From an optimization exercise on the open Yosys and OpenROAD flow, aimed at small area and a short achievable clock period; shortcuts taken in it are not production practice. At most, simulation tests tie the RTL to the original design; equivalence was not proved. Some runs may be left out. An edit can pass the tests and still lose a function that they never use. No functional check of the RTL was part of runs 5 to 11.

run_1/chip.png
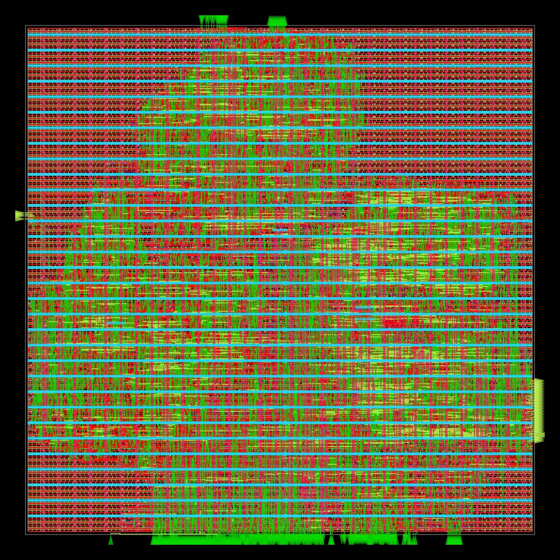
run_1/io_fan.png
Scale: 1 px per um.
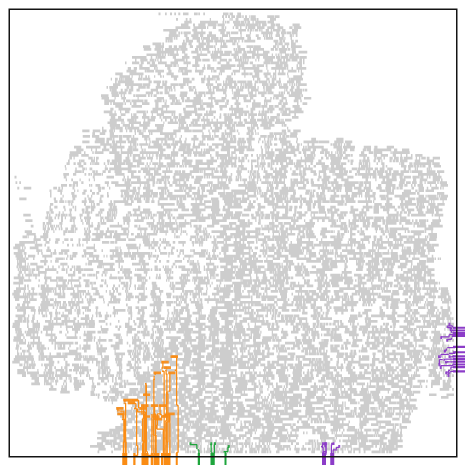
run_1/placement_by_type.png
Scale: 1 px per um.
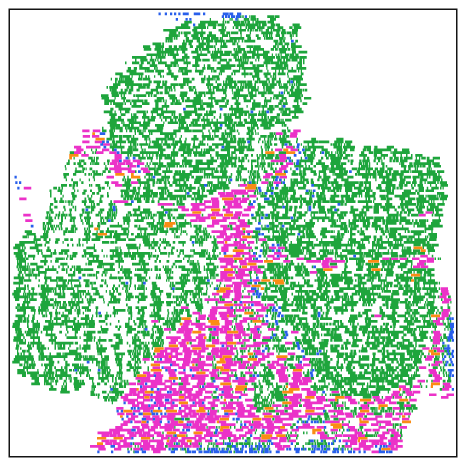
$ cat config.mk
export PLATFORM = sky130hd
export DESIGN_NAME = ppl_proc
export DESIGN_NICKNAME = ppl_proc
export VERILOG_FILES = /design/flow/design.v
export SDC_FILE = /design/flow/constraint.sdc
export NUM_CORES = 4
export LEC_CHECK = 0
export ABC_AREA = 1
export CAP_MARGIN = 20
export CORE_MARGIN = 2
export CORE_UTILIZATION = 40
export SETUP_SLACK_MARGIN = 5
export SLEW_MARGIN = 20
$ cat constraint.sdc
create_clock -name core_clock -period 165.0 [get_ports {clk}]
set_input_delay 33.0000 -clock core_clock [delete_from_list [all_inputs] [get_ports {clk}]]
set_output_delay 33.0000 -clock core_clock [all_outputs]
set_load 0.01 [all_outputs]
$ cat flow/run.sh
#!/bin/bash
# Layout flow: the standard ORFS flow, with smaller port buffers and a tighter
# setup target for timing repair (the SDC and clock period are unchanged).
set -euo pipefail
bash standard.sh \
  "BUFFER_PORTS_ARGS=-buffer_cell sky130_fd_sc_hd__buf_2" \
  SETUP_SLACK_MARGIN=97.5 \
  finish > orfs_flow.log 2>&1
$ cat standard.sh
#!/bin/bash
# synth_recipe.tcl (not shown) runs the flow's synth.tcl, then flattens the netlist and writes it again
# the make line also repeats each setting of config.mk as NAME=value (left out here)
make -C /OpenROAD-flow-scripts/flow DESIGN_CONFIG=/design/flow/config.mk WORK_HOME=/design/flow/orfs CLKGATE_MAP_FILE= SYNTH_SCRIPT=/design/flow/synth_recipe.tcl "${@:-finish}"
$ cat design.v
`timescale 1ns / 1ps
module ppl_proc #(
    parameter PREPARE_CYCLES = 3
) (
    input clk,
    input rst,
    input prepare_flag,
    input        [17:0] start_pos_x,
    input        [17:0] start_pos_y,
    input        [17:0] start_pos_z,
    input signed [19:0] ray_slope_x,
    input signed [19:0] ray_slope_y,
    input signed [19:0] ray_slope_z,
    input        [19:0] pixel_addr,
    input        [4:0] block_id,
    input        [3:0] block_cnt,
    output        [ 3:0] block_cnt_out,
    output signed [19:0] ray_slope_out_x,
    output signed [19:0] ray_slope_out_y,
    output signed [19:0] ray_slope_out_z,
    output        [17:0] end_pos_x,
    output        [17:0] end_pos_y,
    output        [17:0] end_pos_z,
    output [14:0] block_addr,
    output        next_en,
    output [19:0] pixel_addr_out,
    output [12:0] texture_addr
);
    reg [5:0] v;
    always @(posedge clk or posedge rst) begin
        if (rst) v <= 6'd0;
        else     v <= {v[4:0], 1'b1};
    end
    reg [19:0] pix1, sx1, sy1, sz1;
    reg [17:0] px1, py1, pz1;
    reg [ 3:0] cnt1;
    always @(posedge clk) begin
        pix1 <= pixel_addr;
        sx1 <= ray_slope_x; sy1 <= ray_slope_y; sz1 <= ray_slope_z;
        px1 <= start_pos_x; py1 <= start_pos_y; pz1 <= start_pos_z;
        cnt1 <= block_cnt + 4'd1;
    end
    function [4:0] edge_m(input [3:0] pm, input neg);
        edge_m = neg ? ((pm != 4'd0) ? {1'b0, pm} : 5'd16) : (5'd16 - {1'b0, pm});
    endfunction
    wire [4:0] mx = edge_m(px1[11:8], sx1[19]);
    wire [4:0] my = edge_m(py1[11:8], sy1[19]);
    wire [4:0] mz = edge_m(pz1[11:8], sz1[19]);
    wire [19:0] dx = sx1[19] ? -sx1 : sx1;
    wire [19:0] dy = sx1[19] ? -sy1 : sy1;
    wire [19:0] dz = sx1[19] ? -sz1 : sz1;
    function [25:0] idiv(input [4:0] m, input [19:0] d);
        reg [12:0] r, s;
        reg [12:0] q;
        reg c, b;
        integer k, j;
        begin
            r = {m, 8'd0};
            for (k = 12; k >= 0; k = k - 1) begin
                c = 1'b1;
                for (j = k; j < 13; j = j + 1) begin
                    b = ~d[j - k];
                    s[j] = r[j] ^ b ^ c;
                    c = (r[j] & b) | (c & (r[j] ^ b));
                end
                q[k] = ((d >> (13 - k)) == 20'd0) & c;
                for (j = k; j < 13; j = j + 1)
                    if (q[k]) r[j] = s[j];
            end
            idiv = {q, r};
        end
    endfunction
    wire [25:0] ix = idiv(mx, dx);
    wire [25:0] iy = idiv(my, dy);
    wire [25:0] iz = idiv(mz, dz);
    wire zx = (sx1 == 20'd0);
    wire zy = (sy1 == 20'd0);
    wire zz = (sz1 == 20'd0);
    wire [12:0] vx = zx ? 13'h1fff : ix[25:13];
    wire [12:0] vy = zy ? 13'h1fff : iy[25:13];
    wire [12:0] vz = zz ? 13'h1fff : iz[25:13];
    wire        y_lt_x = vy < vx;
    wire [12:0] vmin = y_lt_x ? vy : vx;
    wire        z_lt = vz < vmin;
    wire [2:0]  mf = (v[0] & z_lt) ? 3'b001 : ((v[0] & y_lt_x & ~z_lt) ? 3'b010 : 3'b100);
    reg [19:0] pix2, sx2, sy2, sz2;
    reg [17:0] px2, py2, pz2;
    reg [ 3:0] cnt2;
    always @(posedge clk) begin
        pix2 <= pix1; sx2 <= sx1; sy2 <= sy1; sz2 <= sz1;
        px2 <= px1; py2 <= py1; pz2 <= pz1; cnt2 <= cnt1;
    end
    reg [ 2:0] mf3;    
    always @(posedge clk or posedge rst) begin
        if (rst) mf3 <= 'b0;
        else     mf3 <= mf;
    end
    reg [19:0] pix3, sx3, sy3, sz3;
    reg [17:0] pu3, pv3;    
    reg [ 3:0] cnt3;
    always @(posedge clk) begin
        pix3 <= pix2; sx3 <= sx2; sy3 <= sy2; sz3 <= sz2; cnt3 <= cnt2;
        pu3 <= mf[2] ? py2 : px2;
        pv3 <= mf[0] ? py2 : pz2;
    end
    reg [ 4:0] bnx3, bny3, bnz3;
    wire [4:0] bx2 = px2[16:12] & {5{v[1]}};
    wire [4:0] by2 = py2[16:12] & {5{v[1]}};
    wire [4:0] bz2 = pz2[16:12] & {5{v[1]}};
    wire       dn2 = sy2[19] & v[1];
    always @(posedge clk or posedge rst) begin
        if (rst) begin
            bnx3 <= 'b0; bny3 <= 'b0; bnz3 <= 'b0;
        end else begin
            bnx3 <= mf[2] ? (dn2 ? bx2 - 5'd1 : bx2 + 5'd1) : bx2;
            bny3 <= mf[1] ? (dn2 ? by2 - 5'd1 : by2 + 5'd1) : by2;
            bnz3 <= mf[0] ? (dn2 ? bz2 - 5'd1 : bz2 + 5'd1) : bz2;
        end
    end
    wire [19:0] dsel = ({20{mf3[2]}} & dx) | ({20{mf3[1]}} & dy) | ({20{mf3[0]}} & dz);
    wire [12:0] rsel = ({13{mf3[2]}} & ix[12:0]) | ({13{mf3[1]}} & iy[12:0]) | ({13{mf3[0]}} & iz[12:0]);
    wire [12:0] asel = ({13{mf3[2]}} & ix[25:13]) | ({13{mf3[1]}} & iy[25:13]) | ({13{mf3[0]}} & iz[25:13]);
    wire        zsel = (mf3[2] & zx) | (mf3[1] & zy) | (mf3[0] & zz);
    reg [4:0] lz;
    integer li;
    always @(*) begin
        lz = 5'd0;
        for (li = 0; li < 20; li = li + 1)
            if (dsel[li]) lz = 5'd19 - li[4:0];
    end
    wire [19:0] dnorm = dsel << lz;
    wire [19:0] rnorm = {7'd0, rsel} << lz;
    wire [19:0] u3 = mf3[2] ? sy3 : sx3;
    wire [19:0] v3 = mf3[0] ? sy3 : sz3;
    wire cu = zsel & ~u3[19] & (u3 != 20'd0);
    wire cv = zsel & ~v3[19] & (v3 != 20'd0);
    reg [19:0] pix4, sx4, sy4, sz4;
    reg [ 3:0] cnt4;
    reg [12:0] a4;
    reg [19:0] rn4, dn4;
    reg [17:0] pu4, pv4;
    always @(posedge clk) begin
        pix4 <= pix3; sx4 <= sx3; sy4 <= sy3; sz4 <= sz3; cnt4 <= cnt3;
        a4 <= zsel ? 13'd0 : asel;
        rn4 <= zsel ? 20'd0 : rnorm;
        dn4 <= zsel ? 20'h80000 : dnorm;
        pu4 <= pu3 - {17'd0, cu};
        pv4 <= pv3 - {17'd0, cv};
    end
    reg [ 2:0] mf4;
    reg [14:0] baddr4;
    reg        border4;
    always @(posedge clk or posedge rst) begin
        if (rst) begin
            mf4 <= 'b0; baddr4 <= 'b0; border4 <= 'b0;
        end else begin
            mf4 <= mf3;
            baddr4 <= {bnx3, bny3, bnz3};
            border4 <= (bnx3 == 5'd0) || (bny3 == 5'd0) || (bnz3 == 5'd0);
        end
    end
    reg [22:0] ws, wc, sx, s2, c2, sn, cn;
    reg [19:0] qp, qn;
    reg [3:0] yy;
    reg qpos, qneg;
    integer gi;
    always @(*) begin
        ws = {3'd0, rn4};
        wc = 23'd0;
        for (gi = 19; gi >= 0; gi = gi - 1) begin
            s2 = {ws[21:0], 1'b0};
            c2 = {wc[21:0], 1'b0};
            yy = s2[22:19] + c2[22:19];
            qpos = ~yy[3];
            qneg = yy[3] & ~(yy == 4'b1111);
            qp[gi] = qpos;
            qn[gi] = qneg;
            sx = ({23{qpos}} & ~{3'd0, dn4}) | ({23{qneg}} & {3'd0, dn4});
            sn = s2 ^ c2 ^ sx;
            cn = (s2 & c2) | (sx & (s2 ^ c2));
            ws = sn;
            wc = {cn[21:0], qpos};
        end
    end
    wire [22:0] wfin = ws + wc;
    wire [19:0] fl = qp + ~qn + {19'd0, ~wfin[22]};
    reg [19:0] pix5, sx5, sy5, sz5;
    reg [ 3:0] cnt5;
    reg [32:0] q5;
    reg [17:0] pu5, pv5;
    always @(posedge clk) begin
        pix5 <= pix4; sx5 <= sx4; sy5 <= sy4; sz5 <= sz4; cnt5 <= cnt4;
        q5 <= {a4, fl};
        pu5 <= pu4; pv5 <= pv4;
    end
    reg [ 2:0] mf5;
    reg        border5;
    reg [14:0] baddr5;
    assign block_addr = baddr5;
    always @(posedge clk or posedge rst) begin
        if (rst) begin
            mf5 <= 'b0; border5 <= 'b0; baddr5 <= 'b0;
        end else begin
            mf5 <= mf4; border5 <= border4; baddr5 <= baddr4;
        end
    end
    wire [19:0] u5 = mf5[2] ? sy5 : sx5;
    wire [19:0] v5 = mf5[0] ? sy5 : sz5;
    wire [17:0] eu, ev;
    ppl_mac mac_u (.s(u5), .q(q5), .p(pu5), .e(eu));
    ppl_mac mac_v (.s(v5), .q(q5), .p(pv5), .e(ev));
    wire [17:0] eu5 = eu & {18{v[4]}};
    wire [17:0] ev5 = ev & {18{v[4]}};
    wire [17:0] ex5 = mf5[2] ? {1'b0, baddr5[14:10], 12'd0} : eu5;
    wire [17:0] ey5 = mf5[1] ? {1'b0, baddr5[9:5], 12'd0} : (mf5[2] ? eu5 : ev5);
    wire [17:0] ez5 = mf5[0] ? {1'b0, baddr5[4:0], 12'd0} : ev5;
    wire [3:0]  tx5 = mf5[2] ? ey5[11:8] : ex5[11:8];
    wire [3:0]  ty5 = (mf5[2] | mf5[1]) ? ez5[11:8] : ey5[11:8];
    reg [19:0] pix6, sx6, sy6, sz6;
    reg [17:0] ex6, ey6, ez6;
    reg [ 3:0] cnt6;
    always @(posedge clk) begin
        pix6 <= pix5; sx6 <= sx5; sy6 <= sy5; sz6 <= sz5;
        ex6 <= ex5; ey6 <= ey5; ez6 <= ez5; cnt6 <= cnt5;
    end
    reg border6;
    always @(posedge clk or posedge rst) begin
        if (rst) border6 <= 'b0;
        else     border6 <= border5;
    end
    wire en6 = ~prepare_flag & v[5];
    wire ene = ~prepare_flag & v[0];
    assign pixel_addr_out  = pix6 & {20{en6}};
    assign ray_slope_out_x = sx6 & {20{en6}};
    assign ray_slope_out_y = sy6 & {20{en6}};
    assign ray_slope_out_z = sz6 & {20{en6}};
    assign block_cnt_out   = cnt6 & {4{en6}};
    assign end_pos_x       = ex6 & {18{ene}};
    assign end_pos_y       = ey6 & {18{ene}};
    assign end_pos_z       = ez6 & {18{ene}};
    assign texture_addr    = prepare_flag ? 13'b0 : {block_id, ty5, tx5};
    assign next_en         = prepare_flag | (block_id != 5'd0) | border6;
endmodule
module ppl_mac (
    input  [19:0] s,
    input  [32:0] q,
    input  [17:0] p,
    output [17:0] e
);
    wire one0 = s[0] ^ 1'b0;
    wire two0 = (s[1] & ~s[0] & ~1'b0) | (~s[1] & s[0] & 1'b0);
    wire neg0 = s[1];
    wire w0 = ((one0 & q[0])) ^ neg0;
    wire w1 = ((one0 & q[1]) | (two0 & q[0])) ^ neg0;
    wire w2 = ((one0 & q[2]) | (two0 & q[1])) ^ neg0;
    wire w3 = ((one0 & q[3]) | (two0 & q[2])) ^ neg0;
    wire w4 = ((one0 & q[4]) | (two0 & q[3])) ^ neg0;
    wire w5 = ((one0 & q[5]) | (two0 & q[4])) ^ neg0;
    wire w6 = ((one0 & q[6]) | (two0 & q[5])) ^ neg0;
    wire w7 = ((one0 & q[7]) | (two0 & q[6])) ^ neg0;
    wire w8 = ((one0 & q[8]) | (two0 & q[7])) ^ neg0;
    wire w9 = ((one0 & q[9]) | (two0 & q[8])) ^ neg0;
    wire w10 = ((one0 & q[10]) | (two0 & q[9])) ^ neg0;
    wire w11 = ((one0 & q[11]) | (two0 & q[10])) ^ neg0;
    wire w12 = ((one0 & q[12]) | (two0 & q[11])) ^ neg0;
    wire w13 = ((one0 & q[13]) | (two0 & q[12])) ^ neg0;
    wire w14 = ((one0 & q[14]) | (two0 & q[13])) ^ neg0;
    wire w15 = ((one0 & q[15]) | (two0 & q[14])) ^ neg0;
    wire w16 = ((one0 & q[16]) | (two0 & q[15])) ^ neg0;
    wire w17 = ((one0 & q[17]) | (two0 & q[16])) ^ neg0;
    wire w18 = ((one0 & q[18]) | (two0 & q[17])) ^ neg0;
    wire w19 = ((one0 & q[19]) | (two0 & q[18])) ^ neg0;
    wire w20 = ((one0 & q[20]) | (two0 & q[19])) ^ neg0;
    wire w21 = ((one0 & q[21]) | (two0 & q[20])) ^ neg0;
    wire w22 = ((one0 & q[22]) | (two0 & q[21])) ^ neg0;
    wire w23 = ((one0 & q[23]) | (two0 & q[22])) ^ neg0;
    wire w24 = ((one0 & q[24]) | (two0 & q[23])) ^ neg0;
    wire w25 = ((one0 & q[25]) | (two0 & q[24])) ^ neg0;
    wire w26 = ((one0 & q[26]) | (two0 & q[25])) ^ neg0;
    wire w27 = ((one0 & q[27]) | (two0 & q[26])) ^ neg0;
    wire w28 = ((one0 & q[28]) | (two0 & q[27])) ^ neg0;
    wire w29 = ((one0 & q[29]) | (two0 & q[28])) ^ neg0;
    wire w30 = ((one0 & q[30]) | (two0 & q[29])) ^ neg0;
    wire w31 = ((one0 & q[31]) | (two0 & q[30])) ^ neg0;
    wire w32 = ((one0 & q[32]) | (two0 & q[31])) ^ neg0;
    wire w33 = ((two0 & q[32])) ^ neg0;
    wire one1 = s[2] ^ s[1];
    wire two1 = (s[3] & ~s[2] & ~s[1]) | (~s[3] & s[2] & s[1]);
    wire neg1 = s[3];
    wire w34 = ((one1 & q[0])) ^ neg1;
    wire w35 = ((one1 & q[1]) | (two1 & q[0])) ^ neg1;
    wire w36 = ((one1 & q[2]) | (two1 & q[1])) ^ neg1;
    wire w37 = ((one1 & q[3]) | (two1 & q[2])) ^ neg1;
    wire w38 = ((one1 & q[4]) | (two1 & q[3])) ^ neg1;
    wire w39 = ((one1 & q[5]) | (two1 & q[4])) ^ neg1;
    wire w40 = ((one1 & q[6]) | (two1 & q[5])) ^ neg1;
    wire w41 = ((one1 & q[7]) | (two1 & q[6])) ^ neg1;
    wire w42 = ((one1 & q[8]) | (two1 & q[7])) ^ neg1;
    wire w43 = ((one1 & q[9]) | (two1 & q[8])) ^ neg1;
    wire w44 = ((one1 & q[10]) | (two1 & q[9])) ^ neg1;
    wire w45 = ((one1 & q[11]) | (two1 & q[10])) ^ neg1;
    wire w46 = ((one1 & q[12]) | (two1 & q[11])) ^ neg1;
    wire w47 = ((one1 & q[13]) | (two1 & q[12])) ^ neg1;
    wire w48 = ((one1 & q[14]) | (two1 & q[13])) ^ neg1;
    wire w49 = ((one1 & q[15]) | (two1 & q[14])) ^ neg1;
    wire w50 = ((one1 & q[16]) | (two1 & q[15])) ^ neg1;
    wire w51 = ((one1 & q[17]) | (two1 & q[16])) ^ neg1;
    wire w52 = ((one1 & q[18]) | (two1 & q[17])) ^ neg1;
    wire w53 = ((one1 & q[19]) | (two1 & q[18])) ^ neg1;
    wire w54 = ((one1 & q[20]) | (two1 & q[19])) ^ neg1;
    wire w55 = ((one1 & q[21]) | (two1 & q[20])) ^ neg1;
    wire w56 = ((one1 & q[22]) | (two1 & q[21])) ^ neg1;
    wire w57 = ((one1 & q[23]) | (two1 & q[22])) ^ neg1;
    wire w58 = ((one1 & q[24]) | (two1 & q[23])) ^ neg1;
    wire w59 = ((one1 & q[25]) | (two1 & q[24])) ^ neg1;
    wire w60 = ((one1 & q[26]) | (two1 & q[25])) ^ neg1;
    wire w61 = ((one1 & q[27]) | (two1 & q[26])) ^ neg1;
    wire w62 = ((one1 & q[28]) | (two1 & q[27])) ^ neg1;
    wire w63 = ((one1 & q[29]) | (two1 & q[28])) ^ neg1;
    wire w64 = ((one1 & q[30]) | (two1 & q[29])) ^ neg1;
    wire w65 = ((one1 & q[31]) | (two1 & q[30])) ^ neg1;
    wire w66 = ((one1 & q[32]) | (two1 & q[31])) ^ neg1;
    wire w67 = ((two1 & q[32])) ^ neg1;
    wire one2 = s[4] ^ s[3];
    wire two2 = (s[5] & ~s[4] & ~s[3]) | (~s[5] & s[4] & s[3]);
    wire neg2 = s[5];
    wire w68 = ((one2 & q[0])) ^ neg2;
    wire w69 = ((one2 & q[1]) | (two2 & q[0])) ^ neg2;
    wire w70 = ((one2 & q[2]) | (two2 & q[1])) ^ neg2;
    wire w71 = ((one2 & q[3]) | (two2 & q[2])) ^ neg2;
    wire w72 = ((one2 & q[4]) | (two2 & q[3])) ^ neg2;
    wire w73 = ((one2 & q[5]) | (two2 & q[4])) ^ neg2;
    wire w74 = ((one2 & q[6]) | (two2 & q[5])) ^ neg2;
    wire w75 = ((one2 & q[7]) | (two2 & q[6])) ^ neg2;
    wire w76 = ((one2 & q[8]) | (two2 & q[7])) ^ neg2;
    wire w77 = ((one2 & q[9]) | (two2 & q[8])) ^ neg2;
    wire w78 = ((one2 & q[10]) | (two2 & q[9])) ^ neg2;
    wire w79 = ((one2 & q[11]) | (two2 & q[10])) ^ neg2;
    wire w80 = ((one2 & q[12]) | (two2 & q[11])) ^ neg2;
    wire w81 = ((one2 & q[13]) | (two2 & q[12])) ^ neg2;
    wire w82 = ((one2 & q[14]) | (two2 & q[13])) ^ neg2;
    wire w83 = ((one2 & q[15]) | (two2 & q[14])) ^ neg2;
    wire w84 = ((one2 & q[16]) | (two2 & q[15])) ^ neg2;
    wire w85 = ((one2 & q[17]) | (two2 & q[16])) ^ neg2;
    wire w86 = ((one2 & q[18]) | (two2 & q[17])) ^ neg2;
    wire w87 = ((one2 & q[19]) | (two2 & q[18])) ^ neg2;
    wire w88 = ((one2 & q[20]) | (two2 & q[19])) ^ neg2;
    wire w89 = ((one2 & q[21]) | (two2 & q[20])) ^ neg2;
    wire w90 = ((one2 & q[22]) | (two2 & q[21])) ^ neg2;
    wire w91 = ((one2 & q[23]) | (two2 & q[22])) ^ neg2;
    wire w92 = ((one2 & q[24]) | (two2 & q[23])) ^ neg2;
    wire w93 = ((one2 & q[25]) | (two2 & q[24])) ^ neg2;
    wire w94 = ((one2 & q[26]) | (two2 & q[25])) ^ neg2;
    wire w95 = ((one2 & q[27]) | (two2 & q[26])) ^ neg2;
    wire w96 = ((one2 & q[28]) | (two2 & q[27])) ^ neg2;
    wire w97 = ((one2 & q[29]) | (two2 & q[28])) ^ neg2;
    wire w98 = ((one2 & q[30]) | (two2 & q[29])) ^ neg2;
    wire w99 = ((one2 & q[31]) | (two2 & q[30])) ^ neg2;
    wire w100 = ((one2 & q[32]) | (two2 & q[31])) ^ neg2;
    wire w101 = ((two2 & q[32])) ^ neg2;
    wire one3 = s[6] ^ s[5];
    wire two3 = (s[7] & ~s[6] & ~s[5]) | (~s[7] & s[6] & s[5]);
    wire neg3 = s[7];
    wire w102 = ((one3 & q[0])) ^ neg3;
    wire w103 = ((one3 & q[1]) | (two3 & q[0])) ^ neg3;
    wire w104 = ((one3 & q[2]) | (two3 & q[1])) ^ neg3;
    wire w105 = ((one3 & q[3]) | (two3 & q[2])) ^ neg3;
    wire w106 = ((one3 & q[4]) | (two3 & q[3])) ^ neg3;
    wire w107 = ((one3 & q[5]) | (two3 & q[4])) ^ neg3;
    wire w108 = ((one3 & q[6]) | (two3 & q[5])) ^ neg3;
    wire w109 = ((one3 & q[7]) | (two3 & q[6])) ^ neg3;
    wire w110 = ((one3 & q[8]) | (two3 & q[7])) ^ neg3;
    wire w111 = ((one3 & q[9]) | (two3 & q[8])) ^ neg3;
    wire w112 = ((one3 & q[10]) | (two3 & q[9])) ^ neg3;
    wire w113 = ((one3 & q[11]) | (two3 & q[10])) ^ neg3;
    wire w114 = ((one3 & q[12]) | (two3 & q[11])) ^ neg3;
    wire w115 = ((one3 & q[13]) | (two3 & q[12])) ^ neg3;
    wire w116 = ((one3 & q[14]) | (two3 & q[13])) ^ neg3;
    wire w117 = ((one3 & q[15]) | (two3 & q[14])) ^ neg3;
    wire w118 = ((one3 & q[16]) | (two3 & q[15])) ^ neg3;
    wire w119 = ((one3 & q[17]) | (two3 & q[16])) ^ neg3;
    wire w120 = ((one3 & q[18]) | (two3 & q[17])) ^ neg3;
    wire w121 = ((one3 & q[19]) | (two3 & q[18])) ^ neg3;
    wire w122 = ((one3 & q[20]) | (two3 & q[19])) ^ neg3;
    wire w123 = ((one3 & q[21]) | (two3 & q[20])) ^ neg3;
    wire w124 = ((one3 & q[22]) | (two3 & q[21])) ^ neg3;
    wire w125 = ((one3 & q[23]) | (two3 & q[22])) ^ neg3;
    wire w126 = ((one3 & q[24]) | (two3 & q[23])) ^ neg3;
    wire w127 = ((one3 & q[25]) | (two3 & q[24])) ^ neg3;
    wire w128 = ((one3 & q[26]) | (two3 & q[25])) ^ neg3;
    wire w129 = ((one3 & q[27]) | (two3 & q[26])) ^ neg3;
    wire w130 = ((one3 & q[28]) | (two3 & q[27])) ^ neg3;
    wire w131 = ((one3 & q[29]) | (two3 & q[28])) ^ neg3;
    wire w132 = ((one3 & q[30]) | (two3 & q[29])) ^ neg3;
    wire w133 = ((one3 & q[31]) | (two3 & q[30])) ^ neg3;
    wire one4 = s[8] ^ s[7];
    wire two4 = (s[9] & ~s[8] & ~s[7]) | (~s[9] & s[8] & s[7]);
    wire neg4 = s[9];
    wire w134 = ((one4 & q[0])) ^ neg4;
    wire w135 = ((one4 & q[1]) | (two4 & q[0])) ^ neg4;
    wire w136 = ((one4 & q[2]) | (two4 & q[1])) ^ neg4;
    wire w137 = ((one4 & q[3]) | (two4 & q[2])) ^ neg4;
    wire w138 = ((one4 & q[4]) | (two4 & q[3])) ^ neg4;
    wire w139 = ((one4 & q[5]) | (two4 & q[4])) ^ neg4;
    wire w140 = ((one4 & q[6]) | (two4 & q[5])) ^ neg4;
    wire w141 = ((one4 & q[7]) | (two4 & q[6])) ^ neg4;
    wire w142 = ((one4 & q[8]) | (two4 & q[7])) ^ neg4;
    wire w143 = ((one4 & q[9]) | (two4 & q[8])) ^ neg4;
    wire w144 = ((one4 & q[10]) | (two4 & q[9])) ^ neg4;
    wire w145 = ((one4 & q[11]) | (two4 & q[10])) ^ neg4;
    wire w146 = ((one4 & q[12]) | (two4 & q[11])) ^ neg4;
    wire w147 = ((one4 & q[13]) | (two4 & q[12])) ^ neg4;
    wire w148 = ((one4 & q[14]) | (two4 & q[13])) ^ neg4;
    wire w149 = ((one4 & q[15]) | (two4 & q[14])) ^ neg4;
    wire w150 = ((one4 & q[16]) | (two4 & q[15])) ^ neg4;
    wire w151 = ((one4 & q[17]) | (two4 & q[16])) ^ neg4;
    wire w152 = ((one4 & q[18]) | (two4 & q[17])) ^ neg4;
    wire w153 = ((one4 & q[19]) | (two4 & q[18])) ^ neg4;
    wire w154 = ((one4 & q[20]) | (two4 & q[19])) ^ neg4;
    wire w155 = ((one4 & q[21]) | (two4 & q[20])) ^ neg4;
    wire w156 = ((one4 & q[22]) | (two4 & q[21])) ^ neg4;
    wire w157 = ((one4 & q[23]) | (two4 & q[22])) ^ neg4;
    wire w158 = ((one4 & q[24]) | (two4 & q[23])) ^ neg4;
    wire w159 = ((one4 & q[25]) | (two4 & q[24])) ^ neg4;
    wire w160 = ((one4 & q[26]) | (two4 & q[25])) ^ neg4;
    wire w161 = ((one4 & q[27]) | (two4 & q[26])) ^ neg4;
    wire w162 = ((one4 & q[28]) | (two4 & q[27])) ^ neg4;
    wire w163 = ((one4 & q[29]) | (two4 & q[28])) ^ neg4;
    wire one5 = s[10] ^ s[9];
    wire two5 = (s[11] & ~s[10] & ~s[9]) | (~s[11] & s[10] & s[9]);
    wire neg5 = s[11];
    wire w164 = ((one5 & q[0])) ^ neg5;
    wire w165 = ((one5 & q[1]) | (two5 & q[0])) ^ neg5;
    wire w166 = ((one5 & q[2]) | (two5 & q[1])) ^ neg5;
    wire w167 = ((one5 & q[3]) | (two5 & q[2])) ^ neg5;
    wire w168 = ((one5 & q[4]) | (two5 & q[3])) ^ neg5;
    wire w169 = ((one5 & q[5]) | (two5 & q[4])) ^ neg5;
    wire w170 = ((one5 & q[6]) | (two5 & q[5])) ^ neg5;
    wire w171 = ((one5 & q[7]) | (two5 & q[6])) ^ neg5;
    wire w172 = ((one5 & q[8]) | (two5 & q[7])) ^ neg5;
    wire w173 = ((one5 & q[9]) | (two5 & q[8])) ^ neg5;
    wire w174 = ((one5 & q[10]) | (two5 & q[9])) ^ neg5;
    wire w175 = ((one5 & q[11]) | (two5 & q[10])) ^ neg5;
    wire w176 = ((one5 & q[12]) | (two5 & q[11])) ^ neg5;
    wire w177 = ((one5 & q[13]) | (two5 & q[12])) ^ neg5;
    wire w178 = ((one5 & q[14]) | (two5 & q[13])) ^ neg5;
    wire w179 = ((one5 & q[15]) | (two5 & q[14])) ^ neg5;
    wire w180 = ((one5 & q[16]) | (two5 & q[15])) ^ neg5;
    wire w181 = ((one5 & q[17]) | (two5 & q[16])) ^ neg5;
    wire w182 = ((one5 & q[18]) | (two5 & q[17])) ^ neg5;
    wire w183 = ((one5 & q[19]) | (two5 & q[18])) ^ neg5;
    wire w184 = ((one5 & q[20]) | (two5 & q[19])) ^ neg5;
    wire w185 = ((one5 & q[21]) | (two5 & q[20])) ^ neg5;
    wire w186 = ((one5 & q[22]) | (two5 & q[21])) ^ neg5;
    wire w187 = ((one5 & q[23]) | (two5 & q[22])) ^ neg5;
    wire w188 = ((one5 & q[24]) | (two5 & q[23])) ^ neg5;
    wire w189 = ((one5 & q[25]) | (two5 & q[24])) ^ neg5;
    wire w190 = ((one5 & q[26]) | (two5 & q[25])) ^ neg5;
    wire w191 = ((one5 & q[27]) | (two5 & q[26])) ^ neg5;
    wire one6 = s[12] ^ s[11];
    wire two6 = (s[13] & ~s[12] & ~s[11]) | (~s[13] & s[12] & s[11]);
    wire neg6 = s[13];
    wire w192 = ((one6 & q[0])) ^ neg6;
    wire w193 = ((one6 & q[1]) | (two6 & q[0])) ^ neg6;
    wire w194 = ((one6 & q[2]) | (two6 & q[1])) ^ neg6;
    wire w195 = ((one6 & q[3]) | (two6 & q[2])) ^ neg6;
    wire w196 = ((one6 & q[4]) | (two6 & q[3])) ^ neg6;
    wire w197 = ((one6 & q[5]) | (two6 & q[4])) ^ neg6;
    wire w198 = ((one6 & q[6]) | (two6 & q[5])) ^ neg6;
    wire w199 = ((one6 & q[7]) | (two6 & q[6])) ^ neg6;
    wire w200 = ((one6 & q[8]) | (two6 & q[7])) ^ neg6;
    wire w201 = ((one6 & q[9]) | (two6 & q[8])) ^ neg6;
    wire w202 = ((one6 & q[10]) | (two6 & q[9])) ^ neg6;
    wire w203 = ((one6 & q[11]) | (two6 & q[10])) ^ neg6;
    wire w204 = ((one6 & q[12]) | (two6 & q[11])) ^ neg6;
    wire w205 = ((one6 & q[13]) | (two6 & q[12])) ^ neg6;
    wire w206 = ((one6 & q[14]) | (two6 & q[13])) ^ neg6;
    wire w207 = ((one6 & q[15]) | (two6 & q[14])) ^ neg6;
    wire w208 = ((one6 & q[16]) | (two6 & q[15])) ^ neg6;
    wire w209 = ((one6 & q[17]) | (two6 & q[16])) ^ neg6;
    wire w210 = ((one6 & q[18]) | (two6 & q[17])) ^ neg6;
    wire w211 = ((one6 & q[19]) | (two6 & q[18])) ^ neg6;
    wire w212 = ((one6 & q[20]) | (two6 & q[19])) ^ neg6;
    wire w213 = ((one6 & q[21]) | (two6 & q[20])) ^ neg6;
    wire w214 = ((one6 & q[22]) | (two6 & q[21])) ^ neg6;
    wire w215 = ((one6 & q[23]) | (two6 & q[22])) ^ neg6;
    wire w216 = ((one6 & q[24]) | (two6 & q[23])) ^ neg6;
    wire w217 = ((one6 & q[25]) | (two6 & q[24])) ^ neg6;
    wire one7 = s[14] ^ s[13];
    wire two7 = (s[15] & ~s[14] & ~s[13]) | (~s[15] & s[14] & s[13]);
    wire neg7 = s[15];
    wire w218 = ((one7 & q[0])) ^ neg7;
    wire w219 = ((one7 & q[1]) | (two7 & q[0])) ^ neg7;
    wire w220 = ((one7 & q[2]) | (two7 & q[1])) ^ neg7;
    wire w221 = ((one7 & q[3]) | (two7 & q[2])) ^ neg7;
    wire w222 = ((one7 & q[4]) | (two7 & q[3])) ^ neg7;
    wire w223 = ((one7 & q[5]) | (two7 & q[4])) ^ neg7;
    wire w224 = ((one7 & q[6]) | (two7 & q[5])) ^ neg7;
    wire w225 = ((one7 & q[7]) | (two7 & q[6])) ^ neg7;
    wire w226 = ((one7 & q[8]) | (two7 & q[7])) ^ neg7;
    wire w227 = ((one7 & q[9]) | (two7 & q[8])) ^ neg7;
    wire w228 = ((one7 & q[10]) | (two7 & q[9])) ^ neg7;
    wire w229 = ((one7 & q[11]) | (two7 & q[10])) ^ neg7;
    wire w230 = ((one7 & q[12]) | (two7 & q[11])) ^ neg7;
    wire w231 = ((one7 & q[13]) | (two7 & q[12])) ^ neg7;
    wire w232 = ((one7 & q[14]) | (two7 & q[13])) ^ neg7;
    wire w233 = ((one7 & q[15]) | (two7 & q[14])) ^ neg7;
    wire w234 = ((one7 & q[16]) | (two7 & q[15])) ^ neg7;
    wire w235 = ((one7 & q[17]) | (two7 & q[16])) ^ neg7;
    wire w236 = ((one7 & q[18]) | (two7 & q[17])) ^ neg7;
    wire w237 = ((one7 & q[19]) | (two7 & q[18])) ^ neg7;
    wire w238 = ((one7 & q[20]) | (two7 & q[19])) ^ neg7;
    wire w239 = ((one7 & q[21]) | (two7 & q[20])) ^ neg7;
    wire w240 = ((one7 & q[22]) | (two7 & q[21])) ^ neg7;
    wire w241 = ((one7 & q[23]) | (two7 & q[22])) ^ neg7;
    wire one8 = s[16] ^ s[15];
    wire two8 = (s[17] & ~s[16] & ~s[15]) | (~s[17] & s[16] & s[15]);
    wire neg8 = s[17];
    wire w242 = ((one8 & q[0])) ^ neg8;
    wire w243 = ((one8 & q[1]) | (two8 & q[0])) ^ neg8;
    wire w244 = ((one8 & q[2]) | (two8 & q[1])) ^ neg8;
    wire w245 = ((one8 & q[3]) | (two8 & q[2])) ^ neg8;
    wire w246 = ((one8 & q[4]) | (two8 & q[3])) ^ neg8;
    wire w247 = ((one8 & q[5]) | (two8 & q[4])) ^ neg8;
    wire w248 = ((one8 & q[6]) | (two8 & q[5])) ^ neg8;
    wire w249 = ((one8 & q[7]) | (two8 & q[6])) ^ neg8;
    wire w250 = ((one8 & q[8]) | (two8 & q[7])) ^ neg8;
    wire w251 = ((one8 & q[9]) | (two8 & q[8])) ^ neg8;
    wire w252 = ((one8 & q[10]) | (two8 & q[9])) ^ neg8;
    wire w253 = ((one8 & q[11]) | (two8 & q[10])) ^ neg8;
    wire w254 = ((one8 & q[12]) | (two8 & q[11])) ^ neg8;
    wire w255 = ((one8 & q[13]) | (two8 & q[12])) ^ neg8;
    wire w256 = ((one8 & q[14]) | (two8 & q[13])) ^ neg8;
    wire w257 = ((one8 & q[15]) | (two8 & q[14])) ^ neg8;
    wire w258 = ((one8 & q[16]) | (two8 & q[15])) ^ neg8;
    wire w259 = ((one8 & q[17]) | (two8 & q[16])) ^ neg8;
    wire w260 = ((one8 & q[18]) | (two8 & q[17])) ^ neg8;
    wire w261 = ((one8 & q[19]) | (two8 & q[18])) ^ neg8;
    wire w262 = ((one8 & q[20]) | (two8 & q[19])) ^ neg8;
    wire w263 = ((one8 & q[21]) | (two8 & q[20])) ^ neg8;
    wire one9 = s[18] ^ s[17];
    wire two9 = (s[19] & ~s[18] & ~s[17]) | (~s[19] & s[18] & s[17]);
    wire neg9 = s[19];
    wire w264 = ((one9 & q[0])) ^ neg9;
    wire w265 = ((one9 & q[1]) | (two9 & q[0])) ^ neg9;
    wire w266 = ((one9 & q[2]) | (two9 & q[1])) ^ neg9;
    wire w267 = ((one9 & q[3]) | (two9 & q[2])) ^ neg9;
    wire w268 = ((one9 & q[4]) | (two9 & q[3])) ^ neg9;
    wire w269 = ((one9 & q[5]) | (two9 & q[4])) ^ neg9;
    wire w270 = ((one9 & q[6]) | (two9 & q[5])) ^ neg9;
    wire w271 = ((one9 & q[7]) | (two9 & q[6])) ^ neg9;
    wire w272 = ((one9 & q[8]) | (two9 & q[7])) ^ neg9;
    wire w273 = ((one9 & q[9]) | (two9 & q[8])) ^ neg9;
    wire w274 = ((one9 & q[10]) | (two9 & q[9])) ^ neg9;
    wire w275 = ((one9 & q[11]) | (two9 & q[10])) ^ neg9;
    wire w276 = ((one9 & q[12]) | (two9 & q[11])) ^ neg9;
    wire w277 = ((one9 & q[13]) | (two9 & q[12])) ^ neg9;
    wire w278 = ((one9 & q[14]) | (two9 & q[13])) ^ neg9;
    wire w279 = ((one9 & q[15]) | (two9 & q[14])) ^ neg9;
    wire w280 = ((one9 & q[16]) | (two9 & q[15])) ^ neg9;
    wire w281 = ((one9 & q[17]) | (two9 & q[16])) ^ neg9;
    wire w282 = ((one9 & q[18]) | (two9 & q[17])) ^ neg9;
    wire w283 = ((one9 & q[19]) | (two9 & q[18])) ^ neg9;
    wire w284 = w16 ^ w48;
    wire w285 = w16 & w48;
    wire w286 = w17 ^ w49;
    wire w287 = w17 & w49;
    wire w288 = w18 ^ w50 ^ w82;
    wire w289 = (w18 & w50) | (w82 & (w18 ^ w50));
    wire w290 = w114 ^ w144;
    wire w291 = w114 & w144;
    wire w292 = w19 ^ w51 ^ w83;
    wire w293 = (w19 & w51) | (w83 & (w19 ^ w51));
    wire w294 = w115 ^ w145;
    wire w295 = w115 & w145;
    wire w296 = w20 ^ w52 ^ w84;
    wire w297 = (w20 & w52) | (w84 & (w20 ^ w52));
    wire w298 = w116 ^ w146 ^ w174;
    wire w299 = (w116 & w146) | (w174 & (w116 ^ w146));
    wire w300 = w21 ^ w53 ^ w85;
    wire w301 = (w21 & w53) | (w85 & (w21 ^ w53));
    wire w302 = w117 ^ w147 ^ w175;
    wire w303 = (w117 & w147) | (w175 & (w117 ^ w147));
    wire w304 = w22 ^ w54 ^ w86;
    wire w305 = (w22 & w54) | (w86 & (w22 ^ w54));
    wire w306 = w118 ^ w148 ^ w176;
    wire w307 = (w118 & w148) | (w176 & (w118 ^ w148));
    wire w308 = w23 ^ w55 ^ w87;
    wire w309 = (w23 & w55) | (w87 & (w23 ^ w55));
    wire w310 = w119 ^ w149 ^ w177;
    wire w311 = (w119 & w149) | (w177 & (w119 ^ w149));
    wire w312 = w24 ^ w56 ^ w88;
    wire w313 = (w24 & w56) | (w88 & (w24 ^ w56));
    wire w314 = w120 ^ w150 ^ w178;
    wire w315 = (w120 & w150) | (w178 & (w120 ^ w150));
    wire w316 = w25 ^ w57 ^ w89;
    wire w317 = (w25 & w57) | (w89 & (w25 ^ w57));
    wire w318 = w121 ^ w151 ^ w179;
    wire w319 = (w121 & w151) | (w179 & (w121 ^ w151));
    wire w320 = w26 ^ w58 ^ w90;
    wire w321 = (w26 & w58) | (w90 & (w26 ^ w58));
    wire w322 = w122 ^ w152 ^ w180;
    wire w323 = (w122 & w152) | (w180 & (w122 ^ w152));
    wire w324 = w27 ^ w59 ^ w91;
    wire w325 = (w27 & w59) | (w91 & (w27 ^ w59));
    wire w326 = w123 ^ w153 ^ w181;
    wire w327 = (w123 & w153) | (w181 & (w123 ^ w153));
    wire w328 = w28 ^ w60 ^ w92;
    wire w329 = (w28 & w60) | (w92 & (w28 ^ w60));
    wire w330 = w124 ^ w154 ^ w182;
    wire w331 = (w124 & w154) | (w182 & (w124 ^ w154));
    wire w332 = w29 ^ w61 ^ w93;
    wire w333 = (w29 & w61) | (w93 & (w29 ^ w61));
    wire w334 = w125 ^ w155 ^ w183;
    wire w335 = (w125 & w155) | (w183 & (w125 ^ w155));
    wire w336 = w30 ^ w62 ^ w94;
    wire w337 = (w30 & w62) | (w94 & (w30 ^ w62));
    wire w338 = w126 ^ w156 ^ w184;
    wire w339 = (w126 & w156) | (w184 & (w126 ^ w156));
    wire w340 = w31 ^ w63 ^ w95;
    wire w341 = (w31 & w63) | (w95 & (w31 ^ w63));
    wire w342 = w127 ^ w157 ^ w185;
    wire w343 = (w127 & w157) | (w185 & (w127 ^ w157));
    wire w344 = w32 ^ w64 ^ w96;
    wire w345 = (w32 & w64) | (w96 & (w32 ^ w64));
    wire w346 = w128 ^ w158 ^ w186;
    wire w347 = (w128 & w158) | (w186 & (w128 ^ w158));
    wire w348 = w33 ^ w65 ^ w97;
    wire w349 = (w33 & w65) | (w97 & (w33 ^ w65));
    wire w350 = w129 ^ w159 ^ w187;
    wire w351 = (w129 & w159) | (w187 & (w129 ^ w159));
    wire w352 = ~neg0 ^ w66 ^ w98;
    wire w353 = (~neg0 & w66) | (w98 & (~neg0 ^ w66));
    wire w354 = w130 ^ w160 ^ w188;
    wire w355 = (w130 & w160) | (w188 & (w130 ^ w160));
    wire w356 = w214 ^ w238;
    wire w357 = w214 & w238;
    wire w358 = w67 ^ w99 ^ w131;
    wire w359 = (w67 & w99) | (w131 & (w67 ^ w99));
    wire w360 = w161 ^ w189 ^ w215;
    wire w361 = (w161 & w189) | (w215 & (w161 ^ w189));
    wire w362 = w239 ^ w261;
    wire w363 = w239 & w261;
    wire w364 = ~neg1 ^ w100 ^ w132;
    wire w365 = (~neg1 & w100) | (w132 & (~neg1 ^ w100));
    wire w366 = w162 ^ w190 ^ w216;
    wire w367 = (w162 & w190) | (w216 & (w162 ^ w190));
    wire w368 = w101 ^ w133 ^ w163;
    wire w369 = (w101 & w133) | (w163 & (w101 ^ w133));
    wire w370 = w191 ^ w217;
    wire w371 = w191 & w217;
    wire w372 = w10 ^ w42;
    wire w373 = w10 & w42;
    wire w374 = w11 ^ w43;
    wire w375 = w11 & w43;
    wire w376 = w12 ^ w44 ^ w76;
    wire w377 = (w12 & w44) | (w76 & (w12 ^ w44));
    wire w378 = w108 ^ w138;
    wire w379 = w108 & w138;
    wire w380 = w13 ^ w45 ^ w77;
    wire w381 = (w13 & w45) | (w77 & (w13 ^ w45));
    wire w382 = w109 ^ w139;
    wire w383 = w109 & w139;
    wire w384 = w14 ^ w46 ^ w78;
    wire w385 = (w14 & w46) | (w78 & (w14 ^ w46));
    wire w386 = w110 ^ w140 ^ w168;
    wire w387 = (w110 & w140) | (w168 & (w110 ^ w140));
    wire w388 = w194 ^ w218;
    wire w389 = w194 & w218;
    wire w390 = w15 ^ w47 ^ w79;
    wire w391 = (w15 & w47) | (w79 & (w15 ^ w47));
    wire w392 = w111 ^ w141 ^ w169;
    wire w393 = (w111 & w141) | (w169 & (w111 ^ w141));
    wire w394 = w195 ^ w219;
    wire w395 = w195 & w219;
    wire w396 = w80 ^ w112 ^ w142;
    wire w397 = (w80 & w112) | (w142 & (w80 ^ w112));
    wire w398 = w170 ^ w196 ^ w220;
    wire w399 = (w170 & w196) | (w220 & (w170 ^ w196));
    wire w400 = w242 ^ neg8 ^ w284;
    wire w401 = (w242 & neg8) | (w284 & (w242 ^ neg8));
    wire w402 = w81 ^ w113 ^ w143;
    wire w403 = (w81 & w113) | (w143 & (w81 ^ w113));
    wire w404 = w171 ^ w197 ^ w221;
    wire w405 = (w171 & w197) | (w221 & (w171 ^ w197));
    wire w406 = w243 ^ w286 ^ w285;
    wire w407 = (w243 & w286) | (w285 & (w243 ^ w286));
    wire w408 = w172 ^ w198 ^ w222;
    wire w409 = (w172 & w198) | (w222 & (w172 ^ w198));
    wire w410 = w244 ^ w264 ^ neg9;
    wire w411 = (w244 & w264) | (neg9 & (w244 ^ w264));
    wire w412 = w288 ^ w290 ^ w287;
    wire w413 = (w288 & w290) | (w287 & (w288 ^ w290));
    wire w414 = w173 ^ w199 ^ w223;
    wire w415 = (w173 & w199) | (w223 & (w173 ^ w199));
    wire w416 = w245 ^ w265 ^ w292;
    wire w417 = (w245 & w265) | (w292 & (w245 ^ w265));
    wire w418 = w294 ^ w289 ^ w291;
    wire w419 = (w294 & w289) | (w291 & (w294 ^ w289));
    wire w420 = w200 ^ w224 ^ w246;
    wire w421 = (w200 & w224) | (w246 & (w200 ^ w224));
    wire w422 = w266 ^ p[0] ^ w296;
    wire w423 = (w266 & p[0]) | (w296 & (w266 ^ p[0]));
    wire w424 = w298 ^ w293 ^ w295;
    wire w425 = (w298 & w293) | (w295 & (w298 ^ w293));
    wire w426 = w201 ^ w225 ^ w247;
    wire w427 = (w201 & w225) | (w247 & (w201 ^ w225));
    wire w428 = w267 ^ p[1] ^ w300;
    wire w429 = (w267 & p[1]) | (w300 & (w267 ^ p[1]));
    wire w430 = w302 ^ w297 ^ w299;
    wire w431 = (w302 & w297) | (w299 & (w302 ^ w297));
    wire w432 = w202 ^ w226 ^ w248;
    wire w433 = (w202 & w226) | (w248 & (w202 ^ w226));
    wire w434 = w268 ^ p[2] ^ w304;
    wire w435 = (w268 & p[2]) | (w304 & (w268 ^ p[2]));
    wire w436 = w306 ^ w301 ^ w303;
    wire w437 = (w306 & w301) | (w303 & (w306 ^ w301));
    wire w438 = w203 ^ w227 ^ w249;
    wire w439 = (w203 & w227) | (w249 & (w203 ^ w227));
    wire w440 = w269 ^ p[3] ^ w308;
    wire w441 = (w269 & p[3]) | (w308 & (w269 ^ p[3]));
    wire w442 = w310 ^ w305 ^ w307;
    wire w443 = (w310 & w305) | (w307 & (w310 ^ w305));
    wire w444 = w204 ^ w228 ^ w250;
    wire w445 = (w204 & w228) | (w250 & (w204 ^ w228));
    wire w446 = w270 ^ p[4] ^ w312;
    wire w447 = (w270 & p[4]) | (w312 & (w270 ^ p[4]));
    wire w448 = w314 ^ w309 ^ w311;
    wire w449 = (w314 & w309) | (w311 & (w314 ^ w309));
    wire w450 = w205 ^ w229 ^ w251;
    wire w451 = (w205 & w229) | (w251 & (w205 ^ w229));
    wire w452 = w271 ^ p[5] ^ w316;
    wire w453 = (w271 & p[5]) | (w316 & (w271 ^ p[5]));
    wire w454 = w318 ^ w313 ^ w315;
    wire w455 = (w318 & w313) | (w315 & (w318 ^ w313));
    wire w456 = w206 ^ w230 ^ w252;
    wire w457 = (w206 & w230) | (w252 & (w206 ^ w230));
    wire w458 = w272 ^ p[6] ^ w320;
    wire w459 = (w272 & p[6]) | (w320 & (w272 ^ p[6]));
    wire w460 = w322 ^ w317 ^ w319;
    wire w461 = (w322 & w317) | (w319 & (w322 ^ w317));
    wire w462 = w207 ^ w231 ^ w253;
    wire w463 = (w207 & w231) | (w253 & (w207 ^ w231));
    wire w464 = w273 ^ p[7] ^ w324;
    wire w465 = (w273 & p[7]) | (w324 & (w273 ^ p[7]));
    wire w466 = w326 ^ w321 ^ w323;
    wire w467 = (w326 & w321) | (w323 & (w326 ^ w321));
    wire w468 = w208 ^ w232 ^ w254;
    wire w469 = (w208 & w232) | (w254 & (w208 ^ w232));
    wire w470 = w274 ^ p[8] ^ w328;
    wire w471 = (w274 & p[8]) | (w328 & (w274 ^ p[8]));
    wire w472 = w330 ^ w325 ^ w327;
    wire w473 = (w330 & w325) | (w327 & (w330 ^ w325));
    wire w474 = w209 ^ w233 ^ w255;
    wire w475 = (w209 & w233) | (w255 & (w209 ^ w233));
    wire w476 = w275 ^ p[9] ^ w332;
    wire w477 = (w275 & p[9]) | (w332 & (w275 ^ p[9]));
    wire w478 = w334 ^ w329 ^ w331;
    wire w479 = (w334 & w329) | (w331 & (w334 ^ w329));
    wire w480 = w210 ^ w234 ^ w256;
    wire w481 = (w210 & w234) | (w256 & (w210 ^ w234));
    wire w482 = w276 ^ p[10] ^ w336;
    wire w483 = (w276 & p[10]) | (w336 & (w276 ^ p[10]));
    wire w484 = w338 ^ w333 ^ w335;
    wire w485 = (w338 & w333) | (w335 & (w338 ^ w333));
    wire w486 = w211 ^ w235 ^ w257;
    wire w487 = (w211 & w235) | (w257 & (w211 ^ w235));
    wire w488 = w277 ^ p[11] ^ w340;
    wire w489 = (w277 & p[11]) | (w340 & (w277 ^ p[11]));
    wire w490 = w342 ^ w337 ^ w339;
    wire w491 = (w342 & w337) | (w339 & (w342 ^ w337));
    wire w492 = w212 ^ w236 ^ w258;
    wire w493 = (w212 & w236) | (w258 & (w212 ^ w236));
    wire w494 = w278 ^ p[12] ^ w344;
    wire w495 = (w278 & p[12]) | (w344 & (w278 ^ p[12]));
    wire w496 = w346 ^ w341 ^ w343;
    wire w497 = (w346 & w341) | (w343 & (w346 ^ w341));
    wire w498 = w213 ^ w237 ^ w259;
    wire w499 = (w213 & w237) | (w259 & (w213 ^ w237));
    wire w500 = w279 ^ p[13] ^ w348;
    wire w501 = (w279 & p[13]) | (w348 & (w279 ^ p[13]));
    wire w502 = w350 ^ w345 ^ w347;
    wire w503 = (w350 & w345) | (w347 & (w350 ^ w345));
    wire w504 = w260 ^ w280 ^ p[14];
    wire w505 = (w260 & w280) | (p[14] & (w260 ^ w280));
    wire w506 = 1'b1 ^ w352 ^ w354;
    wire w507 = (1'b1 & w352) | (w354 & (1'b1 ^ w352));
    wire w508 = w356 ^ w349 ^ w351;
    wire w509 = (w356 & w349) | (w351 & (w356 ^ w349));
    wire w510 = w281 ^ p[15] ^ 1'b1;
    wire w511 = (w281 & p[15]) | (1'b1 & (w281 ^ p[15]));
    wire w512 = w358 ^ w360 ^ w362;
    wire w513 = (w358 & w360) | (w362 & (w358 ^ w360));
    wire w514 = w353 ^ w355 ^ w357;
    wire w515 = (w353 & w355) | (w357 & (w353 ^ w355));
    wire w516 = w240 ^ w262 ^ w282;
    wire w517 = (w240 & w262) | (w282 & (w240 ^ w262));
    wire w518 = p[16] ^ w364 ^ w366;
    wire w519 = (p[16] & w364) | (w366 & (p[16] ^ w364));
    wire w520 = w359 ^ w361 ^ w363;
    wire w521 = (w359 & w361) | (w363 & (w359 ^ w361));
    wire w522 = w241 ^ w263 ^ w283;
    wire w523 = (w241 & w263) | (w283 & (w241 ^ w263));
    wire w524 = p[17] ^ 1'b1 ^ w368;
    wire w525 = (p[17] & 1'b1) | (w368 & (p[17] ^ 1'b1));
    wire w526 = w370 ^ w365 ^ w367;
    wire w527 = (w370 & w365) | (w367 & (w370 ^ w365));
    wire w528 = w6 ^ w38;
    wire w529 = w6 & w38;
    wire w530 = w7 ^ w39;
    wire w531 = w7 & w39;
    wire w532 = w8 ^ w40 ^ w72;
    wire w533 = (w8 & w40) | (w72 & (w8 ^ w40));
    wire w534 = w104 ^ w134;
    wire w535 = w104 & w134;
    wire w536 = w9 ^ w41 ^ w73;
    wire w537 = (w9 & w41) | (w73 & (w9 ^ w41));
    wire w538 = w105 ^ w135;
    wire w539 = w105 & w135;
    wire w540 = w74 ^ w106 ^ w136;
    wire w541 = (w74 & w106) | (w136 & (w74 ^ w106));
    wire w542 = w164 ^ neg5 ^ w372;
    wire w543 = (w164 & neg5) | (w372 & (w164 ^ neg5));
    wire w544 = w75 ^ w107 ^ w137;
    wire w545 = (w75 & w107) | (w137 & (w75 ^ w107));
    wire w546 = w165 ^ w374 ^ w373;
    wire w547 = (w165 & w374) | (w373 & (w165 ^ w374));
    wire w548 = w166 ^ w192 ^ neg6;
    wire w549 = (w166 & w192) | (neg6 & (w166 ^ w192));
    wire w550 = w376 ^ w378 ^ w375;
    wire w551 = (w376 & w378) | (w375 & (w376 ^ w378));
    wire w552 = w167 ^ w193 ^ w380;
    wire w553 = (w167 & w193) | (w380 & (w167 ^ w193));
    wire w554 = w382 ^ w377 ^ w379;
    wire w555 = (w382 & w377) | (w379 & (w382 ^ w377));
    wire w556 = neg7 ^ w384 ^ w386;
    wire w557 = (neg7 & w384) | (w386 & (neg7 ^ w384));
    wire w558 = w388 ^ w381 ^ w383;
    wire w559 = (w388 & w381) | (w383 & (w388 ^ w381));
    wire w560 = w390 ^ w392 ^ w394;
    wire w561 = (w390 & w392) | (w394 & (w390 ^ w392));
    wire w562 = w385 ^ w387 ^ w389;
    wire w563 = (w385 & w387) | (w389 & (w385 ^ w387));
    wire w564 = w396 ^ w398 ^ w400;
    wire w565 = (w396 & w398) | (w400 & (w396 ^ w398));
    wire w566 = w391 ^ w393 ^ w395;
    wire w567 = (w391 & w393) | (w395 & (w391 ^ w393));
    wire w568 = w402 ^ w404 ^ w406;
    wire w569 = (w402 & w404) | (w406 & (w402 ^ w404));
    wire w570 = w397 ^ w399 ^ w401;
    wire w571 = (w397 & w399) | (w401 & (w397 ^ w399));
    wire w572 = w408 ^ w410 ^ w412;
    wire w573 = (w408 & w410) | (w412 & (w408 ^ w410));
    wire w574 = w403 ^ w405 ^ w407;
    wire w575 = (w403 & w405) | (w407 & (w403 ^ w405));
    wire w576 = w414 ^ w416 ^ w418;
    wire w577 = (w414 & w416) | (w418 & (w414 ^ w416));
    wire w578 = w409 ^ w411 ^ w413;
    wire w579 = (w409 & w411) | (w413 & (w409 ^ w411));
    wire w580 = w420 ^ w422 ^ w424;
    wire w581 = (w420 & w422) | (w424 & (w420 ^ w422));
    wire w582 = w415 ^ w417 ^ w419;
    wire w583 = (w415 & w417) | (w419 & (w415 ^ w417));
    wire w584 = w426 ^ w428 ^ w430;
    wire w585 = (w426 & w428) | (w430 & (w426 ^ w428));
    wire w586 = w421 ^ w423 ^ w425;
    wire w587 = (w421 & w423) | (w425 & (w421 ^ w423));
    wire w588 = w432 ^ w434 ^ w436;
    wire w589 = (w432 & w434) | (w436 & (w432 ^ w434));
    wire w590 = w427 ^ w429 ^ w431;
    wire w591 = (w427 & w429) | (w431 & (w427 ^ w429));
    wire w592 = w438 ^ w440 ^ w442;
    wire w593 = (w438 & w440) | (w442 & (w438 ^ w440));
    wire w594 = w433 ^ w435 ^ w437;
    wire w595 = (w433 & w435) | (w437 & (w433 ^ w435));
    wire w596 = w444 ^ w446 ^ w448;
    wire w597 = (w444 & w446) | (w448 & (w444 ^ w446));
    wire w598 = w439 ^ w441 ^ w443;
    wire w599 = (w439 & w441) | (w443 & (w439 ^ w441));
    wire w600 = w450 ^ w452 ^ w454;
    wire w601 = (w450 & w452) | (w454 & (w450 ^ w452));
    wire w602 = w445 ^ w447 ^ w449;
    wire w603 = (w445 & w447) | (w449 & (w445 ^ w447));
    wire w604 = w456 ^ w458 ^ w460;
    wire w605 = (w456 & w458) | (w460 & (w456 ^ w458));
    wire w606 = w451 ^ w453 ^ w455;
    wire w607 = (w451 & w453) | (w455 & (w451 ^ w453));
    wire w608 = w462 ^ w464 ^ w466;
    wire w609 = (w462 & w464) | (w466 & (w462 ^ w464));
    wire w610 = w457 ^ w459 ^ w461;
    wire w611 = (w457 & w459) | (w461 & (w457 ^ w459));
    wire w612 = w468 ^ w470 ^ w472;
    wire w613 = (w468 & w470) | (w472 & (w468 ^ w470));
    wire w614 = w463 ^ w465 ^ w467;
    wire w615 = (w463 & w465) | (w467 & (w463 ^ w465));
    wire w616 = w474 ^ w476 ^ w478;
    wire w617 = (w474 & w476) | (w478 & (w474 ^ w476));
    wire w618 = w469 ^ w471 ^ w473;
    wire w619 = (w469 & w471) | (w473 & (w469 ^ w471));
    wire w620 = w480 ^ w482 ^ w484;
    wire w621 = (w480 & w482) | (w484 & (w480 ^ w482));
    wire w622 = w475 ^ w477 ^ w479;
    wire w623 = (w475 & w477) | (w479 & (w475 ^ w477));
    wire w624 = w486 ^ w488 ^ w490;
    wire w625 = (w486 & w488) | (w490 & (w486 ^ w488));
    wire w626 = w481 ^ w483 ^ w485;
    wire w627 = (w481 & w483) | (w485 & (w481 ^ w483));
    wire w628 = w492 ^ w494 ^ w496;
    wire w629 = (w492 & w494) | (w496 & (w492 ^ w494));
    wire w630 = w487 ^ w489 ^ w491;
    wire w631 = (w487 & w489) | (w491 & (w487 ^ w489));
    wire w632 = w498 ^ w500 ^ w502;
    wire w633 = (w498 & w500) | (w502 & (w498 ^ w500));
    wire w634 = w493 ^ w495 ^ w497;
    wire w635 = (w493 & w495) | (w497 & (w493 ^ w495));
    wire w636 = w504 ^ w506 ^ w508;
    wire w637 = (w504 & w506) | (w508 & (w504 ^ w506));
    wire w638 = w499 ^ w501 ^ w503;
    wire w639 = (w499 & w501) | (w503 & (w499 ^ w501));
    wire w640 = w510 ^ w512 ^ w514;
    wire w641 = (w510 & w512) | (w514 & (w510 ^ w512));
    wire w642 = w505 ^ w507 ^ w509;
    wire w643 = (w505 & w507) | (w509 & (w505 ^ w507));
    wire w644 = w516 ^ w518 ^ w520;
    wire w645 = (w516 & w518) | (w520 & (w516 ^ w518));
    wire w646 = w511 ^ w513 ^ w515;
    wire w647 = (w511 & w513) | (w515 & (w511 ^ w513));
    wire w648 = w522 ^ w524 ^ w526;
    wire w649 = (w522 & w524) | (w526 & (w522 ^ w524));
    wire w650 = w517 ^ w519 ^ w521;
    wire w651 = (w517 & w519) | (w521 & (w517 ^ w519));
    wire w652 = w4 ^ w36;
    wire w653 = w4 & w36;
    wire w654 = w5 ^ w37;
    wire w655 = w5 & w37;
    wire w656 = w70 ^ w102 ^ neg3;
    wire w657 = (w70 & w102) | (neg3 & (w70 ^ w102));
    wire w658 = w71 ^ w103 ^ w530;
    wire w659 = (w71 & w103) | (w530 & (w71 ^ w103));
    wire w660 = neg4 ^ w532 ^ w534;
    wire w661 = (neg4 & w532) | (w534 & (neg4 ^ w532));
    wire w662 = w536 ^ w538 ^ w533;
    wire w663 = (w536 & w538) | (w533 & (w536 ^ w538));
    wire w664 = w540 ^ w542 ^ w537;
    wire w665 = (w540 & w542) | (w537 & (w540 ^ w542));
    wire w666 = w544 ^ w546 ^ w541;
    wire w667 = (w544 & w546) | (w541 & (w544 ^ w546));
    wire w668 = w548 ^ w550 ^ w545;
    wire w669 = (w548 & w550) | (w545 & (w548 ^ w550));
    wire w670 = w552 ^ w554 ^ w549;
    wire w671 = (w552 & w554) | (w549 & (w552 ^ w554));
    wire w672 = w556 ^ w558 ^ w553;
    wire w673 = (w556 & w558) | (w553 & (w556 ^ w558));
    wire w674 = w560 ^ w562 ^ w557;
    wire w675 = (w560 & w562) | (w557 & (w560 ^ w562));
    wire w676 = w564 ^ w566 ^ w561;
    wire w677 = (w564 & w566) | (w561 & (w564 ^ w566));
    wire w678 = w568 ^ w570 ^ w565;
    wire w679 = (w568 & w570) | (w565 & (w568 ^ w570));
    wire w680 = w572 ^ w574 ^ w569;
    wire w681 = (w572 & w574) | (w569 & (w572 ^ w574));
    wire w682 = w576 ^ w578 ^ w573;
    wire w683 = (w576 & w578) | (w573 & (w576 ^ w578));
    wire w684 = w580 ^ w582 ^ w577;
    wire w685 = (w580 & w582) | (w577 & (w580 ^ w582));
    wire w686 = w584 ^ w586 ^ w581;
    wire w687 = (w584 & w586) | (w581 & (w584 ^ w586));
    wire w688 = w588 ^ w590 ^ w585;
    wire w689 = (w588 & w590) | (w585 & (w588 ^ w590));
    wire w690 = w592 ^ w594 ^ w589;
    wire w691 = (w592 & w594) | (w589 & (w592 ^ w594));
    wire w692 = w596 ^ w598 ^ w593;
    wire w693 = (w596 & w598) | (w593 & (w596 ^ w598));
    wire w694 = w600 ^ w602 ^ w597;
    wire w695 = (w600 & w602) | (w597 & (w600 ^ w602));
    wire w696 = w604 ^ w606 ^ w601;
    wire w697 = (w604 & w606) | (w601 & (w604 ^ w606));
    wire w698 = w608 ^ w610 ^ w605;
    wire w699 = (w608 & w610) | (w605 & (w608 ^ w610));
    wire w700 = w612 ^ w614 ^ w609;
    wire w701 = (w612 & w614) | (w609 & (w612 ^ w614));
    wire w702 = w616 ^ w618 ^ w613;
    wire w703 = (w616 & w618) | (w613 & (w616 ^ w618));
    wire w704 = w620 ^ w622 ^ w617;
    wire w705 = (w620 & w622) | (w617 & (w620 ^ w622));
    wire w706 = w624 ^ w626 ^ w621;
    wire w707 = (w624 & w626) | (w621 & (w624 ^ w626));
    wire w708 = w628 ^ w630 ^ w625;
    wire w709 = (w628 & w630) | (w625 & (w628 ^ w630));
    wire w710 = w632 ^ w634 ^ w629;
    wire w711 = (w632 & w634) | (w629 & (w632 ^ w634));
    wire w712 = w636 ^ w638 ^ w633;
    wire w713 = (w636 & w638) | (w633 & (w636 ^ w638));
    wire w714 = w640 ^ w642 ^ w637;
    wire w715 = (w640 & w642) | (w637 & (w640 ^ w642));
    wire w716 = w644 ^ w646 ^ w641;
    wire w717 = (w644 & w646) | (w641 & (w644 ^ w646));
    wire w718 = w648 ^ w650 ^ w645;
    wire w719 = (w648 & w650) | (w645 & (w648 ^ w650));
    wire w720 = w2 ^ w34;
    wire w721 = w2 & w34;
    wire w722 = w3 ^ w35;
    wire w723 = w3 & w35;
    wire w724 = w68 ^ neg2 ^ w652;
    wire w725 = (w68 & neg2) | (w652 & (w68 ^ neg2));
    wire w726 = w69 ^ w654 ^ w653;
    wire w727 = (w69 & w654) | (w653 & (w69 ^ w654));
    wire w728 = w528 ^ w656 ^ w655;
    wire w729 = (w528 & w656) | (w655 & (w528 ^ w656));
    wire w730 = w529 ^ w658 ^ w657;
    wire w731 = (w529 & w658) | (w657 & (w529 ^ w658));
    wire w732 = w531 ^ w660 ^ w659;
    wire w733 = (w531 & w660) | (w659 & (w531 ^ w660));
    wire w734 = w535 ^ w662 ^ w661;
    wire w735 = (w535 & w662) | (w661 & (w535 ^ w662));
    wire w736 = w539 ^ w664 ^ w663;
    wire w737 = (w539 & w664) | (w663 & (w539 ^ w664));
    wire w738 = w543 ^ w666 ^ w665;
    wire w739 = (w543 & w666) | (w665 & (w543 ^ w666));
    wire w740 = w547 ^ w668 ^ w667;
    wire w741 = (w547 & w668) | (w667 & (w547 ^ w668));
    wire w742 = w551 ^ w670 ^ w669;
    wire w743 = (w551 & w670) | (w669 & (w551 ^ w670));
    wire w744 = w555 ^ w672 ^ w671;
    wire w745 = (w555 & w672) | (w671 & (w555 ^ w672));
    wire w746 = w559 ^ w674 ^ w673;
    wire w747 = (w559 & w674) | (w673 & (w559 ^ w674));
    wire w748 = w563 ^ w676 ^ w675;
    wire w749 = (w563 & w676) | (w675 & (w563 ^ w676));
    wire w750 = w567 ^ w678 ^ w677;
    wire w751 = (w567 & w678) | (w677 & (w567 ^ w678));
    wire w752 = w571 ^ w680 ^ w679;
    wire w753 = (w571 & w680) | (w679 & (w571 ^ w680));
    wire w754 = w575 ^ w682 ^ w681;
    wire w755 = (w575 & w682) | (w681 & (w575 ^ w682));
    wire w756 = w579 ^ w684 ^ w683;
    wire w757 = (w579 & w684) | (w683 & (w579 ^ w684));
    wire w758 = w583 ^ w686 ^ w685;
    wire w759 = (w583 & w686) | (w685 & (w583 ^ w686));
    wire w760 = w587 ^ w688 ^ w687;
    wire w761 = (w587 & w688) | (w687 & (w587 ^ w688));
    wire w762 = w591 ^ w690 ^ w689;
    wire w763 = (w591 & w690) | (w689 & (w591 ^ w690));
    wire w764 = w595 ^ w692 ^ w691;
    wire w765 = (w595 & w692) | (w691 & (w595 ^ w692));
    wire w766 = w599 ^ w694 ^ w693;
    wire w767 = (w599 & w694) | (w693 & (w599 ^ w694));
    wire w768 = w603 ^ w696 ^ w695;
    wire w769 = (w603 & w696) | (w695 & (w603 ^ w696));
    wire w770 = w607 ^ w698 ^ w697;
    wire w771 = (w607 & w698) | (w697 & (w607 ^ w698));
    wire w772 = w611 ^ w700 ^ w699;
    wire w773 = (w611 & w700) | (w699 & (w611 ^ w700));
    wire w774 = w615 ^ w702 ^ w701;
    wire w775 = (w615 & w702) | (w701 & (w615 ^ w702));
    wire w776 = w619 ^ w704 ^ w703;
    wire w777 = (w619 & w704) | (w703 & (w619 ^ w704));
    wire w778 = w623 ^ w706 ^ w705;
    wire w779 = (w623 & w706) | (w705 & (w623 ^ w706));
    wire w780 = w627 ^ w708 ^ w707;
    wire w781 = (w627 & w708) | (w707 & (w627 ^ w708));
    wire w782 = w631 ^ w710 ^ w709;
    wire w783 = (w631 & w710) | (w709 & (w631 ^ w710));
    wire w784 = w635 ^ w712 ^ w711;
    wire w785 = (w635 & w712) | (w711 & (w635 ^ w712));
    wire w786 = w639 ^ w714 ^ w713;
    wire w787 = (w639 & w714) | (w713 & (w639 ^ w714));
    wire w788 = w643 ^ w716 ^ w715;
    wire w789 = (w643 & w716) | (w715 & (w643 ^ w716));
    wire w790 = w647 ^ w718 ^ w717;
    wire w791 = (w647 & w718) | (w717 & (w647 ^ w718));
    wire w792 = w0 ^ neg0;
    wire w793 = w0 & neg0;
    wire w794 = w1 ^ w793;
    wire w795 = w1 & w793;
    wire w796 = neg1 ^ w720 ^ w795;
    wire w797 = (neg1 & w720) | (w795 & (neg1 ^ w720));
    wire w798 = w722 ^ w721 ^ w797;
    wire w799 = (w722 & w721) | (w797 & (w722 ^ w721));
    wire w800 = w724 ^ w723 ^ w799;
    wire w801 = (w724 & w723) | (w799 & (w724 ^ w723));
    wire w802 = w726 ^ w725 ^ w801;
    wire w803 = (w726 & w725) | (w801 & (w726 ^ w725));
    wire w804 = w728 ^ w727 ^ w803;
    wire w805 = (w728 & w727) | (w803 & (w728 ^ w727));
    wire w806 = w730 ^ w729 ^ w805;
    wire w807 = (w730 & w729) | (w805 & (w730 ^ w729));
    wire w808 = w732 ^ w731 ^ w807;
    wire w809 = (w732 & w731) | (w807 & (w732 ^ w731));
    wire w810 = w734 ^ w733 ^ w809;
    wire w811 = (w734 & w733) | (w809 & (w734 ^ w733));
    wire w812 = w736 ^ w735 ^ w811;
    wire w813 = (w736 & w735) | (w811 & (w736 ^ w735));
    wire w814 = w738 ^ w737 ^ w813;
    wire w815 = (w738 & w737) | (w813 & (w738 ^ w737));
    wire w816 = w740 ^ w739 ^ w815;
    wire w817 = (w740 & w739) | (w815 & (w740 ^ w739));
    wire w818 = w742 ^ w741 ^ w817;
    wire w819 = (w742 & w741) | (w817 & (w742 ^ w741));
    wire w820 = w744 ^ w743 ^ w819;
    wire w821 = (w744 & w743) | (w819 & (w744 ^ w743));
    wire w822 = w746 ^ w745 ^ w821;
    wire w823 = (w746 & w745) | (w821 & (w746 ^ w745));
    wire w824 = w748 ^ w747 ^ w823;
    wire w825 = (w748 & w747) | (w823 & (w748 ^ w747));
    wire w826 = w750 ^ w749 ^ w825;
    wire w827 = (w750 & w749) | (w825 & (w750 ^ w749));
    wire w828 = w752 ^ w751 ^ w827;
    wire w829 = (w752 & w751) | (w827 & (w752 ^ w751));
    wire w830 = w754 ^ w753 ^ w829;
    wire w831 = (w754 & w753) | (w829 & (w754 ^ w753));
    wire w832 = w756 ^ w755 ^ w831;
    wire w833 = (w756 & w755) | (w831 & (w756 ^ w755));
    wire w834 = w758 ^ w757 ^ w833;
    wire w835 = (w758 & w757) | (w833 & (w758 ^ w757));
    wire w836 = w760 ^ w759 ^ w835;
    wire w837 = (w760 & w759) | (w835 & (w760 ^ w759));
    wire w838 = w762 ^ w761 ^ w837;
    wire w839 = (w762 & w761) | (w837 & (w762 ^ w761));
    wire w840 = w764 ^ w763 ^ w839;
    wire w841 = (w764 & w763) | (w839 & (w764 ^ w763));
    wire w842 = w766 ^ w765 ^ w841;
    wire w843 = (w766 & w765) | (w841 & (w766 ^ w765));
    wire w844 = w768 ^ w767 ^ w843;
    wire w845 = (w768 & w767) | (w843 & (w768 ^ w767));
    wire w846 = w770 ^ w769 ^ w845;
    wire w847 = (w770 & w769) | (w845 & (w770 ^ w769));
    wire w848 = w772 ^ w771 ^ w847;
    wire w849 = (w772 & w771) | (w847 & (w772 ^ w771));
    wire w850 = w774 ^ w773 ^ w849;
    wire w851 = (w774 & w773) | (w849 & (w774 ^ w773));
    wire w852 = w776 ^ w775 ^ w851;
    wire w853 = (w776 & w775) | (w851 & (w776 ^ w775));
    wire w854 = w778 ^ w777 ^ w853;
    wire w855 = (w778 & w777) | (w853 & (w778 ^ w777));
    wire w856 = w780 ^ w779 ^ w855;
    wire w857 = (w780 & w779) | (w855 & (w780 ^ w779));
    wire w858 = w782 ^ w781 ^ w857;
    wire w859 = (w782 & w781) | (w857 & (w782 ^ w781));
    wire w860 = w784 ^ w783 ^ w859;
    wire w861 = (w784 & w783) | (w859 & (w784 ^ w783));
    wire w862 = w786 ^ w785 ^ w861;
    wire w863 = (w786 & w785) | (w861 & (w786 ^ w785));
    wire w864 = w788 ^ w787 ^ w863;
    wire w865 = (w788 & w787) | (w863 & (w788 ^ w787));
    wire w866 = w790 ^ w789 ^ w865;
    assign e = {w866, w864, w862, w860, w858, w856, w854, w852, w850, w848, w846, w844, w842, w840, w838, w836, w834, w832};
endmodule
==> flow_metrics.env, run 1 <==
export IMPL_globalRouteMet3Util_pct=3.483
export IMPL_synth_area_per_cell_um2=8.392
export IMPL_critical_path_max_fanout=84
export IMPL_synth_most_common_cell="inv_1"
export IMPL_wire_per_inst_um=21.50
export IMPL_ff_latch_area_um2=18800
export IMPL_overflow=0
export IMPL_numPlacedInstances=11830
export IMPL_synthMuxAreaShare_pct=0.1297
export IMPL_cp_slowest_cell="nand2_8"
export IMPL_placed_area_um2=82240
export IMPL_status="timing/DRC/antenna clean"
export IMPL_synth_common_cells="inv_1, nand2_1, fa_1, dfxtp_1, xor2_1"
export IMPL_r2r_end="q5[19]$_DFF_P_"
export IMPL_hp_class="reg -> reg"
export IMPL_synth_xor_area_share_pct=8.004
export IMPL_synthToLayoutAreaGrowth_pct=9.311
export IMPL_dr_pass1_iters=8
export IMPL_wl_met1_um=104500
export IMPL_grt_pass1_vias=65429
export IMPL_path_cells="buf_2 -> inv_1 -> nand2_8 -> nor2_1 -> buf_2"
export IMPL_cpMostUsedCell="buf_2"
export IMPL_synth_top_area_share_pct=27.26
export IMPL_r2r_setup_slack_ns=111.02
export IMPL_dieWidth_um=445.9
export IMPL_worstMarginPinSlew_ns=1.056
export IMPL_crit_family="simple AND/OR/NAND/NOR gates"
export IMPL_synth_adder_area_share_pct=31.72
-- chip.png (at the start) --
Final Instance Count excl. Fillers: 11,993
Std-Cell Rows: 162

-- io_fan.png (at the start) --
purple -> end_pos_y  # bits 18, direction output, edge 13 right, 5 bottom, end cells 18, buffers 18, wire 238 um
green -> block_cnt_out  # bits 4, direction output, edge bottom, end cells 4, buffers 4, wire 54.1 um
orange -> ray_slope_z  # bits 20, direction input, edge bottom, end cells 20, buffers 20, wire 1,310 um
IO buf count: 312
# IOs: 313

-- placement_by_type.png (at the start) --
blue -> remaining buffers and delay cells  # cells 480, share of their area 3.4%
green -> combinational and other logic  # cells 7,885, share of their area 70%
magenta -> sequential cells  # cells 923, share of their area 23%
orange -> clock drivers and dummy loads  # cells 155, share of their area 3.8%
Placeable Area: 194,600 um^2
fin util: 43.89%
design area: 85,400 um^2
sequential share of cell area: 22.01%

[run 1: layout make-up]
class,count,area share [%]
inverters,1621,7.128
multi-input cells,6264,60.16
clock buffers,111,2.831
clock inverters,44,0.8205
well taps,2542,3.724
flip-flops and latches,923,22.01
diodes,8,0.02344
repair buffers,480,3.305
[run 1: cell usage in the layout (no fill, tap or decap), drive strengths merged, types with 57 or more instances in the layout]
cell type	instances
clkbuf	111
o21ai	655
ha	278
xor2	657
o22ai	581
xnor2	57
nand2	1552
or2	95
nand3	313
fa	1064
inv	1605
dfrtp	63
a21oi	113
buf	480
nor2	543
dfxtp	860
[run 1: per-stage QoR]
| step | utilization (%) | hold slack (ns) | worst slack [ns] |
|---|---|---|---|
| 6_report | 43.89 | 0.3071 | 97.63 |
| 5_1_grt | 43.88 | 0.3160 | 97.53 |
| 4_1_cts | 43.88 | 0.3155 | 97.61 |
| 3_5_place_dp | 42.27 | 0.3121 | 97.42 |
| 3_3_place_gp | 42.27 | 0.3097 | 97.50 |
| 2_1_floorplan | - | 0.3096 | 97.86 |
==> run 1 -> run 2 <==
--- a/config.mk
+++ b/config.mk
@@ -9,5 +9,7 @@
 export CAP_MARGIN = 20
 export CORE_MARGIN = 2
 export CORE_UTILIZATION = 40
+export CTS_CLUSTER_DIAMETER = 150
+export CTS_CLUSTER_SIZE = 20
 export SETUP_SLACK_MARGIN = 5
 export SLEW_MARGIN = 20
run_2/io_fan.png
Scale: 1 px per um.
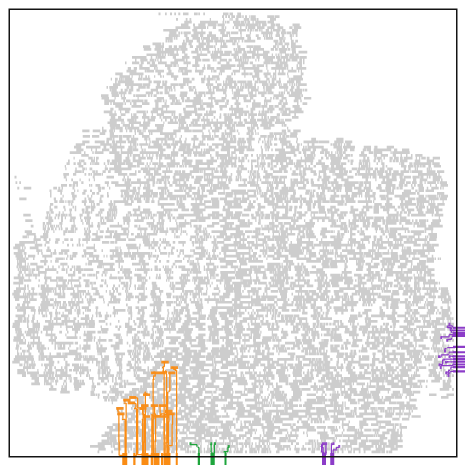
orange -> ray_slope_z  # bits 20, direction input, edge bottom, end cells 20, buffers 20, wire 1,290 um
green -> block_cnt_out  # bits 4, direction output, edge bottom, end cells 4, buffers 4, wire 54.4 um
purple -> end_pos_y  # bits 18, direction output, edge 13 right, 5 bottom, end cells 18, buffers 18, wire 232 um

==> run 2 against run 1 <==
  * Fmax hardly changed
  * Via count shrank 0.59%
  * Synthesized cell count is the same
  * Register-to-register slack worse by 0.11 ns
  * Setup slack got worse by 0.024 ns
  * Still clean on timing, DRC and antenna
  * Critical path type unchanged
==> flow_metrics.env, run 2 <==
export IMPL_synth_main_ff_cell="dfxtp_1"
export IMPL_synthMuxAreaShare_pct=0.1297
export IMPL_fmax_mhz=14.84
export IMPL_synth_seq_area_share_pct=24.06
export IMPL_synth_adder_area_share_pct=31.72
export IMPL_synth_xor_area_share_pct=8.004
export IMPL_cpMostUsedCell="buf_2"
export IMPL_synth_most_common_cell="inv_1"
export IMPL_met1_usage_pct=33.45
export IMPL_path_class="in -> out"
export IMPL_cts_buffer_depth=3
export IMPL_wl_met3_um=18400
export IMPL_globalRouteMet3Util_pct=3.337
export IMPL_status="timing/DRC/antenna clean"
export IMPL_dieWidth_um=445.9
export IMPL_stdcell_count=11906
export IMPL_dr_pass1_iters=6
export IMPL_path_cells="buf_2 -> inv_1 -> nand2_8 -> nor2_1 -> buf_2"
export IMPL_synth_common_cells="inv_1, nand2_1, fa_1, dfxtp_1, xor2_1"
export IMPL_max_stage_delay_ns=0.41
export IMPL_drt_iter0_drc=5555
export IMPL_r2r_setup_slack_ns=110.91
export IMPL_avgViaCountPerCell=5.350
export IMPL_numPortBuffers=312
export IMPL_hp_class="reg -> reg"
export IMPL_rows=162
export IMPL_hold_path_endpoint="sz3[1]$_DFF_P_"
export IMPL_synthToLayoutAreaGrowth_pct=7.210
export IMPL_ant_nets=0
export IMPL_final_cell_mix="inv_1, nand2_1, fa_1, dfxtp_1, xor2_1"
export IMPL_cp_slowest_cell="nand2_8"
export IMPL_core_area_um2=194600
export IMPL_worstHoldStart="sz2[1]$_DFF_P_"
export IMPL_final_setup_skew_ns=0.05873
export IMPL_synth_area_per_cell_um2=8.392
export IMPL_boundaryPins=313
export IMPL_htree_levels=2
export IMPL_postLayoutCellArea_um2=83760
export IMPL_placed_area_um2=82240
export IMPL_worstMarginPinSlew_ns=1.055
export IMPL_antenna_found_initial=14
export IMPL_grt_pass1_vias=65081
export IMPL_layout_commonest_cell="inv_1"
export IMPL_arrival_ns=34.39
export IMPL_wl_met1_um=104900
export IMPL_overflow=0
export IMPL_r2r_end="q5[19]$_DFF_P_"
export IMPL_tritoncts="built"
export IMPL_numPlacedInstances=11830
export IMPL_synth_top_area_share_pct=27.26
export IMPL_synth_edf_count=0
export IMPL_cp_end_kind="primary output"
export IMPL_crit_family="buffers and inverters"
export IMPL_critical_path_max_fanout=84
run_2/metal_density.png
22 x 22 tiles, from black (low) to pale yellow (high), scaled to the fullest tile. Values are wire area over tile area, all layers added.
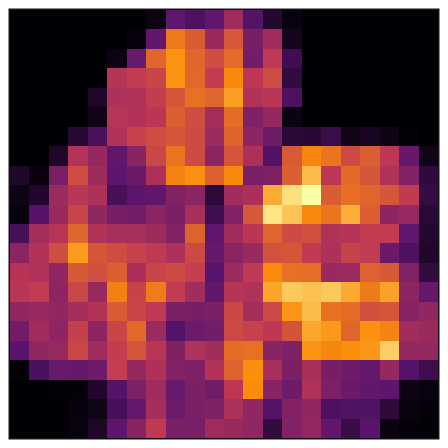
mean over tiles = 0.21
nearly empty tiles = 20%
fullest tile = 0.61
emptiest ninth of the die = upper right
tiles over half the peak = 30%
GRT Overall Usage: 25.68%
final WL: 256,700 um
post-DR wirelength/cell: 21.56 um
via count: 63,700

==> run 2: changes by cell type in the layout (fill, tap and decap cells not counted), moves of 5 or more <==
cell | before | now
clkbuf_16 | 87 | 53
clkinvlp_4 | 7 | 1
clkbuf_8 | 15 | 0
clkinv_2 | 12 | 0
clkinv_16 | 6 | 1
bufinv_16 | 10 | 0
==> run 2: repair_timing <==
item / CTS / global route
hold buffers: 0 / 0
resized for setup: 2 / 0
buffers inserted: 0 / 0
setup endpoints to repair: 56 / 0
==> run 2: layout make-up <==
class	instances	area, um^2
Antenna cell	7	17.52
Timing Repair Buffer	480	2823
Fill cell	19301	110800
Clock inverter	7	118.9
Multi-Input combinational cell	6264	51370
Tap cell	2542	3181
Sequential cell	923	18800
Inverter	1621	6087
Clock buffer	62	1360
==> run 2: metrics by stage <==
step                      setup WS, ns  hold WS [ns]  util, %
after global routing             97.54        0.3156    43.04
after detailed placement         97.42        0.3121    42.27
after floorplan                  97.86        0.3096        -
after CTS                        97.61        0.3082    43.03
final                            97.61        0.2947    43.04
after global placement           97.50        0.3097    42.27
==> run 2 -> run 3 <==
--- a/design.v
+++ b/design.v
@@ -46,9 +46,21 @@
     wire [4:0] mx = edge_m(px1[11:8], sx1[19]);
     wire [4:0] my = edge_m(py1[11:8], sy1[19]);
     wire [4:0] mz = edge_m(pz1[11:8], sz1[19]);
-    wire [19:0] dx = sx1[19] ? -sx1 : sx1;
-    wire [19:0] dy = sx1[19] ? -sy1 : sy1;
-    wire [19:0] dz = sx1[19] ? -sz1 : sz1;
+    function [19:0] cneg(input [19:0] a, input n);
+        reg c, t;
+        integer j;
+        begin
+            c = n;
+            for (j = 0; j < 20; j = j + 1) begin
+                t = a[j] ^ n;
+                cneg[j] = t ^ c;
+                c = t & c;
+            end
+        end
+    endfunction
+    wire [19:0] dx = cneg(sx1, sx1[19]);
+    wire [19:0] dy = cneg(sy1, sx1[19]);
+    wire [19:0] dz = cneg(sz1, sx1[19]);
     function [25:0] idiv(input [4:0] m, input [19:0] d);
         reg [12:0] r, s;
         reg [12:0] q;
@@ -134,6 +146,17 @@
     wire [19:0] v3 = mf3[0] ? sy3 : sz3;
     wire cu = zsel & ~u3[19] & (u3 != 20'd0);
     wire cv = zsel & ~v3[19] & (v3 != 20'd0);
+    function [17:0] dec(input [17:0] a, input b);
+        reg c;
+        integer j;
+        begin
+            c = b;
+            for (j = 0; j < 18; j = j + 1) begin
+                dec[j] = a[j] ^ c;
+                c = ~a[j] & c;
+            end
+        end
+    endfunction
     reg [19:0] pix4, sx4, sy4, sz4;
     reg [ 3:0] cnt4;
     reg [12:0] a4;
@@ -144,8 +167,8 @@
         a4 <= zsel ? 13'd0 : asel;
         rn4 <= zsel ? 20'd0 : rnorm;
         dn4 <= zsel ? 20'h80000 : dnorm;
-        pu4 <= pu3 - {17'd0, cu};
-        pv4 <= pv3 - {17'd0, cv};
+        pu4 <= dec(pu3, cu);
+        pv4 <= dec(pv3, cv);
     end
     reg [ 2:0] mf4;
     reg [14:0] baddr4;
==> flow/run.sh (replaced) <==
#!/bin/bash
# Layout flow: the standard ORFS flow, with smaller port buffers, the buffers that
# synthesis inserted removed before placement (repair_design re-buffers as needed) and a
# tighter setup target for timing repair (the SDC and clock period are unchanged).
set -euo pipefail
bash standard.sh \
  "BUFFER_PORTS_ARGS=-buffer_cell sky130_fd_sc_hd__buf_2" \
  REMOVE_ABC_BUFFERS=1 \
  SETUP_SLACK_MARGIN=97.5 \
  finish > orfs_flow.log 2>&1
run_3/metal_density.png
22 x 22 tiles, from black (low) to pale yellow (high), scaled to the fullest tile. Values are wire area over tile area, all layers added.
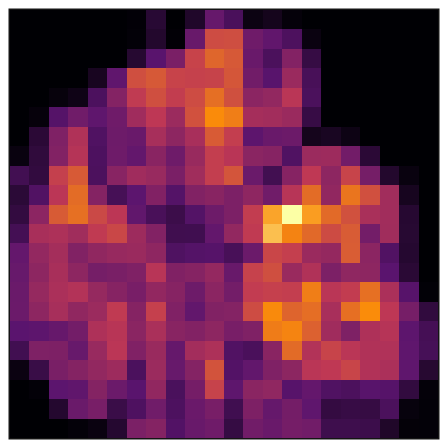
mean over tiles = 0.22
nearly empty tiles = 20%
fullest tile = 0.75
emptiest ninth of the die = upper right
via count: 61,576
GRT Overall Usage: 25.68%

==> run 3 against run 2 <==
  * Hold slack lost 0.053 ns
  * Largest cell class unchanged
  * Setup slack improved by 0.18 ns
  * Still clean
  * Via count down 3.3%
==> flow_metrics.env, run 3 <==
export IMPL_biggestCellCategory="multi-input gates"
export IMPL_critical_path_max_fanout=84
export IMPL_core_area_um2=192400
export IMPL_buffer_area_share_pct=3.450
export IMPL_ff_latch_area_um2=18800
export IMPL_drt_wl_total_um=255200
export IMPL_cp_end_kind="primary output"
export IMPL_synthToLayoutAreaGrowth_pct=7.522
export IMPL_grt_pass1_vias=63149
export IMPL_htree_levels=2
export IMPL_cp_slowest_cell="nand2_8"
export IMPL_status="timing/DRC/antenna clean"
export IMPL_boundaryPins=313
export IMPL_num_antenna_cells=2
export IMPL_synth_common_cells="inv_1, nand2_1, fa_1, dfxtp_1, xor2_1"
export IMPL_drt_iter0_drc=5248
export IMPL_nonClockBufferCount=486
export IMPL_cts_post_setup_buffers_inserted=0
export IMPL_dieWidth_um=443.6
export IMPL_synthMuxAreaShare_pct=0.2217
export IMPL_wire_per_inst_um=22.01
export IMPL_overflow=0
export IMPL_r2r_end="q5[16]$_DFF_P_"
export IMPL_nFillCells=18979
export IMPL_path_cells="buf_2 -> inv_1 -> nand2_8 -> nor2_1 -> buf_2"
export IMPL_multi_input_gates=6019
export IMPL_final_cell_mix="inv_1, nand2_1, fa_1, dfxtp_1, xor2_1"
export IMPL_globalRouteMet3Util_pct=3.292
export IMPL_tritoncts="built"
export IMPL_multiInputGateArea_um2=50860
export IMPL_wl_met1_um=101600
export IMPL_crit_family="buffers and inverters"
export IMPL_final_setup_skew_ns=0.09857
export IMPL_wl_met3_um=17520
run_3/placement_by_type.png
Scale: 1 px per um.
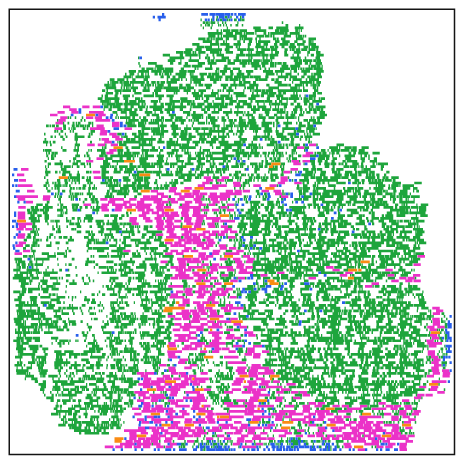
magenta -> sequential cells  # cells 923, share of their area 24%
blue -> remaining buffers and delay cells  # cells 486, share of their area 3.6%
green -> combinational and other logic  # cells 7,582, share of their area 71%
orange -> clock drivers and dummy loads  # cells 75, share of their area 2.0%
fin util: 43.21%
Std-Cell Rows: 161
sequential share of cell area: 22.61%

[run 3: stage by stage]
stage	hold WS (ns)	cell area (um^2)	std cells	setup WS (ns)
after floorplan	0.3096	75400	8505	97.40
after global placement	0.3098	81530	11517	97.69
after detailed placement	0.3121	81540	11517	97.58
after CTS	0.2432	83110	11592	97.58
after global routing	0.2607	83130	11593	97.66
final	0.2417	83130	11594	97.78
[run 3: worst min-delay path by stage]
| stage | to | start | depth (start not counted) |
|---|---|---|---|
| detailed placement | pix2[5]$_DFF_P_ | pix1[5]$_DFF_P_ | 0 |
| global placement | cnt5[0]$_DFF_P_ | cnt4[0]$_DFF_P_ | 0 |
| CTS | pu5[17]$_DFF_P_ | pu4[17]$_DFF_P_ | 0 |
| floorplan | cnt2[0]$_DFF_P_ | cnt1[0]$_DFF_P_ | 0 |
| finish | pu5[12]$_DFF_P_ | pu4[12]$_DFF_P_ | 0 |
| global route | pu5[15]$_DFF_P_ | pu4[15]$_DFF_P_ | 0 |
[run 3: timing repair]
action | CTS | global route
resized for setup | 0 | 2
hold buffers | 0 | 0
endpoints found under the setup margin | 0 | 46
==> run 3 -> run 4 <==
--- a/config.mk
+++ b/config.mk
@@ -9,7 +9,7 @@
 export CAP_MARGIN = 20
 export CORE_MARGIN = 2
 export CORE_UTILIZATION = 40
-export CTS_CLUSTER_DIAMETER = 150
-export CTS_CLUSTER_SIZE = 20
+export CTS_CLUSTER_DIAMETER = 180
+export CTS_CLUSTER_SIZE = 24
 export SETUP_SLACK_MARGIN = 5
 export SLEW_MARGIN = 20
run_4/placement_by_type.png
Scale: 1 px per um.
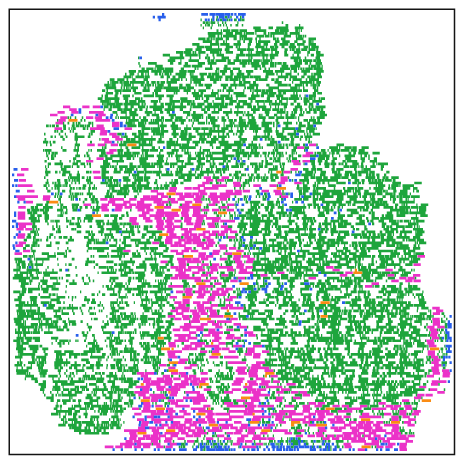
blue -> remaining buffers and delay cells  # cells 486, share of their area 3.6%
magenta -> sequential cells  # cells 923, share of their area 24%
green -> combinational and other logic  # cells 7,582, share of their area 71%
orange -> clock drivers and dummy loads  # cells 61, share of their area 1.5%
fin util: 43.03%
sequential share of cell area: 22.71%

==> run 4 against run 3 <==
  * Routed wire length is essentially flat
  * Non-clock buffer count is the same
  * Count of clock-buffer cells in the layout decreased by 10
  * Register-to-register slack worse by 0.14 ns
  * Final cell count shrank 0.11%
  * Critical path type unchanged
==> flow_metrics.env, run 4 <==
export IMPL_cp_end_kind="primary output"
export IMPL_fmax_mhz=14.88
export IMPL_multiInputGateArea_um2=50860
export IMPL_overflow=0
export IMPL_clock_buffers=56
export IMPL_postLayoutCellArea_um2=82780
export IMPL_worstMarginPinSlew_ns=1.197
export IMPL_worstHoldStart="a4[7]$_SDFF_PP0_"
export IMPL_nFillCells=19001
export IMPL_ant_nets=0
export IMPL_layout_commonest_cell="inv_1"
export IMPL_synth_top_area_share_pct=27.55
export IMPL_buffer_area_share_pct=3.464
export IMPL_final_cell_mix="inv_1, nand2_1, fa_1, dfxtp_1, xor2_1"
export IMPL_dieWidth_um=443.6
export IMPL_core_area_um2=192400
export IMPL_synth_most_common_cell="inv_1"
export IMPL_final_setup_skew_ns=0.09107
export IMPL_n_all_inverters=1563
export IMPL_place_ws_ns=97.58
export IMPL_tritoncts="built"
export IMPL_max_stage_delay_ns=0.34
export IMPL_numPlacedInstances=11517
export IMPL_stdcell_count=11581
export IMPL_hp_class="reg -> reg"
export IMPL_nonClockBufferCount=486
export IMPL_multi_input_gates=6019
export IMPL_status="timing/DRC/antenna clean"
export IMPL_synth_area_per_cell_um2=8.581
export IMPL_htree_levels=2
export IMPL_synthToLayoutAreaGrowth_pct=7.064
export IMPL_holdWs_ns=0.2542
export IMPL_multi_input_area_share_pct=61.44
export IMPL_num_antenna_cells=3
export IMPL_cp_slowest_cell="nand2_8"
export IMPL_boundaryPins=313
export IMPL_placed_area_um2=81540
export IMPL_cts_buffer_depth=3
export IMPL_grt_pass1_vias=62970
export IMPL_nFlopsAndLatches=923
export IMPL_hold_path_endpoint="q5[27]$_DFF_P_"
export IMPL_whs_path_depth=0
export IMPL_cts_post_setup_buffers_inserted=0
export IMPL_synth_edf_count=0
export IMPL_arrival_ns=34.21
export IMPL_synth_seq_area_share_pct=24.31
export IMPL_clkCellAreaFrac_pct=1.468
export IMPL_biggestCellCategory="multi-input gates"
export IMPL_taps=2526
export IMPL_r2r_end="q5[16]$_DFF_P_"
export IMPL_synth_common_cells="inv_1, nand2_1, fa_1, dfxtp_1, xor2_1"
export IMPL_ff_latch_area_um2=18800
export IMPL_path_cells="buf_2 -> inv_1 -> nand2_8 -> nor2_1 -> buf_2"
run_4/metal_density.png
22 x 22 tiles, from black (low) to pale yellow (high), scaled to the fullest tile. Values are wire area over tile area, all layers added.
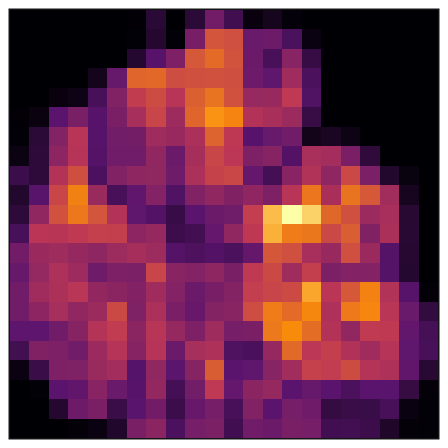
nearly empty tiles = 19%
tiles over half the peak = 17%
mean over tiles = 0.22
emptiest ninth of the die = upper right
fullest tile = 0.73
final WL: 255,300 um
GRT Overall Usage: 25.70%
via count: 61,438

run 4: changes by cell type in the layout (fill, tap and decap cells not counted), sizes merged:
cell,change
clkinv,-3
clkbuf,-10
diode,+1
bufinv,-1
run 4: per-layer routing:
| metal | vias to the layer above | share of wire [%] | GRT usage (%) |
|---|---|---|---|
| met5 | - | 0 | 0 |
| met4 | 0 | 6.6 | 14.55 |
| met3 | 611 | 6.9 | 3.361 |
| met2 | 2598 | 47 | 42.04 |
| met1 | 30054 | 40 | 32.77 |
| li1 | 28175 | - | - |
run 4: timing repair:
item                                    CTS  global route
endpoints found under the setup margin    0            45
resized for setup                         0             2
hold buffers                              0             0
endpoints found under the hold margin     0             0
run 4: kinds of logic (layout without fill, tap and decap cells):
family | Yosys count | count (layout) | synth area share, %
buf+inv | 2068 | 2110 | 10.07
simple gates | 2357 | 2357 | 12.67
other cells | 1 | 4 | 0.004850
fa+ha+maj | 1428 | 1428 | 33.44
mux | 17 | 17 | 0.2217
compound gates | 1497 | 1497 | 11.15
flops | 923 | 923 | 24.31
xor+xnor | 719 | 719 | 8.145
==> run 4 -> run 5 <==
--- a/design.v
+++ b/design.v
@@ -46,21 +46,9 @@
     wire [4:0] mx = edge_m(px1[11:8], sx1[19]);
     wire [4:0] my = edge_m(py1[11:8], sy1[19]);
     wire [4:0] mz = edge_m(pz1[11:8], sz1[19]);
-    function [19:0] cneg(input [19:0] a, input n);
-        reg c, t;
-        integer j;
-        begin
-            c = n;
-            for (j = 0; j < 20; j = j + 1) begin
-                t = a[j] ^ n;
-                cneg[j] = t ^ c;
-                c = t & c;
-            end
-        end
-    endfunction
-    wire [19:0] dx = cneg(sx1, sx1[19]);
-    wire [19:0] dy = cneg(sy1, sx1[19]);
-    wire [19:0] dz = cneg(sz1, sx1[19]);
+    wire [19:0] dx = sx1[19] ? -sx1 : sx1;
+    wire [19:0] dy = sx1[19] ? -sy1 : sy1;
+    wire [19:0] dz = sx1[19] ? -sz1 : sz1;
     function [25:0] idiv(input [4:0] m, input [19:0] d);
         reg [12:0] r, s;
         reg [12:0] q;
@@ -133,42 +121,61 @@
     wire [12:0] rsel = ({13{mf3[2]}} & ix[12:0]) | ({13{mf3[1]}} & iy[12:0]) | ({13{mf3[0]}} & iz[12:0]);
     wire [12:0] asel = ({13{mf3[2]}} & ix[25:13]) | ({13{mf3[1]}} & iy[25:13]) | ({13{mf3[0]}} & iz[25:13]);
     wire        zsel = (mf3[2] & zx) | (mf3[1] & zy) | (mf3[0] & zz);
-    reg [4:0] lz;
-    integer li;
+    function [21:0] fstep(input [20:0] r, input [19:0] d, input integer w, input rip);
+        reg [21:0] t;
+        reg [20:0] x;
+        reg fit, c, b;
+        integer j;
+        begin
+            x = {r[19:0], 1'b0};
+            if (rip) begin
+                c = 1'b1;
+                for (j = 0; j < 21; j = j + 1) begin
+                    b = (j < 20) ? ~d[j] : 1'b1;
+                    t[j] = x[j] ^ b ^ c;
+                    c = (x[j] & b) | (c & (x[j] ^ b));
+                end
+                t[21] = ~c;
+            end else begin
+                t = {1'b0, x} - {2'b0, d};
+            end
+            fit = ~t[21];
+            if (w < 20) fit = fit & ((d >> (w + 1)) == 20'd0);
+            fstep = {fit, fit ? t[20:0] : x};
+        end
+    endfunction
+    localparam KS = 2;
+    localparam NRIP = 0;    
+    reg [20:0] fr;
+    reg [KS-1:0] fh;
+    reg [21:0] fo;
+    integer fi;
     always @(*) begin
-        lz = 5'd0;
-        for (li = 0; li < 20; li = li + 1)
-            if (dsel[li]) lz = 5'd19 - li[4:0];
+        fr = {8'd0, rsel};
+        for (fi = 0; fi < KS; fi = fi + 1) begin
+            fo = fstep(fr, dsel, 13 + fi, 1'b0);
+            fh[KS-1-fi] = fo[21];
+            fr = fo[20:0];
+        end
     end
-    wire [19:0] dnorm = dsel << lz;
-    wire [19:0] rnorm = {7'd0, rsel} << lz;
     wire [19:0] u3 = mf3[2] ? sy3 : sx3;
     wire [19:0] v3 = mf3[0] ? sy3 : sz3;
     wire cu = zsel & ~u3[19] & (u3 != 20'd0);
     wire cv = zsel & ~v3[19] & (v3 != 20'd0);
-    function [17:0] dec(input [17:0] a, input b);
-        reg c;
-        integer j;
-        begin
-            c = b;
-            for (j = 0; j < 18; j = j + 1) begin
-                dec[j] = a[j] ^ c;
-                c = ~a[j] & c;
-            end
-        end
-    endfunction
     reg [19:0] pix4, sx4, sy4, sz4;
     reg [ 3:0] cnt4;
     reg [12:0] a4;
-    reg [19:0] rn4, dn4;
+    reg [KS-1:0] fh4;
+    reg [19:0] fr4, d4;
     reg [17:0] pu4, pv4;
     always @(posedge clk) begin
         pix4 <= pix3; sx4 <= sx3; sy4 <= sy3; sz4 <= sz3; cnt4 <= cnt3;
         a4 <= zsel ? 13'd0 : asel;
-        rn4 <= zsel ? 20'd0 : rnorm;
-        dn4 <= zsel ? 20'h80000 : dnorm;
-        pu4 <= dec(pu3, cu);
-        pv4 <= dec(pv3, cv);
+        fh4 <= zsel ? {KS{1'b0}} : fh;
+        fr4 <= zsel ? 20'd0 : fr[19:0];
+        d4 <= zsel ? 20'h80000 : dsel;
+        pu4 <= pu3 - {17'd0, cu};
+        pv4 <= pv3 - {17'd0, cv};
     end
     reg [ 2:0] mf4;
     reg [14:0] baddr4;
@@ -182,38 +189,25 @@
             border4 <= (bnx3 == 5'd0) || (bny3 == 5'd0) || (bnz3 == 5'd0);
         end
     end
-    reg [22:0] ws, wc, sx, s2, c2, sn, cn;
-    reg [19:0] qp, qn;
-    reg [3:0] yy;
-    reg qpos, qneg;
+    reg [20:0] gr;
+    reg [19-KS:0] fl;
+    reg [21:0] go;
     integer gi;
     always @(*) begin
-        ws = {3'd0, rn4};
-        wc = 23'd0;
-        for (gi = 19; gi >= 0; gi = gi - 1) begin
-            s2 = {ws[21:0], 1'b0};
-            c2 = {wc[21:0], 1'b0};
-            yy = s2[22:19] + c2[22:19];
-            qpos = ~yy[3];
-            qneg = yy[3] & ~(yy == 4'b1111);
-            qp[gi] = qpos;
-            qn[gi] = qneg;
-            sx = ({23{qpos}} & ~{3'd0, dn4}) | ({23{qneg}} & {3'd0, dn4});
-            sn = s2 ^ c2 ^ sx;
-            cn = (s2 & c2) | (sx & (s2 ^ c2));
-            ws = sn;
-            wc = {cn[21:0], qpos};
+        gr = {1'b0, fr4};
+        for (gi = KS; gi < 20; gi = gi + 1) begin
+            go = fstep(gr, d4, 20, gi >= 20 - NRIP);
+            fl[19-gi] = go[21];
+            gr = go[20:0];
         end
     end
-    wire [22:0] wfin = ws + wc;
-    wire [19:0] fl = qp + ~qn + {19'd0, ~wfin[22]};
     reg [19:0] pix5, sx5, sy5, sz5;
     reg [ 3:0] cnt5;
     reg [32:0] q5;
     reg [17:0] pu5, pv5;
     always @(posedge clk) begin
         pix5 <= pix4; sx5 <= sx4; sy5 <= sy4; sz5 <= sz4; cnt5 <= cnt4;
-        q5 <= {a4, fl};
+        q5 <= {a4, fh4, fl};
         pu5 <= pu4; pv5 <= pv4;
     end
     reg [ 2:0] mf5;
==> flow/run.sh (replaced) <==
#!/bin/bash
# Layout flow: the standard ORFS flow, with smaller port buffers and a tighter
# setup target for timing repair (the SDC and clock period are unchanged).
set -euo pipefail
bash standard.sh \
  "BUFFER_PORTS_ARGS=-buffer_cell sky130_fd_sc_hd__buf_2" \
  SETUP_SLACK_MARGIN=98.3 \
  finish > orfs_flow.log 2>&1
--- a/config.mk
+++ b/config.mk
@@ -9,7 +9,5 @@
 export CAP_MARGIN = 20
 export CORE_MARGIN = 2
 export CORE_UTILIZATION = 40
-export CTS_CLUSTER_DIAMETER = 180
-export CTS_CLUSTER_SIZE = 24
 export SETUP_SLACK_MARGIN = 5
 export SLEW_MARGIN = 20
run_5/chip.png
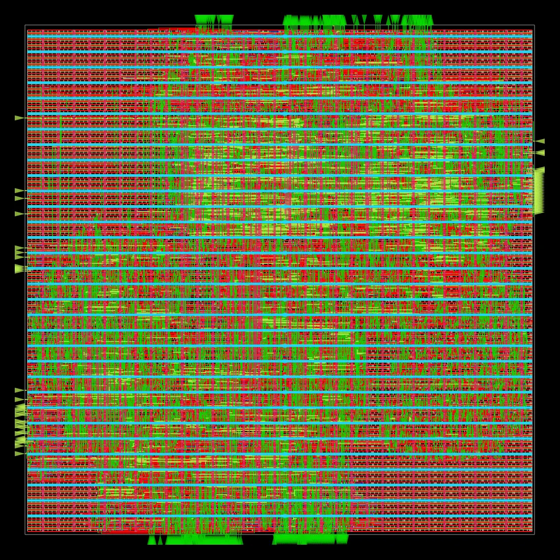
fin util: 45.20%
design area: 88,310 um^2
final WL: 274,600 um
Std-Cell Rows: 162
die width: 447.9 um

==> run 5 against run 4 <==
  * Final cell count grew 11%
  * Register-to-register slack lost 6.6 ns
  * Still clean
  * Non-clock buffer count up 34
  * Hold slack better by 0.034 ns
  * Design area increased by 6.7%
  * Count of clock-buffer cells in the layout rose by 70
  * Clock skew shrank 0.029 ns
  * Largest cell class unchanged
==> flow_metrics.env, run 5 <==
export IMPL_status="timing/DRC/antenna clean"
export IMPL_fmax_mhz=14.95
export IMPL_multiInputGateArea_um2=53370
export IMPL_final_cell_mix="nand2_1, inv_1, dfxtp_1, xor2_1, fa_1"
export IMPL_drt_iter0_drc=5543
export IMPL_cts_hold_buf=0
export IMPL_dr_pass1_iters=6
export IMPL_cts_buffer_depth=3
export IMPL_avgViaCountPerCell=5.327
export IMPL_synth_common_cells="nand2_1, inv_1, dfxtp_1, xor2_1, fa_1"
export IMPL_stdcell_count=12818
export IMPL_cp_end_kind="primary output"
export IMPL_boundaryPins=313
export IMPL_grt_pass1_vias=67512
export IMPL_numPortBuffers=312
export IMPL_r2r_setup_slack_ns=105.12
export IMPL_ff_latch_area_um2=18840
export IMPL_synthToLayoutAreaGrowth_pct=12.05
export IMPL_synth_edf_count=0
export IMPL_wire_per_inst_um=21.42
export IMPL_hp_class="reg -> reg"
export IMPL_nFillCells=19252
export IMPL_critical_path_max_fanout=5
export IMPL_cpMostUsedCell="buf_12"
export IMPL_hold_path_endpoint="q5[24]$_DFF_P_"
export IMPL_dr_total_vias=68282
export IMPL_placed_area_um2=83900
export IMPL_r2r_end="q5[0]$_DFF_P_"
export IMPL_synth_top_area_share_pct=21.89
export IMPL_arrival_ns=33.90
run_5/io_fan.png
Scale: 1 px per um.
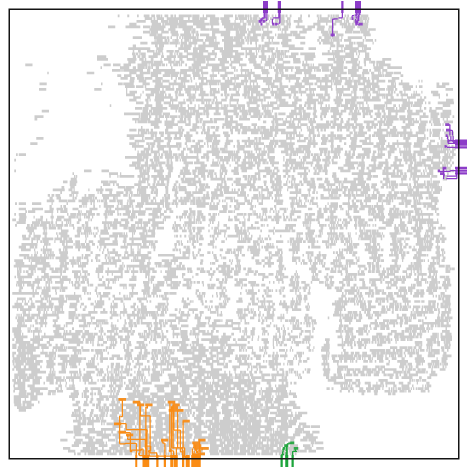
green -> block_cnt_out  # bits 4, direction output, edge bottom, end cells 4, buffers 4, wire 55.1 um
orange -> ray_slope_z  # bits 20, direction input, edge bottom, end cells 20, buffers 20, wire 897 um
purple -> end_pos_y  # bits 18, direction output, edge 10 top, 8 right, end cells 18, buffers 18, wire 308 um

-- run 5: changes by cell type after synthesis, sizes merged, moves of 154 or more --
cell	previous run	this run
nand2	1466	1758
ha	364	533
fa	1064	687
nor2	506	660
a21oi	117	434
xor2	666	853
-- run 5: metal layers --
layer,global-route usage [%],share of wire [%],vias to the layer above
met4,11.22,4.5,0
li1,-,-,32172
met3,4.466,7.3,519
met1,35.87,43,32970
met5,0,0,-
met2,42.99,45,2621
-- run 5: cell type report --
class | count | area share [%]
repair buffers | 520 | 4.143
flip-flops and latches | 925 | 21.33
diodes | 6 | 0.01700
clock inverters | 50 | 0.7254
inverters | 1550 | 6.626
clock buffers | 126 | 3.009
multi-input cells | 7017 | 60.43
well taps | 2624 | 3.718
-- run 5: kinds of logic (layout without fill, tap and decap cells) --
kind of cell / Yosys count / count (layout) / share of synthesized area, %
and+or+nand+nor: 2918 / 2926 / 15.44
buffers and inverters: 1972 / 2246 / 9.581
DFF: 925 / 925 / 23.90
other: 2 / 10 / 0.009529
xor gates and xnor gates: 1030 / 1030 / 11.45
muxes: 30 / 30 / 0.4207
AOI/OAI and AO/OA: 1807 / 1807 / 13.30
adders and majority gates: 1220 / 1220 / 25.91
==> run 5 -> run 6 <==
--- a/flow/run.sh
+++ b/flow/run.sh
@@ -4,5 +4,5 @@
 set -euo pipefail
 bash standard.sh \
   "BUFFER_PORTS_ARGS=-buffer_cell sky130_fd_sc_hd__buf_2" \
-  SETUP_SLACK_MARGIN=98.3 \
+  SETUP_SLACK_MARGIN=97.5 \
   finish > orfs_flow.log 2>&1
run_6/metal_density.png
22 x 22 tiles, from black (low) to pale yellow (high), scaled to the fullest tile. Values are wire area over tile area, all layers added.
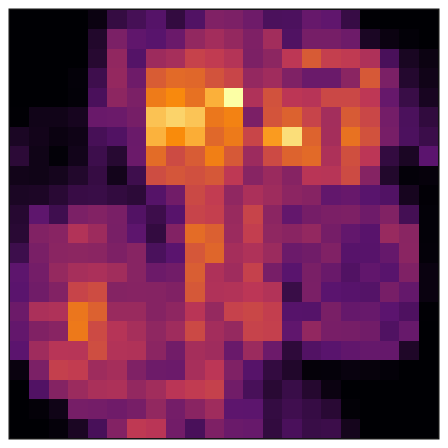
tiles over half the peak = 18%
densest ninth of the die = top centre
fullest tile = 0.73
nearly empty tiles = 13%
post-DR wirelength/cell: 21.08 um
GRT Overall Usage: 26.56%

==> run 6 against run 5 <==
  * Routed wire length decreased by 1.8%
  * Hold slack got worse by 0.0099 ns
  * Critical path depth decreased by 1
  * Largest cell class unchanged
  * Setup slack got worse by 0.31 ns
  * Global-route usage decreased by 0.32 points
  * Fmax decreased by 0.47%
  * Via count increased by 0.33%
  * Count of clock-buffer cells in the layout decreased by 2
  * Clock skew decreased by 0.0083 ns
  * Core utilization decreased by 0.68 points
  * Non-clock buffer count decreased by 11
==> flow_metrics.env, run 6 <==
export IMPL_ant_nets=0
export IMPL_synth_xor_area_share_pct=11.45
export IMPL_synthMuxAreaShare_pct=0.4207
export IMPL_final_setup_skew_ns=0.05405
export IMPL_r2r_setup_slack_ns=104.42
export IMPL_worstHoldStart="pu4[15]$_DFF_P_"
export IMPL_critical_path_max_fanout=84
export IMPL_status="timing/DRC/antenna clean"
export IMPL_arrival_ns=34.21
export IMPL_layout_commonest_cell="nand2_1"
export IMPL_utilization_pct=44.51
export IMPL_drt_iter0_drc=5565
export IMPL_nFillCells=19435
export IMPL_final_cell_mix="nand2_1, inv_1, dfxtp_1, xor2_1, fa_1"
export IMPL_multiInputGateArea_um2=52500
export IMPL_dr_total_vias=68505
export IMPL_cp_end_kind="primary output"
export IMPL_synth_main_ff_cell="dfxtp_1"
export IMPL_tritoncts="built"
export IMPL_overflow=0
export IMPL_antenna_found_initial=8
export IMPL_avgViaCountPerCell=5.353
export IMPL_cts_buffer_depth=3
export IMPL_ff_latch_area_um2=18840
export IMPL_grt_pass1_vias=67943
export IMPL_hp_class="reg -> reg"
export IMPL_placed_area_um2=83480
export IMPL_path_class="in -> out"
export IMPL_worstMarginPinSlew_ns=1.129
export IMPL_synthSimpleGateAreaFrac_pct=15.44
export IMPL_cts_post_setup_buffers_inserted=0
export IMPL_synth_adder_area_share_pct=25.91
export IMPL_synthTopCellsByArea="dfxtp_1, fa_1, xor2_1"
export IMPL_synth_seq_area_share_pct=23.90
export IMPL_holdWs_ns=0.2780
export IMPL_synth_common_cells="nand2_1, inv_1, dfxtp_1, xor2_1, fa_1"
export IMPL_synth_area_per_cell_um2=7.958
export IMPL_synth_top_family_by_area="adder cells"
export IMPL_numPortBuffers=312
export IMPL_boundaryPins=313
export IMPL_r2r_end="q5[0]$_DFF_P_"
export IMPL_synthToLayoutAreaGrowth_pct=10.36
export IMPL_synth_compound_area_share_pct=13.30
export IMPL_hold_path_endpoint="pu5[15]$_DFF_P_"
export IMPL_whs_path_depth=0
export IMPL_drt_wl_total_um=269700
export IMPL_htree_levels=3
export IMPL_fmax_mhz=14.88
export IMPL_rows=162
export IMPL_synth_edf_count=0
export IMPL_synth_top_area_share_pct=21.89
export IMPL_numPlacedInstances=12616
export IMPL_dieWidth_um=447.9
export IMPL_synthCells=9904
export IMPL_dr_pass1_iters=6
run_6/placement_by_type.png
Scale: 1 px per um.
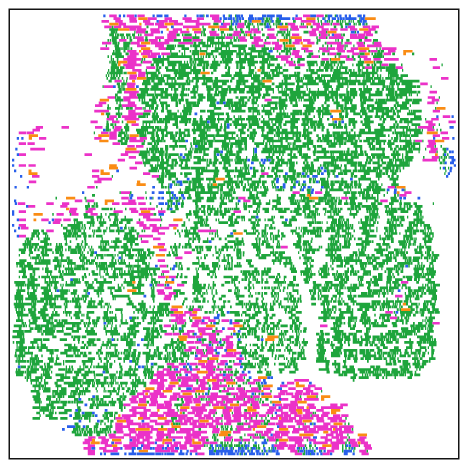
orange -> clock drivers and dummy loads  # cells 178, share of their area 4.1%
green -> combinational and other logic  # cells 8,559, share of their area 70%
blue -> remaining buffers and delay cells  # cells 509, share of their area 3.7%
magenta -> sequential cells  # cells 925, share of their area 23%
Placeable Area: 195,400 um^2
design area: 86,980 um^2

## run 6: worst max-delay path: stages
cell	delay, ns
buf_2	0.17
inv_1	0.14
nand2_2	0.09
buf_6	0.38
nor2_1	0.10
buf_2	0.17
## run 6: kinds of logic after synthesis
| logic type | after synthesis |
|---|---|
| buffers and inverters | 1972 |
| DFF | 925 |
| AOI/OAI and AO/OA | 1807 |
| other | 2 |
| and+or+nand+nor | 2918 |
| muxes | 30 |
| xor gates and xnor gates | 1030 |
| adders and majority gates | 1220 |
## run 6: layout make-up
cell class                      count  area share [%]
Antenna cell                        2        0.005754
Clock buffer                      124           3.081
Clock inverter                     54          0.9048
Inverter                         1550           6.698
Multi-Input combinational cell   7009           60.36
Sequential cell                   925           21.66
Tap cell                         2624           3.775
Timing Repair Buffer              509           3.514
## run 6: routing by layer
layer / part of all wire [%] / GRT usage [%] / up-vias / routed length [um]
li1: - / - / 32172 / -
met1: 42 / 34.67 / 32917 / 114300
met5: 0.015 / 0 / - / 41
met2: 45 / 42.38 / 2736 / 121000
met3: 7.4 / 4.553 / 672 / 19830
met4: 5.4 / 13.10 / 8 / 14570
## run 6: what timing repair did
action	CTS	global route
hold buffers	0	0
gates resized for setup	0	1
endpoints found under the setup margin	0	39
--- run 7 (changed files replaced; the others as in run 6) ---
removed: flow/run.sh
removed: standard.sh
==> design.v <==
`timescale 1ns / 1ps
module ppl_proc #(
    parameter PREPARE_CYCLES = 3
) (
    input clk,
    input rst,
    input prepare_flag,
    input        [17:0] start_pos_x,
    input        [17:0] start_pos_y,
    input        [17:0] start_pos_z,
    input signed [19:0] ray_slope_x,
    input signed [19:0] ray_slope_y,
    input signed [19:0] ray_slope_z,
    input        [19:0] pixel_addr,
    input        [4:0] block_id,
    input        [3:0] block_cnt,
    output        [ 3:0] block_cnt_out,
    output signed [19:0] ray_slope_out_x,
    output signed [19:0] ray_slope_out_y,
    output signed [19:0] ray_slope_out_z,
    output        [17:0] end_pos_x,
    output        [17:0] end_pos_y,
    output        [17:0] end_pos_z,
    output [14:0] block_addr,
    output        next_en,
    output [19:0] pixel_addr_out,
    output [12:0] texture_addr
);
    reg [19:0] pix1, sx1, sy1, sz1;
    reg [17:0] px1, py1, pz1;
    reg [ 3:0] cnt1;
    always @(posedge clk or posedge rst) begin
        if (rst) begin
            pix1 <= 'b0; sx1 <= 'b0; sy1 <= 'b0; sz1 <= 'b0;
            px1 <= 'b0; py1 <= 'b0; pz1 <= 'b0; cnt1 <= 'b0;
        end else begin
            pix1 <= pixel_addr;
            sx1 <= ray_slope_x; sy1 <= ray_slope_y; sz1 <= ray_slope_z;
            px1 <= start_pos_x; py1 <= start_pos_y; pz1 <= start_pos_z;
            cnt1 <= block_cnt + 4'd1;
        end
    end
    function [4:0] edge_m(input [3:0] pm, input neg);
        edge_m = neg ? ((pm != 4'd0) ? {1'b0, pm} : 5'd16) : (5'd16 - {1'b0, pm});
    endfunction
    wire [4:0] mx = edge_m(px1[11:8], sx1[19]);
    wire [4:0] my = edge_m(py1[11:8], sy1[19]);
    wire [4:0] mz = edge_m(pz1[11:8], sz1[19]);
    wire [19:0] dx = sx1[19] ? -sx1 : sx1;
    wire [19:0] dy = sx1[19] ? -sy1 : sy1;
    wire [19:0] dz = sx1[19] ? -sz1 : sz1;
    function [25:0] idiv(input [4:0] m, input [19:0] d);
        reg [12:0] r;
        reg [12:0] q;
        reg [13:0] t;
        integer k;
        begin
            r = {m, 8'd0};
            for (k = 12; k >= 0; k = k - 1) begin
                t = {1'b0, r} - {1'b0, d[12:0] << k};
                q[k] = ((d >> (13 - k)) == 20'd0) & ~t[13];
                if (q[k]) r = t[12:0];
            end
            idiv = {q, r};
        end
    endfunction
    wire [25:0] ix = idiv(mx, dx);
    wire [25:0] iy = idiv(my, dy);
    wire [25:0] iz = idiv(mz, dz);
    wire zx = (sx1 == 20'd0);
    wire zy = (sy1 == 20'd0);
    wire zz = (sz1 == 20'd0);
    wire [12:0] vx = zx ? 13'h1fff : ix[25:13];
    wire [12:0] vy = zy ? 13'h1fff : iy[25:13];
    wire [12:0] vz = zz ? 13'h1fff : iz[25:13];
    wire        y_lt_x = vy < vx;
    wire [12:0] vmin = y_lt_x ? vy : vx;
    wire        z_lt = vz < vmin;
    wire [2:0]  mf = z_lt ? 3'b001 : (y_lt_x ? 3'b010 : 3'b100);
    reg [19:0] pix2, sx2, sy2, sz2;
    reg [17:0] px2, py2, pz2;
    reg [ 3:0] cnt2;
    reg [ 2:0] mf3;    
    always @(posedge clk or posedge rst) begin
        if (rst) begin
            pix2 <= 'b0; sx2 <= 'b0; sy2 <= 'b0; sz2 <= 'b0;
            px2 <= 'b0; py2 <= 'b0; pz2 <= 'b0; cnt2 <= 'b0;
            mf3 <= 'b0;
        end else begin
            pix2 <= pix1; sx2 <= sx1; sy2 <= sy1; sz2 <= sz1;
            px2 <= px1; py2 <= py1; pz2 <= pz1; cnt2 <= cnt1;
            mf3 <= mf;
        end
    end
    reg [19:0] pix3, sx3, sy3, sz3;
    reg [17:0] px3, py3, pz3;
    reg [ 3:0] cnt3;
    reg [ 4:0] bnx3, bny3, bnz3;
    wire [4:0] bx2 = px2[16:12], by2 = py2[16:12], bz2 = pz2[16:12];
    always @(posedge clk or posedge rst) begin
        if (rst) begin
            pix3 <= 'b0; sx3 <= 'b0; sy3 <= 'b0; sz3 <= 'b0;
            px3 <= 'b0; py3 <= 'b0; pz3 <= 'b0; cnt3 <= 'b0;
            bnx3 <= 'b0; bny3 <= 'b0; bnz3 <= 'b0;
        end else begin
            pix3 <= pix2; sx3 <= sx2; sy3 <= sy2; sz3 <= sz2;
            px3 <= px2; py3 <= py2; pz3 <= pz2; cnt3 <= cnt2;
            bnx3 <= mf[2] ? (sy2[19] ? bx2 - 5'd1 : bx2 + 5'd1) : bx2;
            bny3 <= mf[1] ? (sy2[19] ? by2 - 5'd1 : by2 + 5'd1) : by2;
            bnz3 <= mf[0] ? (sy2[19] ? bz2 - 5'd1 : bz2 + 5'd1) : bz2;
        end
    end
    wire [19:0] dsel = ({20{mf3[2]}} & dx) | ({20{mf3[1]}} & dy) | ({20{mf3[0]}} & dz);
    wire [12:0] rsel = ({13{mf3[2]}} & ix[12:0]) | ({13{mf3[1]}} & iy[12:0]) | ({13{mf3[0]}} & iz[12:0]);
    wire [12:0] asel = ({13{mf3[2]}} & ix[25:13]) | ({13{mf3[1]}} & iy[25:13]) | ({13{mf3[0]}} & iz[25:13]);
    wire        zsel = (mf3[2] & zx) | (mf3[1] & zy) | (mf3[0] & zz);
    function [21:0] fstep(input [20:0] r, input [19:0] d, input integer w);
        reg [21:0] t;
        reg fit;
        begin
            t = {r[19:0], 1'b0} - {2'b0, d};
            fit = ~t[21];
            if (w < 20) fit = fit & ((d >> (w + 1)) == 20'd0);
            fstep = {fit, fit ? t[20:0] : {r[19:0], 1'b0}};
        end
    endfunction
    localparam KS = 11;
    reg [20:0] fr;
    reg [KS-1:0] fh;
    reg [21:0] fo;
    integer fi;
    always @(*) begin
        fr = {8'd0, rsel};
        for (fi = 0; fi < KS; fi = fi + 1) begin
            fo = fstep(fr, dsel, 13 + fi);
            fh[KS-1-fi] = fo[21];
            fr = fo[20:0];
        end
    end
    wire [19:0] u3 = mf3[2] ? sy3 : sx3;
    wire [19:0] v3 = mf3[0] ? sy3 : sz3;
    wire [17:0] pu3 = mf3[2] ? py3 : px3;
    wire [17:0] pv3 = mf3[0] ? py3 : pz3;
    wire cu = zsel & ~u3[19] & (u3 != 20'd0);
    wire cv = zsel & ~v3[19] & (v3 != 20'd0);
    reg [19:0] pix4, sx4, sy4, sz4;
    reg [ 3:0] cnt4;
    reg [ 2:0] mf4;
    reg [14:0] baddr4;
    reg        border4;
    reg [12:0] a4;
    reg [KS-1:0] fh4;
    reg [19:0] fr4, d4;
    reg [17:0] pu4, pv4;
    always @(posedge clk or posedge rst) begin
        if (rst) begin
            pix4 <= 'b0; sx4 <= 'b0; sy4 <= 'b0; sz4 <= 'b0;
            cnt4 <= 'b0; mf4 <= 'b0; baddr4 <= 'b0; border4 <= 'b0;
            a4 <= 'b0; fh4 <= 'b0; fr4 <= 'b0; d4 <= 'b0; pu4 <= 'b0; pv4 <= 'b0;
        end else begin
            pix4 <= pix3; sx4 <= sx3; sy4 <= sy3; sz4 <= sz3;
            cnt4 <= cnt3; mf4 <= mf3;
            baddr4 <= {bnx3, bny3, bnz3};
            border4 <= (bnx3 == 5'd0) || (bny3 == 5'd0) || (bnz3 == 5'd0);
            a4 <= zsel ? 13'd0 : asel;
            fh4 <= zsel ? {KS{1'b0}} : fh;
            fr4 <= zsel ? 20'd0 : fr[19:0];
            d4 <= zsel ? 20'h80000 : dsel;
            pu4 <= pu3 - {17'd0, cu};
            pv4 <= pv3 - {17'd0, cv};
        end
    end
    reg [20:0] gr;
    reg [19-KS:0] fl;
    reg [21:0] go;
    integer gi;
    always @(*) begin
        gr = {1'b0, fr4};
        for (gi = KS; gi < 20; gi = gi + 1) begin
            go = fstep(gr, d4, 20);
            fl[19-gi] = go[21];
            gr = go[20:0];
        end
    end
    wire [32:0] q4 = {a4, fh4, fl};
    wire [19:0] u4 = mf4[2] ? sy4 : sx4;
    wire [19:0] v4 = mf4[0] ? sy4 : sz4;
    wire signed [37:0] mu = $signed(u4) * $signed({1'b0, q4});
    wire signed [37:0] mv = $signed(v4) * $signed({1'b0, q4});
    wire [37:0] tu = {pu4, 20'd0} + mu;
    wire [37:0] tv = {pv4, 20'd0} + mv;
    wire [17:0] eu = tu[37:20];
    wire [17:0] ev = tv[37:20];
    wire [17:0] ex4 = mf4[2] ? {1'b0, baddr4[14:10], 12'd0} : eu;
    wire [17:0] ey4 = mf4[1] ? {1'b0, baddr4[9:5], 12'd0} : (mf4[2] ? eu : ev);
    wire [17:0] ez4 = mf4[0] ? {1'b0, baddr4[4:0], 12'd0} : ev;
    reg [19:0] pix5, sx5, sy5, sz5;
    reg [17:0] ex5, ey5, ez5;
    reg [ 3:0] cnt5;
    reg [ 3:0] tx5, ty5;
    reg        border5;
    reg [14:0] baddr5;
    assign block_addr = baddr5;
    always @(posedge clk or posedge rst) begin
        if (rst) begin
            pix5 <= 'b0; sx5 <= 'b0; sy5 <= 'b0; sz5 <= 'b0;
            ex5 <= 'b0; ey5 <= 'b0; ez5 <= 'b0; cnt5 <= 'b0;
            tx5 <= 'b0; ty5 <= 'b0; border5 <= 'b0; baddr5 <= 'b0;
        end else begin
            pix5 <= pix4; sx5 <= sx4; sy5 <= sy4; sz5 <= sz4;
            ex5 <= ex4; ey5 <= ey4; ez5 <= ez4; cnt5 <= cnt4;
            tx5 <= mf4[2] ? ey4[11:8] : ex4[11:8];
            ty5 <= (mf4[2] | mf4[1]) ? ez4[11:8] : ey4[11:8];
            border5 <= border4; baddr5 <= baddr4;
        end
    end
    reg [19:0] pix6, sx6, sy6, sz6;
    reg [17:0] ex6, ey6, ez6;
    reg [ 3:0] cnt6;
    reg        border6;
    always @(posedge clk or posedge rst) begin
        if (rst) begin
            pix6 <= 'b0; sx6 <= 'b0; sy6 <= 'b0; sz6 <= 'b0;
            ex6 <= 'b0; ey6 <= 'b0; ez6 <= 'b0; cnt6 <= 'b0; border6 <= 'b0;
        end else begin
            pix6 <= pix5; sx6 <= sx5; sy6 <= sy5; sz6 <= sz5;
            ex6 <= ex5; ey6 <= ey5; ez6 <= ez5; cnt6 <= cnt5; border6 <= border5;
        end
    end
    assign pixel_addr_out  = prepare_flag ? 20'b0 : pix6;
    assign ray_slope_out_x = prepare_flag ? 20'b0 : sx6;
    assign ray_slope_out_y = prepare_flag ? 20'b0 : sy6;
    assign ray_slope_out_z = prepare_flag ? 20'b0 : sz6;
    assign texture_addr    = prepare_flag ? 13'b0 : {block_id, ty5, tx5};
    assign end_pos_x       = prepare_flag ? 18'b0 : ex6;
    assign end_pos_y       = prepare_flag ? 18'b0 : ey6;
    assign end_pos_z       = prepare_flag ? 18'b0 : ez6;
    assign block_cnt_out   = prepare_flag ? 4'b0 : cnt6;
    assign next_en         = prepare_flag | (block_id != 5'd0) | border6;
endmodule
==> run.sh <==
#!/bin/bash
# synth_recipe.tcl (not shown) runs the flow's synth.tcl, then flattens the netlist and writes it again
# the make line also repeats each setting of config.mk as NAME=value (left out here)
make -C /OpenROAD-flow-scripts/flow DESIGN_CONFIG=/design/flow/config.mk WORK_HOME=/design/flow/orfs CLKGATE_MAP_FILE= SYNTH_SCRIPT=/design/flow/synth_recipe.tcl finish
run_7/io_fan.png
Scale: 1 px per um.
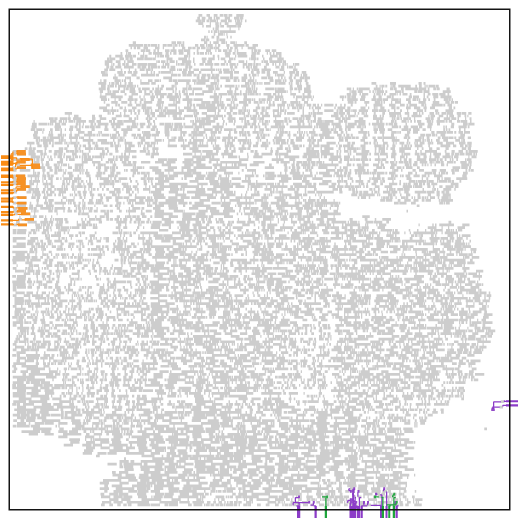
purple -> end_pos_y  # bits 18, direction output, edge 16 bottom, 2 right, end cells 18, buffers 18, wire 271 um
orange -> ray_slope_z  # bits 20, direction input, edge left, end cells 20, buffers 20, wire 200 um
green -> block_cnt_out  # bits 4, direction output, edge bottom, end cells 4, buffers 4, wire 63.8 um

==> run 7 against run 6 <==
  * Routed wire length rose by 18%
  * Critical path depth fell by 1
  * Count of clock-buffer cells in the layout rose by 12
  * Core utilization fell by 0.16 points
  * Die area rose by 24%
  * Global-route usage fell by 1.1 points
  * Synthesized cell count rose by 24%
  * Sequential share of layout area barely moved
  * Hold slack improved by 0.040 ns
  * Critical path type unchanged
  * Largest cell class unchanged
==> flow_metrics.env, run 7 <==
export IMPL_status="timing/DRC/antenna clean"
export IMPL_cts_post_setup_buffers_inserted=0
export IMPL_synth_common_cells="nand2_1, inv_1, nor2_1, fa_1, dfrtp_1"
export IMPL_placed_area_um2=104700
export IMPL_boundaryPins=313
export IMPL_numPortBuffers=312
export IMPL_grt_pass1_vias=79964
export IMPL_synth_most_common_cell="nand2_1"
export IMPL_htree_levels=3
export IMPL_crit_family="buffers and inverters"
export IMPL_globalRouteMet3Util_pct=4.040
export IMPL_core_area_um2=243500
export IMPL_postLayoutCellArea_um2=108000
export IMPL_layout_commonest_cell="nand2_1"
export IMPL_synth_xor_area_share_pct=5.611
export IMPL_critPathBufInv=4
export IMPL_synthTopCellsByArea="dfrtp_1, fa_1, ha_1"
export IMPL_highest_layer="met4"
export IMPL_avgViaCountPerCell=5.144
export IMPL_synth_adder_area_share_pct=31.23
export IMPL_multiInputGateArea_um2=64630
export IMPL_antenna_found_initial=7
export IMPL_synth_edf_count=0
export IMPL_dr_pass1_iters=6
export IMPL_wl_met3_um=21470
export IMPL_dieWidth_um=499.0
export IMPL_path_class="in -> out"
export IMPL_arrival_ns=34.87
export IMPL_tritoncts="built"
export IMPL_synthMuxAreaShare_pct=0.01021
export IMPL_cp_end_kind="primary output"
export IMPL_rows=181
export IMPL_met1_usage_pct=32.43
export IMPL_drt_iter0_drc=5922
export IMPL_worstMarginPinSlew_ns=1.184
export IMPL_hp_class="reg -> reg"
export IMPL_utilization_pct=44.35
export IMPL_grt_busiest_layer="met2"
export IMPL_fin_ws_ns=97.13
run_7/metal_density.png
25 x 25 tiles, from black (low) to pale yellow (high), scaled to the fullest tile. Values are wire area over tile area, all layers added.
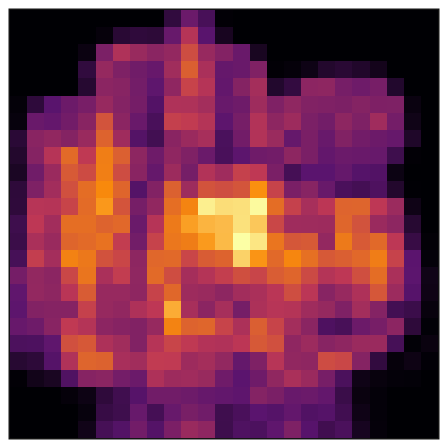
emptiest ninth of the die = upper right
nearly empty tiles = 18%
mean over tiles = 0.21
fullest tile = 0.66
final WL: 318,000 um
GRT Overall Usage: 25.46%
post-DR wirelength/cell: 20.20 um
via count: 80,989

-- run 7: changes by cell type after synthesis, sizes merged, moves of 105 or more --
cell   previous run  this run
nor2            660      1010
xor2            853       408
dfxtp           862         0
ha              533       874
nand3           279       545
nand2          1758      2657
fa              687       983
o22ai           585        38
dfrtp            63       936
o21ai           525       630
a21oi           434       714
inv            1520      2231
-- run 7: path summary, 6_finish.rpt --
kind / slack, ns / endpoint / startpoint
worst min register to register: 0.32 / ez6[14]$_DFF_PP0_ / ez5[14]$_DFF_PP0_
worst max register to register: 99.23 / fr4[0]$_DFF_PP0_ / sz1[0]$_DFF_PP0_
worst max-delay path: 97.13 / ray_slope_out_y[4] / prepare_flag
max in group asynchronous: 128.95 / sx1[19]$_DFF_PP0_ / rst
worst min-delay path: 0.32 / ez6[14]$_DFF_PP0_ / ez5[14]$_DFF_PP0_
min in group asynchronous: 32.88 / pix6[3]$_DFF_PP0_ / rst
-- run 7: final cells by class --
cell class	count	area share, %
inverters	2247	7.818
repair buffers	451	3.883
flip-flops and latches	936	21.70
clock inverters	37	0.5678
multi-input cells	8733	59.86
diodes	3	0.006953
well taps	3202	3.710
clock buffers	136	2.454
## Run 8: files that changed since run 7, shown whole
==> design.v <==
`timescale 1ns / 1ps
module ppl_proc #(
    parameter PREPARE_CYCLES = 3
) (
    input clk,
    input rst,
    input prepare_flag,
    input        [17:0] start_pos_x,
    input        [17:0] start_pos_y,
    input        [17:0] start_pos_z,
    input signed [19:0] ray_slope_x,
    input signed [19:0] ray_slope_y,
    input signed [19:0] ray_slope_z,
    input        [19:0] pixel_addr,
    input        [4:0] block_id,
    input        [3:0] block_cnt,
    output        [ 3:0] block_cnt_out,
    output signed [19:0] ray_slope_out_x,
    output signed [19:0] ray_slope_out_y,
    output signed [19:0] ray_slope_out_z,
    output        [17:0] end_pos_x,
    output        [17:0] end_pos_y,
    output        [17:0] end_pos_z,
    output [14:0] block_addr,
    output        next_en,
    output [19:0] pixel_addr_out,
    output [12:0] texture_addr
);
    reg [5:0] v;
    always @(posedge clk or posedge rst) begin
        if (rst) v <= 6'd0;
        else     v <= {v[4:0], 1'b1};
    end
    reg [19:0] pix1, sx1, sy1, sz1;
    reg [17:0] px1, py1, pz1;
    reg [ 3:0] cnt1;
    always @(posedge clk) begin
        pix1 <= pixel_addr;
        sx1 <= ray_slope_x; sy1 <= ray_slope_y; sz1 <= ray_slope_z;
        px1 <= start_pos_x; py1 <= start_pos_y; pz1 <= start_pos_z;
        cnt1 <= block_cnt + 4'd1;
    end
    function [4:0] edge_m(input [3:0] pm, input neg);
        edge_m = neg ? ((pm != 4'd0) ? {1'b0, pm} : 5'd16) : (5'd16 - {1'b0, pm});
    endfunction
    wire [4:0] mx = edge_m(px1[11:8], sx1[19]);
    wire [4:0] my = edge_m(py1[11:8], sy1[19]);
    wire [4:0] mz = edge_m(pz1[11:8], sz1[19]);
    wire [19:0] dx = sx1[19] ? -sx1 : sx1;
    wire [19:0] dy = sx1[19] ? -sy1 : sy1;
    wire [19:0] dz = sx1[19] ? -sz1 : sz1;
    function [25:0] idiv(input [4:0] m, input [19:0] d);
        reg [12:0] r;
        reg [12:0] q;
        reg [13:0] t;
        integer k;
        begin
            r = {m, 8'd0};
            for (k = 12; k >= 0; k = k - 1) begin
                t = {1'b0, r} - {1'b0, d[12:0] << k};
                q[k] = ((d >> (13 - k)) == 20'd0) & ~t[13];
                if (q[k]) r = t[12:0];
            end
            idiv = {q, r};
        end
    endfunction
    wire [25:0] ix = idiv(mx, dx);
    wire [25:0] iy = idiv(my, dy);
    wire [25:0] iz = idiv(mz, dz);
    wire zx = (sx1 == 20'd0);
    wire zy = (sy1 == 20'd0);
    wire zz = (sz1 == 20'd0);
    wire [12:0] vx = zx ? 13'h1fff : ix[25:13];
    wire [12:0] vy = zy ? 13'h1fff : iy[25:13];
    wire [12:0] vz = zz ? 13'h1fff : iz[25:13];
    wire        y_lt_x = vy < vx;
    wire [12:0] vmin = y_lt_x ? vy : vx;
    wire        z_lt = vz < vmin;
    wire [2:0]  mf = (v[0] & z_lt) ? 3'b001 : ((v[0] & y_lt_x & ~z_lt) ? 3'b010 : 3'b100);
    reg [19:0] pix2, sx2, sy2, sz2;
    reg [17:0] px2, py2, pz2;
    reg [ 3:0] cnt2;
    always @(posedge clk) begin
        pix2 <= pix1; sx2 <= sx1; sy2 <= sy1; sz2 <= sz1;
        px2 <= px1; py2 <= py1; pz2 <= pz1; cnt2 <= cnt1;
    end
    reg [ 2:0] mf3;    
    always @(posedge clk or posedge rst) begin
        if (rst) mf3 <= 'b0;
        else     mf3 <= mf;
    end
    reg [19:0] pix3, sx3, sy3, sz3;
    reg [17:0] pu3, pv3;    
    reg [ 3:0] cnt3;
    always @(posedge clk) begin
        pix3 <= pix2; sx3 <= sx2; sy3 <= sy2; sz3 <= sz2; cnt3 <= cnt2;
        pu3 <= mf[2] ? py2 : px2;
        pv3 <= mf[0] ? py2 : pz2;
    end
    reg [ 4:0] bnx3, bny3, bnz3;
    wire [4:0] bx2 = px2[16:12] & {5{v[1]}};
    wire [4:0] by2 = py2[16:12] & {5{v[1]}};
    wire [4:0] bz2 = pz2[16:12] & {5{v[1]}};
    wire       dn2 = sy2[19] & v[1];
    always @(posedge clk or posedge rst) begin
        if (rst) begin
            bnx3 <= 'b0; bny3 <= 'b0; bnz3 <= 'b0;
        end else begin
            bnx3 <= mf[2] ? (dn2 ? bx2 - 5'd1 : bx2 + 5'd1) : bx2;
            bny3 <= mf[1] ? (dn2 ? by2 - 5'd1 : by2 + 5'd1) : by2;
            bnz3 <= mf[0] ? (dn2 ? bz2 - 5'd1 : bz2 + 5'd1) : bz2;
        end
    end
    wire [19:0] dsel = ({20{mf3[2]}} & dx) | ({20{mf3[1]}} & dy) | ({20{mf3[0]}} & dz);
    wire [12:0] rsel = ({13{mf3[2]}} & ix[12:0]) | ({13{mf3[1]}} & iy[12:0]) | ({13{mf3[0]}} & iz[12:0]);
    wire [12:0] asel = ({13{mf3[2]}} & ix[25:13]) | ({13{mf3[1]}} & iy[25:13]) | ({13{mf3[0]}} & iz[25:13]);
    wire        zsel = (mf3[2] & zx) | (mf3[1] & zy) | (mf3[0] & zz);
    function [21:0] fstep(input [20:0] r, input [19:0] d, input integer w);
        reg [21:0] t;
        reg fit;
        begin
            t = {r[19:0], 1'b0} - {2'b0, d};
            fit = ~t[21];
            if (w < 20) fit = fit & ((d >> (w + 1)) == 20'd0);
            fstep = {fit, fit ? t[20:0] : {r[19:0], 1'b0}};
        end
    endfunction
    localparam KS = 7;
    reg [20:0] fr;
    reg [KS-1:0] fh;
    reg [21:0] fo;
    integer fi;
    always @(*) begin
        fr = {8'd0, rsel};
        for (fi = 0; fi < KS; fi = fi + 1) begin
            fo = fstep(fr, dsel, 13 + fi);
            fh[KS-1-fi] = fo[21];
            fr = fo[20:0];
        end
    end
    wire [19:0] u3 = mf3[2] ? sy3 : sx3;
    wire [19:0] v3 = mf3[0] ? sy3 : sz3;
    wire cu = zsel & ~u3[19] & (u3 != 20'd0);
    wire cv = zsel & ~v3[19] & (v3 != 20'd0);
    reg [19:0] pix4, sx4, sy4, sz4;
    reg [ 3:0] cnt4;
    reg [12:0] a4;
    reg [KS-1:0] fh4;
    reg [19:0] fr4, d4;
    reg [17:0] pu4, pv4;
    always @(posedge clk) begin
        pix4 <= pix3; sx4 <= sx3; sy4 <= sy3; sz4 <= sz3; cnt4 <= cnt3;
        a4 <= zsel ? 13'd0 : asel;
        fh4 <= zsel ? {KS{1'b0}} : fh;
        fr4 <= zsel ? 20'd0 : fr[19:0];
        d4 <= zsel ? 20'h80000 : dsel;
        pu4 <= pu3 - {17'd0, cu};
        pv4 <= pv3 - {17'd0, cv};
    end
    reg [ 2:0] mf4;
    reg [14:0] baddr4;
    reg        border4;
    always @(posedge clk or posedge rst) begin
        if (rst) begin
            mf4 <= 'b0; baddr4 <= 'b0; border4 <= 'b0;
        end else begin
            mf4 <= mf3;
            baddr4 <= {bnx3, bny3, bnz3};
            border4 <= (bnx3 == 5'd0) || (bny3 == 5'd0) || (bnz3 == 5'd0);
        end
    end
    reg [20:0] gr;
    reg [19-KS:0] fl;
    reg [21:0] go;
    integer gi;
    always @(*) begin
        gr = {1'b0, fr4};
        for (gi = KS; gi < 20; gi = gi + 1) begin
            go = fstep(gr, d4, 20);
            fl[19-gi] = go[21];
            gr = go[20:0];
        end
    end
    wire [32:0] q4 = {a4, fh4, fl};
    wire [19:0] u4 = mf4[2] ? sy4 : sx4;
    wire [19:0] v4 = mf4[0] ? sy4 : sz4;
    wire [17:0] eu, ev;
    ppl_mac mac_u (.s(u4), .q(q4), .p(pu4), .e(eu));
    ppl_mac mac_v (.s(v4), .q(q4), .p(pv4), .e(ev));
    wire [17:0] eu4 = eu & {18{v[3]}};
    wire [17:0] ev4 = ev & {18{v[3]}};
    wire [17:0] ex4 = mf4[2] ? {1'b0, baddr4[14:10], 12'd0} : eu4;
    wire [17:0] ey4 = mf4[1] ? {1'b0, baddr4[9:5], 12'd0} : (mf4[2] ? eu4 : ev4);
    wire [17:0] ez4 = mf4[0] ? {1'b0, baddr4[4:0], 12'd0} : ev4;
    reg [19:0] pix5, sx5, sy5, sz5;
    reg [17:0] ex5, ey5, ez5;
    reg [ 3:0] cnt5;
    always @(posedge clk) begin
        pix5 <= pix4; sx5 <= sx4; sy5 <= sy4; sz5 <= sz4;
        ex5 <= ex4; ey5 <= ey4; ez5 <= ez4; cnt5 <= cnt4;
    end
    reg [ 3:0] tx5, ty5;
    reg        border5;
    reg [14:0] baddr5;
    assign block_addr = baddr5;
    always @(posedge clk or posedge rst) begin
        if (rst) begin
            tx5 <= 'b0; ty5 <= 'b0; border5 <= 'b0; baddr5 <= 'b0;
        end else begin
            tx5 <= mf4[2] ? ey4[11:8] : ex4[11:8];
            ty5 <= (mf4[2] | mf4[1]) ? ez4[11:8] : ey4[11:8];
            border5 <= border4; baddr5 <= baddr4;
        end
    end
    reg [19:0] pix6, sx6, sy6, sz6;
    reg [17:0] ex6, ey6, ez6;
    reg [ 3:0] cnt6;
    always @(posedge clk) begin
        pix6 <= pix5; sx6 <= sx5; sy6 <= sy5; sz6 <= sz5;
        ex6 <= ex5; ey6 <= ey5; ez6 <= ez5; cnt6 <= cnt5;
    end
    reg border6;
    always @(posedge clk or posedge rst) begin
        if (rst) border6 <= 'b0;
        else     border6 <= border5;
    end
    wire en6 = ~prepare_flag & v[5];
    wire ene = ~prepare_flag & v[1];
    assign pixel_addr_out  = pix6 & {20{en6}};
    assign ray_slope_out_x = sx6 & {20{en6}};
    assign ray_slope_out_y = sy6 & {20{en6}};
    assign ray_slope_out_z = sz6 & {20{en6}};
    assign block_cnt_out   = cnt6 & {4{en6}};
    assign end_pos_x       = ex6 & {18{ene}};
    assign end_pos_y       = ey6 & {18{ene}};
    assign end_pos_z       = ez6 & {18{ene}};
    assign texture_addr    = prepare_flag ? 13'b0 : {block_id, ty5, tx5};
    assign next_en         = prepare_flag | (block_id != 5'd0) | border6;
endmodule
module ppl_mac (
    input  [19:0] s,
    input  [32:0] q,
    input  [17:0] p,
    output [17:0] e
);
    reg [37:0] rows [0:9];
    reg [37:0] negv;
    reg [2:0] bt;
    reg one, two, neg;
    reg [33:0] m;
    integer j, i;
    always @(*) begin
        negv = 38'd0;
        for (j = 0; j < 10; j = j + 1) begin
            bt = {s[2*j+1], s[2*j], (j == 0) ? 1'b0 : s[2*j-1]};
            one = bt[1] ^ bt[0];
            two = (bt == 3'b100) | (bt == 3'b011);
            neg = bt[2];
            for (i = 0; i < 34; i = i + 1)
                m[i] = (one & ((i < 33) ? q[i] : 1'b0)) | (two & ((i > 0) ? q[i-1] : 1'b0));
            rows[j] = {3'b000, ~neg, m ^ {34{neg}}} << (2 * j);
            negv[2*j] = neg;
        end
    end
    wire [37:0] t = rows[0] + rows[1] + rows[2] + rows[3] + rows[4] + rows[5] + rows[6] + rows[7]
                  + rows[8] + rows[9] + {p, 20'd0} + 38'h2c00000000 + negv;
    assign e = t[37:20];
endmodule
run_8/metal_density.png
23 x 23 tiles, from black (low) to pale yellow (high), scaled to the fullest tile. Values are wire area over tile area, all layers added.
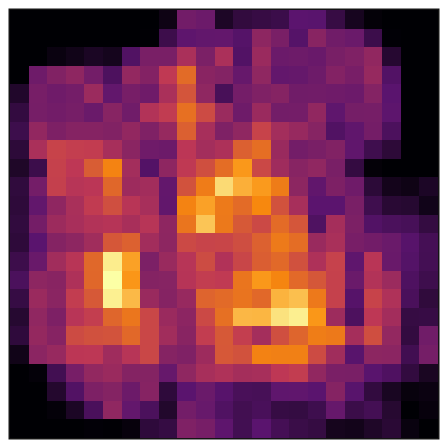
mean over tiles = 0.23
fullest tile = 0.66
densest ninth of the die = centre
nearly empty tiles = 11%
tiles over half the peak = 23%
GRT Overall Usage: 26.82%
via count: 77,231

==> run 8 against run 7 <==
  * Sequential cell count is 16 lower
  * Clock skew is 0.019 ns lower
  * Final cell count is 8.8% lower
  * Synthesized area is 13% lower
  * Routed wire length is 6.2% lower
  * Highest routed layer is now met5
  * Still clean
  * First-iteration DRC count is 6.1% higher
  * Sequential share of layout area is 2.0 points lower
  * Count of clock-buffer cells in the layout is 10 lower
==> flow_metrics.env, run 8 <==
export IMPL_antenna_found_initial=5
export IMPL_synth_edf_count=0
export IMPL_fin_ws_ns=96.24
export IMPL_grt_util_met2_pct=44.16
export IMPL_dr_wl_met2_um=135700
export IMPL_synthToLayoutAreaGrowth_pct=11.18
export IMPL_cp_end_kind="primary output"
export IMPL_boundaryPins=313
export IMPL_r2r_setup_slack_ns=110.13
export IMPL_grt_pass1_vias=76529
export IMPL_final_cell_mix="nand2_1, inv_1, xor2_1, ha_1, dfxtp_1"
export IMPL_synth_top_area_share_pct=19.91
export IMPL_final_setup_skew_ns=0.05625
export IMPL_ant_nets=0
export IMPL_crit_start="prepare_flag"
export IMPL_postLayoutCellArea_um2=95250
export IMPL_cpMostUsedCell="clkdlybuf4s50_1"
export IMPL_cts_hold_buf=0
export IMPL_critical_path_max_fanout=73
export IMPL_numPortBuffers=312
export IMPL_fmax_mhz=14.54
export IMPL_r2r_end="fr4[18]$_SDFF_PP0_"
export IMPL_avgViaCountPerCell=5.376
export IMPL_overflow=0
export IMPL_htree_levels=3
export IMPL_path_class="in -> out"
export IMPL_numPlacedInstances=14185
export IMPL_synth_seq_area_share_pct=21.89
export IMPL_layout_commonest_cell="nand2_1"
export IMPL_status="timing/DRC/antenna clean"
export IMPL_met1_usage_pct=34.39
export IMPL_reg2reg_from="sx1[0]$_DFF_P_"
export IMPL_wl_met1_um=127000
export IMPL_synthCells=11351
export IMPL_dr_pass1_iters=8
export IMPL_wl_met3_um=22040
export IMPL_dieWidth_um=466.8
export IMPL_synth_area_per_cell_um2=7.548
run_8/io_fan.png
Scale: 1 px per um.
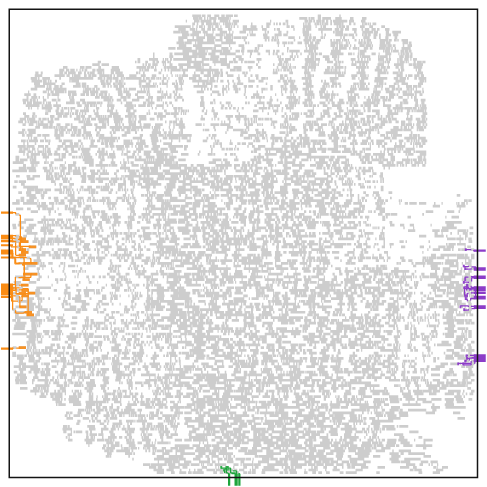
purple -> end_pos_y  # bits 18, direction output, edge right, end cells 18, buffers 18, wire 209 um
orange -> ray_slope_z  # bits 20, direction input, edge left, end cells 20, buffers 20, wire 448 um
green -> block_cnt_out  # bits 4, direction output, edge bottom, end cells 4, buffers 4, wire 56.1 um

[run 8: critical path: cells and delay by family]
family                 cells  cell delay, ns
AND/OR/NAND/NOR            2            0.37
buffers and inverters      4            2.27
[run 8: stage by stage]
stage          hold slack [ns]  utilization, %
5_1_grt                 0.3052           44.82
3_5_place_dp            0.3121           43.21
4_1_cts                 0.3067           44.79
6_report                0.2978           44.82
2_1_floorplan           0.3096               -
3_3_place_gp            0.3099           43.18
[run 8: area by class of cell]
cell class                      count  area, um^2
Sequential cell                   920       18760
Tap cell                         2821        3530
Antenna cell                        5       12.51
Clock inverter                     49       620.6
Inverter                         1688        6340
Timing Repair Buffer              443        4190
Multi-Input combinational cell   8315       59060
Clock buffer                      126        2738
Fill cell                       21278      117300
[run 8: cell families after synthesis]
logic type	count (synthesis)	synth area share (%)
mux	18	0.2103
flops	920	21.89
other cells	2	0.008766
compound gates	2258	14.93
buf+inv	2118	9.457
simple gates	3508	17.37
fa+ha+maj	1363	24.22
xor+xnor	1164	11.90
==> run 8 -> run 9 <==
--- a/config.mk
+++ b/config.mk
@@ -9,5 +9,7 @@
 export CAP_MARGIN = 20
 export CORE_MARGIN = 2
 export CORE_UTILIZATION = 40
+export CTS_BUF_LIST = sky130_fd_sc_hd__clkbuf_8
+export CTS_CLUSTER_SIZE = 30
 export SETUP_SLACK_MARGIN = 5
 export SLEW_MARGIN = 20
run_9/metal_density.png
23 x 23 tiles, from black (low) to pale yellow (high), scaled to the fullest tile. Values are wire area over tile area, all layers added.
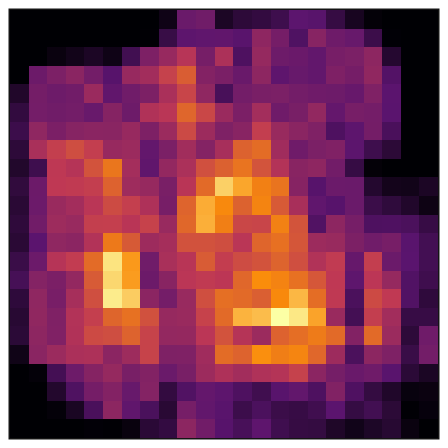
tiles over half the peak = 23%
densest ninth of the die = centre
fullest tile = 0.67
nearly empty tiles = 11%
mean over tiles = 0.23
GRT Overall Usage: 26.88%
via count: 77,689

==> run 9 against run 8 <==
  * Non-clock buffer count stayed put
  * Setup slack better by 0.012 ns
  * Highest routed layer unchanged
  * Still clean
  * Clock skew rose by 0.020 ns
==> flow_metrics.env, run 9 <==
export IMPL_status="timing/DRC/antenna clean"
export IMPL_wl_met3_um=22220
export IMPL_setup_worst_path_end="ray_slope_out_x[1]"
export IMPL_reg2reg_from="sx1[0]$_DFF_P_"
export IMPL_dr_wl_met2_um=135200
export IMPL_rows=169
export IMPL_antenna_found_initial=7
export IMPL_synth_common_cells="nand2_1, inv_1, xor2_1, ha_1, dfxtp_1"
export IMPL_place_ws_ns=96.20
export IMPL_numPortBuffers=312
export IMPL_wl_met1_um=126500
export IMPL_core_area_um2=212500
export IMPL_cts_buffer_depth=3
export IMPL_overflow=0
export IMPL_grt_busiest_layer="met2"
export IMPL_dr_pass1_iters=6
export IMPL_final_setup_skew_ns=0.07615
export IMPL_final_cell_mix="nand2_1, inv_1, xor2_1, ha_1, dfxtp_1"
export IMPL_met1_usage_pct=34.27
export IMPL_drt_iter0_drc=6036
export IMPL_arrival_ns=35.74
export IMPL_holdWs_ns=0.3052
export IMPL_nFillCells=21358
export IMPL_synth_top_area_share_pct=19.91
export IMPL_synth_seq_area_share_pct=21.89
export IMPL_grt_pass1_vias=77088
export IMPL_r2r_setup_slack_ns=110.22
export IMPL_synth_area_per_cell_um2=7.548
export IMPL_synth_top_family_by_area="adder cells"
export IMPL_postLayoutCellArea_um2=95430
export IMPL_hp_class="reg -> reg"
export IMPL_layout_commonest_cell="nand2_1"
export IMPL_cts_resized=0
export IMPL_synthMuxAreaShare_pct=0.2103
export IMPL_cts_hold_buf=0
export IMPL_globalRouteMet3Util_pct=5.037
export IMPL_synth_adder_area_share_pct=24.22
export IMPL_wire_per_inst_um=20.64
export IMPL_ant_nets=0
export IMPL_crit_start="prepare_flag"
export IMPL_htree_levels=4
export IMPL_synth_main_ff_cell="dfxtp_1"
export IMPL_synthSimpleGateAreaFrac_pct=17.37
export IMPL_fmax_mhz=14.55
export IMPL_r2r_end="fr4[18]$_SDFF_PP0_"
export IMPL_placed_area_um2=91830
export IMPL_worstMarginPinSlew_ns=1.186
export IMPL_cts_post_setup_buffers_inserted=0
export IMPL_fin_ws_ns=96.26
export IMPL_avgViaCountPerCell=5.367
run_9/chip.png
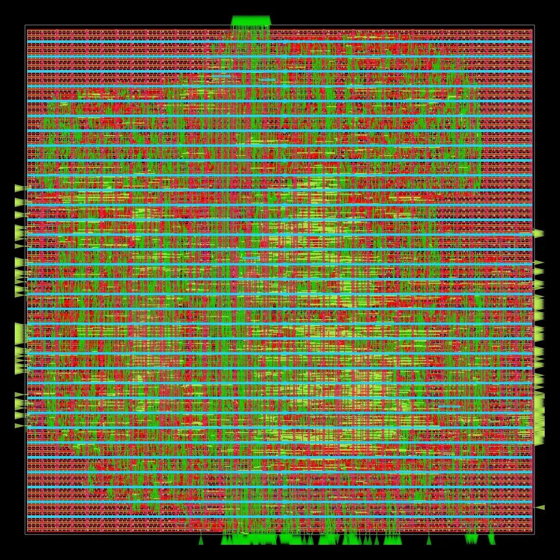
final WL: 298,800 um
Final Instance Count excl. Fillers: 14,476
die width: 466.8 um
fin util: 44.91%

-- run 9: cell counts after synthesis --
No cell type changed its count.
-- run 9: critical path, stage by stage --
cell	delay, ns
clkdlybuf4s50_1	0.81
inv_1	0.26
nand2_4	0.25
buf_4	0.68
nor2_1	0.11
clkdlybuf4s50_1	0.52
-- run 9: final cells by class --
cell class,count,area (um^2),area share (%)
Multi-Input combinational cell,8315,59060,61.89
Timing Repair Buffer,443,4190,4.391
Clock inverter,89,907.1,0.9506
Sequential cell,920,18760,19.66
Antenna cell,10,25.02,0.02622
Inverter,1688,6340,6.644
Tap cell,2821,3530,3.699
Clock buffer,190,2615,2.740
-- run 9: worst min-delay path by stage --
stage / start / to / depth (start not counted)
after floorplan: cnt1[0]$_DFF_P_ / cnt2[0]$_DFF_P_ / 0
after global placement: pix4[17]$_DFF_P_ / pix5[17]$_DFF_P_ / 0
after detailed placement: cnt2[0]$_DFF_P_ / cnt3[0]$_DFF_P_ / 0
after CTS: pix4[14]$_DFF_P_ / pix5[14]$_DFF_P_ / 0
after global routing: cnt2[2]$_DFF_P_ / cnt3[2]$_DFF_P_ / 0
final: ey5[2]$_SDFF_PP0_ / ey6[2]$_DFF_P_ / 0
==> run 9 -> run 10 <==
--- a/design.v
+++ b/design.v
@@ -50,16 +50,22 @@
     wire [19:0] dy = sx1[19] ? -sy1 : sy1;
     wire [19:0] dz = sx1[19] ? -sz1 : sz1;
     function [25:0] idiv(input [4:0] m, input [19:0] d);
-        reg [12:0] r;
+        reg [12:0] r, s;
         reg [12:0] q;
-        reg [13:0] t;
-        integer k;
+        reg c, b;
+        integer k, j;
         begin
             r = {m, 8'd0};
             for (k = 12; k >= 0; k = k - 1) begin
-                t = {1'b0, r} - {1'b0, d[12:0] << k};
-                q[k] = ((d >> (13 - k)) == 20'd0) & ~t[13];
-                if (q[k]) r = t[12:0];
+                c = 1'b1;
+                for (j = k; j < 13; j = j + 1) begin
+                    b = ~d[j - k];
+                    s[j] = r[j] ^ b ^ c;
+                    c = (r[j] & b) | (c & (r[j] ^ b));
+                end
+                q[k] = ((d >> (13 - k)) == 20'd0) & c;
+                for (j = k; j < 13; j = j + 1)
+                    if (q[k]) r[j] = s[j];
             end
             idiv = {q, r};
         end
@@ -125,7 +131,7 @@
             fstep = {fit, fit ? t[20:0] : {r[19:0], 1'b0}};
         end
     endfunction
-    localparam KS = 7;
+    localparam KS = 2;
     reg [20:0] fr;
     reg [KS-1:0] fh;
     reg [21:0] fo;
@@ -181,37 +187,38 @@
             gr = go[20:0];
         end
     end
-    wire [32:0] q4 = {a4, fh4, fl};
-    wire [19:0] u4 = mf4[2] ? sy4 : sx4;
-    wire [19:0] v4 = mf4[0] ? sy4 : sz4;
-    wire [17:0] eu, ev;
-    ppl_mac mac_u (.s(u4), .q(q4), .p(pu4), .e(eu));
-    ppl_mac mac_v (.s(v4), .q(q4), .p(pv4), .e(ev));
-    wire [17:0] eu4 = eu & {18{v[3]}};
-    wire [17:0] ev4 = ev & {18{v[3]}};
-    wire [17:0] ex4 = mf4[2] ? {1'b0, baddr4[14:10], 12'd0} : eu4;
-    wire [17:0] ey4 = mf4[1] ? {1'b0, baddr4[9:5], 12'd0} : (mf4[2] ? eu4 : ev4);
-    wire [17:0] ez4 = mf4[0] ? {1'b0, baddr4[4:0], 12'd0} : ev4;
     reg [19:0] pix5, sx5, sy5, sz5;
-    reg [17:0] ex5, ey5, ez5;
     reg [ 3:0] cnt5;
-    always @(posedge clk) begin
-        pix5 <= pix4; sx5 <= sx4; sy5 <= sy4; sz5 <= sz4;
-        ex5 <= ex4; ey5 <= ey4; ez5 <= ez4; cnt5 <= cnt4;
-    end
-    reg [ 3:0] tx5, ty5;
+    reg [32:0] q5;
+    reg [17:0] pu5, pv5;
+    always @(posedge clk) begin
+        pix5 <= pix4; sx5 <= sx4; sy5 <= sy4; sz5 <= sz4; cnt5 <= cnt4;
+        q5 <= {a4, fh4, fl};
+        pu5 <= pu4; pv5 <= pv4;
+    end
+    reg [ 2:0] mf5;
     reg        border5;
     reg [14:0] baddr5;
     assign block_addr = baddr5;
     always @(posedge clk or posedge rst) begin
         if (rst) begin
-            tx5 <= 'b0; ty5 <= 'b0; border5 <= 'b0; baddr5 <= 'b0;
+            mf5 <= 'b0; border5 <= 'b0; baddr5 <= 'b0;
         end else begin
-            tx5 <= mf4[2] ? ey4[11:8] : ex4[11:8];
-            ty5 <= (mf4[2] | mf4[1]) ? ez4[11:8] : ey4[11:8];
-            border5 <= border4; baddr5 <= baddr4;
-        end
-    end
+            mf5 <= mf4; border5 <= border4; baddr5 <= baddr4;
+        end
+    end
+    wire [19:0] u5 = mf5[2] ? sy5 : sx5;
+    wire [19:0] v5 = mf5[0] ? sy5 : sz5;
+    wire [17:0] eu, ev;
+    ppl_mac mac_u (.s(u5), .q(q5), .p(pu5), .e(eu));
+    ppl_mac mac_v (.s(v5), .q(q5), .p(pv5), .e(ev));
+    wire [17:0] eu5 = eu & {18{v[4]}};
+    wire [17:0] ev5 = ev & {18{v[4]}};
+    wire [17:0] ex5 = mf5[2] ? {1'b0, baddr5[14:10], 12'd0} : eu5;
+    wire [17:0] ey5 = mf5[1] ? {1'b0, baddr5[9:5], 12'd0} : (mf5[2] ? eu5 : ev5);
+    wire [17:0] ez5 = mf5[0] ? {1'b0, baddr5[4:0], 12'd0} : ev5;
+    wire [3:0]  tx5 = mf5[2] ? ey5[11:8] : ex5[11:8];
+    wire [3:0]  ty5 = (mf5[2] | mf5[1]) ? ez5[11:8] : ey5[11:8];
     reg [19:0] pix6, sx6, sy6, sz6;
     reg [17:0] ex6, ey6, ez6;
     reg [ 3:0] cnt6;
@@ -225,7 +232,7 @@
         else     border6 <= border5;
     end
     wire en6 = ~prepare_flag & v[5];
-    wire ene = ~prepare_flag & v[1];
+    wire ene = ~prepare_flag & v[0];
     assign pixel_addr_out  = pix6 & {20{en6}};
     assign ray_slope_out_x = sx6 & {20{en6}};
     assign ray_slope_out_y = sy6 & {20{en6}};
--- a/config.mk
+++ b/config.mk
@@ -9,7 +9,5 @@
 export CAP_MARGIN = 20
 export CORE_MARGIN = 2
 export CORE_UTILIZATION = 40
-export CTS_BUF_LIST = sky130_fd_sc_hd__clkbuf_8
-export CTS_CLUSTER_SIZE = 30
 export SETUP_SLACK_MARGIN = 5
 export SLEW_MARGIN = 20
run_10/placement_by_type.png
Scale: 1 px per um.
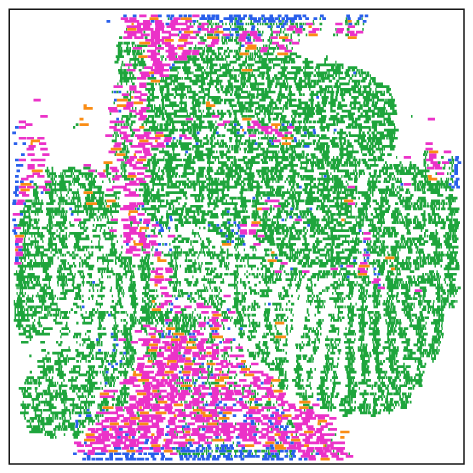
green -> combinational and other logic  # cells 8,708, share of their area 69%
blue -> remaining buffers and delay cells  # cells 479, share of their area 5.0%
orange -> clock drivers and dummy loads  # cells 183, share of their area 4.2%
magenta -> sequential cells  # cells 925, share of their area 22%
Std-Cell Rows: 164
design area: 90,510 um^2
Placeable Area: 200,300 um^2

==> run 10 against run 9 <==
  * Still clean on timing, DRC and antenna
  * Setup slack gained 0.48 ns
  * Die area decreased by 5.7%
  * Core utilization rose by 0.29 points
  * Hold slack gained 0.0045 ns
  * Sequential cell count is 5 higher
==> flow_metrics.env, run 10 <==
export IMPL_worstMarginPinSlew_ns=1.099
export IMPL_crit_family="buffers and inverters"
export IMPL_biggestCellCategory="multi-input gates"
export IMPL_cp_slowest_cell="clkdlybuf4s50_1"
export IMPL_hp_class="reg -> reg"
export IMPL_status="timing/DRC/antenna clean"
export IMPL_buffer_area_share_pct=4.836
export IMPL_num_antenna_cells=2
export IMPL_holdWs_ns=0.3097
export IMPL_dieWidth_um=453.3
export IMPL_grt_util_met2_pct=44.77
export IMPL_antenna_found_initial=5
export IMPL_dr_wl_met2_um=129700
export IMPL_utilization_pct=45.19
export IMPL_synthToLayoutAreaGrowth_pct=12.10
export IMPL_wl_met1_um=111600
export IMPL_grt_pass1_vias=70379
export IMPL_highest_layer="met5"
export IMPL_drt_iter0_drc=5129
export IMPL_max_stage_delay_ns=0.58
export IMPL_taps=2656
export IMPL_clkCellAreaFrac_pct=4.093
export IMPL_clock_buffers=122
export IMPL_dr_total_vias=69243
export IMPL_place_ws_ns=96.70
export IMPL_cts_buffer_depth=3
export IMPL_overflow=0
export IMPL_n_all_inverters=1509
export IMPL_avgViaCountPerCell=5.346
export IMPL_fin_ws_ns=96.74
export IMPL_multi_input_gates=7199
export IMPL_cp_end_kind="primary output"
export IMPL_multiInputGateArea_um2=54590
export IMPL_nFillCells=19672
export IMPL_ant_nets=0
export IMPL_wire_per_inst_um=21.36
export IMPL_cts_hold_buf=0
run_10/chip.png
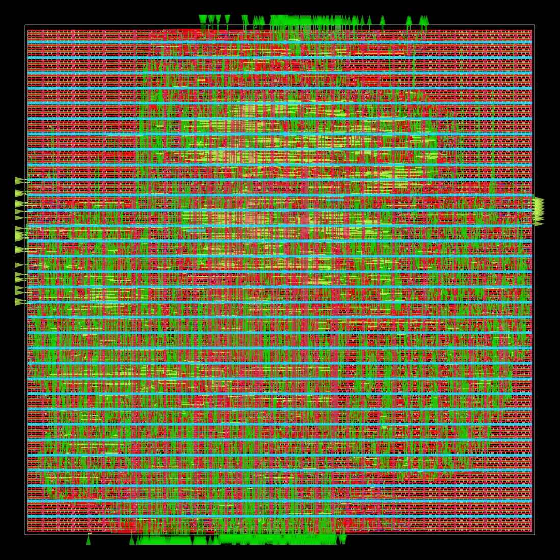
final WL: 276,700 um
area of the die: 205,500 um^2
die span in y: 453.3 um

## run 10: cell types whose count changed in the layout (fill, tap and decap cells not counted), moves of 42 or more
cell	before	now
inv_1	1667	1437
nand2_1	1917	1685
clkbuf_8	190	15
nand3_1	444	276
nor2_1	737	630
xor2_1	935	859
fa_1	493	673
a31oi_1	34	102
clkbuf_16	0	97
buf_4	125	167
xnor2_1	229	172
o21ai_0	618	420
a21oi_1	675	459
ha_1	870	660
## run 10: worst paths after layout
path,to,depth (start not counted),slack [ns]
max,ray_slope_out_x[18],5,96.74
min,pu5[5]$_DFF_P_,0,0.31
max reg2reg,q5[0]$_DFF_P_,299,106.91
min reg2reg,pu5[5]$_DFF_P_,0,0.31
max in group asynchronous,mf5[2]$_DFF_PP0_,3,131.67
min in group asynchronous,baddr5[13]$_DFF_PP0_,3,32.79
## run 10: kinds of logic (layout without fill, tap and decap cells)
family	Yosys count	after routing	synth area share, %
compound gates	1865	1865	13.47
xor+xnor	1031	1031	11.18
fa+ha+maj	1333	1333	26.91
buf+inv	1925	2171	9.220
flops	925	925	23.32
mux	37	37	0.4866
other cells	2	6	0.009301
simple gates	2929	2929	15.39
==> run 10 -> run 11 <==
==> flow/run.sh (new file) <==
#!/bin/bash
# Layout flow: the standard ORFS flow, with smaller port buffers and a tighter
# setup target for timing repair (the SDC and clock period are unchanged).
set -euo pipefail
bash standard.sh \
  "BUFFER_PORTS_ARGS=-buffer_cell sky130_fd_sc_hd__buf_2" \
  SETUP_SLACK_MARGIN=97.5 \
  finish > orfs_flow.log 2>&1
==> standard.sh (new file) <==
#!/bin/bash
# synth_recipe.tcl (not shown) runs the flow's synth.tcl, then flattens the netlist and writes it again
# the make line also repeats each setting of config.mk as NAME=value (left out here)
make -C /OpenROAD-flow-scripts/flow DESIGN_CONFIG=/design/flow/config.mk WORK_HOME=/design/flow/orfs CLKGATE_MAP_FILE= SYNTH_SCRIPT=/design/flow/synth_recipe.tcl "${@:-finish}"
removed: run.sh
run_11/placement_by_type.png
Scale: 1 px per um.
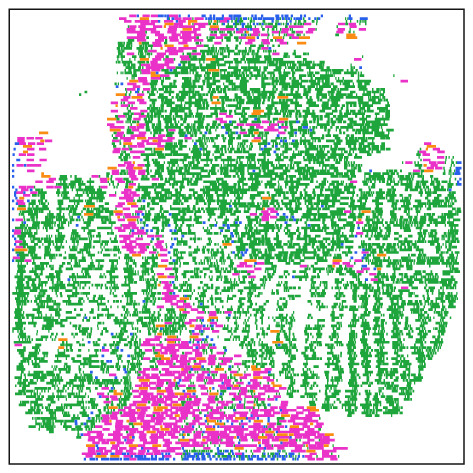
green -> combinational and other logic  # cells 8,708, share of their area 71%
orange -> clock drivers and dummy loads  # cells 174, share of their area 3.9%
magenta -> sequential cells  # cells 925, share of their area 22%
blue -> remaining buffers and delay cells  # cells 475, share of their area 3.3%
fin util: 44.21%
sequential share of cell area: 21.27%
design area: 88,550 um^2

==> run 11 against run 10 <==
  * Fmax up 1.5%
  * Critical path type unchanged
  * Setup slack improved by 0.99 ns
  * Critical path depth did not move
  * Count of clock-buffer cells in the layout is 3 lower
  * Non-clock buffer count is 4 lower
  * Largest cell class unchanged
  * Global-route usage down 0.32 points
  * Critical endpoint is now ray_slope_out_x[3]
  * Register-to-register slack got worse by 0.94 ns
==> flow_metrics.env, run 11 <==
export IMPL_cts_resized=0
export IMPL_chipHeight_um=453.3
export IMPL_max_stage_delay_ns=0.30
export IMPL_synth_area_per_cell_um2=8.036
export IMPL_crit_family="buffers and inverters"
export IMPL_antenna_found_initial=3
export IMPL_grt_util_met2_pct=44.64
export IMPL_crit_start="prepare_flag"
export IMPL_grt_pass1_vias=69921
export IMPL_status="timing/DRC/antenna clean"
export IMPL_place_ws_ns=97.52
export IMPL_wl_met3_um=17440
export IMPL_dr_pass1_iters=7
export IMPL_cpMostUsedCell="buf_2"
export IMPL_worstMarginPinSlew_ns=1.083
export IMPL_dr_wl_met2_um=129200
export IMPL_wl_met1_um=111000
export IMPL_worst_path_stages=5
export IMPL_htree_levels=3
export IMPL_hp_class="reg -> reg"
export IMPL_synth_common_cells="nand2_1, inv_1, dfxtp_1, xor2_1, fa_1"
export IMPL_fin_ws_ns=97.73
export IMPL_final_setup_skew_ns=0.09693
export IMPL_core_area_um2=200300
export IMPL_avgViaCountPerCell=5.358
export IMPL_ant_nets=0
export IMPL_nFillCells=19972
run_11/io_fan.png
Scale: 1 px per um.
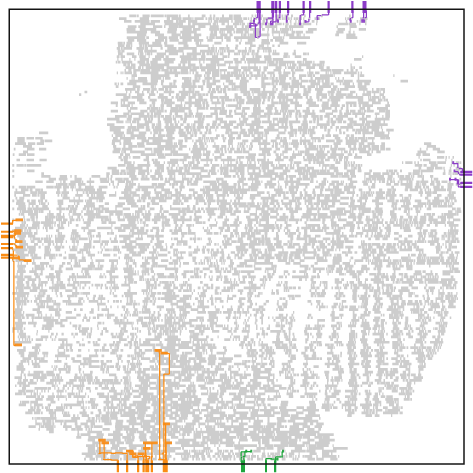
green -> block_cnt_out  # bits 4, direction output, edge bottom, end cells 4, buffers 4, wire 71.8 um
orange -> ray_slope_z  # bits 20, direction input, edge 12 bottom, 8 left, end cells 20, buffers 20, wire 690 um
purple -> end_pos_y  # bits 18, direction output, edge 14 top, 4 right, end cells 18, buffers 18, wire 294 um

==> run 11: changes by cell type in the layout (fill, tap and decap cells not counted), sizes merged <==
| cell | previous run | this run |
|---|---|---|
| inv | 1489 | 1483 |
| buf | 167 | 475 |
| clkinvlp | 4 | 14 |
| clkbuf | 122 | 119 |
| bufinv | 20 | 7 |
| clkinv | 57 | 60 |
| clkdlybuf4s50 | 312 | 0 |
==> run 11: kinds of logic (layout without fill, tap and decap cells) <==
group	count (synthesis)	count (layout)	share of synthesized area, %
xor+xnor	1031	1031	11.18
other cells	2	6	0.009301
compound gates	1865	1865	13.47
mux	37	37	0.4866
flops	925	925	23.32
buf+inv	1925	2158	9.220
fa+ha+maj	1333	1333	26.91
simple gates	2929	2929	15.39
==> run 11: layout make-up <==
type | count | area (um^2) | share of cell area [%]
Multi-Input combinational cell | 7199 | 54600 | 61.66
Sequential cell | 925 | 18840 | 21.27
Inverter | 1509 | 5668 | 6.401
Tap cell | 2656 | 3323 | 3.753
Timing Repair Buffer | 475 | 2785 | 3.145
Clock buffer | 119 | 2606 | 2.943
Clock inverter | 55 | 723.2 | 0.8167
Antenna cell | 2 | 5.005 | 0.005652

==> notes/layouts.md <==
Pictures saved along the way, in no particular order.

Finished layout with every layer on.
(a)
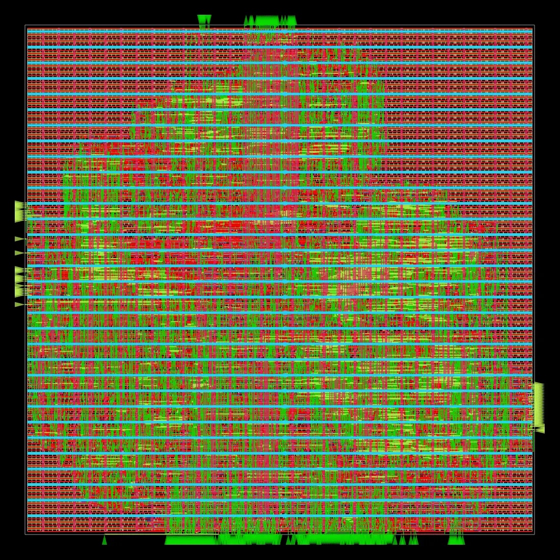
(b)
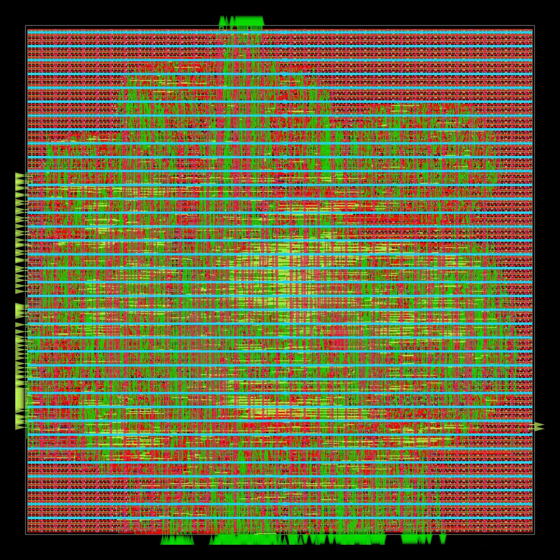
(c)
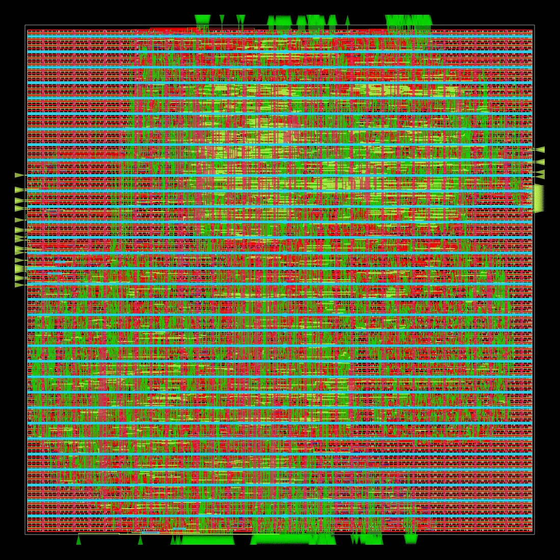
(d)
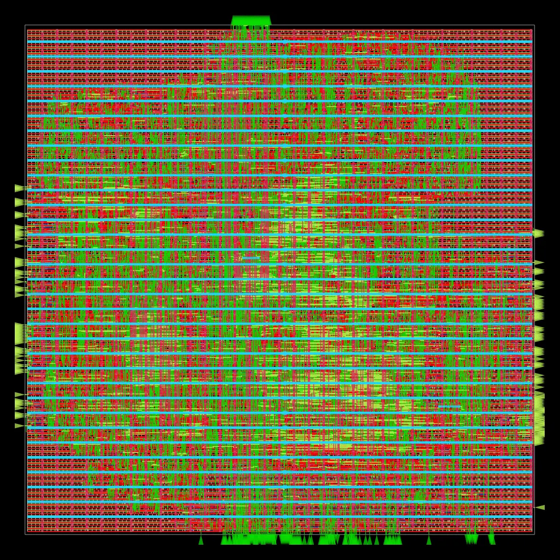
(e)
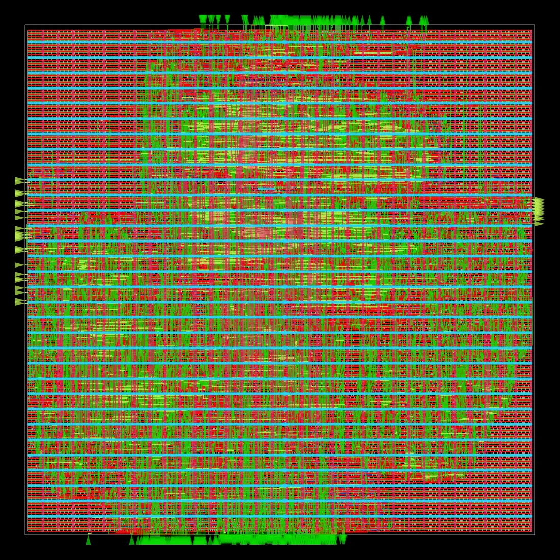
(e) comes from run 11.
(a) comes from run 3.
(d) comes from run 8.
(c) comes from run 6.
(b) comes from run 7.


==> notes/layouts.md <==
Pictures saved along the way, in no particular order.

Wiring heat map.
picture 1
23 x 23 tiles, from black (low) to pale yellow (high), scaled to the fullest tile. Values are wire area over tile area, all layers added.
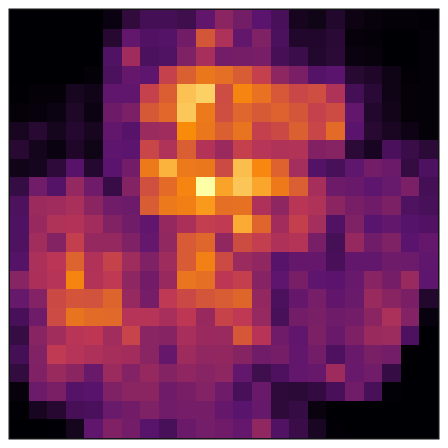
picture 2
22 x 22 tiles, from black (low) to pale yellow (high), scaled to the fullest tile. Values are wire area over tile area, all layers added.
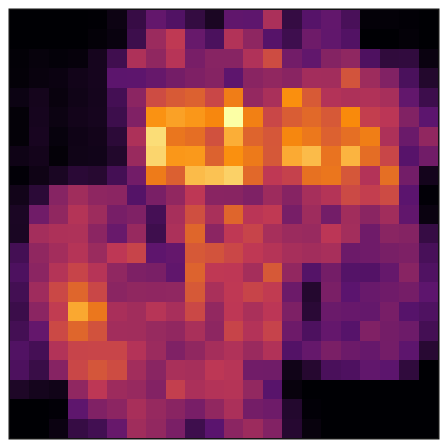
picture 3
22 x 22 tiles, from black (low) to pale yellow (high), scaled to the fullest tile. Values are wire area over tile area, all layers added.
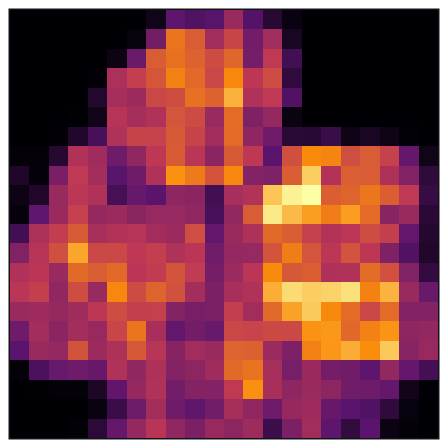
- picture 1 = run 11
- picture 3 = run 1
- picture 2 = run 5

Key to picture 3:
tiles over half the peak = 29%
mean over tiles = 0.22
emptiest ninth of the die = upper right
nearly empty tiles = 21%
fullest tile = 0.61

port drivers added, routing unchanged:
The flow's constraints put no driver on any port. The routed layouts listed below were extracted and timed again, unchanged, in two steps.
Step 1 assumes that a clkbuf_16 drives the clock port and a buf_2 every other input.
Step 2 moves the port delays by t, midway between the first and last clock arrival at a register: inputs arrive t later, outputs are due t later. That takes back most of the time a late clock gives input paths.
a / b / c = ideal ports / drivers / drivers and shift; a / b = the first two.
| run | shift t [ns] | setup WS [ns] | hold slack, ns | clock arrival spread, ns |
|---|---|---|---|---|
| run 1 | 0.749 | 97.632 / 97.608 / 97.608 | 0.307 / 0.307 / 0.307 | 0.068 / 0.068 |
| run 2 | 0.756 | 97.608 / 97.584 / 97.584 | 0.295 / 0.295 / 0.295 | 0.061 / 0.061 |
| run 3 | 0.749 | 97.785 / 97.766 / 97.766 | 0.242 / 0.242 / 0.242 | 0.099 / 0.098 |
| run 4 | 0.744 | 97.788 / 97.769 / 97.769 | 0.254 / 0.254 / 0.254 | 0.091 / 0.091 |
| run 5 | 0.855 | 98.101 / 98.043 / 98.043 | 0.288 / 0.288 / 0.288 | 0.065 / 0.065 |
| run 6 | 0.848 | 97.788 / 97.766 / 97.766 | 0.278 / 0.278 / 0.278 | 0.061 / 0.060 |
| run 7 | 0.783 | 97.134 / 97.097 / 97.097 | 0.318 / 0.318 / 0.318 | 0.079 / 0.079 |
| run 8 | 0.832 | 96.245 / 96.221 / 96.221 | 0.298 / 0.298 / 0.298 | 0.079 / 0.079 |
| run 9 | 1.012 | 96.257 / 96.233 / 96.233 | 0.305 / 0.305 / 0.305 | 0.090 / 0.090 |
| run 10 | 0.842 | 96.741 / 96.712 / 96.712 | 0.310 / 0.310 / 0.310 | 0.047 / 0.046 |
| run 11 | 0.845 | 97.735 / 97.705 / 97.705 | 0.244 / 0.244 / 0.244 | 0.098 / 0.099 |
After both steps every run listed still meets setup and hold. For run 5, which loses most, drivers alone change the setup slack by -0.058 ns; drivers and shift together by -0.058 ns.
